Background: an optimization exercise with open tools, aiming at small area. Do not read the settings as production practice.
Where RTL was checked, it was by simulation tests only, not by an equivalence proof against the original.
Some runs may be left out. An edit can pass the tests and still lose a function that they never use.
For runs 5 to 8, only the layout was checked, not whether the RTL still works.

==> flow/design.v <==
module ram_rc(
 clk,
 rnw,
 be,
 ra,
 wa,
 di,
 din_valid,
 dout
 ) ;
 input clk ;
 input rnw ;             
 input [7:0] be ;        
 input [2:0] ra, wa ;    
 input [63:0] di ;
 input din_valid ;
 output [63:0] dout ;    
 reg [63:0] dout ;
 reg [63:0] mem [0:7] ;
 wire [63:0] col ;
 integer k ;
 always @ (posedge clk)
 begin
  if (din_valid && rnw)
   for (k = 0; k < 8; k = k + 1)
    if (be[k])
     mem[wa][8*k +: 8] <= di[8*k +: 8] ;
 end
 genvar r ;
 generate
  for (r = 0; r < 8; r = r + 1) begin : g_col
   wire [63:0] row = mem[r] ;
   assign col[63-8*r -: 8] = row[63-8*ra -: 8] ;
  end
 endgenerate
 always @ (posedge clk)
  dout <= col ;
endmodule
module dualram(
clk,  
 rnw, 
 be, 
 ra, 
 wa, 
 di, 
 din_valid, 
 dout 
 ) ; 
 input clk ;  
 input rnw ;  
 input din_valid ;  
 input [7:0] be ;  
 input [2:0] ra, wa ;  
 input [63:0] di ;  
 output [63:0] dout ;  
 wire switch_bank;  
 wire [63:0] do1 ; 
 wire [63:0] do2 ; 
 wire [63:0] do_next ; 
 reg [63:0] dout;  
reg rnw_delay ; 
assign switch_bank = ~rnw; 
ram_rc ram1 ( .clk(clk),  
 .rnw(rnw),  
 .be(be),  
 .ra(ra), 
 .wa(wa), 
 .di(di), 
 .din_valid(din_valid), 
 .dout(do1) 
 ) ; 
ram_rc ram2( .clk(clk),  
 .rnw(switch_bank),  
.be(be),  
 .ra(ra), 
 .wa(wa), 
 .di(di), 
 .din_valid(din_valid), 
 .dout(do2) 
 ) ; 
assign do_next = (rnw_delay) ? do2 : do1 ;  
always @ (posedge clk) 
begin 
rnw_delay <= rnw ;  
 dout <= do_next ;  
end 
endmodule
module romc(
clk, 
addr1, 
addr2, 
dout1, 
dout2 
); 
input clk ;  
 input [2:0] addr1 ; 
 input [2:0] addr2 ; 
 output [63:0] dout1; 
 output [63:0] dout2; 
 reg [63:0] dout1_next ;
 reg [63:0] dout2_next ; 
 reg [63:0] dout1_reg1 ;  
 reg [63:0] dout2_reg1 ; 
 reg [63:0] dout1;  
 reg [63:0] dout2;  
 wire [63:0] loc0 ;  
 wire [63:0] loc1 ; 
 wire [63:0] loc2 ; 
 wire [63:0] loc3 ; 
 wire [63:0] loc4 ; 
 wire [63:0] loc5 ; 
 wire [63:0] loc6 ; 
 wire [63:0] loc7 ; 
 assign loc0 = 64'h5B5B5B5B5B5B5B5B ;  
 assign loc1 = 64'h7E6A4719E7B99682 ;  
 assign loc2 = 64'h7631CF8A8ACF3176 ;  
 assign loc3 = 64'h6AE782B9477E1996 ;  
 assign loc4 = 64'h5BA5A55B5BA5A55B ; 
 assign loc5 = 64'h4782196A96E77EB9 ; 
 assign loc6 = 64'h318A76CFCF768A31 ; 
 assign loc7 = 64'h19B96A827E9647E7 ; 
 always @ (loc0 or loc1 or loc2 or loc3 or loc4 or loc5 or loc6 or loc7 or 
 addr1 or addr2) 
begin 
 case (addr1)  
 3'b000 : dout1_next = loc0 ; 
 3'b001 : dout1_next = loc1 ; 
 3'b010 : dout1_next = loc2 ; 
 3'b011 : dout1_next = loc3 ; 
 3'b100 : dout1_next = loc4 ; 
 3'b101 : dout1_next = loc5 ; 
 3'b110 : dout1_next = loc6 ; 
 3'b111 : dout1_next = loc7 ; 
 default : dout1_next = loc0 ; 
 endcase 
 case(addr2)  
 3'b000 : dout2_next = loc0 ; 
 3'b001 : dout2_next = loc1 ; 
 3'b010 : dout2_next = loc2 ; 
 3'b011 : dout2_next = loc3 ;
  3'b100 : dout2_next = loc4 ; 
 3'b101 : dout2_next = loc5 ; 
 3'b110 : dout2_next = loc6 ; 
 3'b111 : dout2_next = loc7 ; 
 default : dout2_next = loc0 ; 
endcase 
end 
always @ (posedge clk)  
begin 
 dout1_reg1 <= dout1_next ;  
 dout2_reg1 <= dout2_next ; 
end 
always @ (posedge clk)  
begin 
 dout1 <= dout1_reg1 ;  
 dout2 <= dout2_reg1 ;  
end 
endmodule
module romq(clk,a,d);
input clk;  
 input [5:0] a;  
 output [7:0] d;  
 reg [7:0] d;  
 reg [7:0] d_next ; 
 reg [63:0] mem_data ;  
wire [63:0] loc0 ; 
wire [63:0] loc1 ; 
 wire [63:0] loc2 ; 
 wire [63:0] loc3 ; 
 wire [63:0] loc4 ; 
 wire [63:0] loc5 ; 
 wire [63:0] loc6 ; 
 wire [63:0] loc7 ; 
 assign loc0 = 64'hFF806C5D4F4C473C ; 
 assign loc1 = 64'h80805D554C473C37 ; 
 assign loc2 = 64'h6C5D4F4C473C3C36 ; 
 assign loc3 = 64'h5D5D4F4C473C3733 ; 
 assign loc4 = 64'h5D4F4C47403B332B ; 
 assign loc5 = 64'h4F4C47403B332B23 ; 
 assign loc6 = 64'h4F4C473C362D251E ; 
 assign loc7 = 64'h4C473B362D251E19 ; 
always @ (*) 
begin 
 case (a[5:3])  
 3'd0 : mem_data = loc0 ; 
 3'd1 : mem_data = loc1 ; 
 3'd2 : mem_data = loc2 ; 
 3'd3 : mem_data = loc3 ; 
 3'd4 : mem_data = loc4 ; 
 3'd5 : mem_data = loc5 ; 
 3'd6 : mem_data = loc6 ; 
 default : mem_data = loc7 ; 
 endcase 
 case (a[2:0])  
 3'd0 : d_next = mem_data [63:56] ; 
 3'd1 : d_next = mem_data [55:48] ; 
 3'd2 : d_next = mem_data [47:40] ; 
 3'd3 : d_next = mem_data [39:32] ; 
 3'd4 : d_next = mem_data [31:24] ; 
 3'd5 : d_next = mem_data [23:16] ; 
 3'd6 : d_next = mem_data [15:8] ; 
 default : d_next = mem_data [7:0] ; 
 endcase 
end 
always @ (posedge clk) 
 d <= d_next ;  
endmodule
module mult11sx8s(
clk,  
 n1, 
 n2, 
 result 
 ) ;
 input clk ; 
input [10:0] n1 ; 
input [7:0] n2 ; 
output [18:0] result ; 
wire n1orn2z ;  
wire [10:0] p1 ;  
wire [10:0] p2 ; 
wire [10:0] p3 ; 
wire [10:0] p4 ; 
wire [10:0] p5 ; 
wire [10:0] p6 ; 
wire [10:0] p7 ; 
wire [10:0] p8 ; 
wire [6:0] s11a ; 
wire [6:0] s12a ; 
wire [6:0] s13a ; 
wire [6:0] s14a ; 
wire [5:0] s11b ; 
wire [5:0] s12b ; 
wire [5:0] s13b ; 
wire [5:0] s14b ; 
wire [12:0] s11 ; 
wire [12:0] s12 ; 
wire [12:0] s13 ; 
wire [12:0] s14 ; 
wire [7:0] s21a ; 
wire [7:0] s22a ; 
wire [6:0] s21b ; 
wire [6:0] s22b ;
wire [14:0] s21 ; 
wire [14:0] s22 ; 
wire [8:0] s31a ; 
wire [7:0] s31b ; 
wire [17:0] s31 ; 
wire res_sign ; 
wire [18:0] res ; 
reg [10:0] n1_mag ;  
reg [7:0] n2_mag ; 
reg [10:0] p1_reg1 ; 
reg [10:0] p2_reg1 ; 
reg [10:0] p3_reg1 ; 
reg [10:0] p4_reg1 ; 
reg [10:0] p5_reg1 ; 
reg [10:0] p6_reg1 ; 
reg [10:0] p7_reg1 ; 
reg [10:0] p8_reg1 ; 
reg [6:0] s11a_reg2 ; 
reg [6:0] s12a_reg2 ; 
reg [6:0] s13a_reg2 ; 
reg [6:0] s14a_reg2 ; 
reg n1_reg1; 
reg n1_reg2; 
reg n1_reg3; 
reg n1_reg4; 
reg n1_reg5; 
reg n1_reg6; 
reg n1_reg7; 
reg n2_reg1; 
reg n2_reg2; 
reg n2_reg3; 
reg n2_reg4; 
reg n2_reg5; 
reg n2_reg6; 
reg n2_reg7; 
reg n1orn2z_reg1 ; 
reg n1orn2z_reg2 ; 
reg n1orn2z_reg3 ; 
reg n1orn2z_reg4 ; 
reg n1orn2z_reg5 ; 
reg n1orn2z_reg6 ; 
reg n1orn2z_reg7 ; 
reg [10:0] p1_reg2 ; 
reg [10:0] p2_reg2 ; 
reg [10:0] p3_reg2 ; 
reg [10:0] p4_reg2 ; 
reg [10:0] p5_reg2 ; 
reg [10:0] p6_reg2 ; 
reg [10:0] p7_reg2 ; 
reg [10:0] p8_reg2 ; 
reg [12:0] s11_reg3 ; 
reg [12:0] s12_reg3 ; 
reg [12:0] s13_reg3 ; 
reg [12:0] s14_reg3 ; 
reg [12:0] s11_reg4 ; 
reg [12:0] s12_reg4 ; 
reg [12:0] s13_reg4 ; 
reg [12:0] s14_reg4 ; 
reg [7:0] s21a_reg4 ; 
reg [7:0] s22a_reg4 ; 
reg [14:0] s21_reg5 ; 
reg [14:0] s22_reg5 ; 
reg [14:0] s21_reg6 ; 
reg [14:0] s22_reg6 ; 
reg [8:0] s31a_reg6 ; 
reg [17:0] s31_reg7 ; 
reg [18:0] result ; 
always @(n1) 
begin 
if(n1[10] == 1'b0) 
n1_mag = n1[10:0] ; 
else 
n1_mag = ~n1[10:0] + 1 ;  
end 
always @(n2) 
begin 
if(n2[7] == 1'b0) 
n2_mag = n2[7:0] ; 
else 
n2_mag = ~n2[7:0] + 1 ;  
end 
assign n1orn2z = ((n1 == 11'b0)||(n2 == 7'b0)) ?1'b1:1'b0 ; 
assign p1 = n1_mag[10:0] & {11{n2_mag[0]}}; 
assign p2 = n1_mag[10:0] & {11{n2_mag[1]}} ; 
assign p3 = n1_mag[10:0] & {11{n2_mag[2]}} ; 
assign p4 = n1_mag[10:0] & {11{n2_mag[3]}} ;
assign p5 = n1_mag[10:0] & {11{n2_mag[4]}} ; 
assign p6 = n1_mag[10:0] & {11{n2_mag[5]}} ; 
assign p7 = n1_mag[10:0] & {11{n2_mag[6]}} ; 
assign p8 = n1_mag[10:0] & {11{n2_mag[7]}} ;
always @ (posedge clk)  
begin 
p1_reg1 <= p1 ; 
p2_reg1 <= p2 ; 
p3_reg1 <= p3 ; 
p4_reg1 <= p4 ; 
p5_reg1 <= p5 ; 
p6_reg1 <= p6 ; 
p7_reg1 <= p7 ; 
p8_reg1 <= p8 ; 
n1_reg1 <= n1[10] ;  
n2_reg1 <= n2[7] ; 
n1orn2z_reg1 <= n1orn2z ;  
end
assign s11a[6:0] = p1_reg1[6:1] + p2_reg1[5:0] ; 
assign s12a[6:0] = p3_reg1[6:1] + p4_reg1[5:0] ; 
assign s13a[6:0] = p5_reg1[6:1] + p6_reg1[5:0] ; 
assign s14a[6:0] = p7_reg1[6:1] + p8_reg1[5:0] ; 
always @ (posedge clk)  
begin 
s11a_reg2 <= s11a ;  
s12a_reg2 <= s12a ; 
s13a_reg2 <= s13a ; 
s14a_reg2 <= s14a ; 
p1_reg2[10:7] <= p1_reg1[10:7] ;  
p2_reg2[10:6] <= p2_reg1[10:6] ; 
p3_reg2[10:7] <= p3_reg1[10:7] ; 
p4_reg2[10:6] <= p4_reg1[10:6] ; 
p5_reg2[10:7] <= p5_reg1[10:7] ; 
p6_reg2[10:6] <= p6_reg1[10:6] ; 
p7_reg2[10:7] <= p7_reg1[10:7] ;
p8_reg2[10:6] <= p8_reg1[10:6] ; 
p1_reg2[0] <= p1_reg1[0] ;  
p3_reg2[0] <= p3_reg1[0] ;  
p5_reg2[0] <= p5_reg1[0] ; 
p7_reg2[0] <= p7_reg1[0] ; 
n1_reg2 <= n1_reg1 ;  
n2_reg2 <= n2_reg1 ; 
n1orn2z_reg2 <= n1orn2z_reg1 ; 
end 
assign s11b[5:0] = {1'b0, p1_reg2[10:7]} + p2_reg2[10:6] + s11a_reg2[6] ; 
assign s12b[5:0] = {1'b0, p3_reg2[10:7]} + p4_reg2[10:6] + s12a_reg2[6] ; 
assign s13b[5:0] = {1'b0, p5_reg2[10:7]} + p6_reg2[10:6] + s13a_reg2[6] ; 
assign s14b[5:0] = {1'b0, p7_reg2[10:7]} + p8_reg2[10:6] + s14a_reg2[6] ; 
assign s11[12:0] = {s11b, s11a_reg2[5:0], p1_reg2[0]} ; 
assign s12[12:0] = {s12b, s12a_reg2[5:0], p3_reg2[0]} ; 
assign s13[12:0] = {s13b, s13a_reg2[5:0], p5_reg2[0]} ; 
assign s14[12:0] = {s14b, s14a_reg2[5:0], p7_reg2[0]} ;
always @ (posedge clk) 
begin 
s11_reg3 <= s11;  
s12_reg3 <= s12; 
s13_reg3 <= s13; 
s14_reg3 <= s14; 
n1_reg3 <= n1_reg2; 
n2_reg3 <= n2_reg2; 
n1orn2z_reg3 <= n1orn2z_reg2; 
end 
assign s21a[7:0] = s11_reg3[8:2] + s12_reg3[6:0] ;  
assign s22a[7:0] = s13_reg3[8:2] + s14_reg3[6:0] ;  
always @ (posedge clk)  
begin 
s11_reg4[12:9] <= s11_reg3[12:9] ;  
s11_reg4[1:0] <= s11_reg3[1:0] ; 
s12_reg4[12:7] <= s12_reg3[12:7] ; 
s13_reg4[12:9] <= s13_reg3[12:9] ; 
s13_reg4[1:0] <= s13_reg3[1:0] ; 
s14_reg4[12:7] <= s14_reg3[12:7] ; 
s21a_reg4 <= s21a ; 
s22a_reg4 <= s22a ; 
n1_reg4 <= n1_reg3 ; 
n2_reg4 <= n2_reg3 ; 
n1orn2z_reg4 <= n1orn2z_reg3 ; 
end
assign s21b[6:0] = {2'b0, s11_reg4[12:9]} +s12_reg4[12:7] + s21a_reg4[7]; 
assign s22b[6:0] = {2'b0, s13_reg4[12:9]} +s14_reg4[12:7] + s22a_reg4[7]; 
assign s21[14:0] = {s21b[5:0], s21a_reg4[6:0], s11_reg4[1:0]} ; 
assign s22[14:0] = {s22b[5:0], s22a_reg4[6:0], s13_reg4[1:0]} ; 
always @ (posedge clk)  
begin 
s21_reg5 <= s21 ;  
s22_reg5 <= s22 ; 
n1_reg5 <= n1_reg4 ; 
n2_reg5 <= n2_reg4 ; 
n1orn2z_reg5 <= n1orn2z_reg4 ; 
end
assign s31a[8:0] = s21_reg5[11:4] + s22_reg5[7:0] ; 
always @ (posedge clk)  
begin 
s21_reg6 [14:12] <= s21_reg5[14:12] ;  
s22_reg6 [14:8] <= s22_reg5[14:8] ; 
s21_reg6 [3:0] <= s21_reg5[3:0] ; 
s31a_reg6 <= s31a ;  
n1_reg6 <= n1_reg5 ; 
n2_reg6 <= n2_reg5 ; 
n1orn2z_reg6<= n1orn2z_reg5 ; 
end 
assign s31b[7:0] = {4'b0, s21_reg6[14:12]} + s22_reg6[14:8] + s31a_reg6[8] ; 
assign s31[17:0] = {s31b[5:0], s31a_reg6[7:0], s21_reg6[3:0]} ; 
always @ (posedge clk)  
begin 
n1_reg7 <= n1_reg6 ;  
n2_reg7 <= n2_reg6 ; 
s31_reg7 <= s31 ; 
n1orn2z_reg7 <= n1orn2z_reg6 ; 
end 
assign res_sign = n1_reg7^n2_reg7 ;  
assign res[18:0] = (res_sign ) ? {1'b1, (~s31_reg7 + 1'b1)}:{1'b0, s31_reg7} ; 
always @ (posedge clk)  
begin 
if (n1orn2z_reg7 == 1'b1) 
result[18:0] <= 19'b0 ; 
else 
result[18:0] <= res ;  
end 
endmodule
module mult8ux8s(
 clk,
 n1,
 n2,
 result
 ) ;
 input clk ;
 input [7:0] n1 ;        
 input [7:0] n2 ;        
 output [15:0] result ;
 wire [18:0] res ;
 mult11sx8s u0 ( .clk(clk),
  .n1({3'b000, n1}),
  .n2(n2),
  .result(res)
  ) ;
 assign result = res[15:0] ;
endmodule
module mult12sx8u(
 clk,
 n1,
 n2,
 dctq
 ) ;
 input clk ;
 input [11:0] n1 ;
 input [7:0] n2 ;
 output [8:0] dctq ;
 reg [8:0] dctq ;
 reg [11:0] n1_mag ;
 reg [11:0] n1_mag_reg1 ;
 reg [7:0] n2_reg1 ;
 reg sign_reg1, sign_reg2, sign_reg3 ;
 reg [15:0] pl_reg2 ;        
 reg [15:0] ph_reg2 ;        
 reg [19:0] prod_reg3 ;      
 reg [19:0] res_reg4 ;       
 reg [19:0] res_reg5 ;
 reg [19:0] res_reg6 ;
 reg [19:0] res_reg7 ;
 always @ (n1)
 begin
  if (n1[11] == 1'b0)
   n1_mag = n1 ;
  else
   n1_mag = ~n1 + 1 ;
 end
 always @ (posedge clk)    
 begin
  n1_mag_reg1 <= n1_mag ;
  n2_reg1 <= n2 ;
  sign_reg1 <= n1[11] ;
 end
 always @ (posedge clk)    
 begin
  pl_reg2 <= n1_mag_reg1 * n2_reg1[3:0] ;
  ph_reg2 <= n1_mag_reg1 * n2_reg1[7:4] ;
  sign_reg2 <= sign_reg1 ;
 end
 always @ (posedge clk)    
 begin
  prod_reg3 <= {4'b0, pl_reg2} + {ph_reg2, 4'b0} ;
  sign_reg3 <= sign_reg2 ;
 end
 always @ (posedge clk)    
 begin
  res_reg4 <= sign_reg3 ? (~prod_reg3 + 1'b1) : prod_reg3 ;
  res_reg5 <= res_reg4 ;
  res_reg6 <= res_reg5 ;
  res_reg7 <= res_reg6 ;
 end
 always @ (posedge clk)    
  dctq <= res_reg7[19:11] ;
endmodule
module adder12s(
clk, 
n0, 
n1, 
n2, 
n3, 
n4, 
n5, 
n6, 
n7, 
sum 
) ;
input clk ; 
input [11:0] n0 ; 
input [11:0] n1 ; 
input [11:0] n2 ; 
input [11:0] n3 ; 
input [11:0] n4 ; 
input [11:0] n5 ; 
input [11:0] n6 ; 
input [11:0] n7 ; 
output [14:0] sum ;
wire [7:0] s00_lsb ; 
wire [7:0] s01_lsb ; 
wire [7:0] s02_lsb ; 
wire [7:0] s03_lsb ; 
wire [5:0] s00_msb ; 
wire [5:0] s01_msb ; 
wire [5:0] s02_msb ; 
wire [5:0] s03_msb ; 
wire [7:0] s10_lsb ; 
wire [7:0] s11_lsb ; 
wire [6:0] s10_msb ; 
wire [6:0] s11_msb ; 
wire [7:0] s20_lsb ; 
reg [11:7] n0_reg1 ; 
reg [11:7] n1_reg1 ; 
reg [11:7] n2_reg1 ; 
reg [11:7] n3_reg1 ; 
reg [11:7] n4_reg1 ; 
reg [11:7] n5_reg1 ; 
reg [11:7] n6_reg1 ; 
reg [11:7] n7_reg1 ; 
reg [7:0] s00_lsbreg1 ; 
reg [7:0] s01_lsbreg1 ; 
reg [7:0] s02_lsbreg1 ; 
reg [7:0] s03_lsbreg1 ; 
reg [5:0] s00_msbreg2 ; 
reg [5:0] s01_msbreg2 ; 
reg [5:0] s02_msbreg2 ; 
reg [5:0] s03_msbreg2 ; 
reg [6:0] s00_lsbreg2 ; 
reg [6:0] s01_lsbreg2 ; 
reg [6:0] s02_lsbreg2 ; 
reg [6:0] s03_lsbreg2 ; 
reg [7:0] s10_lsbreg3 ; 
reg [7:0] s11_lsbreg3 ; 
reg [5:0] s00_msbreg3 ;
reg [5:0] s01_msbreg3 ; 
reg [5:0] s02_msbreg3 ; 
reg [5:0] s03_msbreg3 ; 
reg [6:0] s10_lsbreg4 ; 
reg [6:0] s11_lsbreg4 ; 
reg [6:0] s10_msbreg4 ; 
reg [6:0] s11_msbreg4 ; 
reg [6:0] s10_msbreg5 ; 
reg [6:0] s11_msbreg5 ; 
reg s20_lsbreg5cy ; 
reg [6:0] s20_lsbreg5 ; 
assign s00_lsb[7:0] = n0[6:0]+n1[6:0] ; 
assign s01_lsb[7:0] = n2[6:0]+n3[6:0] ; 
assign s02_lsb[7:0] = n4[6:0]+n5[6:0] ; 
assign s03_lsb[7:0] = n6[6:0]+n7[6:0] ; 
always @ (posedge clk) 
begin 
 n0_reg1[11:7] <= n0[11:7] ; 
 n1_reg1[11:7] <= n1[11:7] ; 
 n2_reg1[11:7] <= n2[11:7] ; 
 n3_reg1[11:7] <= n3[11:7] ; 
 n4_reg1[11:7] <= n4[11:7] ; 
 n5_reg1[11:7] <= n5[11:7] ; 
 n6_reg1[11:7] <= n6[11:7] ; 
 n7_reg1[11:7] <= n7[11:7] ; 
 s00_lsbreg1[7:0] <= s00_lsb[7:0] ; 
 s01_lsbreg1[7:0] <= s01_lsb[7:0] ; 
 s02_lsbreg1[7:0] <= s02_lsb[7:0] ; 
 s03_lsbreg1[7:0] <= s03_lsb[7:0] ; 
end 
assign s00_msb[5:0] = {n0_reg1[11], n0_reg1[11:7]}+ 
 {n1_reg1[11], n1_reg1[11:7]}+s00_lsbreg1[7]; 
assign s01_msb[5:0] = {n2_reg1[11], n2_reg1[11:7]}+ 
 {n3_reg1[11], n3_reg1[11:7]}+s01_lsbreg1[7]; 
 assign s02_msb[5:0] = {n4_reg1[11], n4_reg1[11:7]}+ 
 {n5_reg1[11], n5_reg1[11:7]}+s02_lsbreg1[7]; 
assign s03_msb[5:0] = {n6_reg1[11], n6_reg1[11:7]}+ 
 {n7_reg1[11], n7_reg1[11:7]}+s03_lsbreg1[7]; 
always @ (posedge clk) 
begin 
 s00_msbreg2[5:0] <= s00_msb[5:0] ;  
 s01_msbreg2[5:0] <= s01_msb[5:0] ; 
 s02_msbreg2[5:0] <= s02_msb[5:0] ; 
 s03_msbreg2[5:0] <= s03_msb[5:0] ; 
 s00_lsbreg2[6:0] <= s00_lsbreg1[6:0] ;  
 s01_lsbreg2[6:0] <= s01_lsbreg1[6:0] ; 
 s02_lsbreg2[6:0] <= s02_lsbreg1[6:0] ; 
 s03_lsbreg2[6:0] <= s03_lsbreg1[6:0] ; 
end 
assign s10_lsb[7:0] = s00_lsbreg2[6:0]+s01_lsbreg2[6:0] ; 
assign s11_lsb[7:0] = s02_lsbreg2[6:0] +s03_lsbreg2[6:0] ; 
always @ (posedge clk) 
begin 
 s10_lsbreg3[7:0] <= s10_lsb[7:0] ;  
 s11_lsbreg3[7:0] <= s11_lsb[7:0] ; 
 s00_msbreg3[5:0] <= s00_msbreg2[5:0] ;
 s01_msbreg3[5:0] <= s01_msbreg2[5:0] ; 
 s02_msbreg3[5:0] <= s02_msbreg2[5:0] ; 
 s03_msbreg3[5:0] <= s03_msbreg2[5:0] ; 
end 
assign s10_msb[6:0] = {s00_msbreg3[5], 
 s00_msbreg3[5:0]}+{s01_msbreg3[5], 
 s01_msbreg3[5:0]}+s10_lsbreg3[7] ; 
assign s11_msb[6:0] = {s02_msbreg3[5], s02_msbreg3[5:0]}+ 
 {s03_msbreg3[5], s03_msbreg3[5:0]}+ 
 s11_lsbreg3[7] ; 
 always @ (posedge clk)
 begin 
 s10_lsbreg4[6:0] <= s10_lsbreg3[6:0] ;  
 s11_lsbreg4[6:0] <= s11_lsbreg3[6:0] ; 
 s10_msbreg4[6:0] <= s10_msb[6:0] ;  
 s11_msbreg4[6:0] <= s11_msb[6:0] ; 
end
assign s20_lsb[7:0] = s10_lsbreg4[6:0]+ s11_lsbreg4[6:0] ; 
always @ (posedge clk) 
begin 
 s10_msbreg5[6:0] <= s10_msbreg4[6:0];  
 s11_msbreg5[6:0] <= s11_msbreg4[6:0] ; 
 s20_lsbreg5cy <= s20_lsb[7];  
 s20_lsbreg5[6:0] <= s20_lsb[6:0]; 
end 
assign sum[14:0] = {({s10_msbreg5[6], s10_msbreg5[6:0]}+ 
 {s11_msbreg5[6], s11_msbreg5[6:0]}+ 
 s20_lsbreg5cy), s20_lsbreg5[6:0]}; 
endmodule
module Adder14rs ( clk, 
n0, 
n1, 
n2, 
n3, 
n4, 
n5, 
n6, 
n7, 
sum 
 ) ; 
input clk ; 
input [13:0] n0 ; 
input [13:0] n1 ; 
input [13:0] n2 ; 
input [13:0] n3 ; 
input [13:0] n4 ; 
input [13:0] n5 ; 
input [13:0] n6 ; 
input [13:0] n7 ; 
output [16:0] sum ; 
wire [7:0] s00_lsb ; 
wire [7:0] s01_lsb ; 
wire [7:0] s02_lsb ; 
wire [7:0] s03_lsb ; 
wire [7:0] s00_msb ; 
wire [7:0] s01_msb ; 
wire [7:0] s02_msb ; 
wire [7:0] s03_msb ; 
wire [7:0] s10_lsb ; 
wire [7:0] s11_lsb ; 
wire [8:0] s10_msb ; 
wire [8:0] s11_msb ; 
wire [7:0] s20_lsb ; 
reg [13:7] n0_reg1 ; 
reg [13:7] n1_reg1 ; 
reg [13:7] n2_reg1 ; 
reg [13:7] n3_reg1 ; 
reg [13:7] n4_reg1 ; 
reg [13:7] n5_reg1 ; 
reg [13:7] n6_reg1 ; 
reg [13:7] n7_reg1 ; 
reg [7:0] s00_lsbreg1 ; 
reg [7:0] s01_lsbreg1 ; 
reg [7:0] s02_lsbreg1 ; 
reg [7:0] s03_lsbreg1 ; 
reg [7:0] s00_msbreg2 ; 
reg [7:0] s01_msbreg2 ; 
reg [7:0] s02_msbreg2 ; 
reg [7:0] s03_msbreg2 ; 
reg [6:0] s00_lsbreg2 ; 
reg [6:0] s01_lsbreg2 ; 
reg [6:0] s02_lsbreg2 ; 
reg [6:0] s03_lsbreg2 ; 
reg [7:0] s10_lsbreg3 ; 
reg [7:0] s11_lsbreg3 ; 
reg [7:0] s00_msbreg3 ; 
reg [7:0] s01_msbreg3 ; 
reg [7:0] s02_msbreg3 ; 
reg [7:0] s03_msbreg3 ; 
reg [8:0] s10_lsbreg4 ; 
reg [8:0] s11_lsbreg4 ; 
reg [8:0] s10_msbreg4 ; 
reg [8:0] s11_msbreg4 ; 
reg [8:0] s10_msbreg5 ; 
reg [8:0] s11_msbreg5 ; 
reg s20_lsbreg5cy ; 
reg [6:0] s20_lsbreg5 ; 
assign s00_lsb[7:0] = n0[6:0]+n1[6:0] ; 
assign s01_lsb[7:0] = n2[6:0]+n3[6:0] ; 
assign s02_lsb[7:0] = n4[6:0]+n5[6:0] ; 
assign s03_lsb[7:0] = n6[6:0]+n7[6:0] ; 
always @ (posedge clk) 
begin 
 n0_reg1[13:7] <= n0[13:7] ; 
 n1_reg1[13:7] <= n1[13:7] ; 
 n2_reg1[13:7] <= n2[13:7] ; 
 n3_reg1[13:7] <= n3[13:7] ; 
 n4_reg1[13:7] <= n4[13:7] ; 
 n5_reg1[13:7] <= n5[13:7] ; 
 n6_reg1[13:7] <= n6[13:7] ; 
 n7_reg1[13:7] <= n7[13:7] ; 
 s00_lsbreg1[7:0] <= s00_lsb[7:0] ; 
 s01_lsbreg1[7:0] <= s01_lsb[7:0] ; 
 s02_lsbreg1[7:0] <= s02_lsb[7:0] ; 
 s03_lsbreg1[7:0] <= s03_lsb[7:0] ; 
end 
assign s00_msb[7:0] = {n0_reg1[13], n0_reg1[13:7]}+ 
 {n1_reg1[13], n1_reg1[13:7]}+s00_lsbreg1[7]; 
assign s01_msb[7:0] = {n2_reg1[13], n2_reg1[13:7]}+{n3_reg1[13], n3_reg1[13:7]}+s01_lsbreg1[7]; 
assign s02_msb[7:0] = {n4_reg1[13], n4_reg1[13:7]}+ {n5_reg1[13], n5_reg1[13:7]}+s02_lsbreg1[7]; 
assign s03_msb[7:0] = {n6_reg1[13], n6_reg1[13:7]}+ {n7_reg1[13], n7_reg1[13:7]}+s03_lsbreg1[7]; 
always @ (posedge clk) 
begin 
 s00_msbreg2[7:0] <= s00_msb[7:0] ;  
 s01_msbreg2[7:0] <= s01_msb[7:0] ; 
 s02_msbreg2[7:0] <= s02_msb[7:0] ; 
 s03_msbreg2[7:0] <= s03_msb[7:0] ; 
 s00_lsbreg2[6:0] <= s00_lsbreg1[6:0] ;  
 s01_lsbreg2[6:0] <= s01_lsbreg1[6:0] ; 
 s02_lsbreg2[6:0] <= s02_lsbreg1[6:0] ; 
 s03_lsbreg2[6:0] <= s03_lsbreg1[6:0] ; 
end 
assign s10_lsb[7:0] = s00_lsbreg2[6:0]+s01_lsbreg2[6:0] ; 
assign s11_lsb[7:0] = s02_lsbreg2[6:0] +s03_lsbreg2[6:0] ; 
always @ (posedge clk) 
begin 
 s10_lsbreg3[7:0] <= s10_lsb[7:0] ;  
 s11_lsbreg3[7:0] <= s11_lsb[7:0] ; 
 s00_msbreg3[7:0] <= s00_msbreg2[7:0] ;
 s01_msbreg3[7:0] <= s01_msbreg2[7:0] ; 
 s02_msbreg3[7:0] <= s02_msbreg2[7:0] ; 
 s03_msbreg3[7:0] <= s03_msbreg2[7:0] ; 
end 
assign s10_msb[8:0] = {s00_msbreg3[7], s00_msbreg3[7:0]}+{s01_msbreg3[7], s01_msbreg3[7:0]}+s10_lsbreg3[7] ; 
assign s11_msb[8:0] = {s02_msbreg3[7], s02_msbreg3[7:0]}+ {s03_msbreg3[7], s03_msbreg3[7:0]}+ s11_lsbreg3[7] ; 
always @ (posedge clk) 
begin 
 s10_lsbreg4[6:0] <= s10_lsbreg3[6:0] ;  
 s11_lsbreg4[6:0] <= s11_lsbreg3[6:0] ; 
 s10_msbreg4[8:0] <= s10_msb[8:0] ;  
 s11_msbreg4[8:0] <= s11_msb[8:0] ; 
end 
assign s20_lsb[7:0] = s10_lsbreg4[6:0]+ s11_lsbreg4[6:0] ; 
always @ (posedge clk) 
begin 
 s10_msbreg5[8:0] <= s10_msbreg4[8:0];  
 s11_msbreg5[8:0] <= s11_msbreg4[8:0] ; 
 s20_lsbreg5cy <= s20_lsb[7];  
 s20_lsbreg5[6:0] <= s20_lsb[6:0]; 
end 
assign sum[16:0] = {({s10_msbreg5[8], s10_msbreg5[8:0]}+{s11_msbreg5[8], s11_msbreg5[8:0]}+ s20_lsbreg5cy), s20_lsbreg5[6:0]}; 
endmodule 
module adder14sr(
 clk,
 n0,
 n1,
 n2,
 n3,
 n4,
 n5,
 n6,
 n7,
 dct
 ) ;
 input clk ;
 input [13:0] n0 ;
 input [13:0] n1 ;
 input [13:0] n2 ;
 input [13:0] n3 ;
 input [13:0] n4 ;
 input [13:0] n5 ;
 input [13:0] n6 ;
 input [13:0] n7 ;
 output [11:0] dct ;
 reg [11:0] dct ;
 wire [16:0] sum ;
 Adder14rs add0 ( .clk(clk),
  .n0(n0), .n1(n1), .n2(n2), .n3(n3),
  .n4(n4), .n5(n5), .n6(n6), .n7(n7),
  .sum(sum)
  ) ;
 always @ (posedge clk)
  dct <= sum[15:4] ;
endmodule
module dctreg2x8xn(
clk, 
wa,  
din, 
enreg, 
qr0, 
qr1, 
qr2, 
qr3, 
qr4, 
qr5, 
qr6, 
qr7 
); 
parameter WIDTH = 11 ;  
output [(WIDTH-1):0] qr0; 
output [(WIDTH-1):0] qr1; 
output [(WIDTH-1):0] qr2; 
output [(WIDTH-1):0] qr3; 
output [(WIDTH-1):0] qr4; 
output [(WIDTH-1):0] qr5; 
output [(WIDTH-1):0] qr6; 
output [(WIDTH-1):0] qr7; 
input [(WIDTH-1):0] din; 
input [2:0] wa; 
input enreg; 
input clk; 
reg [(WIDTH-1):0] qr0; 
reg [(WIDTH-1):0] qr1; 
reg [(WIDTH-1):0] qr2; 
reg [(WIDTH-1):0] qr3; 
reg [(WIDTH-1):0] qr4; 
reg [(WIDTH-1):0] qr5; 
reg [(WIDTH-1):0] qr6; 
reg [(WIDTH-1):0] qr7; 
reg [(WIDTH-1):0] q0; 
reg [(WIDTH-1):0] q1; 
reg [(WIDTH-1):0] q2; 
reg [(WIDTH-1):0] q3; 
reg [(WIDTH-1):0] q4; 
reg [(WIDTH-1):0] q5; 
reg [(WIDTH-1):0] q6; 
always @ (posedge clk) 
begin 
if (enreg) 
begin 
case (wa) 
3'b000: q0 <= din;  
3'b001: q1 <= din;  
3'b010: q2 <= din;  
3'b011: q3 <= din; 
3'b100: q4 <= din; 
3'b101: q5 <= din; 
3'b110: q6 <= din;  
3'b111: 
 begin 
 qr0 <= q0;  
 qr1 <= q1;  
 qr2 <= q2; 
 qr3 <= q3; 
 qr4 <= q4; 
 qr5 <= q5; 
 qr6 <= q6; 
 qr7 <= din; 
 end 
endcase 
end
end
endmodule
module dctq_controller(
clk,  
 reset_n, 
 start, 
 hold, 
 ready, 
 rnw, 
 dctq_valid, 
 encnt2, 
 cnt1_reg, 
cnt2_reg, 
cnt3_reg, 
 cnt4_reg, 
 addr 
 ); 
 input clk ; 
input reset_n ; 
input start ; 
input hold ; 
output ready ; 
output rnw ; 
output dctq_valid ; 
output encnt2 ; 
output [5:0] cnt1_reg ; 
output [2:0] cnt2_reg ; 
output [2:0] cnt3_reg ; 
output [5:0] cnt4_reg ; 
output [5:0] addr ; 
reg ready ; 
reg rnw ; 
reg dctq_valid ; 
reg dctq_valid_prev ; 
reg start_reg1 ; 
reg cnt_0 ; 
reg [5:0] cnt1_reg ; 
reg [2:0] cnt2_reg ; 
reg [2:0] cnt3_reg ; 
reg [5:0] cnt4_reg ; 
reg [5:0] addr ; 
reg encnt1 ; 
reg encnt2 ; 
reg encnt3 ; 
reg encnt4 ; 
reg encnt5 ; 
wire start_next1 ; 
wire encnt1_next ; 
wire discnt1_next; 
wire swrnw1 ; 
wire swrnw2 ; 
wire swon_ready ; 
wire [5:0] cnt1_next ; 
wire [2:0] cnt2_next ; 
wire [2:0] cnt3_next ; 
wire [5:0] cnt4_next ; 
wire [5:0] cnt5_next ;
assign cnt1_next = cnt1_reg + 1 ;  
assign cnt2_next = cnt2_reg + 1 ; 
assign cnt3_next = cnt3_reg + 1 ; 
assign cnt4_next = cnt4_reg + 1 ; 
assign cnt5_next = addr + 1 ; 
assign encnt1_next = ((start_reg1 == 1'b1)&&(cnt1_reg == 0)) ? 1'b1 : 1'b0 ; 
assign discnt1_next = ((start_reg1 == 1'b0)&&(cnt1_reg == 6'd63)) ? 1'b1:1'b0 ;
always @ (posedge clk or negedge reset_n) 
begin  
 if (reset_n == 1'b0) 
 encnt1 <= 1'b0 ; 
 else if (hold == 1'b1) 
 encnt1 <= encnt1 ; 
 else if (encnt1_next == 1'b1) 
 encnt1 <= 1'b1 ; 
else if (discnt1_next == 1'b1) 
 encnt1 <= 1'b0 ; 
else 
 encnt1 <= encnt1 ; 
 end 
 always @ (posedge clk or negedge reset_n) 
begin  
 if (reset_n == 1'b0) 
 encnt2 <= 1'b0 ; 
 else if (hold == 1'b1) 
 encnt2 <= encnt2 ; 
 else if (discnt1_next == 1'b1) 
 encnt2 <= 1'b0 ; 
 else if (cnt1_reg == 6'd14) 
 encnt2 <= 1'b1 ; 
 else 
 encnt2 <= encnt2 ; 
end 
always @ (posedge clk or negedge reset_n) 
begin  
 if (reset_n == 1'b0) 
 encnt3 <= 1'b0 ; 
 else if (hold == 1'b1) 
 encnt3 <= encnt3 ; 
 else if (discnt1_next == 1'b1 ) 
 encnt3 <= 1'b0 ; 
 else if (cnt1_reg == 6'd20) 
 encnt3 <= 1'b1 ; 
 else
 encnt3 <= encnt3 ; 
 end
 always @ (posedge clk or negedge reset_n) 
begin  
 if (reset_n == 1'b0) 
 encnt4 <= 1'b0 ; 
 else if (hold == 1'b1) 
 encnt4 <= encnt4 ; 
 else if (discnt1_next == 1'b1) 
 encnt4 <= 1'b0 ; 
 else if (cnt1_reg == 6'd35) 
 encnt4 <= 1'b1 ; 
 else 
 encnt4 <= encnt4 ; 
end 
always @ (posedge clk or negedge reset_n) 
begin  
 if (reset_n == 1'b0) 
 encnt5 <= 1'b0 ; 
 else if (hold == 1'b1) 
 encnt5 <= encnt5 ; 
 else if (discnt1_next == 1'b1) 
 encnt5 <= 1'b0 ; 
 else if (cnt1_reg == 6'd44) 
 encnt5 <= 1'b1 ; 
 else 
 encnt5 <= encnt5 ; 
end
always @ (posedge clk or negedge reset_n) 
begin  
 if (reset_n == 1'b0) 
 cnt1_reg <= 6'd00 ; 
 else if (hold == 1'b1) 
 cnt1_reg <= cnt1_reg ; 
 else if (encnt1 == 1'b1) 
 cnt1_reg <= cnt1_next ; 
 else 
 cnt1_reg <= cnt1_reg ; 
end 
always @ (posedge clk or negedge reset_n) 
begin
 if (reset_n == 1'b0) 
 cnt2_reg <= 6'd00 ; 
 else if (hold == 1'b1) 
 cnt2_reg <= cnt2_reg ; 
 else if (encnt2 == 1'b1) 
 cnt2_reg <= cnt2_next ; 
 else 
 cnt2_reg <= cnt2_reg ; 
end 
always @ (posedge clk or negedge reset_n) 
begin  
 if (reset_n == 1'b0) 
 cnt3_reg <= 6'd00 ; 
else if (hold == 1'b1) 
 cnt3_reg <= cnt3_reg ; 
else if (encnt3 == 1'b1) 
 cnt3_reg <= cnt3_next ; 
else 
 cnt3_reg <= cnt3_reg ; 
end 
always @ (posedge clk or negedge reset_n) 
begin  
 if (reset_n == 1'b0) 
 cnt4_reg <= 6'd00 ; 
 else if (hold == 1'b1) 
 cnt4_reg <= cnt4_reg ; 
 else if (encnt4 == 1'b1) 
 cnt4_reg <= cnt4_next ; 
 else 
 cnt4_reg <= cnt4_reg ; 
end 
always @ (posedge clk or negedge reset_n) 
begin  
 if (reset_n == 1'b0) 
 addr <= 6'd00 ; 
 else if (hold == 1'b1) 
 addr <= addr ; 
 else if (encnt5 == 1'b1) 
 addr <= cnt5_next ; 
 else 
 addr <= addr ; 
end 
assign swrnw1 = ((start_reg1 == 1'b1)&&(cnt1_reg == 0)&&(cnt_0 == 1'b1)) 
? 1'b1 : 1'b0 ; 
assign swrnw2 = ((start_reg1 == 1'b1)&&(cnt1_reg == 63)) ?1'b1 : 1'b0 ; 
always @ (posedge clk or negedge reset_n) 
begin 
 if (reset_n == 1'b0) 
 begin 
 cnt_0 <= 1'b1 ; 
 rnw <= 1'b1 ; 
 end 
 else if (hold == 1'b1) 
 rnw <= rnw ; 
 else if (swrnw1) 
 begin 
 cnt_0 <= 1'b0 ; 
 rnw <= !rnw ;  
 end 
 else if (swrnw2) 
 rnw <= !rnw ;  
 else 
 rnw <= rnw ; 
end
assign swon_ready = ((start_reg1 == 1'b1)&&(cnt1_reg ==6'd01)) ? 1'b1 : 1'b0 ; 
always @ (posedge clk or negedge reset_n) 
begin 
 if (reset_n == 1'b0) 
 ready <= 1'b1; 
 else if (hold == 1'b1) 
 ready <= ready ; 
 else if (swon_ready) 
 ready <= 1'b1; 
 else 
 ready <= !start_reg1 ; 
end 
always @ (posedge clk or negedge reset_n) 
begin 
 if (reset_n == 1'b0) 
 begin 
 dctq_valid_prev <= 1'b0 ; 
 dctq_valid <= 1'b0 ; 
 end 
 else if (hold == 1'b1)  
 begin
 dctq_valid <= 1'b0 ;  
 end 
 else if (cnt1_reg == 6'd44)  
 begin 
 dctq_valid <= 1'b1 ; 
 dctq_valid_prev <= 1'b1 ; 
 end 
 else if (hold == 1'b0) 
 dctq_valid <= dctq_valid_prev ; 
 else 
 dctq_valid <= dctq_valid ; 
end 
assign start_next1 = (start == 1'b1)&&(cnt1_reg == 0) ; 
always @ (posedge clk or negedge reset_n) 
begin 
if (reset_n == 1'b0) 
 start_reg1 <= 1'b0 ; 
else if (hold == 1'b1) 
 start_reg1 <= start_reg1 ; 
else if (start_next1) 
 start_reg1 <= 1'b1 ; 
else if ((start == 1'b0)&&(cnt1_reg == 6'd62)) 
 start_reg1 <= 1'b0 ; 
else 
 start_reg1 <= start_reg1 ; 
end 
endmodule
module dctqtop(  
 clk,  
 reset_n, 
 start, 
 di, 
 din_valid, 
 wa, 
 be, 
 hold, 
 ready, 
 dctq, 
 dctq_valid, 
 addr 
 ); 
input clk ; 
input reset_n ; 
input start ; 
input din_valid ; 
input hold ; 
input [63:0] di ; 
input [2:0] wa ; 
input [7:0] be ; 
output ready ; 
output [8:0] dctq ; 
output dctq_valid ; 
output [5:0] addr ; 
wire ready ;  
wire [8:0] dctq ; 
wire dctq_valid ; 
wire [5:0] addr ; 
wire rnw ; 
wire encnt2 ; 
wire [15:0] result1 ; 
wire [15:0] result2 ; 
wire [15:0] result3 ; 
wire [15:0] result4 ; 
wire [15:0] result5 ; 
wire [15:0] result6 ; 
wire [15:0] result7 ; 
wire [15:0] result8 ; 
wire [14:0] sum1 ; 
wire [11:0] dct ; 
wire [63:0] d0 ; 
wire [63:0] d1 ; 
wire [63:0] d2 ; 
wire [10:0] qr0 ; 
wire [10:0] qr1 ; 
wire [10:0] qr2 ; 
wire [10:0] qr3 ; 
wire [10:0] qr4 ; 
wire [10:0] qr5 ; 
wire [10:0] qr6 ; 
wire [10:0] qr7 ; 
wire [18:0] res1 ; 
wire [18:0] res2 ; 
wire [18:0] res3 ; 
wire [18:0] res4 ; 
wire [18:0] res5 ; 
wire [18:0] res6 ; 
wire [18:0] res7 ; 
wire [18:0] res8 ; 
wire [5:0] cnt1_reg ; 
wire [2:0] cnt2_reg ; 
wire [2:0] cnt3_reg ; 
wire [5:0] cnt4_reg ; 
wire [7:0] qout ;
dualram dualram1 ( .clk(clk), 
 .rnw(rnw), 
 .be(be), 
 .ra(cnt1_reg[2:0]), 
 .wa(wa), 
 .di(di), 
 .din_valid(din_valid), 
 .dout(d0) 
 );
 romc romc1 ( .clk(clk), 
 .addr1(cnt1_reg[5:3]), 
 .addr2(cnt3_reg[2:0]), 
 .dout1(d1), 
 .dout2(d2) 
 ) ; 
 mult8ux8s u11( .clk(clk), 
 .n1(d0[63:56]), 
 .n2(d1[63:56]), 
 .result(result1)  
 ) ; 
mult8ux8s u12( .clk(clk), 
 .n1(d0[55:48]), 
 .n2(d1[55:48]), 
 .result(result2)  
 ) ;
 mult8ux8s u13( .clk(clk), 
 .n1(d0[47:40]), 
 .n2(d1[47:40]), 
 .result(result3)  
 ) ; 
mult8ux8s u14( .clk(clk), 
 .n1(d0[39:32]), 
 .n2(d1[39:32]), 
 .result(result4)  
 ) ; 
mult8ux8s u15( .clk(clk), 
 .n1(d0[31:24]), 
 .n2(d1[31:24]), 
 .result(result5)  
 ) ; 
mult8ux8s u16( .clk(clk), 
 .n1(d0[23:16]), 
 .n2(d1[23:16]), 
 .result(result6)  
 ) ; 
mult8ux8s u17( .clk(clk), 
 .n1(d0[15:8]), 
 .n2(d1[15:8]), 
 .result(result7)  
 ) ; 
 mult8ux8s u18( .clk(clk), 
 .n1(d0[7:0]), 
 .n2(d1[7:0]), 
 .result(result8)  
 ) ; 
adder12s adder12s1( 
 .clk(clk), 
 .n0(result1[15:4]),  
 .n1(result2[15:4]),  
 .n2(result3[15:4]),  
 .n3(result4[15:4]), 
 .n4(result5[15:4]), 
 .n5(result6[15:4]), 
 .n6(result7[15:4]), 
 .n7(result8[15:4]), 
 .sum(sum1) 
 ) ;
 dctreg2x8xn #(11) dctreg1(  
 .clk(clk), 
 .din(sum1[14:4]), 
 .wa(cnt2_reg[2:0]), 
 .enreg(encnt2), 
 .qr0(qr0),  
 .qr1(qr1),  
 .qr2(qr2), 
 .qr3(qr3), 
 .qr4(qr4), 
 .qr5(qr5), 
 .qr6(qr6), 
 .qr7(qr7)  
 ); 
mult11sx8s u21( .clk(clk), 
 .n1(qr0), 
 .n2(d2[63:56]),  
 .result(res1)  
 ) ; 
mult11sx8s u22( .clk(clk), 
 .n1(qr1),  
 .n2(d2[55:48]), 
 .result(res2) 
) ; 
mult11sx8s u23( .clk(clk), 
 .n1(qr2),  
 .n2(d2[47:40]), 
 .result(res3) 
 ) ;
mult11sx8s u24( .clk(clk), 
 .n1(qr3),  
 .n2(d2[39:32]), 
 .result (res4) 
 ) ; 
mult11sx8s u25( .clk(clk), 
 .n1(qr4),  
 .n2(d2[31:24]), 
 .result(res5) 
 ) ; 
mult11sx8s u26( .clk(clk), 
 .n1(qr5),  
 .n2(d2[23:16]), 
 .result(res6) 
 ) ; 
mult11sx8s u27( .clk(clk), 
 .n1(qr6),  
 .n2(d2[15:8]), 
 .result(res7) 
 ) ; 
mult11sx8s u28( .clk(clk), 
 .n1(qr7),  
 .n2(d2[7:0]),  
 .result(res8)  
 ) ; 
adder14sr adder14sr1( .clk(clk), 
 .n0(res1[18:5]),  
 .n1(res2[18:5]), 
 .n2(res3[18:5]), 
 .n3(res4[18:5]), 
 .n4(res5[18:5]), 
 .n5(res6[18:5]), 
 .n6(res7[18:5]), 
 .n7(res8[18:5]), 
 .dct(dct[11:0]) 
 ) ;
romq romq1 (  
.clk(clk), 
 .a(cnt4_reg), 
 .d(qout) 
 ); 
mult12sx8u u31 ( .clk(clk), 
 .n1(dct[11:0]), 
 .n2(qout), 
 .dctq(dctq) 
 );
dctq_controller dctq_control1 ( .clk(clk), 
 .reset_n(reset_n), 
 .start(start), 
 .hold(hold), 
 .ready(ready), 
 .rnw(rnw), 
 .dctq_valid(dctq_valid), 
 .encnt2(encnt2), 
 .cnt1_reg(cnt1_reg), 
 .cnt2_reg(cnt2_reg), 
 .cnt3_reg(cnt3_reg), 
 .cnt4_reg(cnt4_reg), 
 .addr(addr)  
 );  
endmodule
==> flow/run.sh <==
#!/bin/bash
# synth_recipe.tcl (not shown) runs the flow's synth.tcl, then flattens the netlist and writes it again
# the make line also repeats each setting of config.mk as NAME=value (left out here)
make -C /OpenROAD-flow-scripts/flow DESIGN_CONFIG=/design/flow/config.mk WORK_HOME=/design/flow/orfs CLKGATE_MAP_FILE= SYNTH_SCRIPT=/design/flow/synth_recipe.tcl finish
==> flow/config.mk <==
export PLATFORM = sky130hd
export DESIGN_NAME = dctqtop
export DESIGN_NICKNAME = dctqtop
export VERILOG_FILES = /design/flow/design.v
export SDC_FILE = /design/flow/constraint.sdc
export NUM_CORES = 4
export LEC_CHECK = 0
export CAP_MARGIN = 20
export CORE_MARGIN = 2
export CORE_UTILIZATION = 40
export SLEW_MARGIN = 20
==> flow/constraint.sdc <==
create_clock -name core_clock -period 8.0 [get_ports {clk}]
set_input_delay 1.6000 -clock core_clock [delete_from_list [all_inputs] [get_ports {clk}]]
set_output_delay 1.6000 -clock core_clock [all_outputs]
set_load 0.01 [all_outputs]
### Placed standard cells, run 1

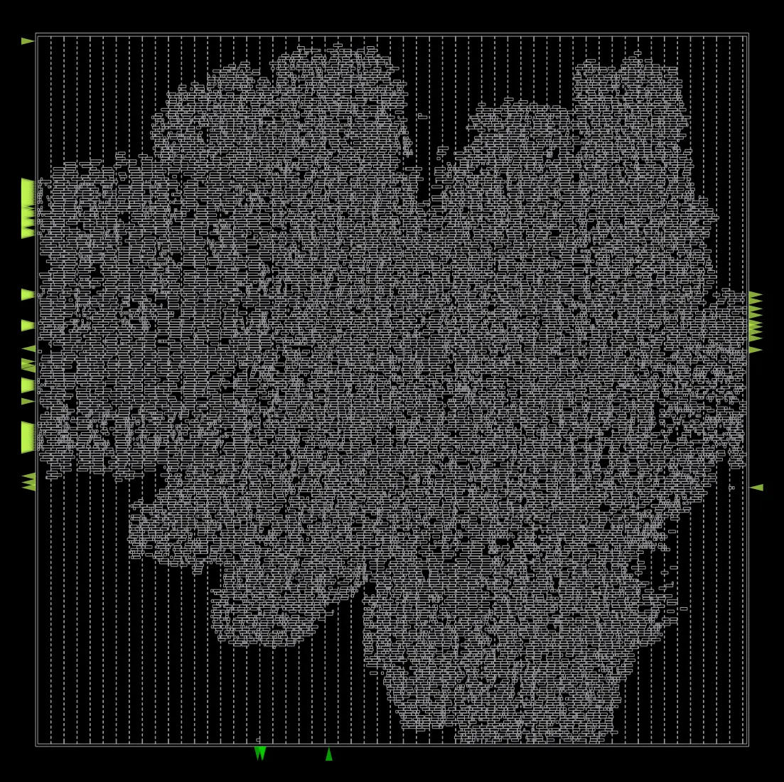
Seq/total area: 59.0%
row cnt: 275
Seq cells: 7010
fillers: 49800
Well Taps: 7479

### I/O nets highlighted, run 1

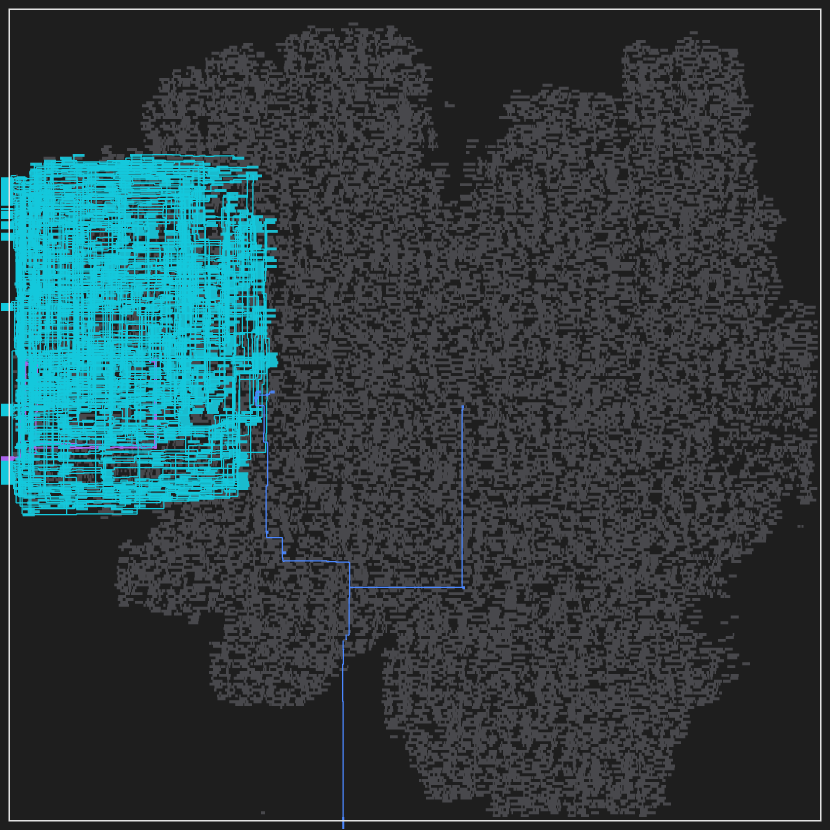
| port | color | bits | direction | end cells | buffers | wire |
|---|---|---|---|---|---|---|
| di | cyan | 64 | input | 1024 | 64 | 61.8 mm |
| hold | blue | 1 | input | 10 | 2 | 792 µm |
| wa | purple | 3 | input | 9 | 3 | 1030 µm |

### Clock network drawn from the DEF, run 1

The bar under the picture is 200 µm long.
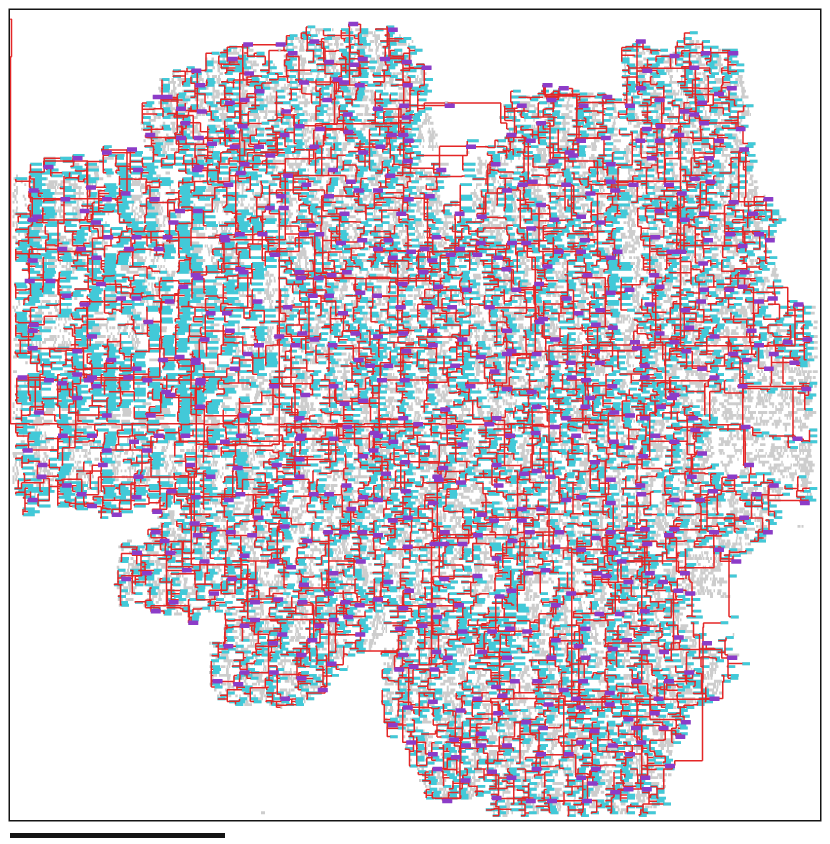
[clock drivers] purple | count: 688
[clock wires] red | length: 72.8 mm
[flip-flops] cyan | count: 7010
flops lie: spread over the die
routed clock nets: 689

==> results.ini, run 1 <==
[global_routing]
busiest_layer=met2
grt_pass1_vias=117000
antenna_found_initial=49
grt_pass1_wl_mm=697
met1_usage_pct=19.5
grt_start_max_net_pins=91
grt_overflow=0
gr-usage-met2_pct=27.9

[run_status]
status=timing/DRC/antenna clean

[final_layout]
inverters=1532
final_util_pct=46.1
layout_common_cells=dfxtp_1 (5785), inv_1 (1519), nor2_1 (1344)
reg_top3=dualram1.ram1.mem: 512 flops, dualram1.ram2.mem: 512 flops
n_all_buffers=161
fin_cells=25900
multi_input_area_mm2=0.0659
syn_to_final_growth_pct=14.7
clock_cell_area_share_pct=9.16
multi_input_gates=8363
antenna_cells=42
dominant_cells=sequential cells

[worst_setup_path]
worstPathCellList=clkinv_2 -> ha_4 -> buf_4 -> mux2i_1 -> nor2_1 -> a21oi_1 -> nor2_1 -> a21oi_1 -> o21ai_0
cp-start-kind=flop
crit_start=dctq_control1.cnt1_reg[0]
critPathSlowestCell=ha_4
worst-setup-path-type=flop to flop
crit_fanout=63
critPathCaptureType=flop

[synth]
synthAdderAreaFrac_pct=9.81
yosysWarnings=11
ys_seq_area_share_pct=67.7
syn_inst=17200
synthMuxAreaShare_pct=2.32
synth_top_family_by_area=adder cells
synth_edf_count=1189

[routing]
drt_iter0_drc=7701
wirelength_mm=466
post_drt_wl_per_cell_um=18.0
num_vias=118000

[flow_run]
drv_cap=0

[floorplan]
ioPinCount=97
dieWidth_um=754
start_util_pct=40.1
die_area_mm2=0.569

[clocking]
cts_tree=built
cts_setup_buffers=0
cts_max_level=6
cts_resized=0

[timing]
setup_tns_ps=0
slew_headroom_pct=17.9
grt_setup_unrepaired=false
postLayoutSetupSlackWorst_ps=3820
tightest_slew_ps=1230

[placed_design]
place_area_mm2=0.234
numPortBuffers=96

[min_path]
hold_path.class=flop to flop

-- run 1: worst paths after layout --
path / endpoint / slack [ps] / cells after the start
worst max-delay path: dualram1.ram2.dout[20] / 3820 / 9
worst min-delay path: u14.u0.p2_reg2[7] / 280 / 0
worst max register to register: dualram1.ram2.dout[20] / 3820 / 9
worst min register to register: u14.u0.p2_reg2[7] / 280 / 0
max in group asynchronous: dctq_control1.cnt1_reg[0] / 6600 / 2
min in group asynchronous: dctq_control1.cnt4_reg[4] / 650 / 2
-- run 1: layer usage --
metal  part of all wire, %  vias up
li1                      -    58000
met1                    40    55600
met2                    49     3195
met3                   6.6     1009
met4                   4.6        8
met5                 0.012        -
-- run 1: cells by family (layout without fill, tap and decap cells) --
group                      after synthesis  in the layout
AOI/OAI and AO/OA                     2240           2240
xor gates and xnor gates              1222           1222
adders and majority gates             1555           1555
buffers and inverters                 1854           2963
DFF                                   7010           7010
muxes                                  353            353
other                                    1             45
and+or+nand+nor                       2990           2990
-- run 1: worst max-delay path: cells and delay by family, from the launching register on --
kind	cells	cell delay [ps]
flip-flops	1	430
AO/OA/AOI/OAI	3	390
buffers and inverters	2	1610
adder cells (fa/ha/maj)	1	1020
multiplexers	1	310
AND/OR/NAND/NOR	2	120
-- run 1: Yosys cell counts, types with 15 or more instances --
master,count,area [µm²]
a21boi_0,17,128
a21o_1,458,3440
a21oi_1,895,4480
a31oi_1,17,106
and2_1,288,1800
and3_1,24,150
buf_1,23,86.3
buf_2,17,85.1
clkbuf_1,282,1060
dfrtp_1,32,801
dfxtp_1,5786,116000
edfxtp_1,1189,35700
fa_1,350,7010
ha_1,1204,15100
inv_1,1520,5710
mux2_2,72,811
mux2i_1,153,1530
mux4_2,128,2880
nand2_1,548,2060
nand2b_1,38,238
nand3_1,38,190
nand4_1,15,93.8
nor2_1,1345,5050
nor2b_1,445,2780
nor3_1,68,340
nor4_1,38,238
o21ai_0,339,1700
o21ai_1,72,360
o21bai_1,218,1640
o31ai_1,95,713
o41ai_1,36,315
or2_2,15,93.8
or3_1,38,238
or4_1,44,330
xnor2_1,703,6160
xor2_1,519,4550
==> run 2: a larger rewrite; changed files in full <==
==> flow/design.v <==
module ram_rc(
 clk,
 we,
 be,
 ra,
 wa,
 di,
 dout
 ) ;
 input clk ;
 input we ;              
 input [7:0] be ;        
 input [2:0] ra, wa ;    
 input [63:0] di ;
 output [63:0] dout ;    
 genvar r, b ;
 generate
  for (r = 0; r < 8; r = r + 1) begin : g_row
   reg [63:0] q ;
   for (b = 0; b < 8; b = b + 1) begin : g_byte
    always @ (posedge clk)
     if (we && (wa == r) && be[b])
      q[8*b +: 8] <= di[8*b +: 8] ;
   end
   assign dout[63-8*r -: 8] = q[63-8*ra -: 8] ;
  end
 endgenerate
endmodule
module dualram(
 clk,
 rnw,
 be,
 ra,
 wa,
 di,
 din_valid,
 dout
 ) ;
 input clk ;
 input rnw ;             
 input din_valid ;
 input [7:0] be ;
 input [2:0] ra, wa ;
 input [63:0] di ;
 output [63:0] dout ;
 wire [63:0] do1 ;
 wire [63:0] do2 ;
 ram_rc ram1 ( .clk(clk), .we(din_valid & rnw), .be(be), .ra(ra), .wa(wa),
  .di(di), .dout(do1) ) ;
 ram_rc ram2 ( .clk(clk), .we(din_valid & ~rnw), .be(be), .ra(ra), .wa(wa),
  .di(di), .dout(do2) ) ;
 assign dout = rnw ? do2 : do1 ;
endmodule
module romc(
 addr,
 dout
 ) ;
 input [2:0] addr ;
 output [63:0] dout ;
 reg [63:0] dout ;
 always @ (*)
  case (addr)
   3'd0 : dout = 64'h5B5B5B5B5B5B5B5B ;
   3'd1 : dout = 64'h7E6A4719E7B99682 ;
   3'd2 : dout = 64'h7631CF8A8ACF3176 ;
   3'd3 : dout = 64'h6AE782B9477E1996 ;
   3'd4 : dout = 64'h5BA5A55B5BA5A55B ;
   3'd5 : dout = 64'h4782196A96E77EB9 ;
   3'd6 : dout = 64'h318A76CFCF768A31 ;
   default : dout = 64'h19B96A827E9647E7 ;
  endcase
endmodule
module romq(a,d);
 input [5:0] a ;
 output [7:0] d ;
 reg [7:0] d ;
 reg [63:0] mem_data ;
 always @ (*)
 begin
  case (a[5:3])
   3'd0 : mem_data = 64'hFF806C5D4F4C473C ;
   3'd1 : mem_data = 64'h80805D554C473C37 ;
   3'd2 : mem_data = 64'h6C5D4F4C473C3C36 ;
   3'd3 : mem_data = 64'h5D5D4F4C473C3733 ;
   3'd4 : mem_data = 64'h5D4F4C47403B332B ;
   3'd5 : mem_data = 64'h4F4C47403B332B23 ;
   3'd6 : mem_data = 64'h4F4C473C362D251E ;
   default : mem_data = 64'h4C473B362D251E19 ;
  endcase
  d = mem_data[63-8*a[2:0] -: 8] ;
 end
endmodule
module mult11sx8s(
 q,
 c,
 odd,
 dct
 ) ;
 input [87:0] q ;
 input [63:0] c ;
 input odd ;
 output [11:0] dct ;
 wire signed [21:0] p ;
 wire [7:0] m ;
 wire signed [22:0] t ;
 wire signed [11:0] u [0:3] ;
 wire [4:0] ml [0:7] ;
 genvar j ;
 generate
  for (j = 0; j < 4; j = j + 1) begin : g_bf
   wire [11:0] a = {q[87-11*j], q[87-11*j -: 11]} ;
   wire [11:0] b = {q[11*j+10], q[11*j +: 11]} ;
   assign u[j] = odd ? a - b : a + b ;
  end
  for (j = 0; j < 8; j = j + 1) begin : g_lo
   assign ml[j] = q[81-11*j -: 5] * c[60-8*j -: 5] ;
  end
 endgenerate
 wire signed [7:0] k0 = c[63:56] ;
 wire signed [7:0] k1 = c[55:48] ;
 wire signed [7:0] k2 = c[47:40] ;
 wire signed [7:0] k3 = c[39:32] ;
 wire signed [8:0] ms ;
 assign p = k0 * u[0] + k1 * u[1] + k2 * u[2] + k3 * u[3] ;
 assign m = ml[0] + ml[1] + ml[2] + ml[3] + ml[4] + ml[5] + ml[6] + ml[7] ;
 assign ms = {1'b0, m} ;
 assign t = p - ms ;
 assign dct = t[20:9] ;
endmodule
module mult8ux8s(
 x,
 c,
 odd,
 din
 ) ;
 input [63:0] x ;
 input [63:0] c ;
 input odd ;
 output [10:0] din ;
 wire signed [19:0] p ;
 wire [6:0] m ;
 wire signed [20:0] t ;
 wire signed [9:0] u [0:3] ;
 wire [3:0] ml [0:7] ;
 genvar r ;
 generate
  for (r = 0; r < 4; r = r + 1) begin : g_bf
   wire [9:0] a = {2'b00, x[63-8*r -: 8]} ;
   wire [9:0] b = {2'b00, x[8*r +: 8]} ;
   assign u[r] = odd ? a - b : a + b ;
  end
  for (r = 0; r < 8; r = r + 1) begin : g_lo
   assign ml[r] = x[59-8*r -: 4] * c[59-8*r -: 4] ;
  end
 endgenerate
 wire signed [7:0] k0 = c[63:56] ;
 wire signed [7:0] k1 = c[55:48] ;
 wire signed [7:0] k2 = c[47:40] ;
 wire signed [7:0] k3 = c[39:32] ;
 wire signed [7:0] ms ;
 assign p = k0 * u[0] + k1 * u[1] + k2 * u[2] + k3 * u[3] ;
 assign m = ml[0] + ml[1] + ml[2] + ml[3] + ml[4] + ml[5] + ml[6] + ml[7] ;
 assign ms = {1'b0, m} ;
 assign t = p - ms ;
 assign din = t[18:8] ;
endmodule
module mult12sx8u(
 n1,
 n2,
 dctq
 ) ;
 input [11:0] n1 ;
 input [7:0] n2 ;
 output [8:0] dctq ;
 wire signed [20:0] prod ;
 wire signed [11:0] a = n1 ;
 wire signed [8:0] b = {1'b0, n2} ;
 assign prod = a * b ;
 assign dctq = prod[19:11] ;
endmodule
module dctreg2x8xn(
clk, 
wa,  
din, 
enreg, 
qr0, 
qr1, 
qr2, 
qr3, 
qr4, 
qr5, 
qr6, 
qr7 
); 
parameter WIDTH = 11 ;  
output [(WIDTH-1):0] qr0; 
output [(WIDTH-1):0] qr1; 
output [(WIDTH-1):0] qr2; 
output [(WIDTH-1):0] qr3; 
output [(WIDTH-1):0] qr4; 
output [(WIDTH-1):0] qr5; 
output [(WIDTH-1):0] qr6; 
output [(WIDTH-1):0] qr7; 
input [(WIDTH-1):0] din; 
input [2:0] wa; 
input enreg; 
input clk; 
reg [(WIDTH-1):0] qr0; 
reg [(WIDTH-1):0] qr1; 
reg [(WIDTH-1):0] qr2; 
reg [(WIDTH-1):0] qr3; 
reg [(WIDTH-1):0] qr4; 
reg [(WIDTH-1):0] qr5; 
reg [(WIDTH-1):0] qr6; 
reg [(WIDTH-1):0] qr7; 
reg [(WIDTH-1):0] q0; 
reg [(WIDTH-1):0] q1; 
reg [(WIDTH-1):0] q2; 
reg [(WIDTH-1):0] q3; 
reg [(WIDTH-1):0] q4; 
reg [(WIDTH-1):0] q5; 
reg [(WIDTH-1):0] q6; 
always @ (posedge clk) 
begin 
if (enreg) 
begin 
case (wa) 
3'b000: q0 <= din;  
3'b001: q1 <= din;  
3'b010: q2 <= din;  
3'b011: q3 <= din; 
3'b100: q4 <= din; 
3'b101: q5 <= din; 
3'b110: q6 <= din;  
3'b111: 
 begin 
 qr0 <= q0;  
 qr1 <= q1;  
 qr2 <= q2; 
 qr3 <= q3; 
 qr4 <= q4; 
 qr5 <= q5; 
 qr6 <= q6; 
 qr7 <= din; 
 end 
endcase 
end
end
endmodule
module dctq_controller(
clk,  
 reset_n, 
 start, 
 hold, 
 ready, 
 rnw, 
 dctq_valid, 
 encnt2, 
 cnt1_reg, 
cnt2_reg, 
cnt3_reg, 
 cnt4_reg, 
 addr 
 ); 
 input clk ; 
input reset_n ; 
input start ; 
input hold ; 
output ready ; 
output rnw ; 
output dctq_valid ; 
output encnt2 ; 
output [5:0] cnt1_reg ; 
output [2:0] cnt2_reg ; 
output [2:0] cnt3_reg ; 
output [5:0] cnt4_reg ; 
output [5:0] addr ; 
reg ready ; 
reg rnw ; 
reg dctq_valid ; 
reg dctq_valid_prev ; 
reg start_reg1 ; 
reg cnt_0 ; 
reg [5:0] cnt1_reg ; 
reg [2:0] cnt2_reg ; 
reg [2:0] cnt3_reg ; 
reg [5:0] cnt4_reg ; 
reg [5:0] addr ; 
reg encnt1 ; 
reg encnt2 ; 
reg encnt3 ; 
reg encnt4 ; 
reg encnt5 ; 
wire start_next1 ; 
wire encnt1_next ; 
wire discnt1_next; 
wire swrnw1 ; 
wire swrnw2 ; 
wire swon_ready ; 
wire [5:0] cnt1_next ; 
wire [2:0] cnt2_next ; 
wire [2:0] cnt3_next ; 
wire [5:0] cnt4_next ; 
wire [5:0] cnt5_next ;
assign cnt1_next = cnt1_reg + 1 ;  
assign cnt2_next = cnt2_reg + 1 ; 
assign cnt3_next = cnt3_reg + 1 ; 
assign cnt4_next = cnt4_reg + 1 ; 
assign cnt5_next = addr + 1 ; 
assign encnt1_next = ((start_reg1 == 1'b1)&&(cnt1_reg == 0)) ? 1'b1 : 1'b0 ; 
assign discnt1_next = ((start_reg1 == 1'b0)&&(cnt1_reg == 6'd63)) ? 1'b1:1'b0 ;
always @ (posedge clk or negedge reset_n) 
begin  
 if (reset_n == 1'b0) 
 encnt1 <= 1'b0 ; 
 else if (hold == 1'b1) 
 encnt1 <= encnt1 ; 
 else if (encnt1_next == 1'b1) 
 encnt1 <= 1'b1 ; 
else if (discnt1_next == 1'b1) 
 encnt1 <= 1'b0 ; 
else 
 encnt1 <= encnt1 ; 
 end 
 always @ (posedge clk or negedge reset_n) 
begin  
 if (reset_n == 1'b0) 
 encnt2 <= 1'b0 ; 
 else if (hold == 1'b1) 
 encnt2 <= encnt2 ; 
 else if (discnt1_next == 1'b1) 
 encnt2 <= 1'b0 ; 
 else if (cnt1_reg == 6'd14) 
 encnt2 <= 1'b1 ; 
 else 
 encnt2 <= encnt2 ; 
end 
always @ (posedge clk or negedge reset_n) 
begin  
 if (reset_n == 1'b0) 
 encnt3 <= 1'b0 ; 
 else if (hold == 1'b1) 
 encnt3 <= encnt3 ; 
 else if (discnt1_next == 1'b1 ) 
 encnt3 <= 1'b0 ; 
 else if (cnt1_reg == 6'd20) 
 encnt3 <= 1'b1 ; 
 else
 encnt3 <= encnt3 ; 
 end
 always @ (posedge clk or negedge reset_n) 
begin  
 if (reset_n == 1'b0) 
 encnt4 <= 1'b0 ; 
 else if (hold == 1'b1) 
 encnt4 <= encnt4 ; 
 else if (discnt1_next == 1'b1) 
 encnt4 <= 1'b0 ; 
 else if (cnt1_reg == 6'd35) 
 encnt4 <= 1'b1 ; 
 else 
 encnt4 <= encnt4 ; 
end 
always @ (posedge clk or negedge reset_n) 
begin  
 if (reset_n == 1'b0) 
 encnt5 <= 1'b0 ; 
 else if (hold == 1'b1) 
 encnt5 <= encnt5 ; 
 else if (discnt1_next == 1'b1) 
 encnt5 <= 1'b0 ; 
 else if (cnt1_reg == 6'd44) 
 encnt5 <= 1'b1 ; 
 else 
 encnt5 <= encnt5 ; 
end
always @ (posedge clk or negedge reset_n) 
begin  
 if (reset_n == 1'b0) 
 cnt1_reg <= 6'd00 ; 
 else if (hold == 1'b1) 
 cnt1_reg <= cnt1_reg ; 
 else if (encnt1 == 1'b1) 
 cnt1_reg <= cnt1_next ; 
 else 
 cnt1_reg <= cnt1_reg ; 
end 
always @ (posedge clk or negedge reset_n) 
begin
 if (reset_n == 1'b0) 
 cnt2_reg <= 6'd00 ; 
 else if (hold == 1'b1) 
 cnt2_reg <= cnt2_reg ; 
 else if (encnt2 == 1'b1) 
 cnt2_reg <= cnt2_next ; 
 else 
 cnt2_reg <= cnt2_reg ; 
end 
always @ (posedge clk or negedge reset_n) 
begin  
 if (reset_n == 1'b0) 
 cnt3_reg <= 6'd00 ; 
else if (hold == 1'b1) 
 cnt3_reg <= cnt3_reg ; 
else if (encnt3 == 1'b1) 
 cnt3_reg <= cnt3_next ; 
else 
 cnt3_reg <= cnt3_reg ; 
end 
always @ (posedge clk or negedge reset_n) 
begin  
 if (reset_n == 1'b0) 
 cnt4_reg <= 6'd00 ; 
 else if (hold == 1'b1) 
 cnt4_reg <= cnt4_reg ; 
 else if (encnt4 == 1'b1) 
 cnt4_reg <= cnt4_next ; 
 else 
 cnt4_reg <= cnt4_reg ; 
end 
always @ (posedge clk or negedge reset_n) 
begin  
 if (reset_n == 1'b0) 
 addr <= 6'd00 ; 
 else if (hold == 1'b1) 
 addr <= addr ; 
 else if (encnt5 == 1'b1) 
 addr <= cnt5_next ; 
 else 
 addr <= addr ; 
end 
assign swrnw1 = ((start_reg1 == 1'b1)&&(cnt1_reg == 0)&&(cnt_0 == 1'b1)) 
? 1'b1 : 1'b0 ; 
assign swrnw2 = ((start_reg1 == 1'b1)&&(cnt1_reg == 63)) ?1'b1 : 1'b0 ; 
always @ (posedge clk or negedge reset_n) 
begin 
 if (reset_n == 1'b0) 
 begin 
 cnt_0 <= 1'b1 ; 
 rnw <= 1'b1 ; 
 end 
 else if (hold == 1'b1) 
 rnw <= rnw ; 
 else if (swrnw1) 
 begin 
 cnt_0 <= 1'b0 ; 
 rnw <= !rnw ;  
 end 
 else if (swrnw2) 
 rnw <= !rnw ;  
 else 
 rnw <= rnw ; 
end
assign swon_ready = ((start_reg1 == 1'b1)&&(cnt1_reg ==6'd01)) ? 1'b1 : 1'b0 ; 
always @ (posedge clk or negedge reset_n) 
begin 
 if (reset_n == 1'b0) 
 ready <= 1'b1; 
 else if (hold == 1'b1) 
 ready <= ready ; 
 else if (swon_ready) 
 ready <= 1'b1; 
 else 
 ready <= !start_reg1 ; 
end 
always @ (posedge clk or negedge reset_n) 
begin 
 if (reset_n == 1'b0) 
 begin 
 dctq_valid_prev <= 1'b0 ; 
 dctq_valid <= 1'b0 ; 
 end 
 else if (hold == 1'b1)  
 begin
 dctq_valid <= 1'b0 ;  
 end 
 else if (cnt1_reg == 6'd44)  
 begin 
 dctq_valid <= 1'b1 ; 
 dctq_valid_prev <= 1'b1 ; 
 end 
 else if (hold == 1'b0) 
 dctq_valid <= dctq_valid_prev ; 
 else 
 dctq_valid <= dctq_valid ; 
end 
assign start_next1 = (start == 1'b1)&&(cnt1_reg == 0) ; 
always @ (posedge clk or negedge reset_n) 
begin 
if (reset_n == 1'b0) 
 start_reg1 <= 1'b0 ; 
else if (hold == 1'b1) 
 start_reg1 <= start_reg1 ; 
else if (start_next1) 
 start_reg1 <= 1'b1 ; 
else if ((start == 1'b0)&&(cnt1_reg == 6'd62)) 
 start_reg1 <= 1'b0 ; 
else 
 start_reg1 <= start_reg1 ; 
end 
endmodule
module dctqtop(
 clk,
 reset_n,
 start,
 di,
 din_valid,
 wa,
 be,
 hold,
 ready,
 dctq,
 dctq_valid,
 addr
 ) ;
 input clk ;
 input reset_n ;
 input start ;
 input din_valid ;
 input hold ;
 input [63:0] di ;
 input [2:0] wa ;
 input [7:0] be ;
 output ready ;
 output [8:0] dctq ;
 output dctq_valid ;
 output [5:0] addr ;
 wire rnw ;
 wire encnt2 ;
 wire [5:0] cnt1_reg ;
 wire [2:0] cnt2_reg ;
 wire [2:0] cnt3_reg ;
 wire [5:0] cnt4_reg ;
 wire [63:0] col ;
 wire [63:0] c1 ;
 wire [63:0] c2 ;
 wire [10:0] din_next ;
 wire [10:0] qr0, qr1, qr2, qr3, qr4, qr5, qr6, qr7 ;
 wire [11:0] dct_next ;
 wire [7:0] qout ;
 wire [8:0] dctq_next ;
 reg [15*11-1:0] din_pipe ;    
 reg [2:0] cnt3_d1, cnt3_d2 ;   
 reg [13*12-1:0] dct_pipe ;    
 reg [9*9-1:0] dctq_pipe ;     
 dualram dualram1 ( .clk(clk), .rnw(rnw), .be(be), .ra(cnt1_reg[2:0]),
  .wa(wa), .di(di), .din_valid(din_valid), .dout(col) ) ;
 romc romc1 ( .addr(cnt1_reg[5:3]), .dout(c1) ) ;
 mult8ux8s first ( .x(col), .c(c1), .odd(cnt1_reg[3]), .din(din_next) ) ;
 always @ (posedge clk)
  din_pipe <= {din_pipe[14*11-1:0], din_next} ;
 dctreg2x8xn #(11) dctreg1 ( .clk(clk), .din(din_pipe[15*11-1 -: 11]),
  .wa(cnt2_reg), .enreg(encnt2),
  .qr0(qr0), .qr1(qr1), .qr2(qr2), .qr3(qr3),
  .qr4(qr4), .qr5(qr5), .qr6(qr6), .qr7(qr7) ) ;
 always @ (posedge clk)
 begin
  cnt3_d1 <= cnt3_reg ;
  cnt3_d2 <= cnt3_d1 ;
 end
 romc romc2 ( .addr(cnt3_d2), .dout(c2) ) ;
 mult11sx8s second ( .q({qr0, qr1, qr2, qr3, qr4, qr5, qr6, qr7}), .c(c2),
  .odd(cnt3_d2[0]), .dct(dct_next) ) ;
 always @ (posedge clk)
  dct_pipe <= {dct_pipe[12*12-1:0], dct_next} ;
 romq romq1 ( .a(cnt4_reg), .d(qout) ) ;
 mult12sx8u quant ( .n1(dct_pipe[13*12-1 -: 12]), .n2(qout), .dctq(dctq_next) ) ;
 always @ (posedge clk)
  dctq_pipe <= {dctq_pipe[8*9-1:0], dctq_next} ;
 assign dctq = dctq_pipe[9*9-1 -: 9] ;
 dctq_controller dctq_control1 ( .clk(clk), .reset_n(reset_n), .start(start),
  .hold(hold), .ready(ready), .rnw(rnw), .dctq_valid(dctq_valid),
  .encnt2(encnt2), .cnt1_reg(cnt1_reg), .cnt2_reg(cnt2_reg),
  .cnt3_reg(cnt3_reg), .cnt4_reg(cnt4_reg), .addr(addr) ) ;
endmodule
==> results.ini, run 2 <==
[final_layout]
layout_common_cells=buf_4 (1298), edfxtp_1 (1189), inv_1 (1145)
syn_to_final_growth_pct=22.4
n_fill_cell=21200
multi_input_area_mm2=0.0487

[worst_setup_path]
r2r_cells=46
r2r_end=din_pipe[10]
critPathSlowestCell=dfstp_4
reg2reg_slack_ps=-2740
worst-setup-path-type=flop to flop
crit_fanout=8
crit_start=dctq_control1.rnw
critical_path_buf_inv_count=9

[timing]
postLayoutSetupSlackWorst_ps=-2740
slew_headroom_pct=18.1
grt_setup_unrepaired=true
setup_viol=23

[synth]
synth_top_family_by_area=adder cells
post-synth-top-area-fraction_pct=36.7
yosysWarnings=8
synth.most_common_cell=edfxtp_1
synth_area_leaders=edfxtp_1 (37%), fa_1 (16%), dfxtp_1 (8.4%), ha_1 (8.1%), mux4_2 (4.5%)
synth_edf_count=1189
synthAdderAreaFrac_pct=24.5
ys_seq_area_share_pct=46.0
yosysTopAreaCell=edfxtp_1

[floorplan]
die_area_mm2=0.247
dieWidth_um=497
start_util_pct=40.1

[global_routing]
grt_start_max_net_pins=66
antenna_found_initial=10
grt_pass1_vias=66400
grt_pass1_wl_mm=395

[routing]
num_vias=63500
post_drt_wl_per_cell_um=20.4
drt_iter0_drc=5033

[run_status]
failed_checks=setup timing
status=failed layout checks

[min_path]
min_path_cells=0
hold_path.class=flop to flop

[placed_design]
numPortBuffers=96
place_area_mm2=0.111

[flow_run]
drv_cap=0

[clocking]
cts_tree=built

## run 2: changes by cell type after synthesis, moves of 241 or more
| cell | delta |
|---|---|
| dfxtp_1 | -5378 |
| xnor2_1 | -375 |
| xor2_1 | -409 |
| fa_1 | +448 |
| o21ai_0 | -241 |
| ha_1 | -575 |
| a21oi_1 | -627 |
| inv_1 | -357 |
| a21o_1 | -400 |
| nor2_1 | -728 |
| nor2b_1 | -385 |
## run 2: metal layers
layer / vias up / share of wire [%] / GRT usage [%]
met3: 360 / 6.1 / 2.89
met2: 1895 / 49 / 35.2
met1: 32100 / 42 / 27.6
met5: - / 0 / 0
li1: 29200 / - / -
met4: 0 / 3.4 / 6.66
## run 2: repair_timing
action	4_1_cts	5_1_grt
cloned	4	0
endpoints found under the setup margin	23	23
setup buffers	66	45
resized for setup	178	157
pin swaps	94	112
## run 2: worst max-delay path by stage
stage,endpoint,slack [ps],cells past startpoint
6_report,din_pipe[10],-2740,46
5_1_grt,din_pipe[10],-3120,46
4_1_cts,din_pipe[10],-2710,49
3_5_place_dp,din_pipe[10],-3090,45
3_3_place_gp,din_pipe[10],-3060,46
2_1_floorplan,din_pipe[10],-2600,55
## run 2: cell type report
cell class	count	share of cell area, %
multi-input cells	4881	40.9
flip-flops and latches	1632	37.6
repair buffers	1466	10.0
inverters	1176	3.71
clock buffers	207	3.68
well taps	3202	3.36
clock inverters	94	0.782
diodes	8	0.0168
## run 2: stage by stage
stage / setup WS (ps) / utilization, % / hold WS [ps] / setup TNS, ps
global route: -3120 / 49.1 / 276 / -57030
floorplan: -2600 / - / 310 / -40700
global placement: -3060 / 45.9 / 310 / -52670
detailed placement: -3090 / 45.9 / 312 / -55040
finish: -2740 / 49.1 / 274 / -48990
CTS: -2710 / 48.7 / 272 / -48670
## run 2: cell families after synthesis
logic type	Yosys count
mux	354
fa+ha+maj	1427
xor+xnor	441
other cells	2
simple gates	1865
buf+inv	1421
compound gates	791
flops	1632
### M4 wires, run 2

The bar under the picture is 100 µm long. Supply wires on this layer in gray.
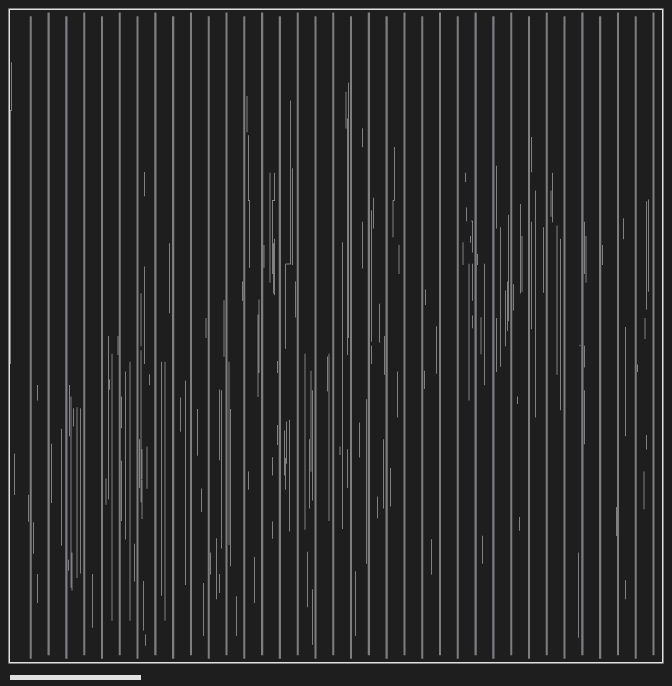
nets with wire on the layer: 115
longest straight run: 218 µm
share of all routed wire: 3.4%
main direction: vertical

### Clock network drawn from the DEF, run 2

The bar under the picture is 100 µm long.
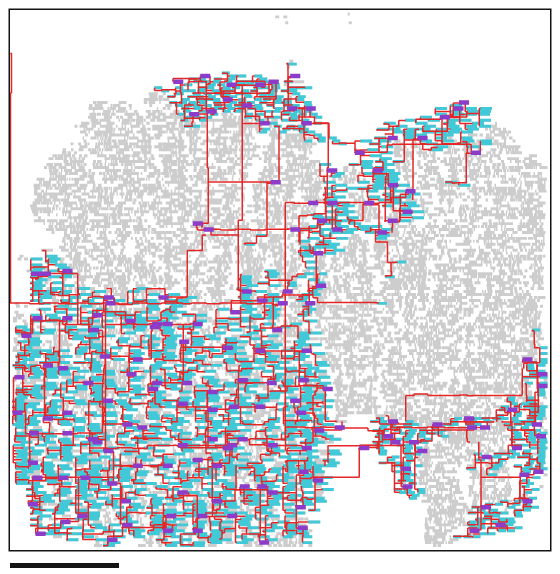
[clock drivers] purple | count: 164
[clock wires] red | length: 19000 µm
[flip-flops] cyan | count: 1632
routed clock nets: 165
flops lie: spread over the die

### Placed standard cells, run 2

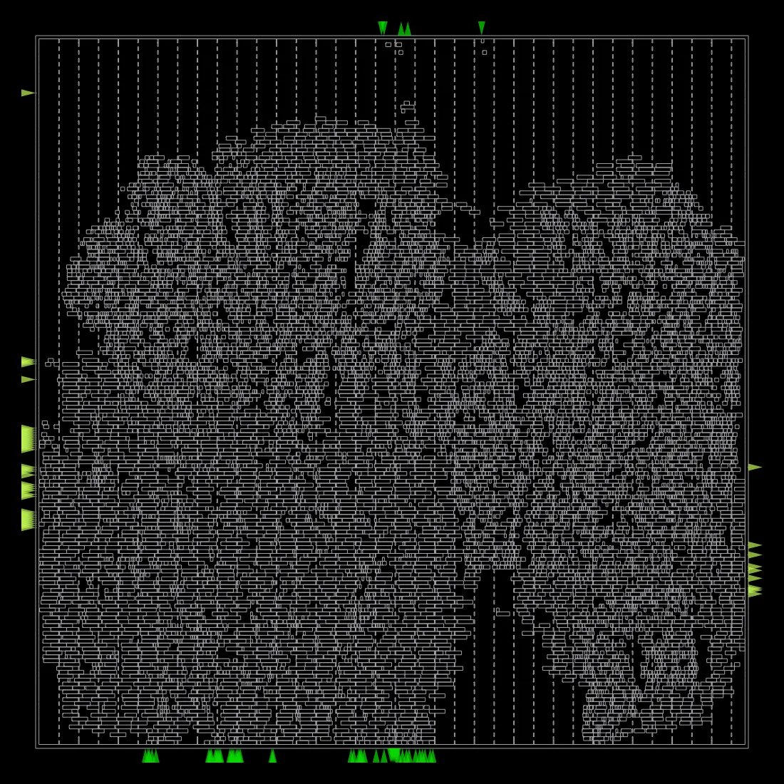
Seq/total area: 37.6%
row cnt: 181
Non-Filler Instances: 12700
Seq cells: 1632

==> run 3: too many edits to list; what changed since run 2 <==
flow/design.v: 575 -> 2928 lines; modules unchanged: 4
  mult11sx8s: edited, 37 -> 726 lines
  mult8ux8s: edited, 37 -> 629 lines
  mult12sx8u: edited, 14 -> 176 lines
  adder12s: new, 395 lines
  adder14rs: new, 536 lines
  dctqtop: edited, 74 -> 92 lines
  removed: romc, romq
==> module dctqtop as of run 3 <==
module dctqtop(
 clk,
 reset_n,
 start,
 di,
 din_valid,
 wa,
 be,
 hold,
 ready,
 dctq,
 dctq_valid,
 addr
 ) ;
 input clk ;
 input reset_n ;
 input start ;
 input din_valid ;
 input hold ;
 input [63:0] di ;
 input [2:0] wa ;
 input [7:0] be ;
 output ready ;
 output [8:0] dctq ;
 output dctq_valid ;
 output [5:0] addr ;
 wire rnw ;
 wire encnt2 ;
 wire [5:0] cnt1_reg ;
 wire [2:0] cnt2_reg ;
 wire [2:0] cnt3_reg ;
 wire [5:0] cnt4_reg ;
 wire [63:0] col ;
 wire [39:0] u1 ;
 wire [6:0] ms1 ;
 wire [10:0] din_next ;
 wire [10:0] qr0, qr1, qr2, qr3, qr4, qr5, qr6, qr7 ;
 wire [47:0] u2 ;
 wire [7:0] ms2 ;
 wire [11:0] dct_next ;
 wire [8:0] dctq_next ;
 reg [39:0] u1_reg ;           
 reg [6:0] ms1_reg ;           
 reg [2:0] k1_reg ;            
 reg [14*11-1:0] din_pipe ;    
 reg [2:0] cnt3_d1, cnt3_d2 ;  
 reg [47:0] u2_reg ;           
 reg [7:0] ms2_reg ;           
 reg [2:0] k2_reg ;            
 reg [12*12-1:0] dct_pipe ;    
 reg [9*9-1:0] dctq_pipe ;     
 dualram dualram1 ( .clk(clk), .rnw(rnw), .be(be), .ra(cnt1_reg[2:0]),
  .wa(wa), .di(di), .din_valid(din_valid), .dout(col) ) ;
 adder12s first_a ( .x(col), .k(cnt1_reg[5:3]), .u(u1), .msum(ms1) ) ;
 always @ (posedge clk)
 begin
  u1_reg <= u1 ;
  ms1_reg <= ms1 ;
  k1_reg <= cnt1_reg[5:3] ;
 end
 mult8ux8s first_b ( .u(u1_reg), .msum(ms1_reg), .k(k1_reg), .din(din_next) ) ;
 always @ (posedge clk)
  din_pipe <= {din_pipe[13*11-1:0], din_next} ;
 dctreg2x8xn #(11) dctreg1 ( .clk(clk), .din(din_pipe[14*11-1 -: 11]),
  .wa(cnt2_reg), .enreg(encnt2),
  .qr0(qr0), .qr1(qr1), .qr2(qr2), .qr3(qr3),
  .qr4(qr4), .qr5(qr5), .qr6(qr6), .qr7(qr7) ) ;
 always @ (posedge clk)
 begin
  cnt3_d1 <= cnt3_reg ;
  cnt3_d2 <= cnt3_d1 ;
 end
 adder14rs second_a ( .q({qr0, qr1, qr2, qr3, qr4, qr5, qr6, qr7}),
  .k(cnt3_d2), .u(u2), .msum(ms2) ) ;
 always @ (posedge clk)
 begin
  u2_reg <= u2 ;
  ms2_reg <= ms2 ;
  k2_reg <= cnt3_d2 ;
 end
 mult11sx8s second_b ( .u(u2_reg), .msum(ms2_reg), .k(k2_reg), .dct(dct_next) ) ;
 always @ (posedge clk)
  dct_pipe <= {dct_pipe[11*12-1:0], dct_next} ;
 mult12sx8u quant ( .dct(dct_pipe[12*12-1 -: 12]), .a(cnt4_reg), .dctq(dctq_next) ) ;
 always @ (posedge clk)
  dctq_pipe <= {dctq_pipe[8*9-1:0], dctq_next} ;
 assign dctq = dctq_pipe[9*9-1 -: 9] ;
 dctq_controller dctq_control1 ( .clk(clk), .reset_n(reset_n), .start(start),
  .hold(hold), .ready(ready), .rnw(rnw), .dctq_valid(dctq_valid),
  .encnt2(encnt2), .cnt1_reg(cnt1_reg), .cnt2_reg(cnt2_reg),
  .cnt3_reg(cnt3_reg), .cnt4_reg(cnt4_reg), .addr(addr) ) ;
endmodule
==> module mult12sx8u as of run 3 <==
module mult12sx8u(dct, a, dctq) ;
 input [11:0] dct ;
 input [5:0] a ;
 output [8:0] dctq ;
 wire qn0 = 64'h4e95f5ead494a051 >> a ;
 wire q10 = 64'hb665f5ebd716ac59 >> a ;
 wire q20 = 64'h4890000000800000 >> a ;
 wire qn1 = 64'h952a52a52b6b54ac >> a ;
 wire q11 = 64'h356af2e5ab6b5cac >> a ;
 wire q21 = 64'h8a1404085090a040 >> a ;
 wire qn2 = 64'h3870e0c0c0818004 >> a ;
 wire q12 = 64'h193363c6cc8d9834 >> a ;
 wire q22 = 64'he0c0800103020408 >> a ;
 wire qn3 = 64'h0000000000000302 >> a ;
 wire q13 = 64'h3f7ffffffffefcf8 >> a ;
 wire q23 = 64'h0000000000010306 >> a ;
 wire q14 = 64'h0000000000000303 >> a ;
 wire t_w1 = ((q10 & dct[0])) ^ qn0 ;
 wire t_w2 = ((q10 & dct[1]) | (q20 & dct[0])) ^ qn0 ;
 wire t_w3 = ((q10 & dct[2]) | (q20 & dct[1])) ^ qn0 ;
 wire t_w4 = ((q10 & dct[3]) | (q20 & dct[2])) ^ qn0 ;
 wire t_w5 = ((q10 & dct[4]) | (q20 & dct[3])) ^ qn0 ;
 wire t_w6 = ((q10 & dct[5]) | (q20 & dct[4])) ^ qn0 ;
 wire t_w7 = ((q10 & dct[6]) | (q20 & dct[5])) ^ qn0 ;
 wire t_w8 = ((q10 & dct[7]) | (q20 & dct[6])) ^ qn0 ;
 wire t_w9 = ((q10 & dct[8]) | (q20 & dct[7])) ^ qn0 ;
 wire t_w10 = ((q10 & dct[9]) | (q20 & dct[8])) ^ qn0 ;
 wire t_w11 = ((q10 & dct[10]) | (q20 & dct[9])) ^ qn0 ;
 wire t_w12 = ((q10 & dct[11]) | (q20 & dct[10])) ^ qn0 ;
 wire t_w13 = ((q10 & dct[11]) | (q20 & dct[11])) ^ qn0 ;
 wire t_w14 = ~t_w13 ;
 wire t_w15 = ((q11 & dct[0])) ^ qn1 ;
 wire t_w16 = ((q11 & dct[1]) | (q21 & dct[0])) ^ qn1 ;
 wire t_w17 = ((q11 & dct[2]) | (q21 & dct[1])) ^ qn1 ;
 wire t_w18 = ((q11 & dct[3]) | (q21 & dct[2])) ^ qn1 ;
 wire t_w19 = ((q11 & dct[4]) | (q21 & dct[3])) ^ qn1 ;
 wire t_w20 = ((q11 & dct[5]) | (q21 & dct[4])) ^ qn1 ;
 wire t_w21 = ((q11 & dct[6]) | (q21 & dct[5])) ^ qn1 ;
 wire t_w22 = ((q11 & dct[7]) | (q21 & dct[6])) ^ qn1 ;
 wire t_w23 = ((q11 & dct[8]) | (q21 & dct[7])) ^ qn1 ;
 wire t_w24 = ((q11 & dct[9]) | (q21 & dct[8])) ^ qn1 ;
 wire t_w25 = ((q11 & dct[10]) | (q21 & dct[9])) ^ qn1 ;
 wire t_w26 = ((q11 & dct[11]) | (q21 & dct[10])) ^ qn1 ;
 wire t_w27 = ((q11 & dct[11]) | (q21 & dct[11])) ^ qn1 ;
 wire t_w28 = ~t_w27 ;
 wire t_w29 = ((q12 & dct[0])) ^ qn2 ;
 wire t_w30 = ((q12 & dct[1]) | (q22 & dct[0])) ^ qn2 ;
 wire t_w31 = ((q12 & dct[2]) | (q22 & dct[1])) ^ qn2 ;
 wire t_w32 = ((q12 & dct[3]) | (q22 & dct[2])) ^ qn2 ;
 wire t_w33 = ((q12 & dct[4]) | (q22 & dct[3])) ^ qn2 ;
 wire t_w34 = ((q12 & dct[5]) | (q22 & dct[4])) ^ qn2 ;
 wire t_w35 = ((q12 & dct[6]) | (q22 & dct[5])) ^ qn2 ;
 wire t_w36 = ((q12 & dct[7]) | (q22 & dct[6])) ^ qn2 ;
 wire t_w37 = ((q12 & dct[8]) | (q22 & dct[7])) ^ qn2 ;
 wire t_w38 = ((q12 & dct[9]) | (q22 & dct[8])) ^ qn2 ;
 wire t_w39 = ((q12 & dct[10]) | (q22 & dct[9])) ^ qn2 ;
 wire t_w40 = ((q12 & dct[11]) | (q22 & dct[10])) ^ qn2 ;
 wire t_w41 = ((q12 & dct[11]) | (q22 & dct[11])) ^ qn2 ;
 wire t_w42 = ~t_w41 ;
 wire t_w43 = ((q13 & dct[0])) ^ qn3 ;
 wire t_w44 = ((q13 & dct[1]) | (q23 & dct[0])) ^ qn3 ;
 wire t_w45 = ((q13 & dct[2]) | (q23 & dct[1])) ^ qn3 ;
 wire t_w46 = ((q13 & dct[3]) | (q23 & dct[2])) ^ qn3 ;
 wire t_w47 = ((q13 & dct[4]) | (q23 & dct[3])) ^ qn3 ;
 wire t_w48 = ((q13 & dct[5]) | (q23 & dct[4])) ^ qn3 ;
 wire t_w49 = ((q13 & dct[6]) | (q23 & dct[5])) ^ qn3 ;
 wire t_w50 = ((q13 & dct[7]) | (q23 & dct[6])) ^ qn3 ;
 wire t_w51 = ((q13 & dct[8]) | (q23 & dct[7])) ^ qn3 ;
 wire t_w52 = ((q13 & dct[9]) | (q23 & dct[8])) ^ qn3 ;
 wire t_w53 = ((q13 & dct[10]) | (q23 & dct[9])) ^ qn3 ;
 wire t_w54 = ((q13 & dct[11]) | (q23 & dct[10])) ^ qn3 ;
 wire t_w55 = ((q13 & dct[11]) | (q23 & dct[11])) ^ qn3 ;
 wire t_w56 = ~t_w55 ;
 wire t_w57 = (q14 & dct[0]) ;
 wire t_w58 = (q14 & dct[1]) ;
 wire t_w59 = (q14 & dct[2]) ;
 wire t_w60 = (q14 & dct[3]) ;
 wire t_w61 = (q14 & dct[4]) ;
 wire t_w62 = (q14 & dct[5]) ;
 wire t_w63 = (q14 & dct[6]) ;
 wire t_w64 = (q14 & dct[7]) ;
 wire t_w65 = (q14 & dct[8]) ;
 wire t_w66 = (q14 & dct[9]) ;
 wire t_w67 = (q14 & dct[10]) ;
 wire t_w68 = (q14 & dct[11]) ;
 wire t_w69 = (q14 & dct[11]) ;
 wire t_w70 = qn3 ^ t_w43 ;
 wire t_w71 = qn3 & t_w43 ;
 wire t_w72 = t_w44 ^ t_w32 ;
 wire t_w73 = t_w44 & t_w32 ;
 wire t_w74 = t_w57 ^ t_w45 ^ t_w33 ;
 wire t_w75 = (t_w57 & t_w45) | (t_w57 & t_w33) | (t_w45 & t_w33) ;
 wire t_w76 = t_w58 ^ t_w46 ^ t_w34 ;
 wire t_w77 = (t_w58 & t_w46) | (t_w58 & t_w34) | (t_w46 & t_w34) ;
 wire t_w78 = t_w59 ^ t_w47 ^ t_w35 ;
 wire t_w79 = (t_w59 & t_w47) | (t_w59 & t_w35) | (t_w47 & t_w35) ;
 wire t_w80 = t_w60 ^ t_w48 ^ t_w36 ;
 wire t_w81 = (t_w60 & t_w48) | (t_w60 & t_w36) | (t_w48 & t_w36) ;
 wire t_w82 = ~(t_w61 ^ t_w49) ;
 wire t_w83 = t_w61 | t_w49 ;
 wire t_w84 = t_w37 ^ t_w25 ;
 wire t_w85 = t_w37 & t_w25 ;
 wire t_w86 = ~(t_w62 ^ t_w50) ;
 wire t_w87 = t_w62 | t_w50 ;
 wire t_w88 = t_w38 ^ t_w26 ;
 wire t_w89 = t_w38 & t_w26 ;
 wire t_w90 = t_w63 ^ t_w51 ^ t_w39 ;
 wire t_w91 = (t_w63 & t_w51) | (t_w63 & t_w39) | (t_w51 & t_w39) ;
 wire t_w92 = ~t_w64 ;
 wire t_w93 = qn2 ^ t_w29 ;
 wire t_w94 = qn2 & t_w29 ;
 wire t_w95 = t_w30 ^ t_w18 ;
 wire t_w96 = t_w30 & t_w18 ;
 wire t_w97 = t_w70 ^ t_w31 ^ t_w19 ;
 wire t_w98 = (t_w70 & t_w31) | (t_w70 & t_w19) | (t_w31 & t_w19) ;
 wire t_w99 = t_w71 ^ t_w72 ^ t_w20 ;
 wire t_w100 = (t_w71 & t_w72) | (t_w71 & t_w20) | (t_w72 & t_w20) ;
 wire t_w101 = t_w73 ^ t_w74 ^ t_w21 ;
 wire t_w102 = (t_w73 & t_w74) | (t_w73 & t_w21) | (t_w74 & t_w21) ;
 wire t_w103 = t_w75 ^ t_w76 ^ t_w22 ;
 wire t_w104 = (t_w75 & t_w76) | (t_w75 & t_w22) | (t_w76 & t_w22) ;
 wire t_w105 = t_w77 ^ t_w78 ^ t_w23 ;
 wire t_w106 = (t_w77 & t_w78) | (t_w77 & t_w23) | (t_w78 & t_w23) ;
 wire t_w107 = t_w79 ^ t_w80 ^ t_w24 ;
 wire t_w108 = (t_w79 & t_w80) | (t_w79 & t_w24) | (t_w80 & t_w24) ;
 wire t_w109 = t_w81 ^ t_w84 ^ t_w82 ;
 wire t_w110 = (t_w81 & t_w84) | (t_w81 & t_w82) | (t_w84 & t_w82) ;
 wire t_w111 = t_w85 ^ t_w83 ^ t_w88 ;
 wire t_w112 = (t_w85 & t_w83) | (t_w85 & t_w88) | (t_w83 & t_w88) ;
 wire t_w113 = t_w89 ^ t_w87 ^ t_w90 ;
 wire t_w114 = (t_w89 & t_w87) | (t_w89 & t_w90) | (t_w87 & t_w90) ;
 wire t_w115 = t_w91 ^ t_w92 ^ t_w52 ;
 wire t_w116 = (t_w91 & t_w92) | (t_w91 & t_w52) | (t_w92 & t_w52) ;
 wire t_w117 = t_w64 ^ t_w65 ^ t_w53 ;
 wire t_w118 = (t_w64 & t_w65) | (t_w64 & t_w53) | (t_w65 & t_w53) ;
 wire t_w119 = ~t_w66 ;
 wire t_w120 = qn1 ^ t_w15 ;
 wire t_w121 = qn1 & t_w15 ;
 wire t_w122 = t_w16 ^ t_w4 ;
 wire t_w123 = t_w16 & t_w4 ;
 wire t_w124 = t_w93 ^ t_w17 ^ t_w5 ;
 wire t_w125 = (t_w93 & t_w17) | (t_w93 & t_w5) | (t_w17 & t_w5) ;
 wire t_w126 = t_w94 ^ t_w95 ^ t_w6 ;
 wire t_w127 = (t_w94 & t_w95) | (t_w94 & t_w6) | (t_w95 & t_w6) ;
 wire t_w128 = t_w96 ^ t_w97 ^ t_w7 ;
 wire t_w129 = (t_w96 & t_w97) | (t_w96 & t_w7) | (t_w97 & t_w7) ;
 wire t_w130 = t_w98 ^ t_w99 ^ t_w8 ;
 wire t_w131 = (t_w98 & t_w99) | (t_w98 & t_w8) | (t_w99 & t_w8) ;
 wire t_w132 = t_w100 ^ t_w101 ^ t_w9 ;
 wire t_w133 = (t_w100 & t_w101) | (t_w100 & t_w9) | (t_w101 & t_w9) ;
 wire t_w134 = t_w102 ^ t_w103 ^ t_w10 ;
 wire t_w135 = (t_w102 & t_w103) | (t_w102 & t_w10) | (t_w103 & t_w10) ;
 wire t_w136 = t_w104 ^ t_w105 ^ t_w11 ;
 wire t_w137 = (t_w104 & t_w105) | (t_w104 & t_w11) | (t_w105 & t_w11) ;
 wire t_w138 = t_w106 ^ t_w107 ^ t_w12 ;
 wire t_w139 = (t_w106 & t_w107) | (t_w106 & t_w12) | (t_w107 & t_w12) ;
 wire t_w140 = t_w108 ^ t_w109 ^ t_w14 ;
 wire t_w141 = (t_w108 & t_w109) | (t_w108 & t_w14) | (t_w109 & t_w14) ;
 wire t_w142 = t_w110 ^ t_w111 ^ t_w86 ;
 wire t_w143 = (t_w110 & t_w111) | (t_w110 & t_w86) | (t_w111 & t_w86) ;
 wire t_w144 = t_w112 ^ t_w113 ^ t_w28 ;
 wire t_w145 = (t_w112 & t_w113) | (t_w112 & t_w28) | (t_w113 & t_w28) ;
 wire t_w146 = t_w114 ^ t_w115 ^ t_w40 ;
 wire t_w147 = (t_w114 & t_w115) | (t_w114 & t_w40) | (t_w115 & t_w40) ;
 wire t_w148 = t_w116 ^ t_w117 ^ t_w42 ;
 wire t_w149 = (t_w116 & t_w117) | (t_w116 & t_w42) | (t_w117 & t_w42) ;
 wire t_w150 = t_w118 ^ t_w119 ^ t_w54 ;
 wire t_w151 = (t_w118 & t_w119) | (t_w118 & t_w54) | (t_w119 & t_w54) ;
 wire t_w152 = t_w66 ^ t_w67 ^ t_w56 ;
 wire t_w153 = (t_w66 & t_w67) | (t_w66 & t_w56) | (t_w67 & t_w56) ;
 wire t_w154 = ~t_w68 ;
 wire [19:0] t_ra = {t_w154, t_w152, t_w150, t_w148, t_w146, t_w144, t_w142, t_w140, t_w138, t_w136, t_w134, t_w132, t_w130, t_w128, t_w126, t_w124, t_w122, t_w3, t_w2, t_w1} ;
 wire [19:0] t_rb = {t_w153, t_w151, t_w149, t_w147, t_w145, t_w143, t_w141, t_w139, t_w137, t_w135, t_w133, t_w131, t_w129, t_w127, t_w125, t_w123, t_w121, t_w120, 1'b0, qn0} ;
 wire [19:0] t_sum = t_ra + t_rb ;
 assign dctq = t_sum[19:11] ;
endmodule
--- a/flow/config.mk
+++ b/flow/config.mk
@@ -8,4 +8,4 @@
 export CAP_MARGIN = 20
 export CORE_MARGIN = 2
-export CORE_UTILIZATION = 40
+export CORE_UTILIZATION = 65
 export SLEW_MARGIN = 20
==> results.ini, run 3 <==
[synth]
synth_common_cells=edfxtp_1 (1189), inv_1 (740), fa_1 (527)
synth_edf_count=1189
ys_seq_area_share_pct=54.0
yosysTopAreaCell=edfxtp_1

[floorplan]
die_area_mm2=0.135
start_util_pct=65.5
ioPinCount=97
dieWidth_um=368

[final_layout]
layout_common_cells=edfxtp_1 (1189), inv_1 (740), fa_1 (527)
reg_top3=dualram1.ram1.g_row.q: 512 flops, dualram1.ram2.g_row.q: 512 flops, din_pipe: 154 flops
n_fill_cell=8728
multi_input_area_mm2=0.0351

[placed_design]
numPortBuffers=96

[timing]
setup_viol=0
tightest_slew_ps=1310
slew_headroom_pct=12.2
setup_tns_ps=0
whs_ps=261

[global_routing]
grt_pass1_wl_mm=336
grt_pass1_vias=51800
grt_overflow=0

[min_path]
min_to=din_pipe[99]

[run_status]
status=timing/DRC/antenna clean

[worst_setup_path]
critPathSlowestCell=dfstp_4
r2r_cells=20
r2r_end=ms1_reg[5]

[routing]
post_drt_wl_per_cell_um=27.2

[run 3: cell families after synthesis]
| logic type | share of synthesized area (%) |
|---|---|
| AO/OA/AOI/OAI | 7.17 |
| XOR/XNOR | 6.05 |
| adder cells (fa/ha/maj) | 15.5 |
| buffers and inverters | 5.40 |
| flip-flops | 54.0 |
| multiplexers | 7.28 |
| AND/OR/NAND/NOR | 4.58 |
[run 3: cell type report]
class | count | area share, %
clock buffer | 211 | 4.76
inverter | 750 | 2.97
sequential | 1718 | 49.1
tap | 1755 | 2.32
antenna | 10 | 0.0264
clock inverter | 98 | 1.26
multi-input combinational | 3421 | 37.1
timing repair buffer | 277 | 2.55
[run 3: stage by stage]
stage	cell area (µm²)	utilization, %
after floorplan	86100	-
after global placement	89000	67.7
after detailed placement	89000	67.7
after CTS	94700	72.0
after global routing	94700	72.1
final	94700	72.1
[run 3: repair_timing]
item,CTS,global route
endpoints found under the setup margin,0,1
hold endpoints to repair,0,0
gates resized for setup,0,1
[run 3: layer usage]
metal	share of wire (%)	routed length, µm	vias up	track usage [%]
met2	47	105000	2649	53.1
met5	0.024	53	-	0
li1	-	-	21900	-
met1	39	88400	25800	47.5
met4	4.4	9850	8	13.8
met3	9.5	21400	410	6.34
[run 3: worst register-to-register path: cells and delay by family (launching register included)]
kind | cells | cell delay (ps)
multiplexers | 1 | 540
flip-flops | 1 | 840
AND/OR/NAND/NOR | 2 | 370
AO/OA/AOI/OAI | 2 | 870
buffers and inverters | 5 | 490
adder cells (fa/ha/maj) | 10 | 4480
[run 3: how the worst max path moves through the flow]
stage | to | slack [ps] | cells past startpoint
2_1_floorplan | dct_pipe[10] | 20 | 30
3_3_place_gp | ms1_reg[5] | 410 | 20
3_5_place_dp | ms1_reg[5] | 310 | 20
4_1_cts | ms1_reg[5] | 240 | 20
5_1_grt | dct_pipe[10] | 7 | 28
6_report | ms1_reg[5] | 250 | 20
### M4 wires, run 3

The bar under the picture is 100 µm long. Supply wires on this layer in gray.
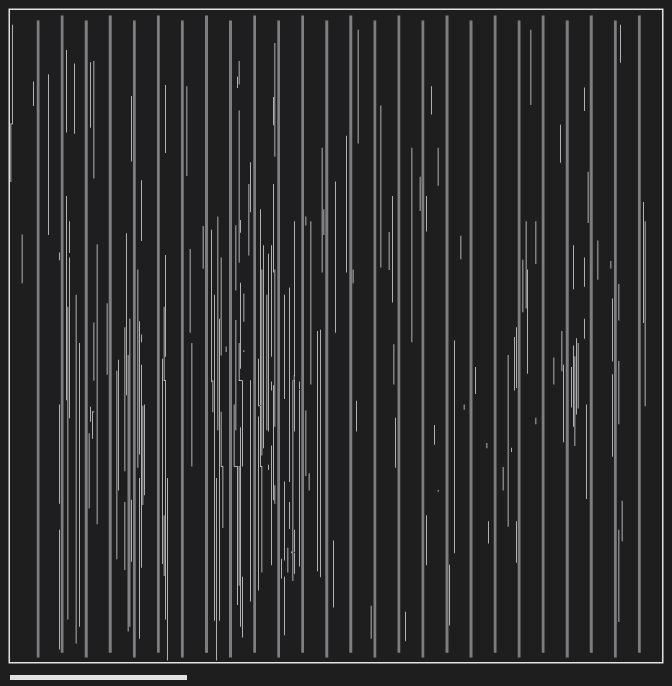
nets with wire on the layer: 132
main direction: vertical

### Drive-strength map, run 3

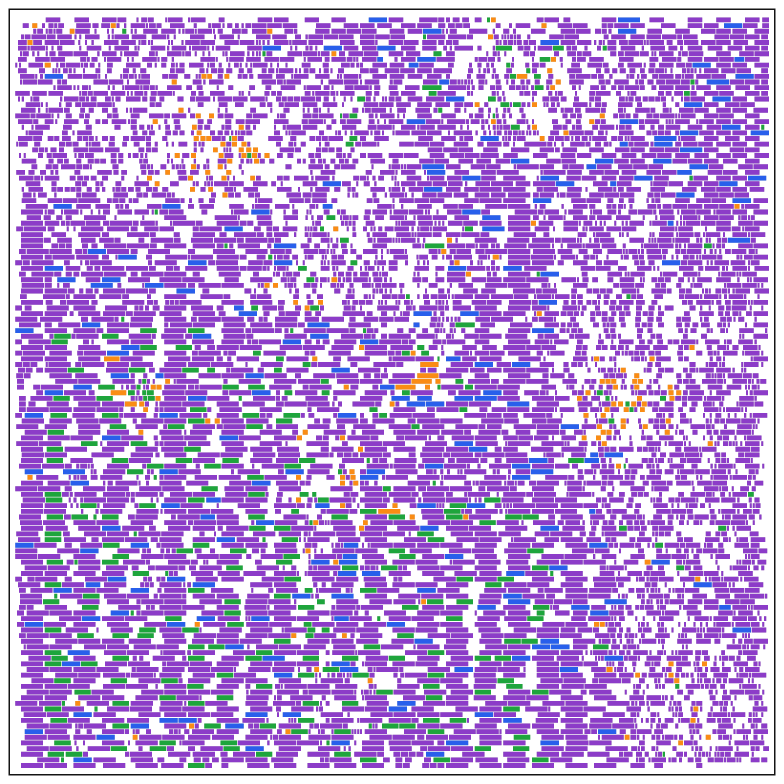
| size | color | cells | share | most used |
|---|---|---|---|---|
| _3 and _4 cells | orange | 192 | 3.0% | buf_4 |
| _0 and _1 cells | purple | 5742 | 89% | edfxtp_1 |
| _6 and larger | blue | 223 | 3.4% | clkbuf_16 |
| _2 cells | green | 318 | 4.9% | mux4_2 |

### Placed standard cells, run 3

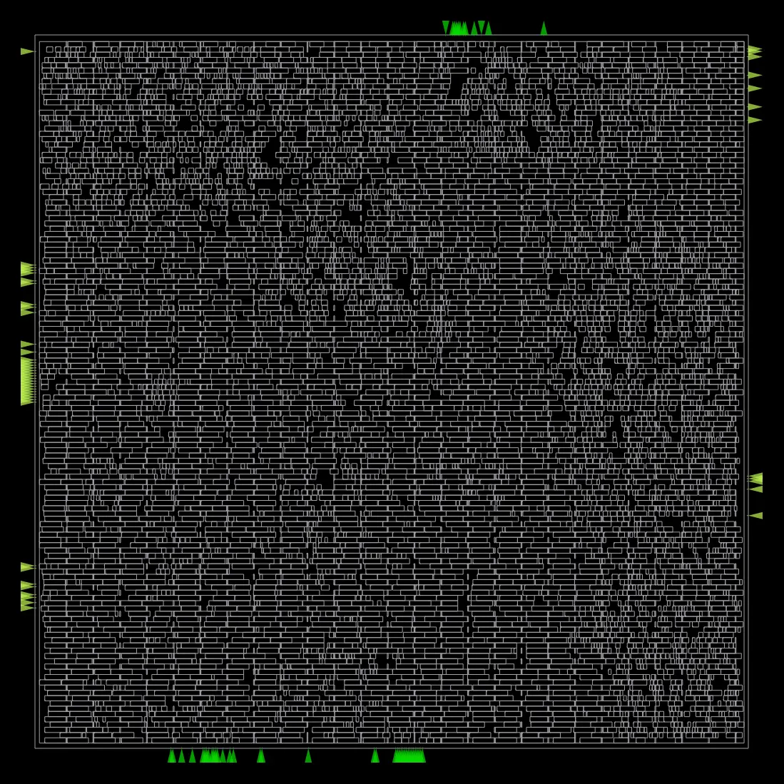
Non-Filler Instances: 8240
Final Util: 72.1%
Seq cells: 1718
row cnt: 133

==> inputs of run 4 (changes only) <==
--- a/flow/config.mk
+++ b/flow/config.mk
@@ -7,5 +7,5 @@
 export LEC_CHECK = 0
 export CAP_MARGIN = 20
 export CORE_MARGIN = 2
-export CORE_UTILIZATION = 65
+export CORE_UTILIZATION = 40
 export SLEW_MARGIN = 20
==> results.ini, run 4 <==
[run_status]
status=timing/DRC/antenna clean

[synth]
syn_inst=6277
synth_common_cells=edfxtp_1 (1189), inv_1 (740), fa_1 (527)
yosysWarnings=4
ys_seq_area_share_pct=54.0
yosysTopAreaCell=edfxtp_1
post-synth-top-area-fraction_pct=41.5
synth.most_common_cell=edfxtp_1

[clocking]
cts_tree=built
cts_max_level=4

[worst_setup_path]
cp.depth=19
critical_path_buf_inv_count=4
critPathCaptureType=flop
r2r_end=ms1_reg[5]
cp-start-kind=flop
crit_fanout=25
critPathSlowestCell=dfstp_4
crit_start=dctq_control1.rnw
worst-setup-path-type=flop to flop
cp-endpoint=ms1_reg[5]
worstPathCellList=mux4_1 -> mux2_2 -> a211oi_1 -> o22ai_1 -> and2_1 -> ha_1 -> inv_1 -> fa_1 -> inv_1 -> fa_1 -> inv_1 -> fa_1 -> fa_1 -> inv_1 -> fa_1 -> fa_1 -> fa_1 -> fa_1 -> fa_1

[routing]
post_drt_wl_per_cell_um=25.4
drt_iter0_drc=5605
wirelength_mm=237

[floorplan]
start_util_pct=40.2
die_area_mm2=0.219
rows=170
ioPinCount=97

[flow_run]
drv_cap=0

[global_routing]
grt_pass1_wl_mm=349
antenna_found_initial=28
grt_overflow=0
grt_start_max_net_pins=72

[timing]
grt_setup_unrepaired=false
slew_headroom_pct=23.4
setup_tns_ps=0
whs_ps=308

[placed_design]
numPortBuffers=96

[min_path]
hold_path.class=flop to flop

[final_layout]
layout_common_cells=edfxtp_1 (1189), inv_1 (740), fa_1 (527)

==> run 4: cell types whose count changed in the layout (fill, tap and decap cells not counted), moves of 5 or more <==
cell,previous run,this run
clkinv_4,3,8
clkinv_2,29,17
diode_2,10,5
clkbuf_8,6,15
buf_4,172,182
clkbuf_16,172,180
==> run 4: worst min-delay path by stage <==
stage / start / depth (start not counted) / end
2_1_floorplan: cnt3_d1[0] / 0 / cnt3_d2[0]
3_3_place_gp: din_pipe[13] / 0 / din_pipe[24]
3_5_place_dp: din_pipe[110] / 0 / din_pipe[121]
4_1_cts: dctq_pipe[15] / 0 / dctq_pipe[24]
5_1_grt: dct_pipe[120] / 0 / dct_pipe[132]
6_report: dctq_pipe[15] / 0 / dctq_pipe[24]
==> run 4: timing repair <==
action	in CTS	in global routing
endpoints found under the hold margin	0	0
endpoints found under the setup margin	0	5
resized for setup	0	4
==> run 4: cell type report <==
class | instances | area, µm²
clock inverter | 88 | 1050
fill | 19000 | 118000
timing repair buffer | 283 | 2420
antenna | 5 | 12.5
multi-input combinational | 3421 | 35100
tap | 2838 | 3550
sequential | 1718 | 46500
inverter | 750 | 2820
clock buffer | 232 | 4850
==> run 4: through the flow <==
stage | cells | setup slack, ps | utilization, % | cell area (µm²)
2_1_floorplan | 6277 | 19.4 | - | 86100
3_3_place_gp | 9010 | 67.1 | 42.2 | 90400
3_5_place_dp | 9010 | 54.9 | 42.2 | 90400
4_1_cts | 9330 | 77.1 | 44.9 | 96300
5_1_grt | 9331 | 15.0 | 45.0 | 96300
6_report | 9335 | 348 | 45.0 | 96300
==> run 4: cells by family (layout without fill, tap and decap cells) <==
kind of cell             after synthesis  after routing  synth area share, %
adder cells (fa/ha/maj)              752            752                 15.5
flip-flops                          1718           1718                 54.0
XOR/XNOR                             593            593                 6.05
AND/OR/NAND/NOR                      812            812                 4.58
multiplexers                         375            375                 7.28
buffers and inverters               1138           1353                 5.40
other                                  0              5                    0
AO/OA/AOI/OAI                        889            889                 7.17
==> run 4: layer usage <==
metal	wire length [µm]	part of all wire, %	global-route usage [%]
met5	151	0.064	0
met4	7940	3.4	7.05
met3	18800	7.9	4.00
met2	108000	46	33.5
met1	102000	43	31.0
### Drive-strength map, run 4

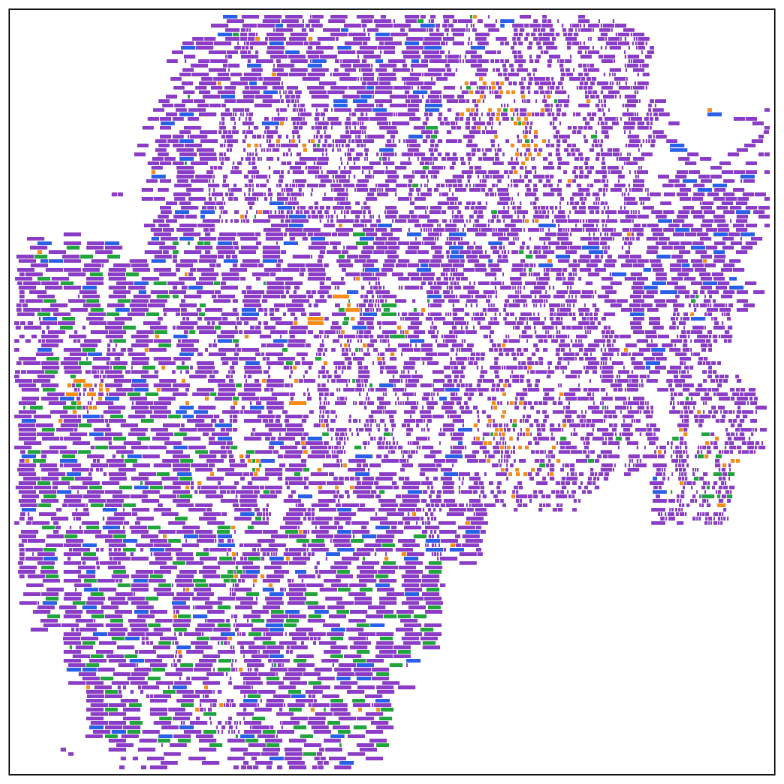
| size | color | cells | share | most used |
|---|---|---|---|---|
| _0 and _1 cells | purple | 5747 | 89% | edfxtp_1 |
| _6 and larger | blue | 230 | 3.5% | clkbuf_16 |
| _3 and _4 cells | orange | 211 | 3.3% | buf_4 |
| _2 cells | green | 304 | 4.7% | mux4_2 |

### Clock network drawn from the DEF, run 4

The bar under the picture is 100 µm long.
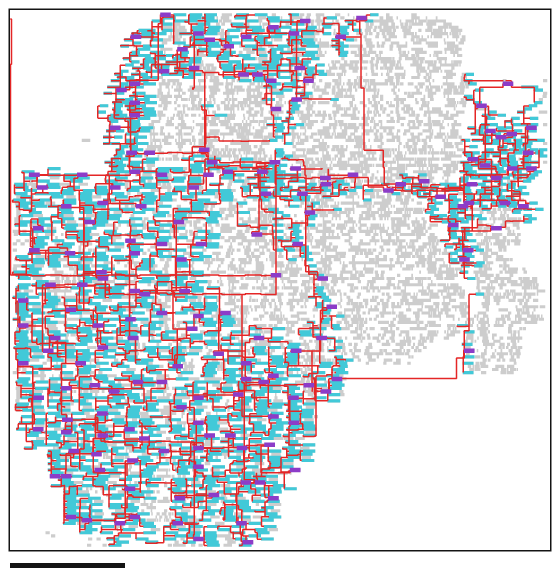
[clock wires] red | length: 19600 µm
[clock drivers] purple | count: 174
[flip-flops] cyan | count: 1718
routed clock nets: 175
flops lie: spread over the die

### M4 wires, run 4

The bar under the picture is 100 µm long. Supply wires on this layer in gray.
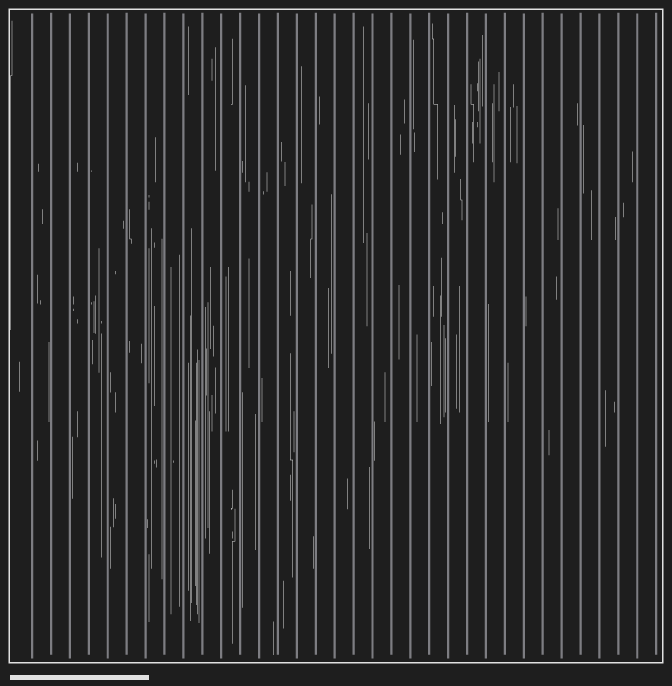
longest straight run: 269 µm
main direction: vertical
nets with wire on the layer: 100
wire length on this layer: 7940 µm

--- run 5: outline of the changes from run 4 ---
flow/design.v: 2928 -> 2936 lines; modules unchanged: 4
  mult11sx8s: edited, 726 -> 724 lines
  mult8ux8s: edited, 629 -> 629 lines
  mult12sx8u: edited, 176 -> 186 lines
  adder12s: edited, 395 -> 395 lines
  adder14rs: edited, 536 -> 536 lines
  dctqtop: edited, 92 -> 92 lines
==> module dctqtop as of run 5 <==
module dctqtop(
 clk,
 reset_n,
 start,
 di,
 din_valid,
 wa,
 be,
 hold,
 ready,
 dctq,
 dctq_valid,
 addr
 ) ;
 input clk ;
 input reset_n ;
 input start ;
 input din_valid ;
 input hold ;
 input [63:0] di ;
 input [2:0] wa ;
 input [7:0] be ;
 output ready ;
 output [8:0] dctq ;
 output dctq_valid ;
 output [5:0] addr ;
 wire rnw ;
 wire encnt2 ;
 wire [5:0] cnt1_reg ;
 wire [2:0] cnt2_reg ;
 wire [2:0] cnt3_reg ;
 wire [5:0] cnt4_reg ;
 wire [63:0] col ;
 wire [39:0] u1 ;
 wire [2:0] ms1 ;
 wire [10:0] din_next ;
 wire [10:0] qr0, qr1, qr2, qr3, qr4, qr5, qr6, qr7 ;
 wire [47:0] u2 ;
 wire [2:0] ms2 ;
 wire [11:0] dct_next ;
 wire [8:0] dctq_next ;
 reg [39:0] u1_reg ;           
 reg [2:0] ms1_reg ;           
 reg [2:0] k1_reg ;            
 reg [14*11-1:0] din_pipe ;    
 reg [2:0] cnt3_d1, cnt3_d2 ;  
 reg [47:0] u2_reg ;           
 reg [2:0] ms2_reg ;           
 reg [2:0] k2_reg ;            
 reg [12*12-1:0] dct_pipe ;    
 reg [9*9-1:0] dctq_pipe ;     
 dualram dualram1 ( .clk(clk), .rnw(rnw), .be(be), .ra(cnt1_reg[2:0]),
  .wa(wa), .di(di), .din_valid(din_valid), .dout(col) ) ;
 adder12s first_a ( .x(col), .k(cnt1_reg[5:3]), .u(u1), .msum(ms1) ) ;
 always @ (posedge clk)
 begin
  u1_reg <= u1 ;
  ms1_reg <= ms1 ;
  k1_reg <= cnt1_reg[5:3] ;
 end
 mult8ux8s first_b ( .u(u1_reg), .msum(ms1_reg), .k(k1_reg), .din(din_next) ) ;
 always @ (posedge clk)
  din_pipe <= {din_pipe[13*11-1:0], din_next} ;
 dctreg2x8xn #(11) dctreg1 ( .clk(clk), .din(din_pipe[14*11-1 -: 11]),
  .wa(cnt2_reg), .enreg(encnt2),
  .qr0(qr0), .qr1(qr1), .qr2(qr2), .qr3(qr3),
  .qr4(qr4), .qr5(qr5), .qr6(qr6), .qr7(qr7) ) ;
 always @ (posedge clk)
 begin
  cnt3_d1 <= cnt3_reg ;
  cnt3_d2 <= cnt3_d1 ;
 end
 adder14rs second_a ( .q({qr0, qr1, qr2, qr3, qr4, qr5, qr6, qr7}),
  .k(cnt3_d2), .u(u2), .msum(ms2) ) ;
 always @ (posedge clk)
 begin
  u2_reg <= u2 ;
  ms2_reg <= ms2 ;
  k2_reg <= cnt3_d2 ;
 end
 mult11sx8s second_b ( .u(u2_reg), .msum(ms2_reg), .k(k2_reg), .dct(dct_next) ) ;
 always @ (posedge clk)
  dct_pipe <= {dct_pipe[11*12-1:0], dct_next} ;
 mult12sx8u quant ( .dct(dct_pipe[12*12-1 -: 12]), .a(cnt4_reg), .dctq(dctq_next) ) ;
 always @ (posedge clk)
  dctq_pipe <= {dctq_pipe[8*9-1:0], dctq_next} ;
 assign dctq = dctq_pipe[9*9-1 -: 9] ;
 dctq_controller dctq_control1 ( .clk(clk), .reset_n(reset_n), .start(start),
  .hold(hold), .ready(ready), .rnw(rnw), .dctq_valid(dctq_valid),
  .encnt2(encnt2), .cnt1_reg(cnt1_reg), .cnt2_reg(cnt2_reg),
  .cnt3_reg(cnt3_reg), .cnt4_reg(cnt4_reg), .addr(addr) ) ;
endmodule
==> module mult12sx8u as of run 5 <==
module mult12sx8u(dct, a, dctq) ;
 input [11:0] dct ;
 input [5:0] a ;
 output [8:0] dctq ;
 wire qn0 = 64'h4e95f5ead494a051 >> a ;
 wire q10 = 64'hb665f5ebd716ac59 >> a ;
 wire q20 = 64'h4890000000800000 >> a ;
 wire qn1 = 64'h952a52a52b6b54ac >> a ;
 wire q11 = 64'h356af2e5ab6b5cac >> a ;
 wire q21 = 64'h8a1404085090a040 >> a ;
 wire qn2 = 64'h3870e0c0c0818004 >> a ;
 wire q12 = 64'h193363c6cc8d9834 >> a ;
 wire q22 = 64'he0c0800103020408 >> a ;
 wire qn3 = 64'h0000000000000302 >> a ;
 wire q13 = 64'h3f7ffffffffefcf8 >> a ;
 wire q23 = 64'h0000000000010306 >> a ;
 wire q14 = 64'h0000000000000303 >> a ;
 wire t_w1 = ((q10 & dct[0])) ^ qn0 ;
 wire t_w2 = ((q10 & dct[1]) | (q20 & dct[0])) ^ qn0 ;
 wire t_w3 = ((q10 & dct[2]) | (q20 & dct[1])) ^ qn0 ;
 wire t_w4 = ((q10 & dct[3]) | (q20 & dct[2])) ^ qn0 ;
 wire t_w5 = ((q10 & dct[4]) | (q20 & dct[3])) ^ qn0 ;
 wire t_w6 = ((q10 & dct[5]) | (q20 & dct[4])) ^ qn0 ;
 wire t_w7 = ((q10 & dct[6]) | (q20 & dct[5])) ^ qn0 ;
 wire t_w8 = ((q10 & dct[7]) | (q20 & dct[6])) ^ qn0 ;
 wire t_w9 = ((q10 & dct[8]) | (q20 & dct[7])) ^ qn0 ;
 wire t_w10 = ((q10 & dct[9]) | (q20 & dct[8])) ^ qn0 ;
 wire t_w11 = ((q10 & dct[10]) | (q20 & dct[9])) ^ qn0 ;
 wire t_w12 = ((q10 & dct[11]) | (q20 & dct[10])) ^ qn0 ;
 wire t_w13 = ((q10 & dct[11]) | (q20 & dct[11])) ^ qn0 ;
 wire t_w14 = ~t_w13 ;
 wire t_w15 = ((q11 & dct[0])) ^ qn1 ;
 wire t_w16 = ((q11 & dct[1]) | (q21 & dct[0])) ^ qn1 ;
 wire t_w17 = ((q11 & dct[2]) | (q21 & dct[1])) ^ qn1 ;
 wire t_w18 = ((q11 & dct[3]) | (q21 & dct[2])) ^ qn1 ;
 wire t_w19 = ((q11 & dct[4]) | (q21 & dct[3])) ^ qn1 ;
 wire t_w20 = ((q11 & dct[5]) | (q21 & dct[4])) ^ qn1 ;
 wire t_w21 = ((q11 & dct[6]) | (q21 & dct[5])) ^ qn1 ;
 wire t_w22 = ((q11 & dct[7]) | (q21 & dct[6])) ^ qn1 ;
 wire t_w23 = ((q11 & dct[8]) | (q21 & dct[7])) ^ qn1 ;
 wire t_w24 = ((q11 & dct[9]) | (q21 & dct[8])) ^ qn1 ;
 wire t_w25 = ((q11 & dct[10]) | (q21 & dct[9])) ^ qn1 ;
 wire t_w26 = ((q11 & dct[11]) | (q21 & dct[10])) ^ qn1 ;
 wire t_w27 = ((q11 & dct[11]) | (q21 & dct[11])) ^ qn1 ;
 wire t_w28 = ~t_w27 ;
 wire t_w29 = ((q12 & dct[0])) ^ qn2 ;
 wire t_w30 = ((q12 & dct[1]) | (q22 & dct[0])) ^ qn2 ;
 wire t_w31 = ((q12 & dct[2]) | (q22 & dct[1])) ^ qn2 ;
 wire t_w32 = ((q12 & dct[3]) | (q22 & dct[2])) ^ qn2 ;
 wire t_w33 = ((q12 & dct[4]) | (q22 & dct[3])) ^ qn2 ;
 wire t_w34 = ((q12 & dct[5]) | (q22 & dct[4])) ^ qn2 ;
 wire t_w35 = ((q12 & dct[6]) | (q22 & dct[5])) ^ qn2 ;
 wire t_w36 = ((q12 & dct[7]) | (q22 & dct[6])) ^ qn2 ;
 wire t_w37 = ((q12 & dct[8]) | (q22 & dct[7])) ^ qn2 ;
 wire t_w38 = ((q12 & dct[9]) | (q22 & dct[8])) ^ qn2 ;
 wire t_w39 = ((q12 & dct[10]) | (q22 & dct[9])) ^ qn2 ;
 wire t_w40 = ((q12 & dct[11]) | (q22 & dct[10])) ^ qn2 ;
 wire t_w41 = ((q12 & dct[11]) | (q22 & dct[11])) ^ qn2 ;
 wire t_w42 = ~t_w41 ;
 wire t_w43 = ((q13 & dct[0])) ^ qn3 ;
 wire t_w44 = ((q13 & dct[1]) | (q23 & dct[0])) ^ qn3 ;
 wire t_w45 = ((q13 & dct[2]) | (q23 & dct[1])) ^ qn3 ;
 wire t_w46 = ((q13 & dct[3]) | (q23 & dct[2])) ^ qn3 ;
 wire t_w47 = ((q13 & dct[4]) | (q23 & dct[3])) ^ qn3 ;
 wire t_w48 = ((q13 & dct[5]) | (q23 & dct[4])) ^ qn3 ;
 wire t_w49 = ((q13 & dct[6]) | (q23 & dct[5])) ^ qn3 ;
 wire t_w50 = ((q13 & dct[7]) | (q23 & dct[6])) ^ qn3 ;
 wire t_w51 = ((q13 & dct[8]) | (q23 & dct[7])) ^ qn3 ;
 wire t_w52 = ((q13 & dct[9]) | (q23 & dct[8])) ^ qn3 ;
 wire t_w53 = ((q13 & dct[10]) | (q23 & dct[9])) ^ qn3 ;
 wire t_w54 = ((q13 & dct[11]) | (q23 & dct[10])) ^ qn3 ;
 wire t_w55 = ((q13 & dct[11]) | (q23 & dct[11])) ^ qn3 ;
 wire t_w56 = ~t_w55 ;
 wire t_w57 = (q14 & dct[0]) ;
 wire t_w58 = (q14 & dct[1]) ;
 wire t_w59 = (q14 & dct[2]) ;
 wire t_w60 = (q14 & dct[3]) ;
 wire t_w61 = (q14 & dct[4]) ;
 wire t_w62 = (q14 & dct[5]) ;
 wire t_w63 = (q14 & dct[6]) ;
 wire t_w64 = (q14 & dct[7]) ;
 wire t_w65 = (q14 & dct[8]) ;
 wire t_w66 = (q14 & dct[9]) ;
 wire t_w67 = (q14 & dct[10]) ;
 wire t_w68 = (q14 & dct[11]) ;
 wire t_w69 = (q14 & dct[11]) ;
 wire t_w70 = qn3 ^ t_w43 ;
 wire t_w71 = qn3 & t_w43 ;
 wire t_w72 = t_w44 ^ t_w32 ;
 wire t_w73 = t_w44 & t_w32 ;
 wire t_w74 = t_w57 ^ t_w45 ^ t_w33 ;
 wire t_w75 = (t_w57 & t_w45) | (t_w57 & t_w33) | (t_w45 & t_w33) ;
 wire t_w76 = t_w58 ^ t_w46 ^ t_w34 ;
 wire t_w77 = (t_w58 & t_w46) | (t_w58 & t_w34) | (t_w46 & t_w34) ;
 wire t_w78 = t_w59 ^ t_w47 ^ t_w35 ;
 wire t_w79 = (t_w59 & t_w47) | (t_w59 & t_w35) | (t_w47 & t_w35) ;
 wire t_w80 = t_w60 ^ t_w48 ^ t_w36 ;
 wire t_w81 = (t_w60 & t_w48) | (t_w60 & t_w36) | (t_w48 & t_w36) ;
 wire t_w82 = ~(t_w61 ^ t_w49) ;
 wire t_w83 = t_w61 | t_w49 ;
 wire t_w84 = t_w37 ^ t_w25 ;
 wire t_w85 = t_w37 & t_w25 ;
 wire t_w86 = ~(t_w62 ^ t_w50) ;
 wire t_w87 = t_w62 | t_w50 ;
 wire t_w88 = t_w38 ^ t_w26 ;
 wire t_w89 = t_w38 & t_w26 ;
 wire t_w90 = t_w63 ^ t_w51 ^ t_w39 ;
 wire t_w91 = (t_w63 & t_w51) | (t_w63 & t_w39) | (t_w51 & t_w39) ;
 wire t_w92 = ~t_w64 ;
 wire t_w93 = qn2 ^ t_w29 ;
 wire t_w94 = qn2 & t_w29 ;
 wire t_w95 = t_w30 ^ t_w18 ;
 wire t_w96 = t_w30 & t_w18 ;
 wire t_w97 = t_w70 ^ t_w31 ^ t_w19 ;
 wire t_w98 = (t_w70 & t_w31) | (t_w70 & t_w19) | (t_w31 & t_w19) ;
 wire t_w99 = t_w71 ^ t_w72 ^ t_w20 ;
 wire t_w100 = (t_w71 & t_w72) | (t_w71 & t_w20) | (t_w72 & t_w20) ;
 wire t_w101 = t_w73 ^ t_w74 ^ t_w21 ;
 wire t_w102 = (t_w73 & t_w74) | (t_w73 & t_w21) | (t_w74 & t_w21) ;
 wire t_w103 = t_w75 ^ t_w76 ^ t_w22 ;
 wire t_w104 = (t_w75 & t_w76) | (t_w75 & t_w22) | (t_w76 & t_w22) ;
 wire t_w105 = t_w77 ^ t_w78 ^ t_w23 ;
 wire t_w106 = (t_w77 & t_w78) | (t_w77 & t_w23) | (t_w78 & t_w23) ;
 wire t_w107 = t_w79 ^ t_w80 ^ t_w24 ;
 wire t_w108 = (t_w79 & t_w80) | (t_w79 & t_w24) | (t_w80 & t_w24) ;
 wire t_w109 = t_w81 ^ t_w84 ^ t_w82 ;
 wire t_w110 = (t_w81 & t_w84) | (t_w81 & t_w82) | (t_w84 & t_w82) ;
 wire t_w111 = t_w85 ^ t_w83 ^ t_w88 ;
 wire t_w112 = (t_w85 & t_w83) | (t_w85 & t_w88) | (t_w83 & t_w88) ;
 wire t_w113 = t_w89 ^ t_w87 ^ t_w90 ;
 wire t_w114 = (t_w89 & t_w87) | (t_w89 & t_w90) | (t_w87 & t_w90) ;
 wire t_w115 = t_w91 ^ t_w92 ^ t_w52 ;
 wire t_w116 = (t_w91 & t_w92) | (t_w91 & t_w52) | (t_w92 & t_w52) ;
 wire t_w117 = t_w64 ^ t_w65 ^ t_w53 ;
 wire t_w118 = (t_w64 & t_w65) | (t_w64 & t_w53) | (t_w65 & t_w53) ;
 wire t_w119 = ~t_w66 ;
 wire t_w120 = qn1 ^ t_w15 ;
 wire t_w121 = qn1 & t_w15 ;
 wire t_w122 = t_w16 ^ t_w4 ;
 wire t_w123 = t_w16 & t_w4 ;
 wire t_w124 = t_w93 ^ t_w17 ^ t_w5 ;
 wire t_w125 = (t_w93 & t_w17) | (t_w93 & t_w5) | (t_w17 & t_w5) ;
 wire t_w126 = t_w94 ^ t_w95 ^ t_w6 ;
 wire t_w127 = (t_w94 & t_w95) | (t_w94 & t_w6) | (t_w95 & t_w6) ;
 wire t_w128 = t_w96 ^ t_w97 ^ t_w7 ;
 wire t_w129 = (t_w96 & t_w97) | (t_w96 & t_w7) | (t_w97 & t_w7) ;
 wire t_w130 = t_w98 ^ t_w99 ^ t_w8 ;
 wire t_w131 = (t_w98 & t_w99) | (t_w98 & t_w8) | (t_w99 & t_w8) ;
 wire t_w132 = t_w100 ^ t_w101 ^ t_w9 ;
 wire t_w133 = (t_w100 & t_w101) | (t_w100 & t_w9) | (t_w101 & t_w9) ;
 wire t_w134 = t_w102 ^ t_w103 ^ t_w10 ;
 wire t_w135 = (t_w102 & t_w103) | (t_w102 & t_w10) | (t_w103 & t_w10) ;
 wire t_w136 = t_w104 ^ t_w105 ^ t_w11 ;
 wire t_w137 = (t_w104 & t_w105) | (t_w104 & t_w11) | (t_w105 & t_w11) ;
 wire t_w138 = t_w106 ^ t_w107 ^ t_w12 ;
 wire t_w139 = (t_w106 & t_w107) | (t_w106 & t_w12) | (t_w107 & t_w12) ;
 wire t_w140 = t_w108 ^ t_w109 ^ t_w14 ;
 wire t_w141 = (t_w108 & t_w109) | (t_w108 & t_w14) | (t_w109 & t_w14) ;
 wire t_w142 = t_w110 ^ t_w111 ^ t_w86 ;
 wire t_w143 = (t_w110 & t_w111) | (t_w110 & t_w86) | (t_w111 & t_w86) ;
 wire t_w144 = t_w112 ^ t_w113 ^ t_w28 ;
 wire t_w145 = (t_w112 & t_w113) | (t_w112 & t_w28) | (t_w113 & t_w28) ;
 wire t_w146 = t_w114 ^ t_w115 ^ t_w40 ;
 wire t_w147 = (t_w114 & t_w115) | (t_w114 & t_w40) | (t_w115 & t_w40) ;
 wire t_w148 = t_w116 ^ t_w117 ^ t_w42 ;
 wire t_w149 = (t_w116 & t_w117) | (t_w116 & t_w42) | (t_w117 & t_w42) ;
 wire t_w150 = t_w118 ^ t_w119 ^ t_w54 ;
 wire t_w151 = (t_w118 & t_w119) | (t_w118 & t_w54) | (t_w119 & t_w54) ;
 wire t_w152 = t_w66 ^ t_w67 ^ t_w56 ;
 wire t_w153 = (t_w66 & t_w67) | (t_w66 & t_w56) | (t_w67 & t_w56) ;
 wire t_w154 = ~t_w68 ;
 wire t_w155 = (t_w1 & qn0) | (t_w1 & 1'b0) | (qn0 & 1'b0) ;
 wire t_w156 = (t_w2 & 1'b0) | (t_w2 & t_w155) | (1'b0 & t_w155) ;
 wire t_w157 = (t_w3 & t_w120) | (t_w3 & t_w156) | (t_w120 & t_w156) ;
 wire t_w158 = (t_w122 & t_w121) | (t_w122 & t_w157) | (t_w121 & t_w157) ;
 wire t_w159 = (t_w124 & t_w123) | (t_w124 & t_w158) | (t_w123 & t_w158) ;
 wire t_w160 = (t_w126 & t_w125) | (t_w126 & t_w159) | (t_w125 & t_w159) ;
 wire t_w161 = (t_w128 & t_w127) | (t_w128 & t_w160) | (t_w127 & t_w160) ;
 wire t_w162 = (t_w130 & t_w129) | (t_w130 & t_w161) | (t_w129 & t_w161) ;
 wire t_w163 = (t_w132 & t_w131) | (t_w132 & t_w162) | (t_w131 & t_w162) ;
 wire t_w164 = (t_w134 & t_w133) | (t_w134 & t_w163) | (t_w133 & t_w163) ;
 wire t_w165 = (t_w136 & t_w135) | (t_w136 & t_w164) | (t_w135 & t_w164) ;
 wire [8:0] t_ra = {t_w154, t_w152, t_w150, t_w148, t_w146, t_w144, t_w142, t_w140, t_w138} ;
 wire [8:0] t_rb = {t_w153, t_w151, t_w149, t_w147, t_w145, t_w143, t_w141, t_w139, t_w137} ;
 assign dctq = t_ra + t_rb + t_w165 ;
endmodule
--- a/flow/config.mk
+++ b/flow/config.mk
@@ -8,4 +8,5 @@
 export CAP_MARGIN = 20
 export CORE_MARGIN = 2
-export CORE_UTILIZATION = 40
+export CORE_UTILIZATION = 65
+export CTS_BUF_LIST = sky130_fd_sc_hd__clkbuf_4 sky130_fd_sc_hd__clkbuf_8
 export SLEW_MARGIN = 20
==> results.ini, run 5 <==
[routing]
post_drt_wl_per_cell_um=26.6
wirelength_mm=224
num_vias=51100
drt_iter0_drc=6130

[final_layout]
nets=7254
reg_top3=dualram1.ram1.g_row.q: 512 flops, dualram1.ram2.g_row.q: 512 flops, din_pipe: 154 flops
layout_common_cells=edfxtp_1 (1189), inv_1 (685), fa_1 (517)
drive_gt1_share_pct=15.9
syn_to_final_growth_pct=10.7

[global_routing]
grt_overflow=0
grt_pass1_wl_mm=331
grt_start_max_net_pins=90
grt_pass1_vias=51500
antenna_found_initial=20

[floorplan]
die_h_um=367
dieWidth_um=367
start_util_pct=65.3
die_area_mm2=0.134
rows=133
ioPinCount=97

[synth]
post-synth-top-area-fraction_pct=41.8
ys_seq_area_share_pct=54.2
synth_common_cells=edfxtp_1 (1189), inv_1 (688), fa_1 (520)
synth_edf_count=1189
yosysTopAreaCell=edfxtp_1
synth.most_common_cell=edfxtp_1
yosysWarnings=4
ys.flop_type=edfxtp_1
syn_inst=6201
synth_area_leaders=edfxtp_1 (42%), fa_1 (12%), dfxtp_1 (11%), mux4_2 (4.6%), xnor2_1 (4.4%)
synth_seq_cells=1709

[flow_run]
drv_cap=0

[timing]
setup_viol=0
tightest_slew_ps=1290
grt_setup_unrepaired=true
setup_tns_ps=0
hold_viol_final=0
slew_headroom_pct=14.0
clock_skew_ps=98.7
drv_slew=0
whs_ps=289

[clocking]
cts_tree=built
numCtsBuffers=280
clock_latency_ps=1000
cts_max_level=5

[min_path]
hold_path.class=flop to flop

[worst_setup_path]
critPathCaptureType=flop
worst-setup-path-type=flop to flop
critPathSlowestCell=fa_1
crit_fanout=7
cp-start-kind=flop

[placed_design]
globalplace.congestion=0.963
numPortBuffers=96

[run_status]
status=timing/DRC/antenna clean

[run 5: kinds of logic after synthesis]
logic type | synth area share [%]
flip-flops | 54.2
adder cells (fa/ha/maj) | 15.3
AND/OR/NAND/NOR | 4.69
AO/OA/AOI/OAI | 7.43
multiplexers | 7.24
XOR/XNOR | 5.89
buffers and inverters | 5.30
[run 5: timing repair]
| action | CTS | global route |
|---|---|---|
| gates resized for setup | 0 | 44 |
| buffers inserted | 0 | 12 |
| setup endpoints to repair | 0 | 9 |
[run 5: final cells by class]
cell class / count / area [µm²] / share of cell area, %
flip-flops and latches: 1709 / 46300 / 48.9
multi-input cells: 3399 / 34900 / 36.9
clock buffers: 391 / 4870 / 5.15
repair buffers: 353 / 3030 / 3.21
inverters: 704 / 2650 / 2.80
well taps: 1755 / 2200 / 2.32
clock inverters: 83 / 601 / 0.635
diodes: 9 / 22.5 / 0.0238
repair inverters: 1 / 5.00 / 0.00529
[run 5: final timing paths]
kind	slack, ps	startpoint	depth (start not counted)	endpoint
setup / recovery	310	k2_reg[1]	32	dct_pipe[10]
hold / removal	290	din_pipe[142]	0	din_pipe[153]
setup reg to reg	310	k2_reg[1]	32	dct_pipe[10]
hold reg to reg	290	din_pipe[142]	0	din_pipe[153]
max in group asynchronous	6450	reset_n	1	dctq_control1.cnt1_reg[0]
min in group asynchronous	770	reset_n	1	dctq_control1.cnt4_reg[5]
[run 5: stage by stage]
| stage | instance area (µm²) | cells | worst slack (ps) |
|---|---|---|---|
| final | 94600 | 8404 | 308 |
| after global routing | 94600 | 8398 | -83.2 |
| after CTS | 94300 | 8380 | 95.4 |
| after detailed placement | 88900 | 7906 | 80.8 |
| after global placement | 88900 | 7905 | 165 |
| after floorplan | 85600 | 6201 | -87.6 |
[run 5: metal layers]
metal / share of wire (%) / up-vias / track usage (%)
li1: - / 22200 / -
met1: 39 / 25700 / 46.7
met2: 47 / 2661 / 52.8
met3: 9.3 / 497 / 6.33
met4: 5.0 / 6 / 15.1
met5: 0.021 / - / 0
[run 5: critical path: cells and delay by family, from the launching register on]
family,cells,cell delay [ps]
buf+inv,3,140
fa+ha+maj,11,4660
compound gates,13,1760
simple gates,3,450
flops,1,390
xor+xnor,2,240
### Clock network drawn from the DEF, run 5

The bar under the picture is 100 µm long.
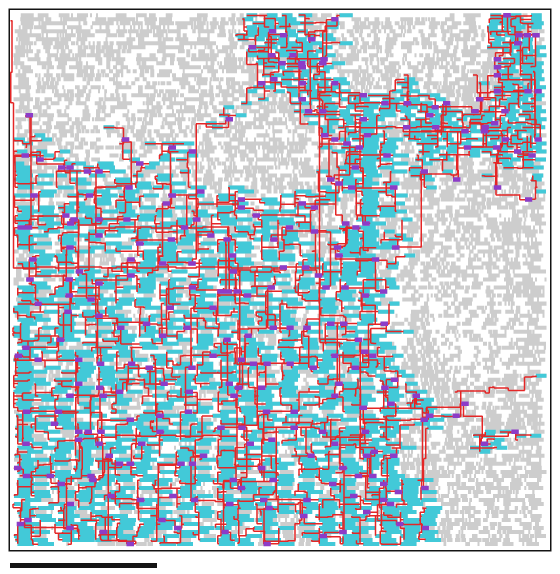
[clock drivers] purple | count: 280
[flip-flops] cyan | count: 1709
[clock wires] red | length: 19300 µm
routed clock nets: 281

### M4 wires, run 5

The bar under the picture is 100 µm long. Supply wires on this layer in gray.
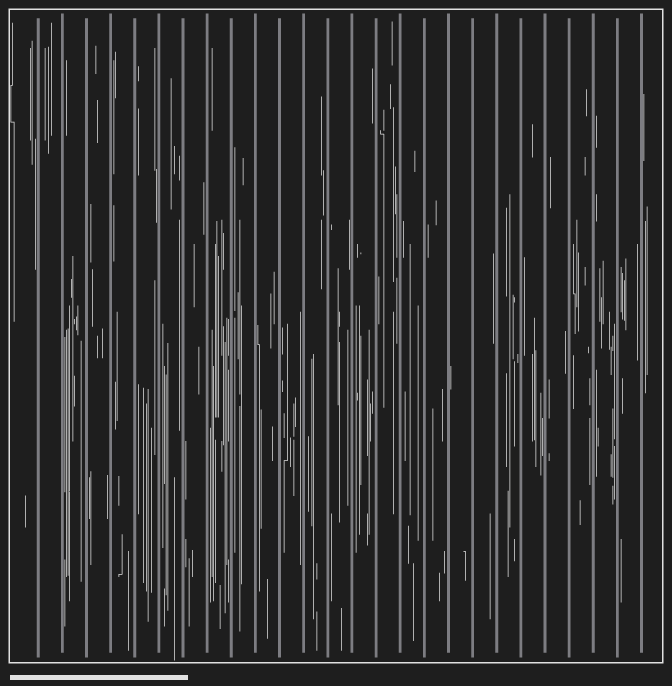
longest straight run: 187 µm
main direction: vertical
share of all routed wire: 5.0%

### Placed standard cells, run 5

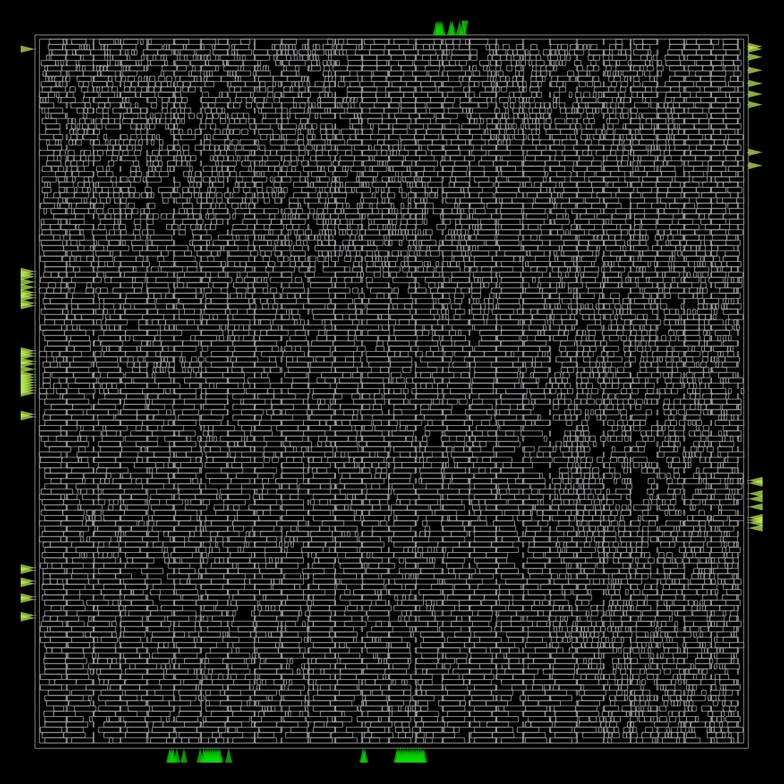
Non-Filler Instances: 8404
fillers: 8841
CORE AREA: 0.131 mm²
Seq cells: 1709
Final Util: 72.2%

==> inputs of run 6 (changes only) <==
--- a/flow/config.mk
+++ b/flow/config.mk
@@ -8,5 +8,5 @@
 export CAP_MARGIN = 20
 export CORE_MARGIN = 2
 export CORE_UTILIZATION = 65
-export CTS_BUF_LIST = sky130_fd_sc_hd__clkbuf_4 sky130_fd_sc_hd__clkbuf_8
+export CTS_BUF_LIST = sky130_fd_sc_hd__clkbuf_8
 export SLEW_MARGIN = 20
==> results.ini, run 6 <==
[global_routing]
grt_pass1_vias=51500
grt_start_max_net_pins=90
grt_pass1_wl_mm=331

[timing]
tightest_slew_ps=1280
setup_tns_ps=0
grt_setup_unrepaired=true
clock_skew_ps=106
hold_viol_final=0

[routing]
drt_iter0_drc=6388
wirelength_mm=224

[synth]
synth_seq_cells=1709
synth_edf_count=1189
synth_common_cells=edfxtp_1 (1189), inv_1 (688), fa_1 (520)
syn_inst=6201

[final_layout]
syn_to_final_growth_pct=10.3
reg_top3=dualram1.ram1.g_row.q: 512 flops, dualram1.ram2.g_row.q: 512 flops, din_pipe: 154 flops
regArea_mm2=0.0463
multi_input_area_mm2=0.0349
fin_cells=8401
nets=7251

[floorplan]
start_util_pct=65.3
ioPinCount=97

[clocking]
clock_latency_ps=980

[run_status]
status=timing/DRC/antenna clean

[placed_design]
numPortBuffers=96

## run 6: per-layer routing
metal / GRT usage [%] / vias to the layer above / share of wire [%]
met5: 0 / - / 0.017
met4: 14.5 / 6 / 4.6
met3: 6.31 / 490 / 9.4
met2: 52.9 / 2698 / 47
met1: 46.6 / 25700 / 39
li1: - / 22200 / -
## run 6: worst register-to-register path: cells and delay by family (launching register included)
family	cells	cell delay, ps
flip-flops	1	390
AO/OA/AOI/OAI	13	1710
buffers and inverters	3	160
XOR/XNOR	2	240
adder cells (fa/ha/maj)	11	4670
AND/OR/NAND/NOR	3	460
## run 6: area by class of cell
class,instances,area share (%)
clock buffers,309,4.51
multi-input cells,3399,37.0
flip-flops and latches,1709,49.1
clock inverters,165,0.963
diodes,9,0.0239
repair inverters,1,0.00531
repair buffers,350,3.20
well taps,1755,2.33
inverters,704,2.81
## run 6: timing repair
| action | CTS | global route |
|---|---|---|
| gates resized for setup | 0 | 45 |
| hold endpoints to repair | 0 | 0 |
| setup buffers | 0 | 9 |
| setup endpoints to repair | 0 | 8 |
## run 6: kinds of logic (layout without fill, tap and decap cells)
group / Yosys count / in the layout / synth area share (%)
AO/OA/AOI/OAI: 893 / 893 / 7.43
XOR/XNOR: 573 / 573 / 5.89
adder cells (fa/ha/maj): 735 / 735 / 15.3
buffers and inverters: 1093 / 1529 / 5.30
flip-flops: 1709 / 1709 / 54.2
multiplexers: 357 / 357 / 7.24
other: 0 / 9 / 0
AND/OR/NAND/NOR: 841 / 841 / 4.69
## run 6: metrics by stage
stage | setup slack [ps] | hold slack, ps
2_1_floorplan | -87.6 | 310
3_3_place_gp | 165 | 310
3_5_place_dp | 80.8 | 312
4_1_cts | 97.8 | 285
5_1_grt | -32.8 | 286
6_report | 333 | 288
## run 6: worst paths after layout
| check | start | end | slack [ps] | depth (start not counted) |
|---|---|---|---|---|
| worst max-delay path | k2_reg[1] | dct_pipe[10] | 330 | 32 |
| worst min-delay path | din_pipe[125] | din_pipe[136] | 290 | 0 |
| worst max register to register | k2_reg[1] | dct_pipe[10] | 330 | 32 |
| worst min register to register | din_pipe[125] | din_pipe[136] | 290 | 0 |
| max in group asynchronous | reset_n | dctq_control1.cnt1_reg[0] | 6460 | 1 |
| min in group asynchronous | reset_n | dctq_control1.cnt4_reg[5] | 790 | 1 |
### Placed standard cells, run 6

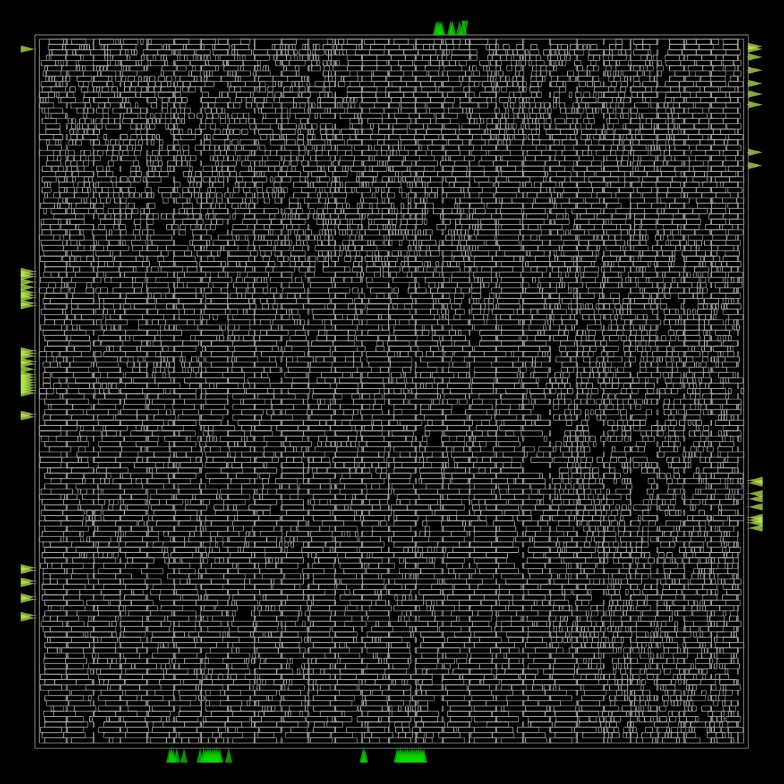
Final Util: 72.0%
Well Taps: 1755
fillers: 8911

### Clock network drawn from the DEF, run 6

The bar under the picture is 100 µm long.
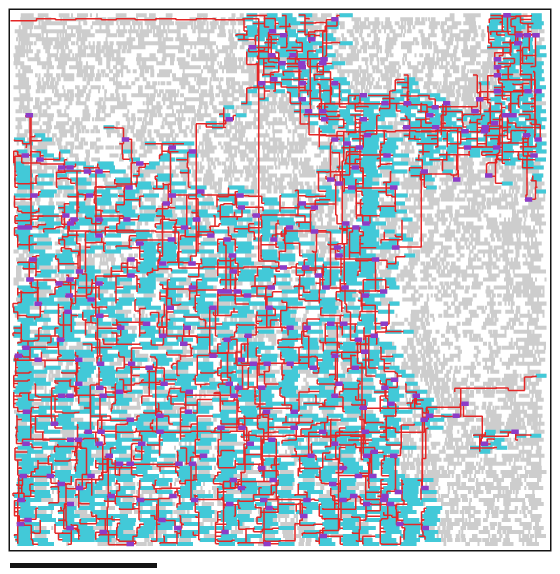
[clock wires] red | length: 19400 µm
[flip-flops] cyan | count: 1709
[clock drivers] purple | count: 280
routed clock nets: 281

### I/O nets highlighted, run 6

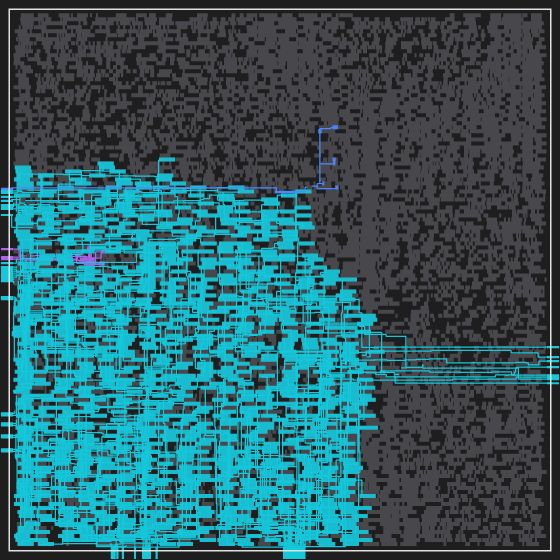
| port | color | bits | direction | end cells | buffers | wire |
|---|---|---|---|---|---|---|
| hold | blue | 1 | input | 7 | 1 | 295 µm |
| wa | purple | 3 | input | 11 | 3 | 240 µm |
| di | cyan | 64 | input | 1024 | 64 | 23.8 mm |

==> inputs of run 7 (changes only) <==
--- a/flow/config.mk
+++ b/flow/config.mk
@@ -8,5 +8,6 @@
 export CAP_MARGIN = 20
 export CORE_MARGIN = 2
 export CORE_UTILIZATION = 65
-export CTS_BUF_LIST = sky130_fd_sc_hd__clkbuf_8
+export CTS_CLUSTER_DIAMETER = 80
+export CTS_CLUSTER_SIZE = 30
 export SLEW_MARGIN = 20
==> results.ini, run 7 <==
[clocking]
cts_tree=built
numCtsBuffers=79
clock_latency_ps=740
cts_max_level=3

[final_layout]
reg_top3=dualram1.ram1.g_row.q: 512 flops, dualram1.ram2.g_row.q: 512 flops, din_pipe: 154 flops
multi_input_area_mm2=0.0349
sh_seq_area_pct=50.5
buf_share_pct=3.27
inverters=705
regArea_mm2=0.0463
n_all_buffers=349
final_area_mm2=0.0918

[placed_design]
dp_cells=7906
numPortBuffers=96

[run_status]
status=timing/DRC/antenna clean

[worst_setup_path]
critPathCaptureType=flop
r2r_end=dct_pipe[10]
reg2reg_slack_ps=340

[synth]
yosysTopAreaCell=edfxtp_1
synth_top_family_by_area=adder cells
synth.most_common_cell=edfxtp_1
yosys.area_share.simple_pct=4.69
synth_common_cells=edfxtp_1 (1189), inv_1 (688), fa_1 (520)
synthAdderAreaFrac_pct=15.3
ys_seq_area_share_pct=54.2

[routing]
post_drt_wl_per_cell_um=27.3
drt_iter0_drc=6183

[floorplan]
die_area_mm2=0.134
start_util_pct=65.3
tap_cells=1755
rows=133
ioPinCount=97

[global_routing]
grt_pass1_wl_mm=325
grt_pass1_vias=49600
grt_overflow=0

[timing]
slew_headroom_pct=16.8
drv_slew=0
setup_viol=0

## run 7: cell counts after synthesis
No cell type changed its count.
## run 7: per-stage QoR
| stage | setup slack, ps | util, % | setup TNS (ps) |
|---|---|---|---|
| 6_report | 339 | 70.1 | 0 |
| 5_1_grt | -9.53 | 70.0 | -9.53 |
| 4_1_cts | 84.3 | 69.9 | 0 |
| 3_5_place_dp | 80.8 | 67.9 | 0 |
| 3_3_place_gp | 165 | 67.8 | 0 |
| 2_1_floorplan | -87.6 | - | -87.6 |
## run 7: how the worst max path moves through the flow
stage | startpoint | end | slack, ps | cells past startpoint
floorplan | k2_reg[1] | dct_pipe[10] | -90 | 37
detailed placement | k2_reg[0] | dct_pipe[10] | 80 | 31
CTS | k1_reg[1] | din_pipe[10] | 80 | 32
finish | k2_reg[1] | dct_pipe[10] | 340 | 32
global route | k2_reg[1] | dct_pipe[10] | -10 | 32
global placement | k2_reg[0] | dct_pipe[10] | 160 | 31
## run 7: cell families (layout without fill, tap and decap cells)
group           after synthesis  count (layout)
flops                      1709            1709
buf+inv                    1093            1186
compound gates              893             893
simple gates                841             841
fa+ha+maj                   735             735
xor+xnor                    573             573
mux                         357             357
other cells                   0               7
## run 7: repair_timing
action / 4_1_cts / 5_1_grt
endpoints found under the setup margin: 0 / 8
resized for setup: 0 / 42
setup buffers: 0 / 8
## run 7: layer usage
| metal | global-route usage (%) | share of wire [%] | routed length (µm) |
|---|---|---|---|
| met5 | 0 | 0.019 | 41 |
| met3 | 5.42 | 9.1 | 19900 |
| met2 | 52.9 | 48 | 104000 |
| met1 | 46.3 | 39 | 85600 |
| met4 | 12.6 | 4.4 | 9750 |
## run 7: worst max-delay path, delay by kind of cell, from the launching register on
family	cells	cell delay [ps]
buffers and inverters	3	150
XOR/XNOR	2	240
adder cells (fa/ha/maj)	11	4670
flip-flops	1	380
AO/OA/AOI/OAI	13	1710
AND/OR/NAND/NOR	3	460
### M4 wires, run 7

The bar under the picture is 100 µm long. Supply wires on this layer in gray.
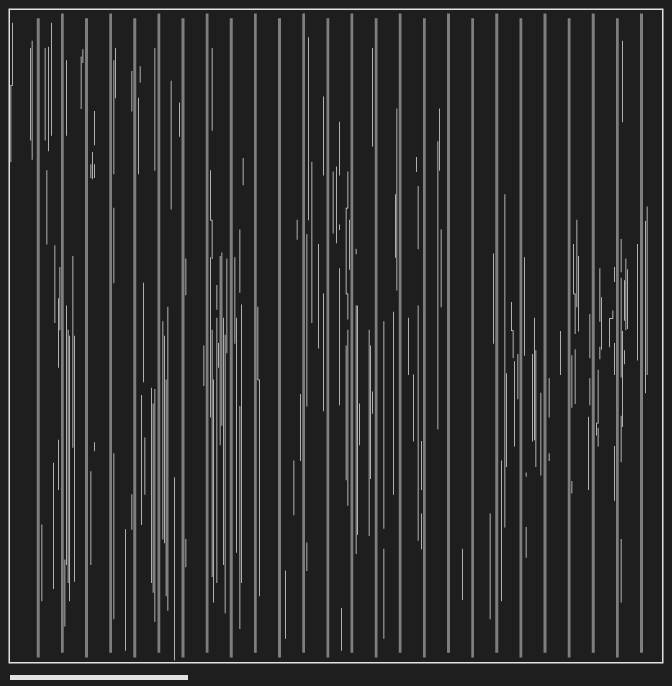
main direction: vertical
longest straight run: 187 µm
share of all routed wire: 4.4%
wire length on this layer: 9750 µm

### The worst timing path, run 7

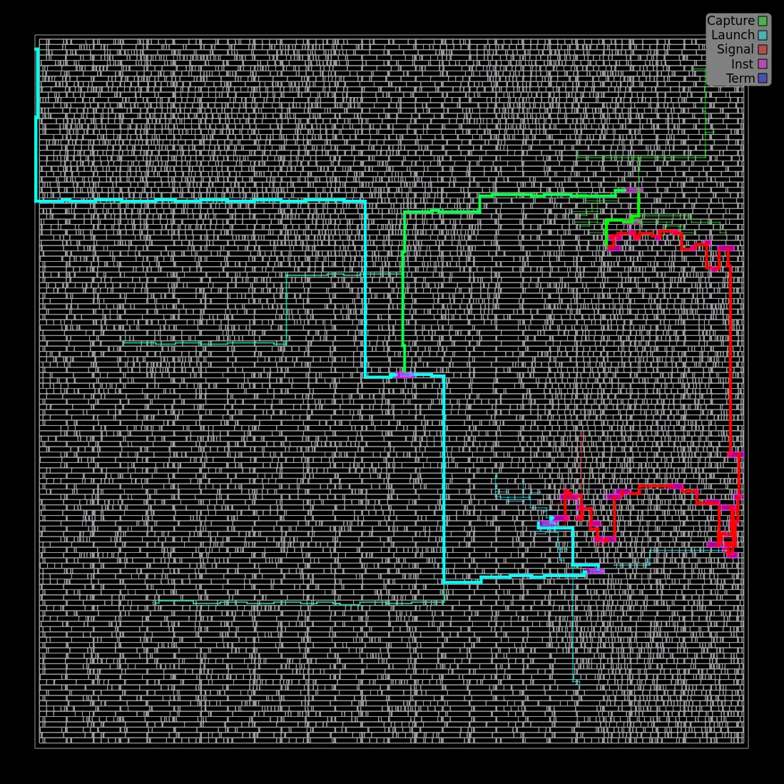
Final Util: 70.1%
crit path time final: 7660 ps
setup TNS: 0 ps
Non-Filler Instances: 8056
final setup margin: 339 ps

### Clock network drawn from the DEF, run 7

The bar under the picture is 100 µm long.
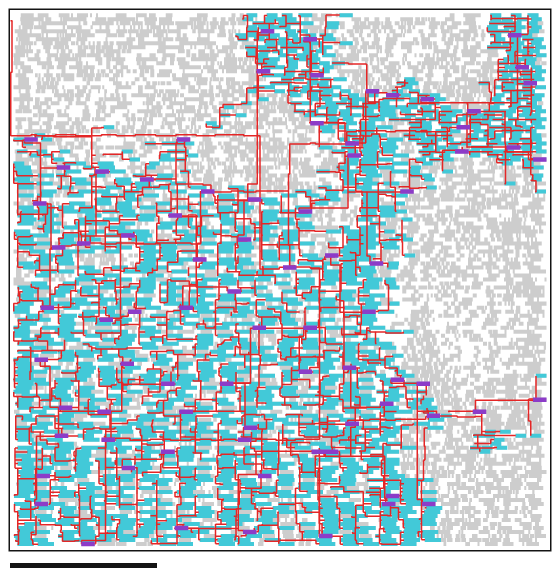
[flip-flops] cyan | count: 1709
[clock drivers] purple | count: 79
[clock wires] red | length: 15900 µm
flops lie: spread over the die

==> inputs of run 8 (changes only) <==
--- a/flow/config.mk
+++ b/flow/config.mk
@@ -8,6 +8,6 @@
 export CAP_MARGIN = 20
 export CORE_MARGIN = 2
 export CORE_UTILIZATION = 65
-export CTS_CLUSTER_DIAMETER = 80
-export CTS_CLUSTER_SIZE = 30
+export CTS_CLUSTER_DIAMETER = 60
+export CTS_CLUSTER_SIZE = 25
 export SLEW_MARGIN = 20
==> results.ini, run 8 <==
[clocking]
cts_tree=built
numCtsBuffers=106

[min_path]
min_to=din_pipe[93]
hp-start=din_pipe[82]
hold_path.class=flop to flop
min_path_cells=0

[routing]
wirelength_mm=222
post_drt_wl_per_cell_um=27.3

[worst_setup_path]
reg2reg_slack_ps=230
r2r_cells=32
critPathSlowestCell=fa_1
critPathCaptureType=flop
cp-start-kind=flop
r2r_end=dct_pipe[10]
worst-setup-path-type=flop to flop

[synth]
yosysWarnings=4
synth_seq_cells=1709
ys_seq_area_share_pct=54.2
synth.most_common_cell=edfxtp_1
synth_common_cells=edfxtp_1 (1189), inv_1 (688), fa_1 (520)
ys.flop_type=edfxtp_1

[final_layout]
layout_common_cells=edfxtp_1 (1189), inv_1 (685), fa_1 (517)
reg_top3=dualram1.ram1.g_row.q: 512 flops, dualram1.ram2.g_row.q: 512 flops, din_pipe: 154 flops
syn_to_final_growth_pct=8.80
regArea_mm2=0.0463

[floorplan]
die_h_um=367
rows=133

[timing]
drv_slew=0
setup_viol=0
tightest_slew_ps=1260
slew_headroom_pct=15.8
whs_ps=322

[global_routing]
antenna_found_initial=17
grt_pass1_wl_mm=327
grt_start_max_net_pins=90
grt_pass1_vias=50200

[flow_run]
drv_cap=0

[run_status]
status=timing/DRC/antenna clean

[placed_design]
place_area_mm2=0.0889

run 8: logic make-up after synthesis:
group / synth area share [%]
AOI/OAI and AO/OA: 7.43
xor gates and xnor gates: 5.89
adders and majority gates: 15.3
buffers and inverters: 5.30
DFF: 54.2
muxes: 7.24
and+or+nand+nor: 4.69
run 8: how the worst max path moves through the flow:
stage	cells past startpoint	to	startpoint	slack, ps
floorplan	37	dct_pipe[10]	k2_reg[1]	-90
global placement	31	dct_pipe[10]	k2_reg[0]	160
detailed placement	31	dct_pipe[10]	k2_reg[0]	80
CTS	32	dct_pipe[10]	k2_reg[0]	40
global route	33	dct_pipe[10]	k2_reg[1]	-90
finish	32	dct_pipe[10]	k2_reg[1]	230
run 8: per-stage QoR:
| stage | util (%) | instances |
|---|---|---|
| 5_1_grt | 71.0 | 8120 |
| 4_1_cts | 70.8 | 8101 |
| 6_report | 71.0 | 8125 |
| 3_3_place_gp | 67.8 | 7905 |
| 2_1_floorplan | - | 6201 |
| 3_5_place_dp | 67.9 | 7906 |
run 8: timing repair:
| action | CTS | global route |
|---|---|---|
| buffers inserted | 0 | 13 |
| setup endpoints to repair | 0 | 8 |
| gates resized for setup | 0 | 46 |
run 8: routing by layer:
layer	vias up	GRT usage (%)	part of all wire, %
met5	-	0	0.027
met4	8	13.5	4.8
met3	419	5.58	9.3
met2	2496	53.0	47
met1	25400	46.4	39
li1	21800	-	-
run 8: layout make-up:
class	instances	share of cell area (%)
clock buffer	116	2.95
clock inverter	79	1.20
inverter	704	2.85
sequential	1709	49.8
tap	1755	2.36
multi-input combinational	3399	37.5
timing repair inverter	1	0.00538
timing repair buffer	354	3.27
antenna	8	0.0215
run 8: critical path: cells and delay by family (launching register included):
family | cells | cell delay, ps
buf+inv | 3 | 150
xor+xnor | 2 | 250
compound gates | 13 | 1810
flops | 1 | 390
simple gates | 3 | 470
fa+ha+maj | 11 | 4690
### The worst timing path, run 8

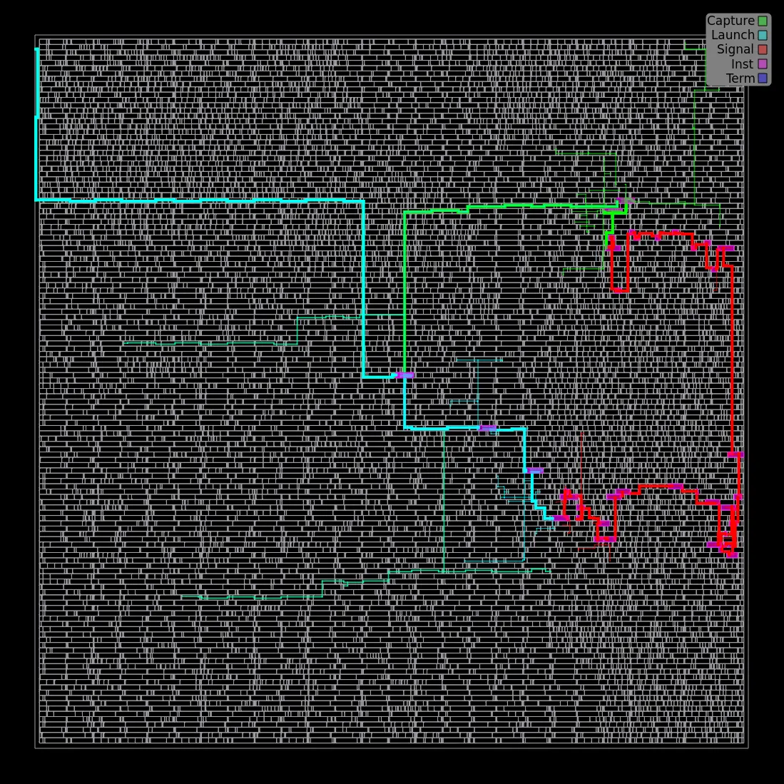
Final Util: 71.0%
Non-Filler Instances: 8125
crit path time final: 7770 ps
final setup margin: 229 ps

### Drive-strength map, run 8

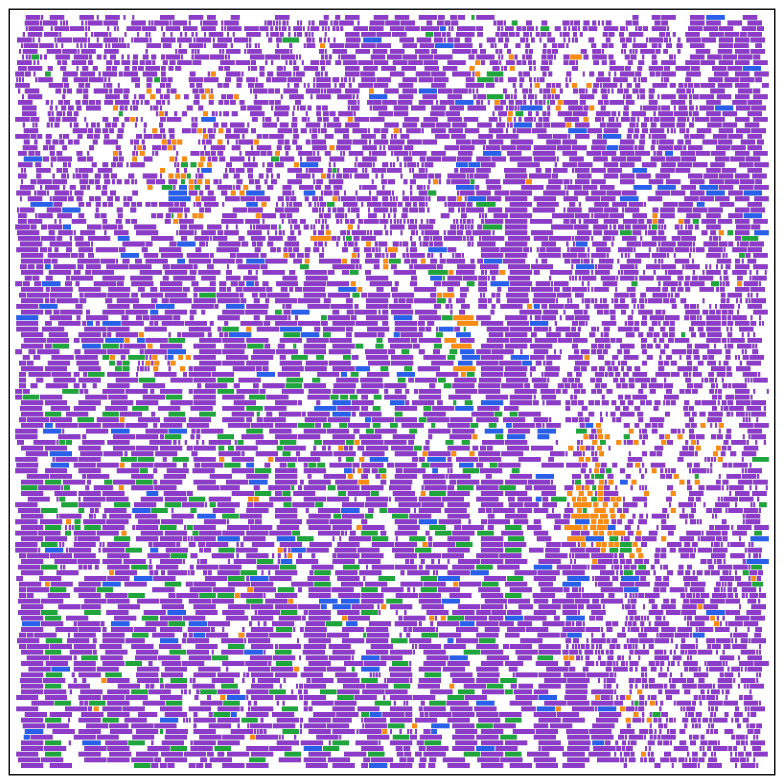
| size | color | cells | share | most used |
|---|---|---|---|---|
| _2 cells | green | 346 | 5.4% | mux4_2 |
| _0 and _1 cells | purple | 5559 | 87% | edfxtp_1 |
| _6 and larger | blue | 185 | 2.9% | clkbuf_16 |
| _3 and _4 cells | orange | 272 | 4.3% | buf_4 |

### Clock network drawn from the DEF, run 8

The bar under the picture is 100 µm long.
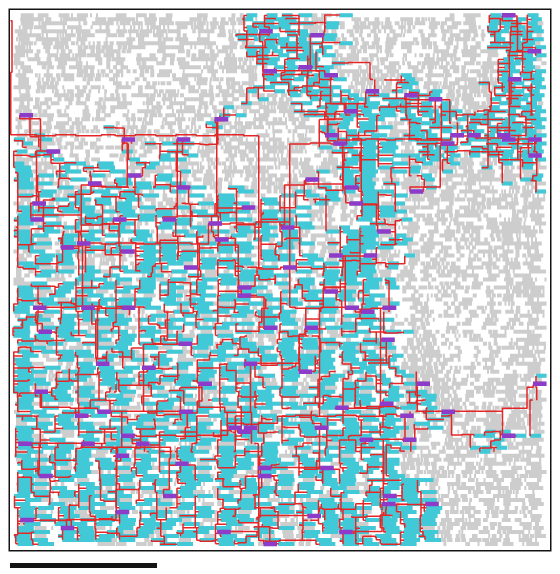
[flip-flops] cyan | count: 1709
[clock drivers] purple | count: 106
[clock wires] red | length: 16200 µm
flops lie: spread over the die
routed clock nets: 107

==> inputs of run 9 (changes only) <==
--- a/flow/design.v
+++ b/flow/design.v
@@ -2,27 +2,26 @@
  clk,
  we,
  be,
- ra,
  wa,
  di,
- dout
+ q
  ) ;
  input clk ;
  input we ;              
  input [7:0] be ;        
- input [2:0] ra, wa ;    
+ input [2:0] wa ;        
  input [63:0] di ;
- output [63:0] dout ;    
+ output [511:0] q ;      
  genvar r, b ;
  generate
   for (r = 0; r < 8; r = r + 1) begin : g_row
-   reg [63:0] q ;
+   reg [63:0] row ;
    for (b = 0; b < 8; b = b + 1) begin : g_byte
     always @ (posedge clk)
      if (we && (wa == r) && be[b])
-      q[8*b +: 8] <= di[8*b +: 8] ;
+      row[8*b +: 8] <= di[8*b +: 8] ;
    end
-   assign dout[63-8*r -: 8] = q[63-8*ra -: 8] ;
+   assign q[511-64*r -: 64] = row ;
   end
  endgenerate
 endmodule
@@ -30,7 +29,7 @@
  clk,
  rnw,
  be,
- ra,
+ sel,
  wa,
  di,
  din_valid,
@@ -40,16 +39,29 @@
  input rnw ;             
  input din_valid ;
  input [7:0] be ;
- input [2:0] ra, wa ;
+ input [15:0] sel ;
+ input [2:0] wa ;
  input [63:0] di ;
- output [63:0] dout ;
- wire [63:0] do1 ;
- wire [63:0] do2 ;
- ram_rc ram1 ( .clk(clk), .we(din_valid & rnw), .be(be), .ra(ra), .wa(wa),
-  .di(di), .dout(do1) ) ;
- ram_rc ram2 ( .clk(clk), .we(din_valid & ~rnw), .be(be), .ra(ra), .wa(wa),
-  .di(di), .dout(do2) ) ;
- assign dout = rnw ? do2 : do1 ;
+ output [63:0] dout ;    
+ wire [511:0] q1 ;
+ wire [511:0] q2 ;
+ ram_rc ram1 ( .clk(clk), .we(din_valid & rnw), .be(be), .wa(wa),
+  .di(di), .q(q1) ) ;
+ ram_rc ram2 ( .clk(clk), .we(din_valid & ~rnw), .be(be), .wa(wa),
+  .di(di), .q(q2) ) ;
+ genvar r, b, c ;
+ generate
+  for (r = 0; r < 8; r = r + 1) begin : g_row
+   for (b = 0; b < 8; b = b + 1) begin : g_bit
+    wire [15:0] cand ;
+    for (c = 0; c < 8; c = c + 1) begin : g_col
+     assign cand[c] = q1[511-64*r-8*c-7+b] ;
+     assign cand[8+c] = q2[511-64*r-8*c-7+b] ;
+    end
+    assign dout[63-8*r-7+b] = |(cand & sel) ;
+   end
+  end
+ endgenerate
 endmodule
 module mult11sx8s(u, msum, k, dct) ;
  input [47:0] u ;
@@ -2603,7 +2615,8 @@
 cnt2_reg, 
 cnt3_reg, 
  cnt4_reg, 
- addr 
+ addr, 
+ rsel 
  ); 
  input clk ; 
 input reset_n ; 
@@ -2618,6 +2631,10 @@
 output [2:0] cnt3_reg ; 
 output [5:0] cnt4_reg ; 
 output [5:0] addr ; 
+output [15:0] rsel ;  
+reg [15:0] rsel ; 
+wire [5:0] cnt1_n ; 
+wire rnw_n ; 
 reg ready ; 
 reg rnw ; 
 reg dctq_valid ; 
@@ -2794,6 +2811,15 @@
  else 
  rnw <= rnw ; 
 end
+assign cnt1_n = (hold == 1'b0 && encnt1 == 1'b1) ? cnt1_next : cnt1_reg ;
+assign rnw_n = (hold == 1'b0 && (swrnw1 || swrnw2)) ? !rnw : rnw ;
+always @ (posedge clk or negedge reset_n) 
+begin 
+ if (reset_n == 1'b0) 
+ rsel <= 16'h0100 ; 
+ else 
+ rsel <= 16'h0001 << {rnw_n, cnt1_n[2:0]} ; 
+end 
 assign swon_ready = ((start_reg1 == 1'b1)&&(cnt1_reg ==6'd01)) ? 1'b1 : 1'b0 ; 
 always @ (posedge clk or negedge reset_n) 
 begin 
@@ -2875,6 +2901,7 @@
  wire [2:0] cnt3_reg ;
  wire [5:0] cnt4_reg ;
  wire [63:0] col ;
+ wire [15:0] rsel ;
  wire [39:0] u1 ;
  wire [2:0] ms1 ;
  wire [10:0] din_next ;
@@ -2893,7 +2920,7 @@
  reg [2:0] k2_reg ;            
  reg [12*12-1:0] dct_pipe ;    
  reg [9*9-1:0] dctq_pipe ;     
- dualram dualram1 ( .clk(clk), .rnw(rnw), .be(be), .ra(cnt1_reg[2:0]),
+ dualram dualram1 ( .clk(clk), .rnw(rnw), .be(be), .sel(rsel),
   .wa(wa), .di(di), .din_valid(din_valid), .dout(col) ) ;
  adder12s first_a ( .x(col), .k(cnt1_reg[5:3]), .u(u1), .msum(ms1) ) ;
  always @ (posedge clk)
@@ -2932,5 +2959,6 @@
  dctq_controller dctq_control1 ( .clk(clk), .reset_n(reset_n), .start(start),
   .hold(hold), .ready(ready), .rnw(rnw), .dctq_valid(dctq_valid),
   .encnt2(encnt2), .cnt1_reg(cnt1_reg), .cnt2_reg(cnt2_reg),
-  .cnt3_reg(cnt3_reg), .cnt4_reg(cnt4_reg), .addr(addr) ) ;
+  .cnt3_reg(cnt3_reg), .cnt4_reg(cnt4_reg), .addr(addr),
+  .rsel(rsel) ) ;
 endmodule
--- a/flow/config.mk
+++ b/flow/config.mk
@@ -8,6 +8,7 @@
 export CAP_MARGIN = 20
 export CORE_MARGIN = 2
 export CORE_UTILIZATION = 65
-export CTS_CLUSTER_DIAMETER = 60
-export CTS_CLUSTER_SIZE = 25
+export CTS_CLUSTER_DIAMETER = 80
+export CTS_CLUSTER_SIZE = 30
+export GPL_TIMING_DRIVEN = 0
 export SLEW_MARGIN = 20
==> results.ini, run 9 <==
[floorplan]
die_area_mm2=0.130
die_h_um=361
ioPinCount=97
start_util_pct=65.7
dieWidth_um=361

[min_path]
hold_path.class=flop to flop

[run_status]
status=failed layout checks
failed_checks=setup timing

[global_routing]
grt_pass1_wl_mm=373
grt_overflow=0
grt_start_max_net_pins=60

[final_layout]
syn_to_final_growth_pct=8.49
layout_common_cells=edfxtp_1 (1189), inv_1 (673), a22oi_1 (515)
nets=7260
reg_top3=dualram1.ram1.g_row.row: 512 flops, dualram1.ram2.g_row.row: 512 flops, din_pipe: 154 flops
final_area_mm2=0.0897

[timing]
postLayoutSetupSlackWorst_ps=-130
clock_skew_ps=88.0
tightest_slew_ps=1330
setup_viol=3
slew_headroom_pct=11.1
whs_ps=308
min_period_ps=8130
hold_viol_final=0

[synth]
synth_area_leaders=edfxtp_1 (43%), fa_1 (13%), dfxtp_1 (12%), a22oi_1 (4.8%), xnor2_1 (4.6%)
synth.most_common_cell=edfxtp_1
syn_inst=6212
yosysTopAreaCell=edfxtp_1
ys.flop_type=edfxtp_1
synth_seq_cells=1725
ys_seq_area_share_pct=56.5
synth_common_cells=edfxtp_1 (1189), inv_1 (681), a22oi_1 (526)
synth_edf_count=1189

[clocking]
cts_max_level=3
cts_tree=built

[routing]
num_vias=54100
drt_iter0_drc=7724

[placed_design]
globalplace.congestion=1.04
dp_worst_setup_slack_ps=-1660
numPortBuffers=96
place_area_mm2=0.0859
dp_cells=7962

[worst_setup_path]
cp-start-kind=flop
cpLargestDelayFamily=adder cells

-- run 9: worst register-to-register path, delay by kind of cell, from the launching register on --
kind,cells,cell delay (ps)
flip-flops,1,380
AND/OR/NAND/NOR,3,220
adder cells (fa/ha/maj),11,4750
buffers and inverters,7,710
XOR/XNOR,1,200
AO/OA/AOI/OAI,10,1800
-- run 9: routing by layer --
metal,part of all wire [%],up-vias,track usage (%)
met5,0.0057,-,0
met4,7.9,4,25.0
met3,13,998,10.8
met2,45,4177,63.0
met1,34,26600,50.8
li1,-,22300,-
-- run 9: cell families after synthesis --
logic type / Yosys count / share of synthesized area (%)
fa+ha+maj: 734 / 15.8
flops: 1725 / 56.5
buf+inv: 1085 / 5.18
compound gates: 1215 / 11.0
simple gates: 850 / 5.08
mux: 28 / 0.408
xor+xnor: 575 / 6.09
-- run 9: path summary, 6_finish.rpt --
check	start	to	slack [ps]	cells past startpoint
setup reg to reg	k2_reg[1]	dct_pipe[10]	-130	32
hold / removal	dct_pipe[95]	dct_pipe[107]	310	0
setup / recovery	k2_reg[1]	dct_pipe[10]	-130	32
min in group asynchronous	reset_n	dctq_control1.dctq_valid	660	1
hold reg to reg	dct_pipe[95]	dct_pipe[107]	310	0
max in group asynchronous	reset_n	dctq_control1.rsel[8]	6860	2
-- run 9: layout make-up --
type | instances | area (µm²) | area share [%]
multi-input cells | 3402 | 32300 | 36.0
well taps | 1650 | 2060 | 2.30
clock buffers | 97 | 1970 | 2.19
inverters | 690 | 2620 | 2.92
flip-flops and latches | 1725 | 46700 | 52.1
diodes | 7 | 17.5 | 0.0195
repair buffers | 183 | 1610 | 1.79
plain buffers | 379 | 1920 | 2.14
clock inverters | 25 | 513 | 0.572
-- run 9: timing repair --
| action | CTS | global route |
|---|---|---|
| setup buffers | 51 | 35 |
| pin swaps | 28 | 59 |
| resized for setup | 165 | 133 |
| setup endpoints to repair | 23 | 18 |
### I/O nets highlighted, run 9

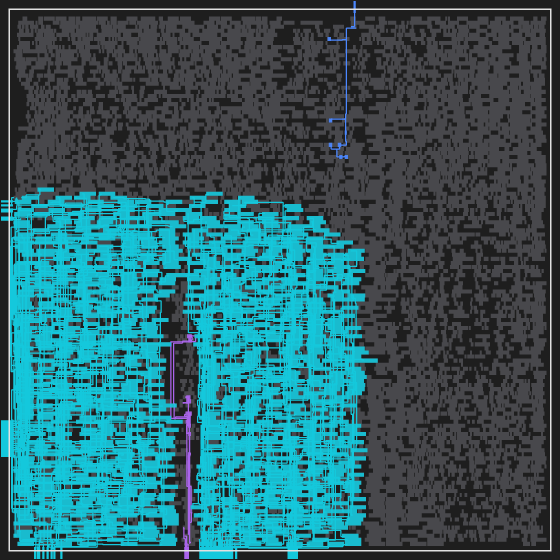
| port | color | bits | direction | end cells | buffers | wire |
|---|---|---|---|---|---|---|
| wa | purple | 3 | input | 11 | 3 | 501 µm |
| hold | blue | 1 | input | 7 | 1 | 151 µm |
| di | cyan | 64 | input | 1024 | 66 | 34.3 mm |

### M4 wires, run 9

The bar under the picture is 100 µm long. Supply wires on this layer in gray.
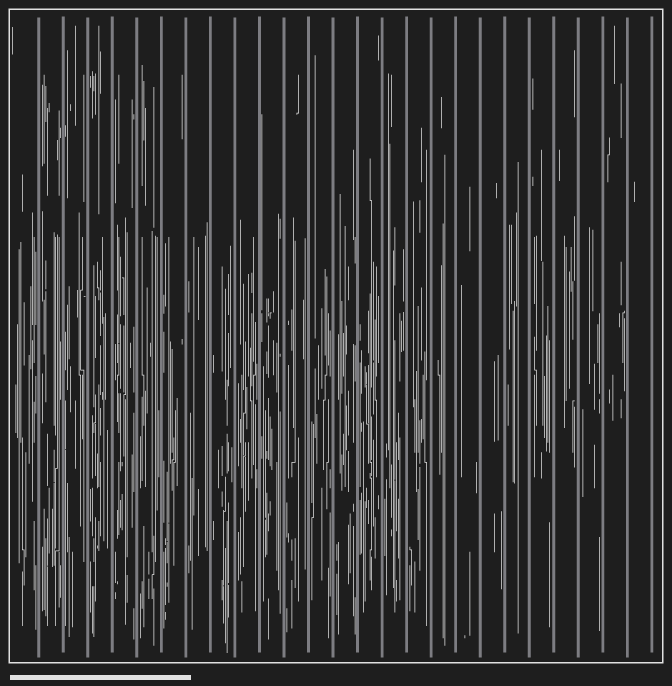
wire length on this layer: 20.7 mm
nets with wire on the layer: 292

### Placed standard cells, run 9

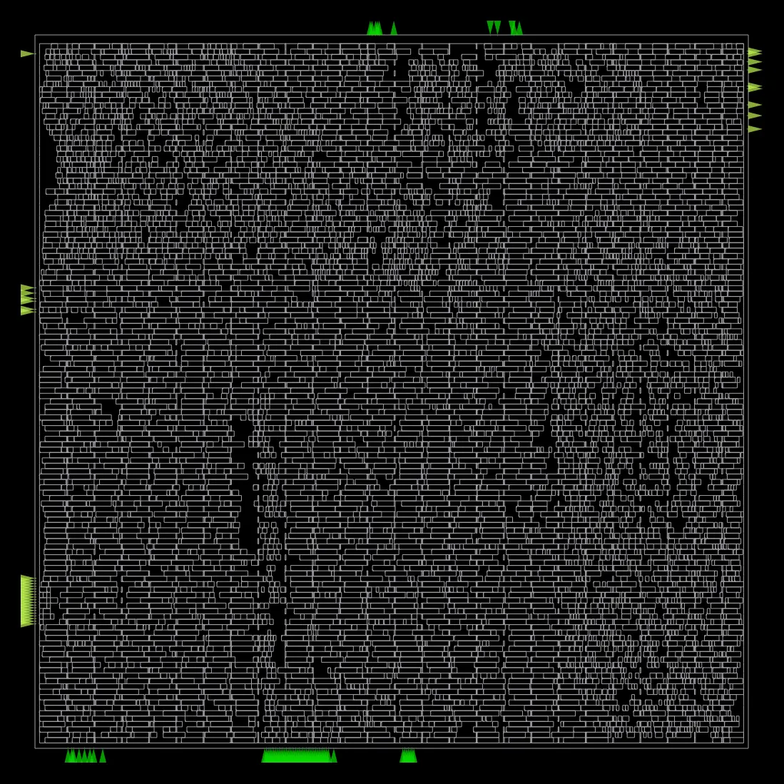
row cnt: 130
Seq/total area: 52.1%
fillers: 8600
Non-Filler Instances: 8158

==> inputs of run 10 (changes only) <==
--- a/flow/config.mk
+++ b/flow/config.mk
@@ -10,5 +10,4 @@
 export CORE_UTILIZATION = 65
 export CTS_CLUSTER_DIAMETER = 80
 export CTS_CLUSTER_SIZE = 30
-export GPL_TIMING_DRIVEN = 0
 export SLEW_MARGIN = 20
==> results.ini, run 10 <==
[run_status]
status=timing/DRC/antenna clean

[routing]
wl_met3_mm=29.8
drt_iter0_drc=7279
post_drt_wl_per_cell_um=31.3
num_vias=52900

[final_layout]
syn_to_final_growth_pct=7.89
drive_gt1_share_pct=8.58
fin_cells=8012

[floorplan]
die_h_um=361
ioPinCount=97
rows=130

[clocking]
numCtsBuffers=76
clock_latency_ps=760

[worst_setup_path]
critical_path_buf_inv_count=3
worst-setup-path-type=flop to flop
cpLargestDelayFamily=adder cells
r2r_cells=30
crit_fanout=7
reg2reg_slack_ps=170

[timing]
min_period_ps=7830
hold_viol_final=0
postLayoutSetupSlackWorst_ps=168
tightest_slew_ps=1400
slew_headroom_pct=6.64

[synth]
ys.flop_type=edfxtp_1
synth_edf_count=1189
post-synth-top-area-fraction_pct=43.2
yosysTopAreaCell=edfxtp_1
synth_area_leaders=edfxtp_1 (43%), fa_1 (13%), dfxtp_1 (12%), a22oi_1 (4.8%), xnor2_1 (4.6%)

[placed_design]
dp_worst_setup_slack_ps=-28.5
dp_cells=7842
globalplace.congestion=0.965

[global_routing]
grt_overflow=0
grt_pass1_vias=52900

[min_path]
min_path_cells=0

[flow_run]
drv_cap=0

run 10: cell counts after synthesis:
Identical to the previous run, type by type.
run 10: cell type report:
type / count / area, µm²
repair buffers: 402 / 3300
fillers: 8680 / 36700
diodes: 11 / 27.5
flip-flops and latches: 1725 / 46700
well taps: 1650 / 2060
clock buffers: 99 / 2020
repair inverters: 1 / 5.00
inverters: 690 / 2610
multi-input cells: 3402 / 32000
clock inverters: 32 / 508
run 10: cells by family (layout without fill, tap and decap cells):
group	after synthesis	after routing	share of synthesized area (%)
simple gates	850	850	5.08
xor+xnor	575	575	6.09
other cells	0	11	0
fa+ha+maj	734	734	15.8
flops	1725	1725	56.5
mux	28	28	0.408
buf+inv	1085	1224	5.18
compound gates	1215	1215	11.0
run 10: routing by layer:
metal	track usage [%]	up-vias
li1	-	22000
met1	50.5	26300
met2	60.9	3752
met3	8.27	886
met4	22.3	6
met5	0	-
run 10: worst register-to-register path: cells and delay by family, from the launching register on:
kind	cells	cell delay (ps)
adder cells (fa/ha/maj)	11	4580
XOR/XNOR	1	110
AND/OR/NAND/NOR	4	540
flip-flops	1	410
buffers and inverters	3	160
AO/OA/AOI/OAI	11	1930
run 10: stage by stage:
stage          setup TNS, ps  instance area (µm²)  hold WS (ps)
2_1_floorplan          -48.3                82900           310
3_3_place_gp               0                86300           310
3_5_place_dp           -38.1                86300           312
4_1_cts                    0                88800           321
5_1_grt                 -192                89200           328
6_report                   0                89200           312
run 10: worst max path at each step:
stage / start / endpoint / slack (ps) / cells past startpoint
final: k2_reg[1] / dct_pipe[10] / 170 / 30
after global placement: k1_reg[1] / din_pipe[10] / 40 / 29
after detailed placement: k1_reg[1] / din_pipe[10] / -30 / 29
after CTS: k1_reg[1] / din_pipe[10] / 10 / 29
after global routing: k1_reg[0] / din_pipe[9] / -70 / 30
after floorplan: k2_reg[1] / dct_pipe[10] / -50 / 33
run 10: what timing repair did:
action / in CTS / in global routing
setup endpoints to repair: 2 / 10
endpoints found under the hold margin: 0 / 0
setup buffers: 0 / 27
gates cloned: 0 / 1
hold buffers: 0 / 0
resized for setup: 1 / 51
pin swaps: 0 / 8
### I/O nets highlighted, run 10

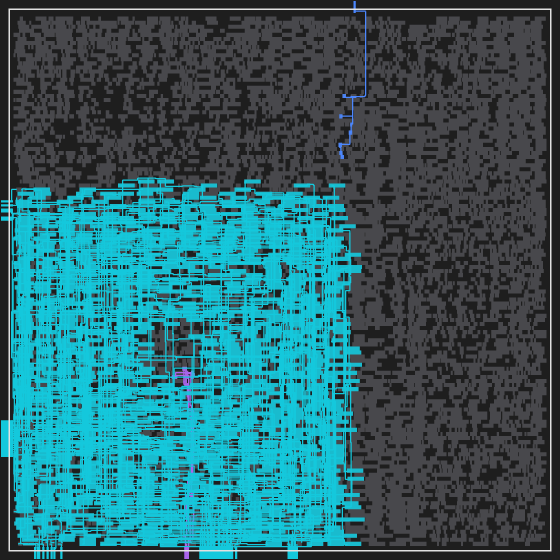
| port | color | bits | direction | end cells | buffers | wire |
|---|---|---|---|---|---|---|
| wa | purple | 3 | input | 11 | 3 | 432 µm |
| hold | blue | 1 | input | 7 | 1 | 142 µm |
| di | cyan | 64 | input | 1024 | 120 | 46.1 mm |

### Clock network drawn from the DEF, run 10

The bar under the picture is 100 µm long.
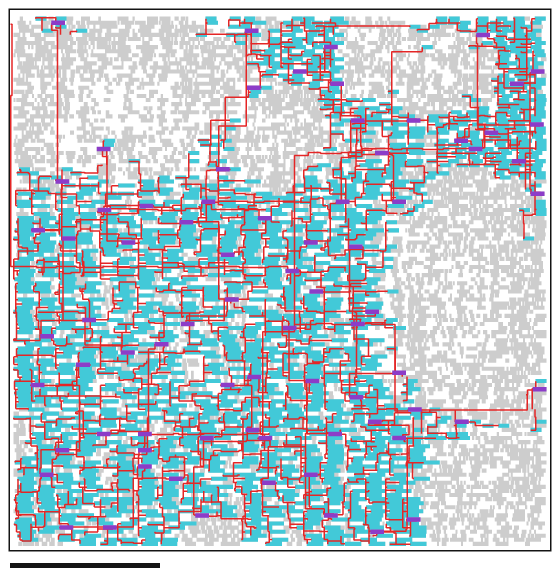
[flip-flops] cyan | count: 1725
[clock drivers] purple | count: 76
[clock wires] red | length: 15700 µm
flops lie: spread over the die

### M4 wires, run 10

The bar under the picture is 100 µm long. Supply wires on this layer in gray.
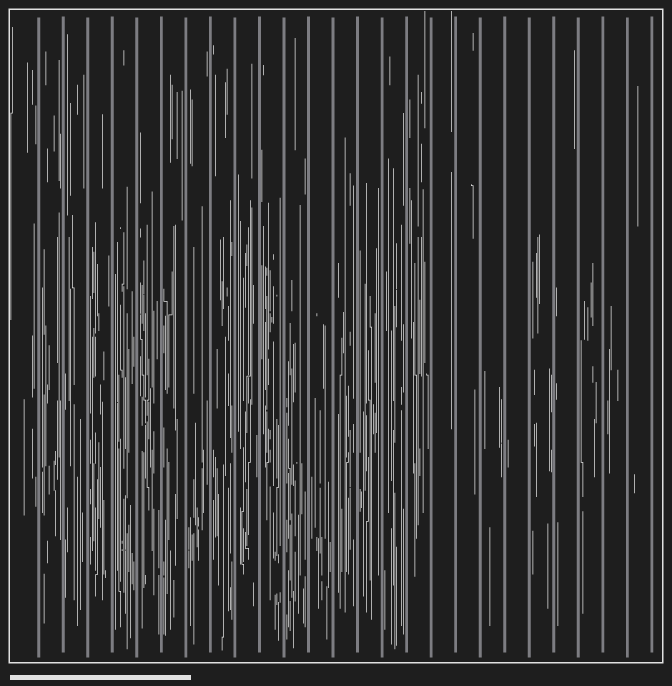
wire length on this layer: 18500 µm
nets with wire on the layer: 230
share of all routed wire: 7.4%
longest straight run: 263 µm

==> run 11: too many edits to list; what changed since run 10 <==
flow/design.v: 2964 -> 3029 lines; modules unchanged: 5
  mult11sx8s: edited, 724 -> 728 lines
  mult8ux8s: edited, 629 -> 633 lines
  mult12sx8u: edited, 186 -> 185 lines
  adder12s: edited, 395 -> 414 lines
  adder14rs: edited, 536 -> 563 lines
  bfa: new, 6 lines
  bha: new, 6 lines
==> module mult12sx8u as of run 11 <==
module mult12sx8u(dct, a, dctq) ;
 input [11:0] dct ;
 input [5:0] a ;
 output [8:0] dctq ;
 wire qn0 = 64'h4e95f5ead494a051 >> a ;
 wire q10 = 64'hb665f5ebd716ac59 >> a ;
 wire q20 = 64'h4890000000800000 >> a ;
 wire qn1 = 64'h952a52a52b6b54ac >> a ;
 wire q11 = 64'h356af2e5ab6b5cac >> a ;
 wire q21 = 64'h8a1404085090a040 >> a ;
 wire qn2 = 64'h3870e0c0c0818004 >> a ;
 wire q12 = 64'h193363c6cc8d9834 >> a ;
 wire q22 = 64'he0c0800103020408 >> a ;
 wire qn3 = 64'h0000000000000302 >> a ;
 wire q13 = 64'h3f7ffffffffefcf8 >> a ;
 wire q23 = 64'h0000000000010306 >> a ;
 wire q14 = 64'h0000000000000303 >> a ;
 wire t_w1 = ((q10 & dct[0])) ^ qn0 ;
 wire t_w2 = ((q10 & dct[1]) | (q20 & dct[0])) ^ qn0 ;
 wire t_w3 = ((q10 & dct[2]) | (q20 & dct[1])) ^ qn0 ;
 wire t_w4 = ((q10 & dct[3]) | (q20 & dct[2])) ^ qn0 ;
 wire t_w5 = ((q10 & dct[4]) | (q20 & dct[3])) ^ qn0 ;
 wire t_w6 = ((q10 & dct[5]) | (q20 & dct[4])) ^ qn0 ;
 wire t_w7 = ((q10 & dct[6]) | (q20 & dct[5])) ^ qn0 ;
 wire t_w8 = ((q10 & dct[7]) | (q20 & dct[6])) ^ qn0 ;
 wire t_w9 = ((q10 & dct[8]) | (q20 & dct[7])) ^ qn0 ;
 wire t_w10 = ((q10 & dct[9]) | (q20 & dct[8])) ^ qn0 ;
 wire t_w11 = ((q10 & dct[10]) | (q20 & dct[9])) ^ qn0 ;
 wire t_w12 = ((q10 & dct[11]) | (q20 & dct[10])) ^ qn0 ;
 wire t_w13 = ((q10 & dct[11]) | (q20 & dct[11])) ^ qn0 ;
 wire t_w14 = ((q11 & dct[0])) ^ qn1 ;
 wire t_w15 = ((q11 & dct[1]) | (q21 & dct[0])) ^ qn1 ;
 wire t_w16 = ((q11 & dct[2]) | (q21 & dct[1])) ^ qn1 ;
 wire t_w17 = ((q11 & dct[3]) | (q21 & dct[2])) ^ qn1 ;
 wire t_w18 = ((q11 & dct[4]) | (q21 & dct[3])) ^ qn1 ;
 wire t_w19 = ((q11 & dct[5]) | (q21 & dct[4])) ^ qn1 ;
 wire t_w20 = ((q11 & dct[6]) | (q21 & dct[5])) ^ qn1 ;
 wire t_w21 = ((q11 & dct[7]) | (q21 & dct[6])) ^ qn1 ;
 wire t_w22 = ((q11 & dct[8]) | (q21 & dct[7])) ^ qn1 ;
 wire t_w23 = ((q11 & dct[9]) | (q21 & dct[8])) ^ qn1 ;
 wire t_w24 = ((q11 & dct[10]) | (q21 & dct[9])) ^ qn1 ;
 wire t_w25 = ((q11 & dct[11]) | (q21 & dct[10])) ^ qn1 ;
 wire t_w26 = ((q11 & dct[11]) | (q21 & dct[11])) ^ qn1 ;
 wire t_w27 = ((q12 & dct[0])) ^ qn2 ;
 wire t_w28 = ((q12 & dct[1]) | (q22 & dct[0])) ^ qn2 ;
 wire t_w29 = ((q12 & dct[2]) | (q22 & dct[1])) ^ qn2 ;
 wire t_w30 = ((q12 & dct[3]) | (q22 & dct[2])) ^ qn2 ;
 wire t_w31 = ((q12 & dct[4]) | (q22 & dct[3])) ^ qn2 ;
 wire t_w32 = ((q12 & dct[5]) | (q22 & dct[4])) ^ qn2 ;
 wire t_w33 = ((q12 & dct[6]) | (q22 & dct[5])) ^ qn2 ;
 wire t_w34 = ((q12 & dct[7]) | (q22 & dct[6])) ^ qn2 ;
 wire t_w35 = ((q12 & dct[8]) | (q22 & dct[7])) ^ qn2 ;
 wire t_w36 = ((q12 & dct[9]) | (q22 & dct[8])) ^ qn2 ;
 wire t_w37 = ((q12 & dct[10]) | (q22 & dct[9])) ^ qn2 ;
 wire t_w38 = ((q12 & dct[11]) | (q22 & dct[10])) ^ qn2 ;
 wire t_w39 = ((q12 & dct[11]) | (q22 & dct[11])) ^ qn2 ;
 wire t_w40 = ((q13 & dct[0])) ^ qn3 ;
 wire t_w41 = ((q13 & dct[1]) | (q23 & dct[0])) ^ qn3 ;
 wire t_w42 = ((q13 & dct[2]) | (q23 & dct[1])) ^ qn3 ;
 wire t_w43 = ((q13 & dct[3]) | (q23 & dct[2])) ^ qn3 ;
 wire t_w44 = ((q13 & dct[4]) | (q23 & dct[3])) ^ qn3 ;
 wire t_w45 = ((q13 & dct[5]) | (q23 & dct[4])) ^ qn3 ;
 wire t_w46 = ((q13 & dct[6]) | (q23 & dct[5])) ^ qn3 ;
 wire t_w47 = ((q13 & dct[7]) | (q23 & dct[6])) ^ qn3 ;
 wire t_w48 = ((q13 & dct[8]) | (q23 & dct[7])) ^ qn3 ;
 wire t_w49 = ((q13 & dct[9]) | (q23 & dct[8])) ^ qn3 ;
 wire t_w50 = ((q13 & dct[10]) | (q23 & dct[9])) ^ qn3 ;
 wire t_w51 = ((q13 & dct[11]) | (q23 & dct[10])) ^ qn3 ;
 wire t_w52 = ((q13 & dct[11]) | (q23 & dct[11])) ^ qn3 ;
 wire t_w53 = (q14 & dct[0]) ;
 wire t_w54 = (q14 & dct[1]) ;
 wire t_w55 = (q14 & dct[2]) ;
 wire t_w56 = (q14 & dct[3]) ;
 wire t_w57 = (q14 & dct[4]) ;
 wire t_w58 = (q14 & dct[5]) ;
 wire t_w59 = (q14 & dct[6]) ;
 wire t_w60 = (q14 & dct[7]) ;
 wire t_w61 = (q14 & dct[8]) ;
 wire t_w62 = (q14 & dct[9]) ;
 wire t_w63 = (q14 & dct[10]) ;
 wire t_w64 = (q14 & dct[11]) ;
 wire t_w65 = (q14 & dct[11]) ;
 wire t_s66, t_c66 ;
 bha t_a66 ( .a(qn3), .b(t_w40), .s(t_s66), .co(t_c66) ) ;
 wire t_s67, t_c67 ;
 bha t_a67 ( .a(t_w41), .b(t_w30), .s(t_s67), .co(t_c67) ) ;
 wire t_s68, t_c68 ;
 bfa t_a68 ( .a(t_w53), .b(t_w42), .c(t_w31), .s(t_s68), .co(t_c68) ) ;
 wire t_s69, t_c69 ;
 bfa t_a69 ( .a(t_w54), .b(t_w43), .c(t_w32), .s(t_s69), .co(t_c69) ) ;
 wire t_s70, t_c70 ;
 bfa t_a70 ( .a(t_w55), .b(t_w44), .c(t_w33), .s(t_s70), .co(t_c70) ) ;
 wire t_s71, t_c71 ;
 bfa t_a71 ( .a(t_w56), .b(t_w45), .c(t_w34), .s(t_s71), .co(t_c71) ) ;
 wire t_s72, t_c72 ;
 bfa t_a72 ( .a(t_w57), .b(t_w46), .c(t_w35), .s(t_s72), .co(t_c72) ) ;
 wire t_s73, t_c73 ;
 bfa t_a73 ( .a(t_w58), .b(t_w47), .c(t_w36), .s(t_s73), .co(t_c73) ) ;
 wire t_s74, t_c74 ;
 bfa t_a74 ( .a(t_w59), .b(t_w48), .c(t_w37), .s(t_s74), .co(t_c74) ) ;
 wire t_s75, t_c75 ;
 bha t_a75 ( .a(t_w60), .b(t_w49), .s(t_s75), .co(t_c75) ) ;
 wire t_s76, t_c76 ;
 bha t_a76 ( .a(qn2), .b(t_w27), .s(t_s76), .co(t_c76) ) ;
 wire t_s77, t_c77 ;
 bha t_a77 ( .a(t_w28), .b(t_w17), .s(t_s77), .co(t_c77) ) ;
 wire t_s78, t_c78 ;
 bfa t_a78 ( .a(t_s66), .b(t_w29), .c(t_w18), .s(t_s78), .co(t_c78) ) ;
 wire t_s79, t_c79 ;
 bfa t_a79 ( .a(t_c66), .b(t_s67), .c(t_w19), .s(t_s79), .co(t_c79) ) ;
 wire t_s80, t_c80 ;
 bfa t_a80 ( .a(t_c67), .b(t_s68), .c(t_w20), .s(t_s80), .co(t_c80) ) ;
 wire t_s81, t_c81 ;
 bfa t_a81 ( .a(t_c68), .b(t_s69), .c(t_w21), .s(t_s81), .co(t_c81) ) ;
 wire t_s82, t_c82 ;
 bfa t_a82 ( .a(t_c69), .b(t_s70), .c(t_w22), .s(t_s82), .co(t_c82) ) ;
 wire t_s83, t_c83 ;
 bfa t_a83 ( .a(t_c70), .b(t_s71), .c(t_w23), .s(t_s83), .co(t_c83) ) ;
 wire t_s84, t_c84 ;
 bfa t_a84 ( .a(t_c71), .b(t_w13), .c(t_s72), .s(t_s84), .co(t_c84) ) ;
 wire t_w85 = ~t_w13 ;
 wire t_w86 = t_c72 ^ t_w85 ^ t_s73 ;
 wire t_w87 = (t_c72 & t_w85) | (t_c72 & t_s73) | (t_w85 & t_s73) ;
 wire t_s88, t_c88 ;
 bfa t_a88 ( .a(t_w25), .b(t_c73), .c(t_s74), .s(t_s88), .co(t_c88) ) ;
 wire t_s89, t_c89 ;
 bfa t_a89 ( .a(t_c74), .b(t_s75), .c(t_w38), .s(t_s89), .co(t_c89) ) ;
 wire t_s90, t_c90 ;
 bfa t_a90 ( .a(t_c75), .b(t_w61), .c(t_w50), .s(t_s90), .co(t_c90) ) ;
 wire t_s91, t_c91 ;
 bha t_a91 ( .a(t_w62), .b(t_w51), .s(t_s91), .co(t_c91) ) ;
 wire t_s92, t_c92 ;
 bha t_a92 ( .a(qn1), .b(t_w14), .s(t_s92), .co(t_c92) ) ;
 wire t_s93, t_c93 ;
 bha t_a93 ( .a(t_w15), .b(t_w4), .s(t_s93), .co(t_c93) ) ;
 wire t_s94, t_c94 ;
 bfa t_a94 ( .a(t_s76), .b(t_w16), .c(t_w5), .s(t_s94), .co(t_c94) ) ;
 wire t_s95, t_c95 ;
 bfa t_a95 ( .a(t_c76), .b(t_s77), .c(t_w6), .s(t_s95), .co(t_c95) ) ;
 wire t_s96, t_c96 ;
 bfa t_a96 ( .a(t_c77), .b(t_s78), .c(t_w7), .s(t_s96), .co(t_c96) ) ;
 wire t_s97, t_c97 ;
 bfa t_a97 ( .a(t_c78), .b(t_s79), .c(t_w8), .s(t_s97), .co(t_c97) ) ;
 wire t_s98, t_c98 ;
 bfa t_a98 ( .a(t_c79), .b(t_s80), .c(t_w9), .s(t_s98), .co(t_c98) ) ;
 wire t_s99, t_c99 ;
 bfa t_a99 ( .a(t_c80), .b(t_s81), .c(t_w10), .s(t_s99), .co(t_c99) ) ;
 wire t_s100, t_c100 ;
 bfa t_a100 ( .a(t_c81), .b(t_s82), .c(t_w11), .s(t_s100), .co(t_c100) ) ;
 wire t_s101, t_c101 ;
 bfa t_a101 ( .a(t_c82), .b(t_s83), .c(t_w12), .s(t_s101), .co(t_c101) ) ;
 wire t_s102, t_c102 ;
 bfa t_a102 ( .a(t_c83), .b(t_s84), .c(t_w24), .s(t_s102), .co(t_c102) ) ;
 wire t_w103 = ~t_w25 ;
 wire t_w104 = t_c84 ^ t_w86 ^ t_w103 ;
 wire t_w105 = (t_c84 & t_w86) | (t_c84 & t_w103) | (t_w86 & t_w103) ;
 wire t_w106 = ~t_w26 ;
 wire t_w107 = t_w87 ^ t_s88 ^ t_w106 ;
 wire t_w108 = (t_w87 & t_s88) | (t_w87 & t_w106) | (t_s88 & t_w106) ;
 wire t_w109 = t_c88 ^ t_s89 ^ 1'b1 ;
 wire t_w110 = (t_c88 & t_s89) | (t_c88 & 1'b1) | (t_s89 & 1'b1) ;
 wire t_w111 = ~t_w39 ;
 wire t_w112 = t_c89 ^ t_s90 ^ t_w111 ;
 wire t_w113 = (t_c89 & t_s90) | (t_c89 & t_w111) | (t_s90 & t_w111) ;
 wire t_w114 = t_c90 ^ t_s91 ^ 1'b1 ;
 wire t_w115 = (t_c90 & t_s91) | (t_c90 & 1'b1) | (t_s91 & 1'b1) ;
 wire t_w116 = ~t_w52 ;
 wire t_w117 = t_c91 ^ t_w63 ^ t_w116 ;
 wire t_w118 = (t_c91 & t_w63) | (t_c91 & t_w116) | (t_w63 & t_w116) ;
 wire t_w119 = ~t_w64 ;
 wire t_w120 = (t_w1 & qn0) | (t_w1 & 1'b0) | (qn0 & 1'b0) ;
 wire t_w121 = (t_w2 & 1'b0) | (t_w2 & t_w120) | (1'b0 & t_w120) ;
 wire t_w122 = (t_w3 & t_s92) | (t_w3 & t_w121) | (t_s92 & t_w121) ;
 wire t_w123 = (t_s93 & t_c92) | (t_s93 & t_w122) | (t_c92 & t_w122) ;
 wire t_w124 = (t_s94 & t_c93) | (t_s94 & t_w123) | (t_c93 & t_w123) ;
 wire t_w125 = (t_s95 & t_c94) | (t_s95 & t_w124) | (t_c94 & t_w124) ;
 wire t_w126 = (t_s96 & t_c95) | (t_s96 & t_w125) | (t_c95 & t_w125) ;
 wire t_w127 = (t_s97 & t_c96) | (t_s97 & t_w126) | (t_c96 & t_w126) ;
 wire t_w128 = (t_s98 & t_c97) | (t_s98 & t_w127) | (t_c97 & t_w127) ;
 wire t_w129 = (t_s99 & t_c98) | (t_s99 & t_w128) | (t_c98 & t_w128) ;
 wire t_w130 = (t_s100 & t_c99) | (t_s100 & t_w129) | (t_c99 & t_w129) ;
 wire [8:0] t_ra = {t_w119, t_w117, t_w114, t_w112, t_w109, t_w107, t_w104, t_s102, t_s101} ;
 wire [8:0] t_rb = {t_w118, t_w115, t_w113, t_w110, t_w108, t_w105, t_c102, t_c101, t_c100} ;
 assign dctq = t_ra + t_rb + t_w130 ;
endmodule
==> module bha as of run 11 <==
module bha(a, b, s, co) ;
 input a, b ;
 output s, co ;
 assign s = a ^ b ;
 assign co = a & b ;
endmodule
==> module bfa as of run 11 <==
module bfa(a, b, c, s, co) ;
 input a, b, c ;
 output s, co ;
 assign s = a ^ b ^ c ;
 assign co = (a & b) | (a & c) | (b & c) ;
endmodule
==> results.ini, run 11 <==
[clocking]
cts_max_level=3
postCtsHoldBufs=0
numCtsBuffers=76

[placed_design]
dp_cells=7739
place_area_mm2=0.0857
globalplace.congestion=0.969

[worst_setup_path]
reg2reg_slack_ps=340
critPathCaptureType=flop
worst-setup-path-type=flop to flop
cp-start-kind=flop
r2r_cells=33
critPathSlowestCell=fa_1
r2r_end=dct_pipe[10]
crit_fanout=5
r2r-start=k2_reg[1]

[synth]
synth.most_common_cell=edfxtp_1
synth_edf_count=1189
yosysWarnings=4
synth_seq_cells=1725
synth_area_leaders=edfxtp_1 (43%), fa_1 (13%), dfxtp_1 (12%), a22oi_1 (4.8%), xnor2_1 (4.6%)
post-synth-top-area-fraction_pct=43.4
ys.flop_type=edfxtp_1
syn_inst=6124
yosysTopAreaCell=edfxtp_1
synth_common_cells=edfxtp_1 (1189), inv_1 (639), a22oi_1 (530)

[floorplan]
dieWidth_um=360
coreArea_mm2=0.126
start_util_pct=65.5
rows=130
die_area_mm2=0.129

[timing]
drv_slew=0
tightest_slew_ps=1350
min_period_ps=7660
grt_setup_unrepaired=true

[routing]
drt_iter0_drc=7402
post_drt_wl_per_cell_um=31.5
wirelength_mm=249

[final_layout]
syn_to_final_growth_pct=7.81
nets=6972
final_area_mm2=0.0887
reg_top3=dualram1.ram1.g_row.row: 512 flops, dualram1.ram2.g_row.row: 512 flops, din_pipe: 154 flops
fin_cells=7913

[min_path]
hold_path.class=flop to flop
min_path_cells=0

[global_routing]
grt_overflow=0
grt_pass1_vias=52500
grt_pass1_wl_mm=361

[run_status]
status=timing/DRC/antenna clean

-- run 11: cell type report --
cell class              count  area [µm²]  share of cell area [%]
clock inverters            28         542                   0.611
well taps                1650        2060                    2.33
clock buffers             111        2040                    2.30
diodes                     26        65.1                  0.0734
repair buffers            367        3060                    3.45
inverters                 650        2440                    2.76
flip-flops and latches   1725       46700                    52.7
multi-input cells        3356       31700                    35.8
-- run 11: worst max-delay path by stage --
stage | slack (ps) | from | to
2_1_floorplan | 30 | k2_reg[1] | dct_pipe[10]
3_3_place_gp | 2 | k2_reg[0] | dct_pipe[10]
3_5_place_dp | -50 | k2_reg[0] | dct_pipe[10]
4_1_cts | 50 | k2_reg[0] | dct_pipe[10]
5_1_grt | -60 | k2_reg[1] | dct_pipe[10]
6_report | 340 | k2_reg[1] | dct_pipe[10]
-- run 11: timing repair --
action / in CTS / in global routing
endpoints found under the setup margin: 2 / 7
resized for setup: 7 / 59
gates cloned: 0 / 0
pin swaps: 5 / 42
buffers inserted: 2 / 6
-- run 11: cell families (layout without fill, tap and decap cells) --
kind of cell	Yosys count	in the layout	synth area share, %
XOR/XNOR	583	583	6.21
multiplexers	37	37	0.526
adder cells (fa/ha/maj)	726	726	15.8
AO/OA/AOI/OAI	1205	1205	11.0
flip-flops	1725	1725	56.8
other	0	26	0
buffers and inverters	1043	1156	4.94
AND/OR/NAND/NOR	805	805	4.82
-- run 11: worst max-delay path: cells and delay by family (launching register included) --
kind	cells	cell delay, ps
and+or+nand+nor	4	420
AOI/OAI and AO/OA	12	1820
DFF	1	400
adders and majority gates	11	4210
buffers and inverters	4	420
xor gates and xnor gates	2	300
-- run 11: stage by stage --
step / hold slack, ps / utilization, %
6_report: 324 / 70.6
5_1_grt: 312 / 70.6
4_1_cts: 317 / 70.3
3_5_place_dp: 312 / 68.2
3_3_place_gp: 310 / 68.2
2_1_floorplan: 310 / -
-- run 11: routing by layer --
metal | GRT usage, % | wire (µm)
met5 | 0 | 7
met4 | 27.1 | 21800
met3 | 8.74 | 29300
met2 | 60.8 | 113000
met1 | 49.2 | 85700
### I/O nets highlighted, run 11

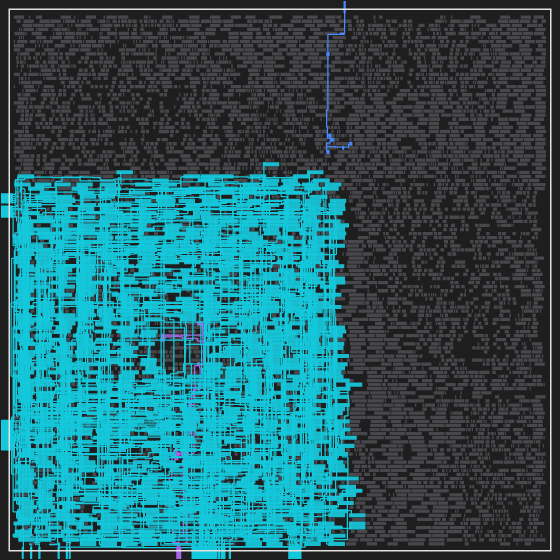
| port | color | bits | direction | end cells | buffers | wire |
|---|---|---|---|---|---|---|
| wa | purple | 3 | input | 11 | 3 | 499 µm |
| hold | blue | 1 | input | 6 | 1 | 137 µm |
| di | cyan | 64 | input | 1024 | 114 | 47.0 mm |

### Clock network drawn from the DEF, run 11

The bar under the picture is 100 µm long.
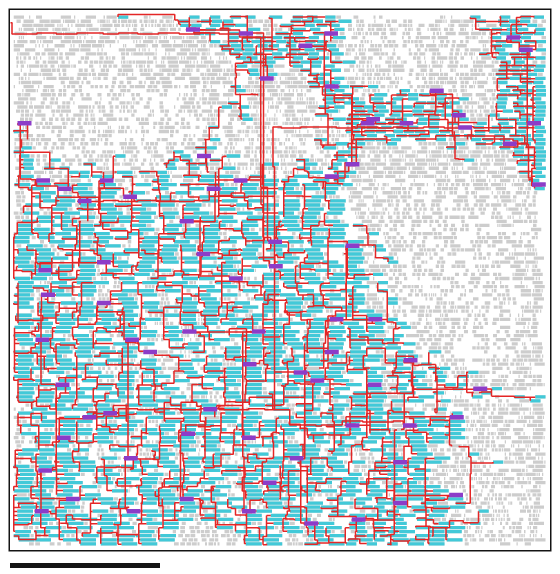
[clock wires] red | length: 15700 µm
[clock drivers] purple | count: 76
[flip-flops] cyan | count: 1725
flops lie: spread over the die
routed clock nets: 77

### M4 wires, run 11

The bar under the picture is 100 µm long. Supply wires on this layer in gray.
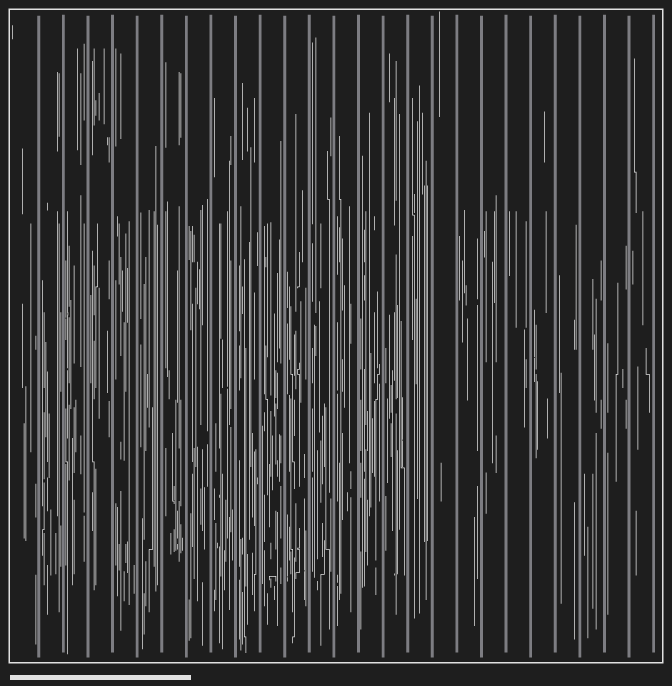
wire length on this layer: 21.8 mm
nets with wire on the layer: 234
main direction: vertical

==> inputs of run 12 (changes only) <==
--- a/flow/config.mk
+++ b/flow/config.mk
@@ -5,9 +5,11 @@
 export SDC_FILE = /design/flow/constraint.sdc
 export NUM_CORES = 4
 export LEC_CHECK = 0
+export ABC_AREA = 1
 export CAP_MARGIN = 20
 export CORE_MARGIN = 2
 export CORE_UTILIZATION = 65
 export CTS_CLUSTER_DIAMETER = 80
 export CTS_CLUSTER_SIZE = 30
 export SLEW_MARGIN = 20
+export TNS_END_PERCENT = 5
==> results.ini, run 12 <==
[placed_design]
dp_cells=8160
globalplace.congestion=1.02
place_area_mm2=0.0849

[floorplan]
ioPinCount=97
coreArea_mm2=0.125
rows=130
dieWidth_um=359
die_h_um=359
start_util_pct=65.2

[worst_setup_path]
critPathCaptureType=flop
reg2reg_slack_ps=400
crit_fanout=10
critPathSlowestCell=fa_1

[clocking]
cts_tree=built
cts_setup_buffers=0
clock_latency_ps=760
postCtsHoldBufs=0
cts_resized=0
cts_max_level=3

[synth]
synth_area_leaders=edfxtp_1 (44%), fa_1 (13%), dfxtp_1 (12%), xor2_1 (4.9%), inv_1 (4.2%)
synth_common_cells=edfxtp_1 (1189), inv_1 (909), nand2_1 (666)
yosysWarnings=4
ys.flop_type=edfxtp_1
synth_edf_count=1189
synth.most_common_cell=edfxtp_1
synth_seq_cells=1725
yosysTopAreaCell=edfxtp_1
syn_inst=6496

[global_routing]
antenna_found_initial=14
grt_pass1_wl_mm=362
grt_overflow=0
grt_usage_pct=40.2
grt_start_max_net_pins=59

[routing]
wirelength_mm=255
post_drt_wl_per_cell_um=30.7
num_vias=52700
drt_iter0_drc=7405

[timing]
hold_viol_final=0
setup_viol=0
grt_setup_unrepaired=false
drv_slew=0
clock_skew_ps=63.5
slew_headroom_pct=12.1

[final_layout]
syn_to_final_growth_pct=7.35
layout_common_cells=edfxtp_1 (1189), inv_1 (907), nand2_1 (664)
final_area_mm2=0.0877
drive_gt1_share_pct=5.73
reg_top3=dualram1.ram1.g_row.row: 512 flops, dualram1.ram2.g_row.row: 512 flops, din_pipe: 154 flops
n_fill_cell=8756

[run_status]
status=timing/DRC/antenna clean

[min_path]
hold_path.class=flop to flop

[flow_run]
drv_cap=0

[run 12: changes by cell type after synthesis, moves of 165 or more]
cell and delta:
a22oi_1 -523, xnor2_1 -317, xor2_1 +309, inv_1 +270
and2_1 -176, nor2_1 +242, o22ai_1 +269, nand2_1 +452
clkbuf_1 -165
[run 12: cell type report]
cell class | count | area, µm² | share of cell area (%)
Sequential cell | 1725 | 46700 | 53.3
Multi-Input combinational cell | 3587 | 30400 | 34.7
Inverter | 946 | 3560 | 4.06
Timing Repair Buffer | 258 | 2200 | 2.51
Clock buffer | 100 | 2140 | 2.44
Tap cell | 1650 | 2060 | 2.35
Clock inverter | 36 | 606 | 0.690
Antenna cell | 7 | 17.5 | 0.0200
[run 12: cells by family after synthesis]
family,count (synthesis),synth area share (%)
DFF,1725,57.1
and+or+nand+nor,1278,6.35
xor gates and xnor gates,576,6.18
buffers and inverters,1184,5.73
muxes,2,0.0276
AOI/OAI and AO/OA,1011,8.77
adders and majority gates,720,15.8
[run 12: critical path, delay by kind of cell (launching register included)]
family / cells / cell delay [ps]
fa+ha+maj: 9 / 4050
compound gates: 9 / 1420
buf+inv: 7 / 670
simple gates: 6 / 610
flops: 1 / 400
xor+xnor: 2 / 340
[run 12: worst paths after layout]
check                               from                  endpoint  cells past startpoint
max in group asynchronous        reset_n     dctq_control1.rsel[7]                      2
setup / recovery               k1_reg[0]              din_pipe[10]                     33
hold / removal             dctq_pipe[51]             dctq_pipe[60]                      0
min in group asynchronous        reset_n  dctq_control1.dctq_valid                      2
setup reg to reg               k1_reg[0]              din_pipe[10]                     33
hold reg to reg            dctq_pipe[51]             dctq_pipe[60]                      0
[run 12: per-layer routing]
layer / wire length, µm / GRT usage (%) / part of all wire (%)
met1: 89800 / 51.7 / 35
met2: 116000 / 61.9 / 45
met3: 27300 / 7.86 / 11
met4: 22100 / 28.5 / 8.7
met5: 71 / 0 / 0.028
[run 12: metrics by stage]
stage | worst slack, ps | hold slack, ps
floorplan | 494 | 310
global placement | 350 | 310
detailed placement | 192 | 312
CTS | 164 | 318
global route | 27.6 | 328
finish | 399 | 317
### Clock network drawn from the DEF, run 12

The bar under the picture is 100 µm long.
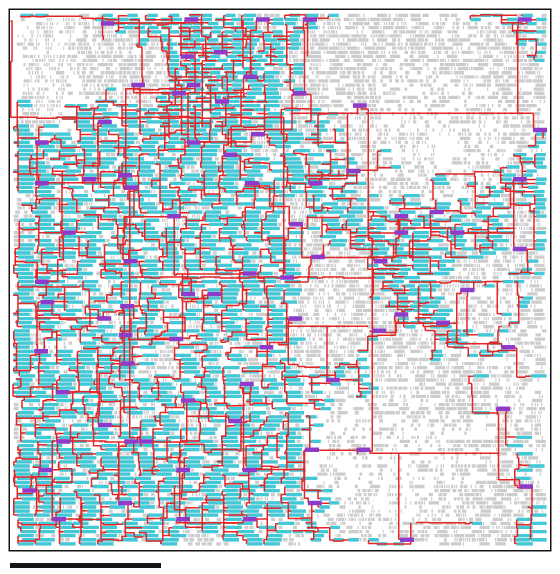
[flip-flops] cyan | count: 1725
[clock drivers] purple | count: 81
[clock wires] red | length: 16700 µm
routed clock nets: 82
flops lie: spread over the die

### Drive-strength map, run 12

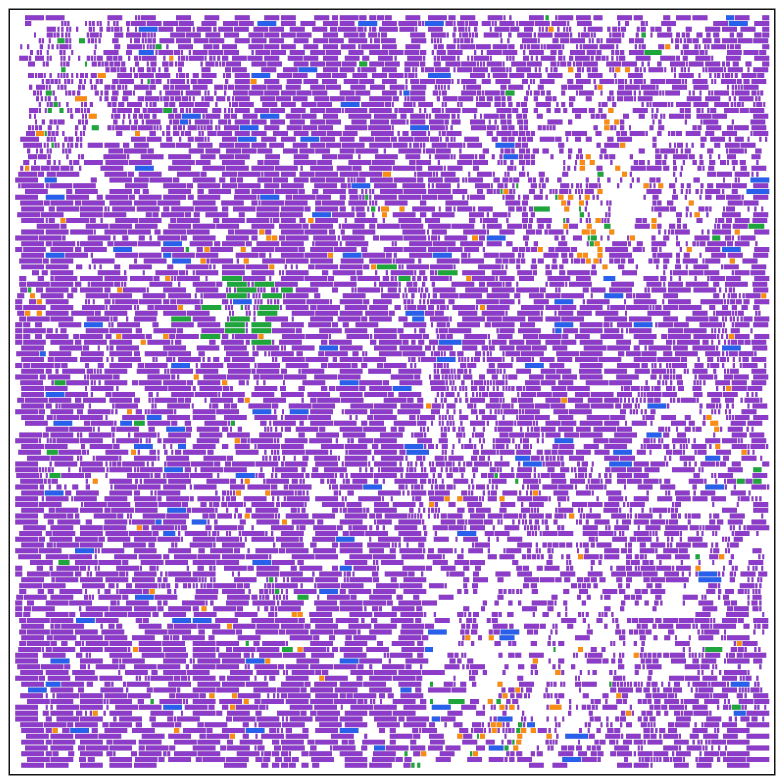
| size | color | cells | share | most used |
|---|---|---|---|---|
| _3 and _4 cells | orange | 166 | 2.5% | buf_4 |
| _2 cells | green | 94 | 1.4% | inv_2 |
| _6 and larger | blue | 121 | 1.8% | clkbuf_16 |
| _0 and _1 cells | purple | 6271 | 94% | edfxtp_1 |

### The worst timing path, run 12

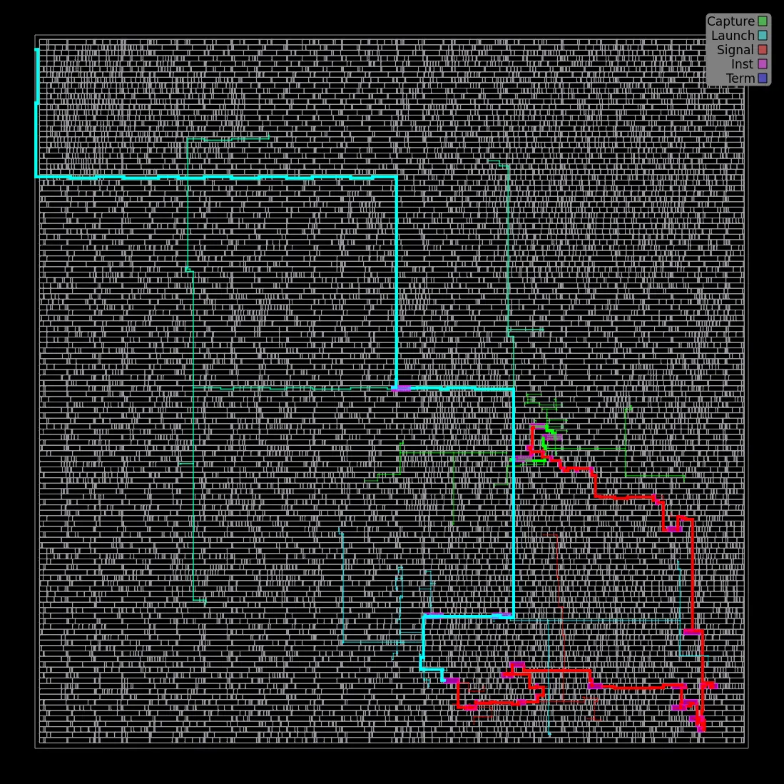
crit path time final: 7600 ps
final setup margin: 399 ps
Final Util: 70.0%
Non-Filler Instances: 8309

==> inputs of run 13 (changes only) <==
--- a/flow/config.mk
+++ b/flow/config.mk
@@ -12,4 +12,3 @@
 export CTS_CLUSTER_DIAMETER = 80
 export CTS_CLUSTER_SIZE = 30
 export SLEW_MARGIN = 20
-export TNS_END_PERCENT = 5
==> results.ini, run 13 <==
[synth]
ys_seq_area_share_pct=57.1
synth_edf_count=1189
synth_common_cells=edfxtp_1 (1189), inv_1 (909), nand2_1 (666)
yosysWarnings=4
synth_area_leaders=edfxtp_1 (44%), fa_1 (13%), dfxtp_1 (12%), xor2_1 (4.9%), inv_1 (4.2%)
ys.flop_type=edfxtp_1

[floorplan]
die_h_um=359
rows=130
dieWidth_um=359

[final_layout]
nets=7395
fin_cells=8309
drive_gt1_share_pct=5.73
reg_top3=dualram1.ram1.g_row.row: 512 flops, dualram1.ram2.g_row.row: 512 flops, din_pipe: 154 flops

[worst_setup_path]
critPathCaptureType=flop
critPathSlowestCell=fa_1
worst-setup-path-type=flop to flop

[placed_design]
place_area_mm2=0.0849
dp_cells=8160
numPortBuffers=96

[global_routing]
grt_start_max_net_pins=59
grt_pass1_vias=52300
antenna_found_initial=14
grt_usage_pct=40.2

[timing]
setup_viol=0
postLayoutSetupSlackWorst_ps=399
clock_skew_ps=63.5

[clocking]
postCtsHoldBufs=0
numCtsBuffers=81

[routing]
dr.max_layer_used=met5
wirelength_mm=255
wl_met2_mm=116
wl_met3_mm=27.3

[min_path]
hp-start=dctq_pipe[51]
hold_path.class=flop to flop

[run_status]
status=timing/DRC/antenna clean

[run 13: cell counts in the layout (fill, tap and decap cells not counted)]
Identical to the previous run, type by type.
[run 13: logic make-up (layout without fill, tap and decap cells)]
family	Yosys count	after routing	synth area share [%]
flops	1725	1725	57.1
simple gates	1278	1278	6.35
buf+inv	1184	1340	5.73
compound gates	1011	1011	8.77
fa+ha+maj	720	720	15.8
xor+xnor	576	576	6.18
mux	2	2	0.0276
other cells	0	7	0
[run 13: final cells by class]
class / count / area (µm²)
Sequential cell: 1725 / 46700
Inverter: 946 / 3560
Clock buffer: 100 / 2140
Fill cell: 8756 / 37500
Timing Repair Buffer: 258 / 2200
Multi-Input combinational cell: 3587 / 30400
Tap cell: 1650 / 2060
Clock inverter: 36 / 606
Antenna cell: 7 / 17.5
[run 13: path summary, 6_finish.rpt]
check	slack, ps	endpoint	depth (start not counted)
min in group asynchronous	1040	dctq_control1.dctq_valid	2
worst min-delay path	320	dctq_pipe[60]	0
worst max register to register	400	din_pipe[10]	33
max in group asynchronous	6300	dctq_control1.rsel[7]	2
worst max-delay path	400	din_pipe[10]	33
worst min register to register	320	dctq_pipe[60]	0
[run 13: what timing repair did]
action,in CTS,in global routing
setup buffers,0,0
hold endpoints to repair,0,0
setup endpoints to repair,0,4
resized for setup,0,16
[run 13: routing by layer]
layer	vias to the layer above	track usage [%]
met5	-	0
met4	8	28.5
met3	772	7.86
met2	3531	61.9
met1	26100	51.7
li1	22300	-
[run 13: metrics by stage]
stage / hold slack, ps
after global routing: 328
after CTS: 318
after detailed placement: 312
after global placement: 310
final: 317
after floorplan: 310
### M4 wires, run 13

The bar under the picture is 100 µm long. Supply wires on this layer in gray.
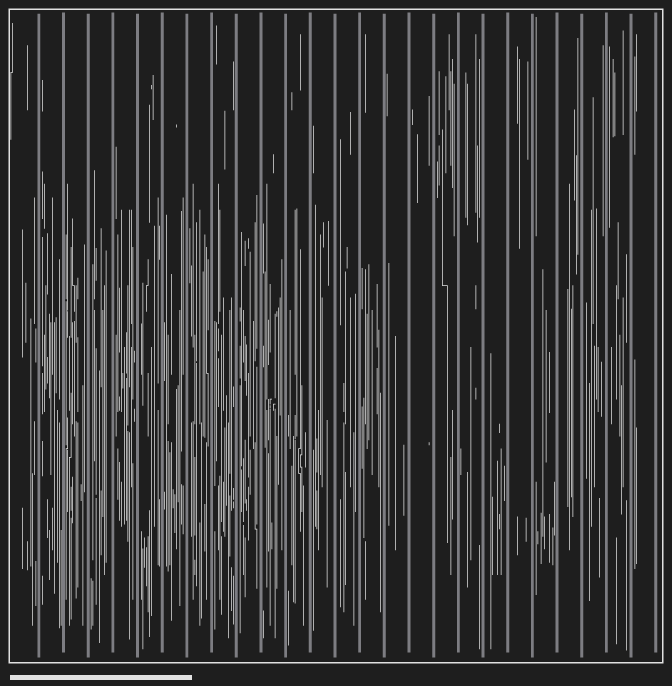
wire length on this layer: 22.1 mm
main direction: vertical

### I/O nets highlighted, run 13

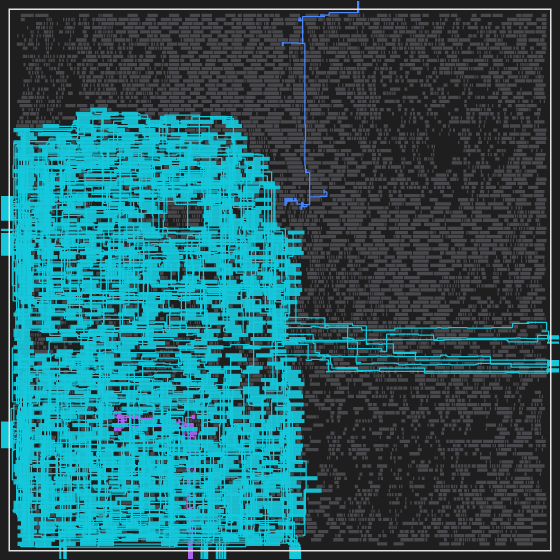
| port | color | bits | direction | end cells | buffers | wire |
|---|---|---|---|---|---|---|
| di | cyan | 64 | input | 1024 | 78 | 37.1 mm |
| hold | blue | 1 | input | 9 | 1 | 235 µm |
| wa | purple | 3 | input | 16 | 3 | 513 µm |

### Placed standard cells, run 13

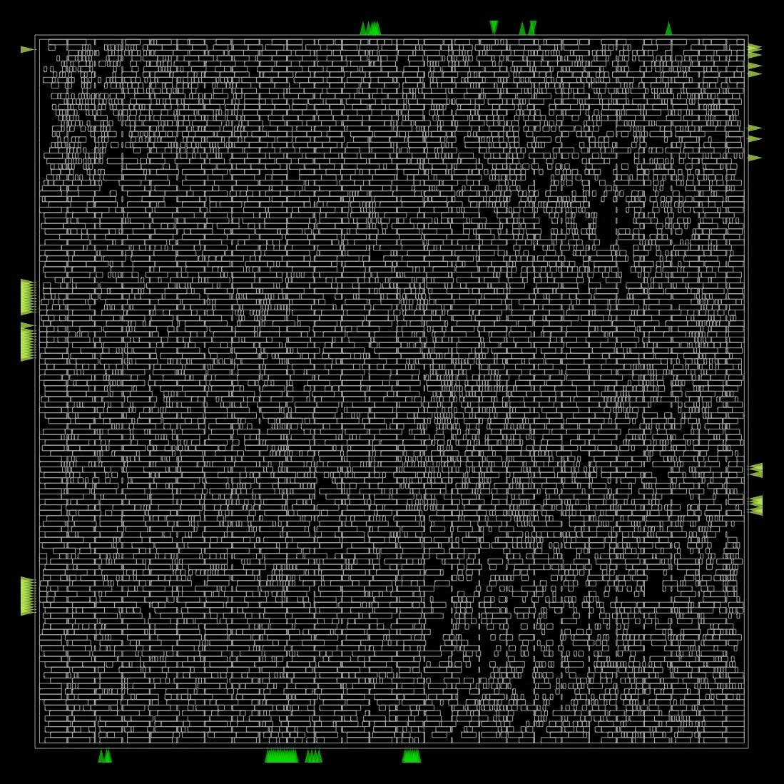
Seq cells: 1725
CORE AREA: 0.125 mm²
Seq/total area: 53.3%

==> inputs of run 14 (changes only) <==
--- a/flow/config.mk
+++ b/flow/config.mk
@@ -8,7 +8,7 @@
 export ABC_AREA = 1
 export CAP_MARGIN = 20
 export CORE_MARGIN = 2
-export CORE_UTILIZATION = 65
+export CORE_UTILIZATION = 76
 export CTS_CLUSTER_DIAMETER = 80
 export CTS_CLUSTER_SIZE = 30
 export SLEW_MARGIN = 20
==> results.ini, run 14 <==
[run_status]
status=timing/DRC/antenna clean

[worst_setup_path]
critical_path_buf_inv_count=5
critPathCaptureType=flop
cpLargestDelayFamily=adder cells
worstPathCellList=buf_4 -> a22o_1 -> nor2_1 -> nand4_1 -> nor2_1 -> nor2_1 -> ha_1 -> inv_1 -> fa_1 -> xnor2_1 -> xor2_1 -> xnor2_1 -> fa_1 -> inv_1 -> fa_1 -> inv_1 -> fa_1 -> inv_1 -> fa_1 -> fa_1 -> fa_1

[synth]
post-synth-top-area-fraction_pct=43.7
ys.flop_type=edfxtp_1
synth_seq_cells=1725
synth.most_common_cell=edfxtp_1

[clocking]
clock_latency_ps=740
numCtsBuffers=75
cts_setup_buffers=0
cts_tree=built

[final_layout]
syn_to_final_growth_pct=6.26
nets=7352
final_area_mm2=0.0868

[global_routing]
grt_pass1_wl_mm=377
grt_start_max_net_pins=63
grt_pass1_vias=56600
grt_usage_pct=48.0
antenna_found_initial=22

[timing]
drv_slew=0
tightest_slew_ps=1420

[flow_run]
drv_cap=0

[routing]
drt_iter0_drc=9396

[placed_design]
place_area_mm2=0.0842
globalplace.congestion=1.02

[floorplan]
dieWidth_um=332

-- run 14: final cells by class --
class                   instances  area, µm²
diodes                         22       55.1
clock buffers                 117       2080
clock inverters                20        362
fillers                      5652      20100
inverters                     946       3560
multi-input cells            3587      30400
flip-flops and latches       1725      46700
well taps                    1403       1760
repair buffers                221       1850
-- run 14: logic make-up after synthesis --
group	Yosys count	synth area share, %
fa+ha+maj	720	15.8
flops	1725	57.1
mux	2	0.0276
xor+xnor	576	6.18
simple gates	1278	6.35
compound gates	1011	8.77
buf+inv	1184	5.73
-- run 14: timing repair --
action / in CTS / in global routing
endpoints found under the setup margin: 1 / 4
pin swaps: 0 / 1
hold buffers: 0 / 0
resized for setup: 6 / 21
endpoints found under the hold margin: 0 / 0
-- run 14: metrics by stage --
stage	hold slack [ps]	setup TNS (ps)	std cells
finish	323	0	8041
global route	330	-32.7	8019
CTS	321	0	8012
detailed placement	312	-63.9	7875
global placement	310	0	7875
floorplan	310	0	6496
-- run 14: final timing paths --
path / from / end / slack, ps / cells after the start
hold reg to reg: dct_pipe[17] / dct_pipe[29] / 320 / 0
min in group asynchronous: reset_n / dctq_control1.addr[1] / 1080 / 2
max in group asynchronous: reset_n / dctq_control1.rsel[4] / 6260 / 2
setup reg to reg: dctq_control1.rsel[0] / ms1_reg[1] / 160 / 21
setup / recovery: dctq_control1.rsel[0] / ms1_reg[1] / 160 / 21
hold / removal: dct_pipe[17] / dct_pipe[29] / 320 / 0
-- run 14: worst register-to-register path, stage by stage, from the launching register on --
cell and delay [ps]:
dfrtp_2 690, buf_4 400, a22o_1 310, nor2_1 850
nand4_1 570, nor2_1 590, nor2_1 90, ha_1 290
inv_1 50, fa_1 400, xnor2_1 190, xor2_1 220
xnor2_1 130, fa_1 490, inv_1 50, fa_1 350
inv_1 80, fa_1 420, inv_1 90, fa_1 450
fa_1 480, fa_1 510
-- run 14: per-layer routing --
layer	up-vias	part of all wire, %	global-route usage, %
met4	10	9.5	35.2
met1	26400	32	59.4
met2	5404	43	69.9
met5	-	0.025	0
met3	1368	16	17.9
li1	22200	-	-
### I/O nets highlighted, run 14

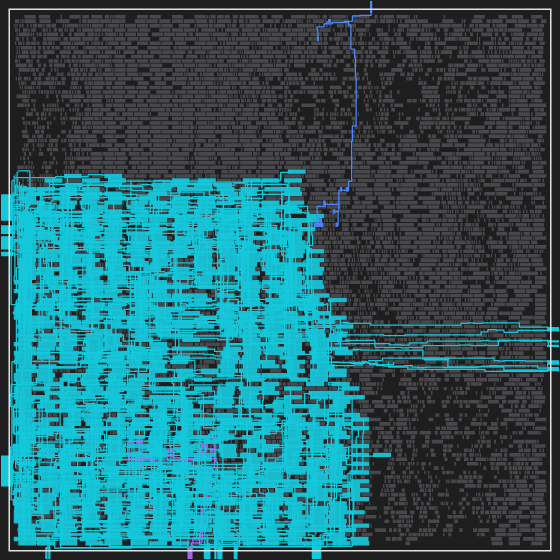
| port | color | bits | direction | end cells | buffers | wire |
|---|---|---|---|---|---|---|
| wa | purple | 3 | input | 16 | 3 | 468 µm |
| di | cyan | 64 | input | 1024 | 64 | 35.4 mm |
| hold | blue | 1 | input | 9 | 1 | 234 µm |

### The worst timing path, run 14

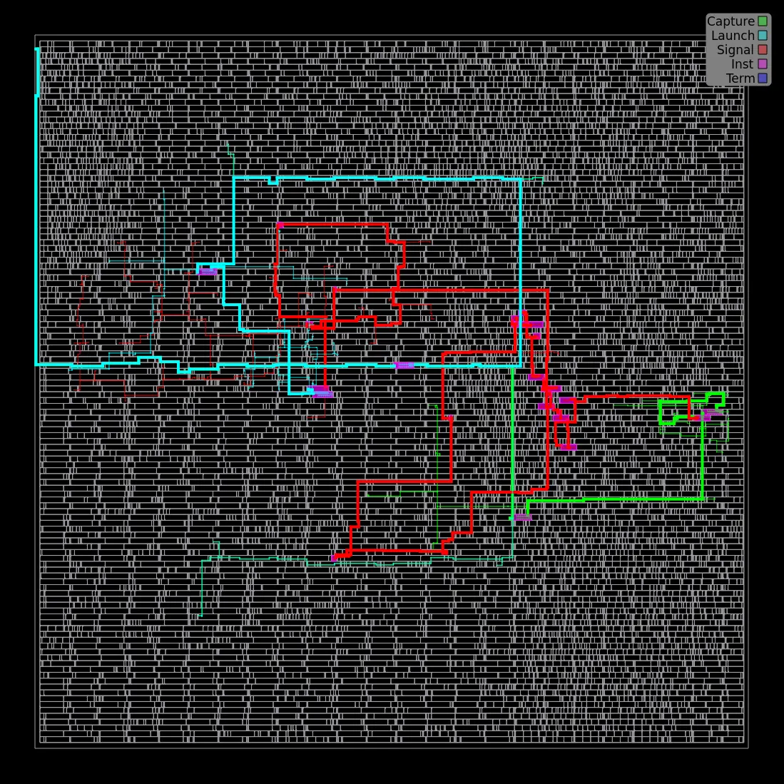
Final Util: 81.2%
Non-Filler Instances: 8041
crit path time final: 7840 ps
final setup margin: 159 ps

### M4 wires, run 14

The bar under the picture is 100 µm long. Supply wires on this layer in gray.
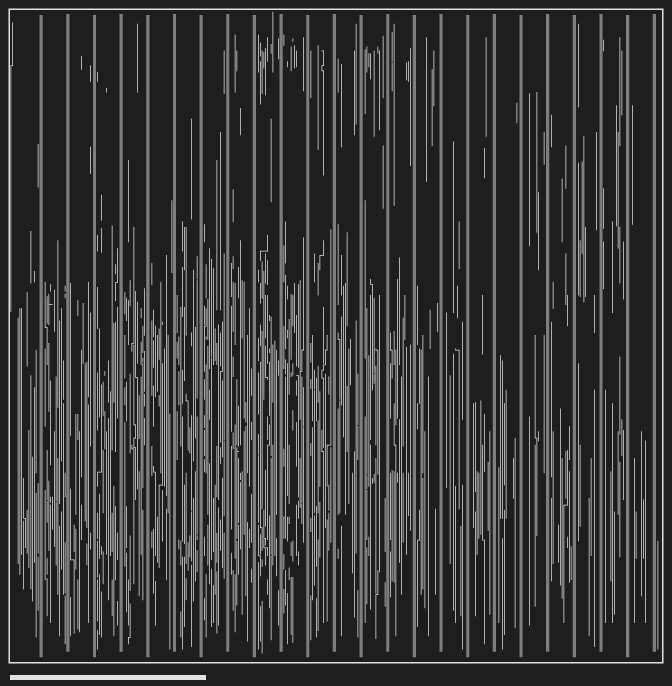
nets with wire on the layer: 459
wire length on this layer: 24.8 mm
longest straight run: 141 µm
share of all routed wire: 9.6%
main direction: vertical

==> inputs of run 15 (changes only) <==
--- a/flow/config.mk
+++ b/flow/config.mk
@@ -8,7 +8,8 @@
 export ABC_AREA = 1
 export CAP_MARGIN = 20
 export CORE_MARGIN = 2
-export CORE_UTILIZATION = 76
+export CORE_UTILIZATION = 65
 export CTS_CLUSTER_DIAMETER = 80
 export CTS_CLUSTER_SIZE = 30
+export PLACE_DENSITY = 0.8
 export SLEW_MARGIN = 20
==> results.ini, run 15 <==
[run_status]
status=timing/DRC/antenna clean

[routing]
num_vias=53000
drt_iter0_drc=7502

[final_layout]
layout_common_cells=edfxtp_1 (1189), inv_1 (907), nand2_1 (663)
drive_gt1_share_pct=5.61
syn_to_final_growth_pct=7.05
nets=7385
reg_top3=dualram1.ram1.g_row.row: 512 flops, dualram1.ram2.g_row.row: 512 flops, din_pipe: 154 flops

[worst_setup_path]
r2r-start=k2_reg[0]
reg2reg_slack_ps=460
r2r_cells=33
worst-setup-path-type=flop to flop
critical_path_buf_inv_count=8
critPathCaptureType=flop
crit_fanout=11
crit_start=k2_reg[0]

[synth]
synth_common_cells=edfxtp_1 (1189), inv_1 (909), nand2_1 (666)
ys_seq_area_share_pct=57.1
post-synth-top-area-fraction_pct=43.7
synth-xor-area-share_pct=6.18
synth_top_family_by_area=adder cells
synth_edf_count=1189
synth_compound_area_share_pct=8.77
yosysWarnings=4
synth_seq_cells=1725
yosys.area_share.simple_pct=6.35
ys.flop_type=edfxtp_1
syn_inst=6496
synth_area_leaders=edfxtp_1 (44%), fa_1 (13%), dfxtp_1 (12%), xor2_1 (4.9%), inv_1 (4.2%)

[clocking]
cts_resized=0
cts_max_level=3
cts_setup_buffers=0
postCtsHoldBufs=0

[placed_design]
place_area_mm2=0.0848
numPortBuffers=96

[floorplan]
coreArea_mm2=0.125
rows=130
die_area_mm2=0.129

[timing]
clock_skew_ps=111
setup_viol=0
grt_setup_unrepaired=false
setup_tns_ps=0
drv_slew=0

[global_routing]
grt_start_max_net_pins=64
grt_pass1_wl_mm=350
grt_overflow=0

[min_path]
min_path_cells=0
min_to=din_pipe[63]

-- run 15: kinds of logic after synthesis --
family	count (synthesis)
flip-flops	1725
AND/OR/NAND/NOR	1278
buffers and inverters	1184
AO/OA/AOI/OAI	1011
adder cells (fa/ha/maj)	720
XOR/XNOR	576
multiplexers	2
-- run 15: layout make-up --
type | instances | area, µm² | share of cell area [%]
flip-flops and latches | 1725 | 46700 | 53.4
multi-input cells | 3587 | 30400 | 34.7
inverters | 946 | 3560 | 4.07
clock buffers | 105 | 2070 | 2.37
well taps | 1650 | 2060 | 2.36
repair buffers | 250 | 2050 | 2.34
clock inverters | 34 | 626 | 0.715
diodes | 4 | 10.0 | 0.0114
-- run 15: per-stage QoR --
stage / std cells / setup slack (ps) / utilization (%)
4_1_cts: 8297 / 250 / 69.9
3_5_place_dp: 8158 / 318 / 67.7
5_1_grt: 8298 / 9.63 / 69.8
3_3_place_gp: 8158 / 401 / 67.7
2_1_floorplan: 6496 / 494 / -
6_report: 8301 / 462 / 69.8
-- run 15: metal layers --
metal  routed length, µm  vias to the layer above  global-route usage, %
li1                    -                    22200                      -
met1               86900                    26000                   51.3
met2              106000                     3856                   56.4
met3               30800                      870                   9.12
met4               19500                       14                   24.3
met5                  97                        -                      0
-- run 15: how the worst max path moves through the flow --
| stage | depth (start not counted) | to |
|---|---|---|
| after detailed placement | 33 | dct_pipe[10] |
| after CTS | 32 | din_pipe[10] |
| after global routing | 34 | din_pipe[10] |
| after floorplan | 36 | din_pipe[10] |
| after global placement | 32 | din_pipe[10] |
| final | 33 | dct_pipe[10] |
-- run 15: worst register-to-register path: cells and delay by family, from the launching register on --
family,cells,cell delay [ps]
AOI/OAI and AO/OA,6,890
DFF,1,400
and+or+nand+nor,8,1140
xor gates and xnor gates,2,320
buffers and inverters,8,700
adders and majority gates,9,4000
### I/O nets highlighted, run 15

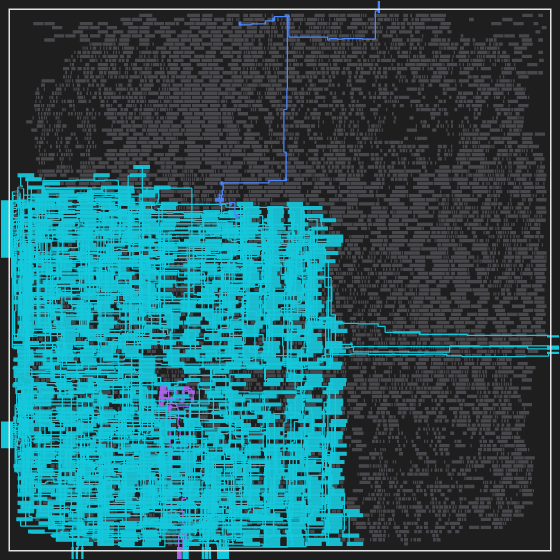
| port | color | bits | direction | end cells | buffers | wire |
|---|---|---|---|---|---|---|
| di | cyan | 64 | input | 1024 | 75 | 37.1 mm |
| wa | purple | 3 | input | 16 | 3 | 510 µm |
| hold | blue | 1 | input | 9 | 1 | 337 µm |

### Clock network drawn from the DEF, run 15

The bar under the picture is 100 µm long.
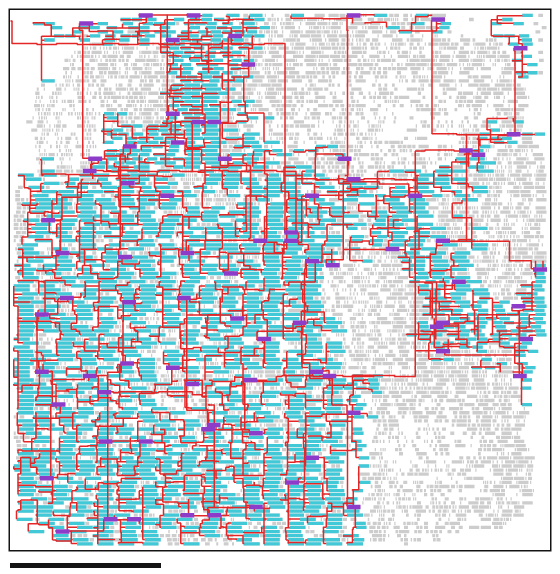
[flip-flops] cyan | count: 1725
[clock drivers] purple | count: 79
[clock wires] red | length: 15700 µm
flops lie: spread over the die
routed clock nets: 80

### Placed standard cells, run 15

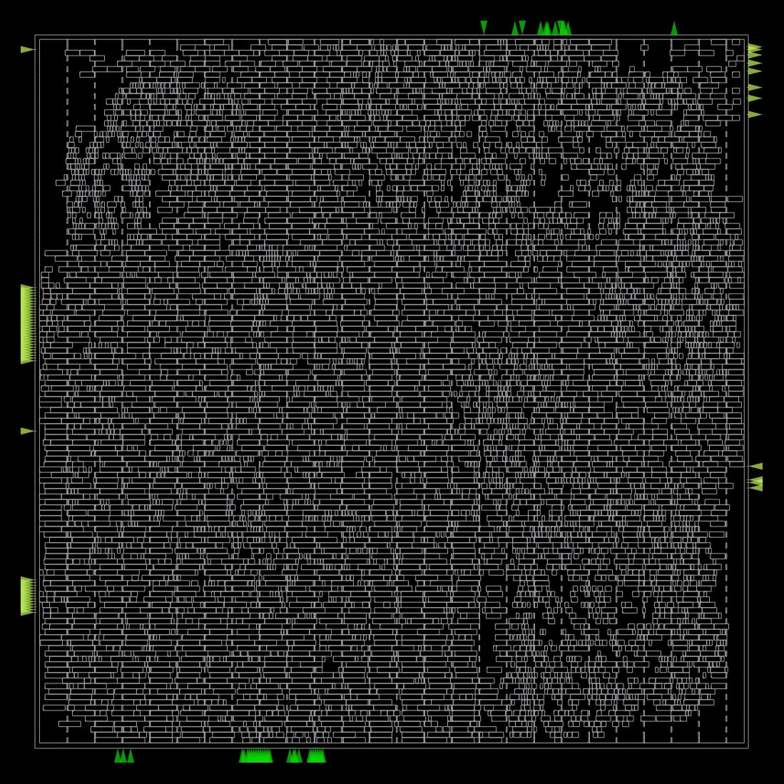
Seq/total area: 53.4%
fillers: 8615
Final Util: 69.8%

==> inputs of run 16 (changes only) <==
--- a/flow/config.mk
+++ b/flow/config.mk
@@ -8,7 +8,7 @@
 export ABC_AREA = 1
 export CAP_MARGIN = 20
 export CORE_MARGIN = 2
-export CORE_UTILIZATION = 65
+export CORE_UTILIZATION = 72
 export CTS_CLUSTER_DIAMETER = 80
 export CTS_CLUSTER_SIZE = 30
 export PLACE_DENSITY = 0.8
==> results.ini, run 16 <==
[floorplan]
dieWidth_um=341
die_area_mm2=0.116
die_h_um=341
rows=123

[final_layout]
drive_gt1_share_pct=5.50
fin_cells=8157

[timing]
setup_viol=0
postLayoutSetupSlackWorst_ps=324
drv_slew=0

[worst_setup_path]
critPathSlowestCell=fa_1
r2r_cells=32
critPathCaptureType=flop
worst-setup-path-type=flop to flop
crit_fanout=13

[synth]
synth_common_cells=edfxtp_1 (1189), inv_1 (909), nand2_1 (666)
ys.flop_type=edfxtp_1
yosysWarnings=4
post-synth-top-area-fraction_pct=43.7

[run_status]
status=timing/DRC/antenna clean

[global_routing]
antenna_found_initial=24
met3_usage_pct=13.9
grt_pass1_vias=55500

[placed_design]
numPortBuffers=96

[routing]
post_drt_wl_per_cell_um=31.8

[clocking]
cts_max_level=3

run 16: logic make-up after synthesis:
family | after synthesis | share of synthesized area (%)
compound gates | 1011 | 8.77
xor+xnor | 576 | 6.18
fa+ha+maj | 720 | 15.8
buf+inv | 1184 | 5.73
flops | 1725 | 57.1
mux | 2 | 0.0276
simple gates | 1278 | 6.35
run 16: path summary, 6_finish.rpt:
kind,from,to,slack [ps]
min in group asynchronous,reset_n,dctq_control1.addr[0],1060
max in group asynchronous,reset_n,dctq_control1.rsel[9],6320
setup / recovery,k2_reg[0],dct_pipe[10],320
hold reg to reg,din_pipe[127],din_pipe[138],320
hold / removal,din_pipe[127],din_pipe[138],320
setup reg to reg,k2_reg[0],dct_pipe[10],320
run 16: through the flow:
step	hold WS [ps]	area, µm²	TNS [ps]
after global routing	326	87200	-10.0
after CTS	323	87100	0
after detailed placement	312	84600	0
after global placement	310	84600	0
after floorplan	310	81700	0
final	319	87200	0
run 16: final cells by class:
class	count	area, µm²	share of cell area [%]
flip-flops and latches	1725	46700	53.6
multi-input cells	3587	30400	34.9
inverters	946	3560	4.08
repair buffers	259	2170	2.49
clock buffers	110	2070	2.38
well taps	1500	1880	2.15
clock inverters	23	348	0.399
diodes	7	17.5	0.0201
run 16: worst max-delay path: cells and delay by family, from the launching register on:
family,cells,cell delay [ps]
adders and majority gates,9,3940
AOI/OAI and AO/OA,9,1370
and+or+nand+nor,7,1010
buffers and inverters,5,610
DFF,1,340
xor gates and xnor gates,2,340
run 16: what timing repair did:
item / in CTS / in global routing
buffers inserted: 0 / 2
endpoints found under the setup margin: 0 / 3
resized for setup: 0 / 10
run 16: metal layers:
layer | up-vias | wire, µm
met5 | - | 90
met4 | 14 | 21500
met3 | 1120 | 38300
met2 | 4795 | 112000
met1 | 26500 | 87400
li1 | 22300 | -
### I/O nets highlighted, run 16

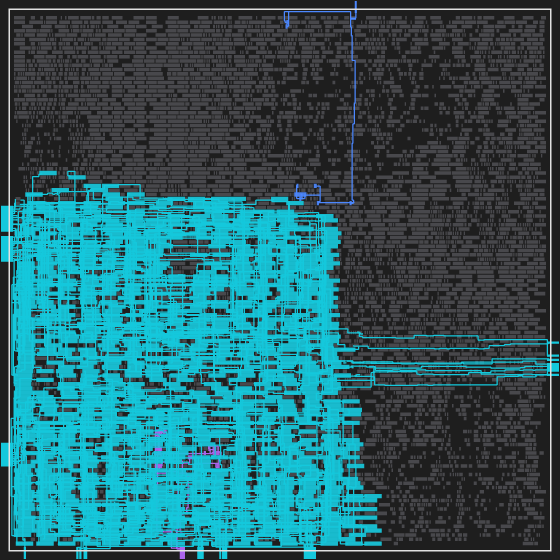
| port | color | bits | direction | end cells | buffers | wire |
|---|---|---|---|---|---|---|
| hold | blue | 1 | input | 9 | 1 | 265 µm |
| di | cyan | 64 | input | 1024 | 69 | 35.1 mm |
| wa | purple | 3 | input | 16 | 3 | 443 µm |

### M4 wires, run 16

The bar under the picture is 100 µm long. Supply wires on this layer in gray.
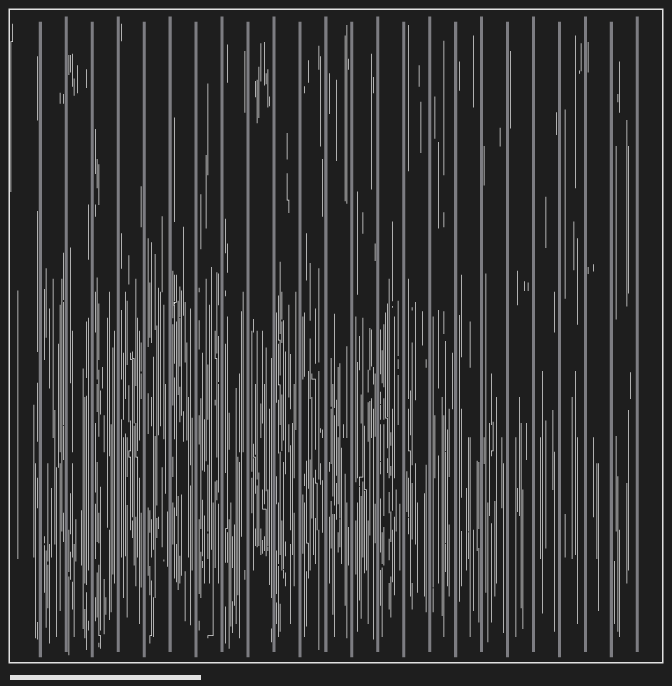
longest straight run: 167 µm
wire length on this layer: 21.5 mm
nets with wire on the layer: 385

### Drive-strength map, run 16

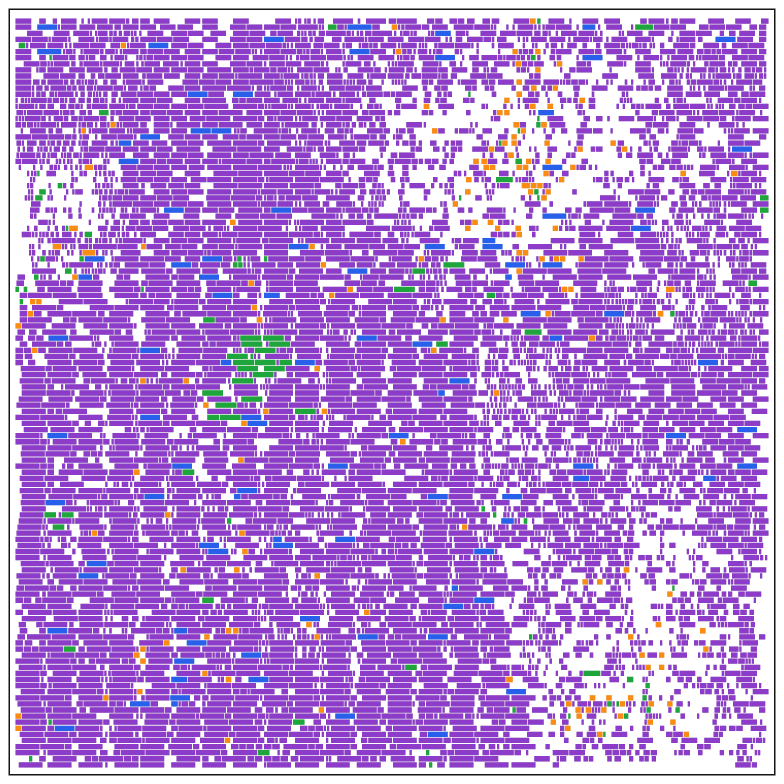
| size | color | cells | share |
|---|---|---|---|
| _0 and _1 cells | purple | 6284 | 94% |
| _6 and larger | blue | 101 | 1.5% |
| _2 cells | green | 97 | 1.5% |
| _3 and _4 cells | orange | 168 | 2.5% |

==> inputs of run 17 (changes only) <==
--- a/flow/config.mk
+++ b/flow/config.mk
@@ -11,5 +11,4 @@
 export CORE_UTILIZATION = 72
 export CTS_CLUSTER_DIAMETER = 80
 export CTS_CLUSTER_SIZE = 30
-export PLACE_DENSITY = 0.8
 export SLEW_MARGIN = 20
==> results.ini, run 17 <==
[clocking]
cts_max_level=3
clock_latency_ps=740
cts_tree=built
cts_resized=0

[min_path]
min_to=din_pipe[96]
hp-start=din_pipe[85]
min_path_cells=0

[floorplan]
rows=123
ioPinCount=97

[placed_design]
globalplace.congestion=1.04
dp_cells=7984
numPortBuffers=96
place_area_mm2=0.0844

[worst_setup_path]
crit_start=k2_reg[0]
critPathSlowestCell=fa_1
r2r_cells=31
worst-setup-path-type=flop to flop
cp-start-kind=flop
r2r_end=dct_pipe[10]
r2r-start=k2_reg[0]

[routing]
wirelength_mm=243
drt_iter0_drc=8134

[synth]
synth_top_family_by_area=adder cells
synth_compound_area_share_pct=8.77
synth_area_leaders=edfxtp_1 (44%), fa_1 (13%), dfxtp_1 (12%), xor2_1 (4.9%), inv_1 (4.2%)
yosys.area_share.simple_pct=6.35
ys.flop_type=edfxtp_1
synth.most_common_cell=edfxtp_1
syn_inst=6496

[flow_run]
drv_cap=0

[timing]
drv_slew=0
setup_tns_ps=0
clock_skew_ps=43.9
tightest_slew_ps=1330
hold_viol_final=0
min_period_ps=7630
setup_viol=0
slew_headroom_pct=11.4

[global_routing]
grt_start_max_net_pins=66
grt_pass1_wl_mm=352
antenna_found_initial=18
grt_usage_pct=42.5

[final_layout]
layout_common_cells=edfxtp_1 (1189), inv_1 (907), nand2_1 (664)
reg_top3=dualram1.ram1.g_row.row: 512 flops, dualram1.ram2.g_row.row: 512 flops, din_pipe: 154 flops
final_area_mm2=0.0870
n_fill_cell=6817

[run_status]
status=timing/DRC/antenna clean

## run 17: final cells by class
class	instances	area, µm²	area share, %
diodes	5	12.5	0.0144
clock buffers	107	2050	2.36
clock inverters	26	453	0.520
inverters	946	3560	4.09
multi-input cells	3587	30400	34.9
flip-flops and latches	1725	46700	53.7
well taps	1500	1880	2.16
repair buffers	231	1950	2.24
## run 17: worst max path at each step
stage          cells past startpoint            to  slack, ps
2_1_floorplan                     36  din_pipe[10]        490
6_report                          31  dct_pipe[10]        370
5_1_grt                           31  dct_pipe[10]        0.3
4_1_cts                           32  dct_pipe[10]        210
3_3_place_gp                      32  dct_pipe[10]        470
3_5_place_dp                      32  dct_pipe[10]        240
## run 17: routing by layer
metal	GRT usage, %	part of all wire (%)
met1	55.7	35
met2	61.7	43
met3	13.1	14
met4	28.2	8.2
met5	0.899	0.087
## run 17: metrics by stage
stage	hold slack, ps	worst slack, ps
3_3_place_gp	310	472
2_1_floorplan	310	494
3_5_place_dp	312	236
4_1_cts	327	213
5_1_grt	326	0.334
6_report	324	373
## run 17: kinds of logic after synthesis
family          Yosys count
mux                       2
fa+ha+maj               720
xor+xnor                576
compound gates         1011
flops                  1725
simple gates           1278
buf+inv                1184
### I/O nets highlighted, run 17

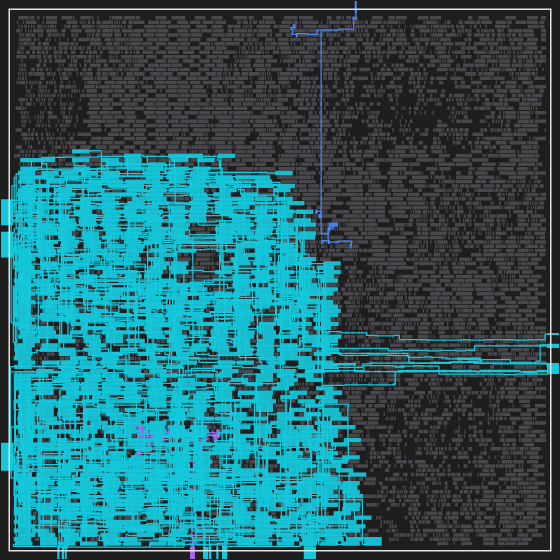
| port | color | bits | direction | end cells | buffers | wire |
|---|---|---|---|---|---|---|
| hold | blue | 1 | input | 9 | 1 | 243 µm |
| wa | purple | 3 | input | 16 | 3 | 459 µm |
| di | cyan | 64 | input | 1024 | 72 | 36.0 mm |

### Drive-strength map, run 17

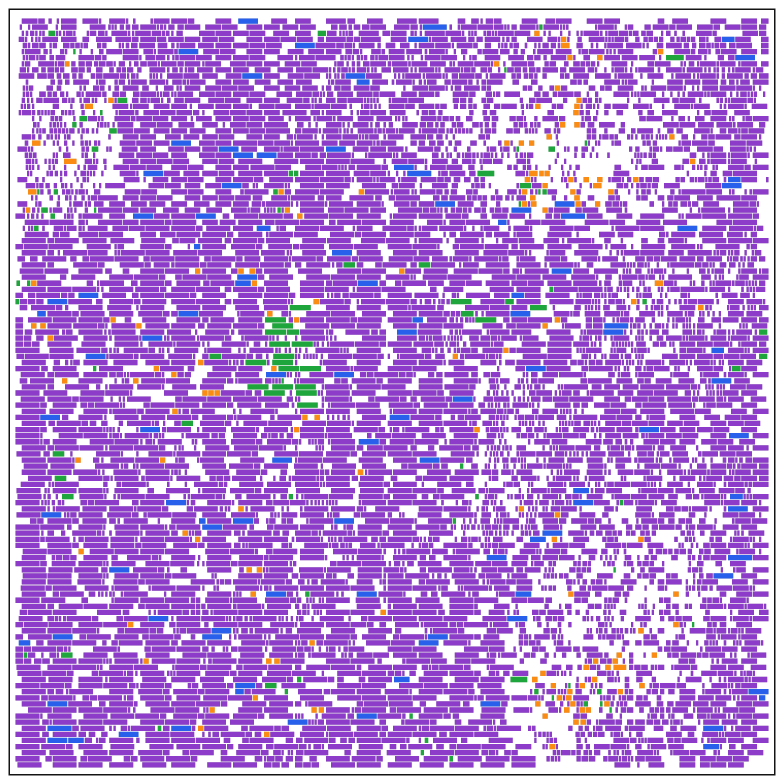
| size | color | cells | share | most used |
|---|---|---|---|---|
| _3 and _4 cells | orange | 143 | 2.2% | buf_4 |
| _6 and larger | blue | 105 | 1.6% | clkbuf_16 |
| _2 cells | green | 96 | 1.4% | inv_2 |
| _0 and _1 cells | purple | 6278 | 95% | edfxtp_1 |

### Placed standard cells, run 17

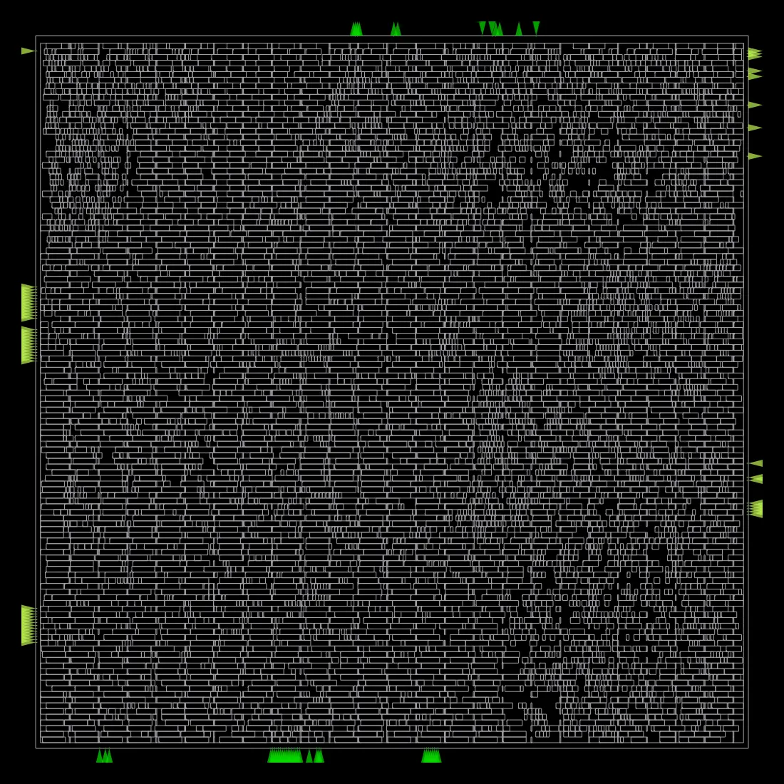
CORE AREA: 0.112 mm²
Non-Filler Instances: 8127
Final Util: 77.4%

what the ideal ports hide:
How much do the figures lean on ideal ports? The routed layouts below were timed once more, with nothing changed but the port constraints.
Step 1 assumes that a clkbuf_16 drives the clock port and a buf_2 every other input.
Step 2 also shifts input and output timing later by t, the mid clock arrival at the registers, as if the neighbouring blocks saw the same clock.
Slacks: no drivers / after step 1 / after step 2; pairs: no drivers / after step 1.
run	shift t [ns]	setup WS [ns]	cell pins on the clock port's net
run 1	1.164	3.823 / 3.823 / 3.121	1
run 2	0.871	-2.741 / -2.741 / -2.741	1
run 3	0.859	0.254 / 0.254 / 0.254	1
run 4	0.915	0.348 / 0.348 / 0.348	1
run 5	1.018	0.308 / 0.308 / 0.308	1
run 6	1.000	0.333 / 0.333 / 0.333	1
run 7	0.780	0.339 / 0.339 / 0.339	1
run 8	0.821	0.229 / 0.229 / 0.229	1
run 9	0.829	-0.130 / -0.130 / -0.130	1
run 10	0.798	0.168 / 0.168 / 0.168	1
run 11	0.815	0.341 / 0.341 / 0.341	1
run 12	0.808	0.399 / 0.399 / 0.399	1
run 13	0.808	0.399 / 0.399 / 0.399	1
run 14	0.793	0.159 / 0.159 / 0.159	1
run 15	0.804	0.462 / 0.462 / 0.462	1
run 16	0.785	0.324 / 0.324 / 0.324	1
run 17	0.791	0.373 / 0.373 / 0.373	1
For run 1, which loses most, drivers alone change the setup slack by 0.000 ns; drivers and shift together by -0.702 ns.
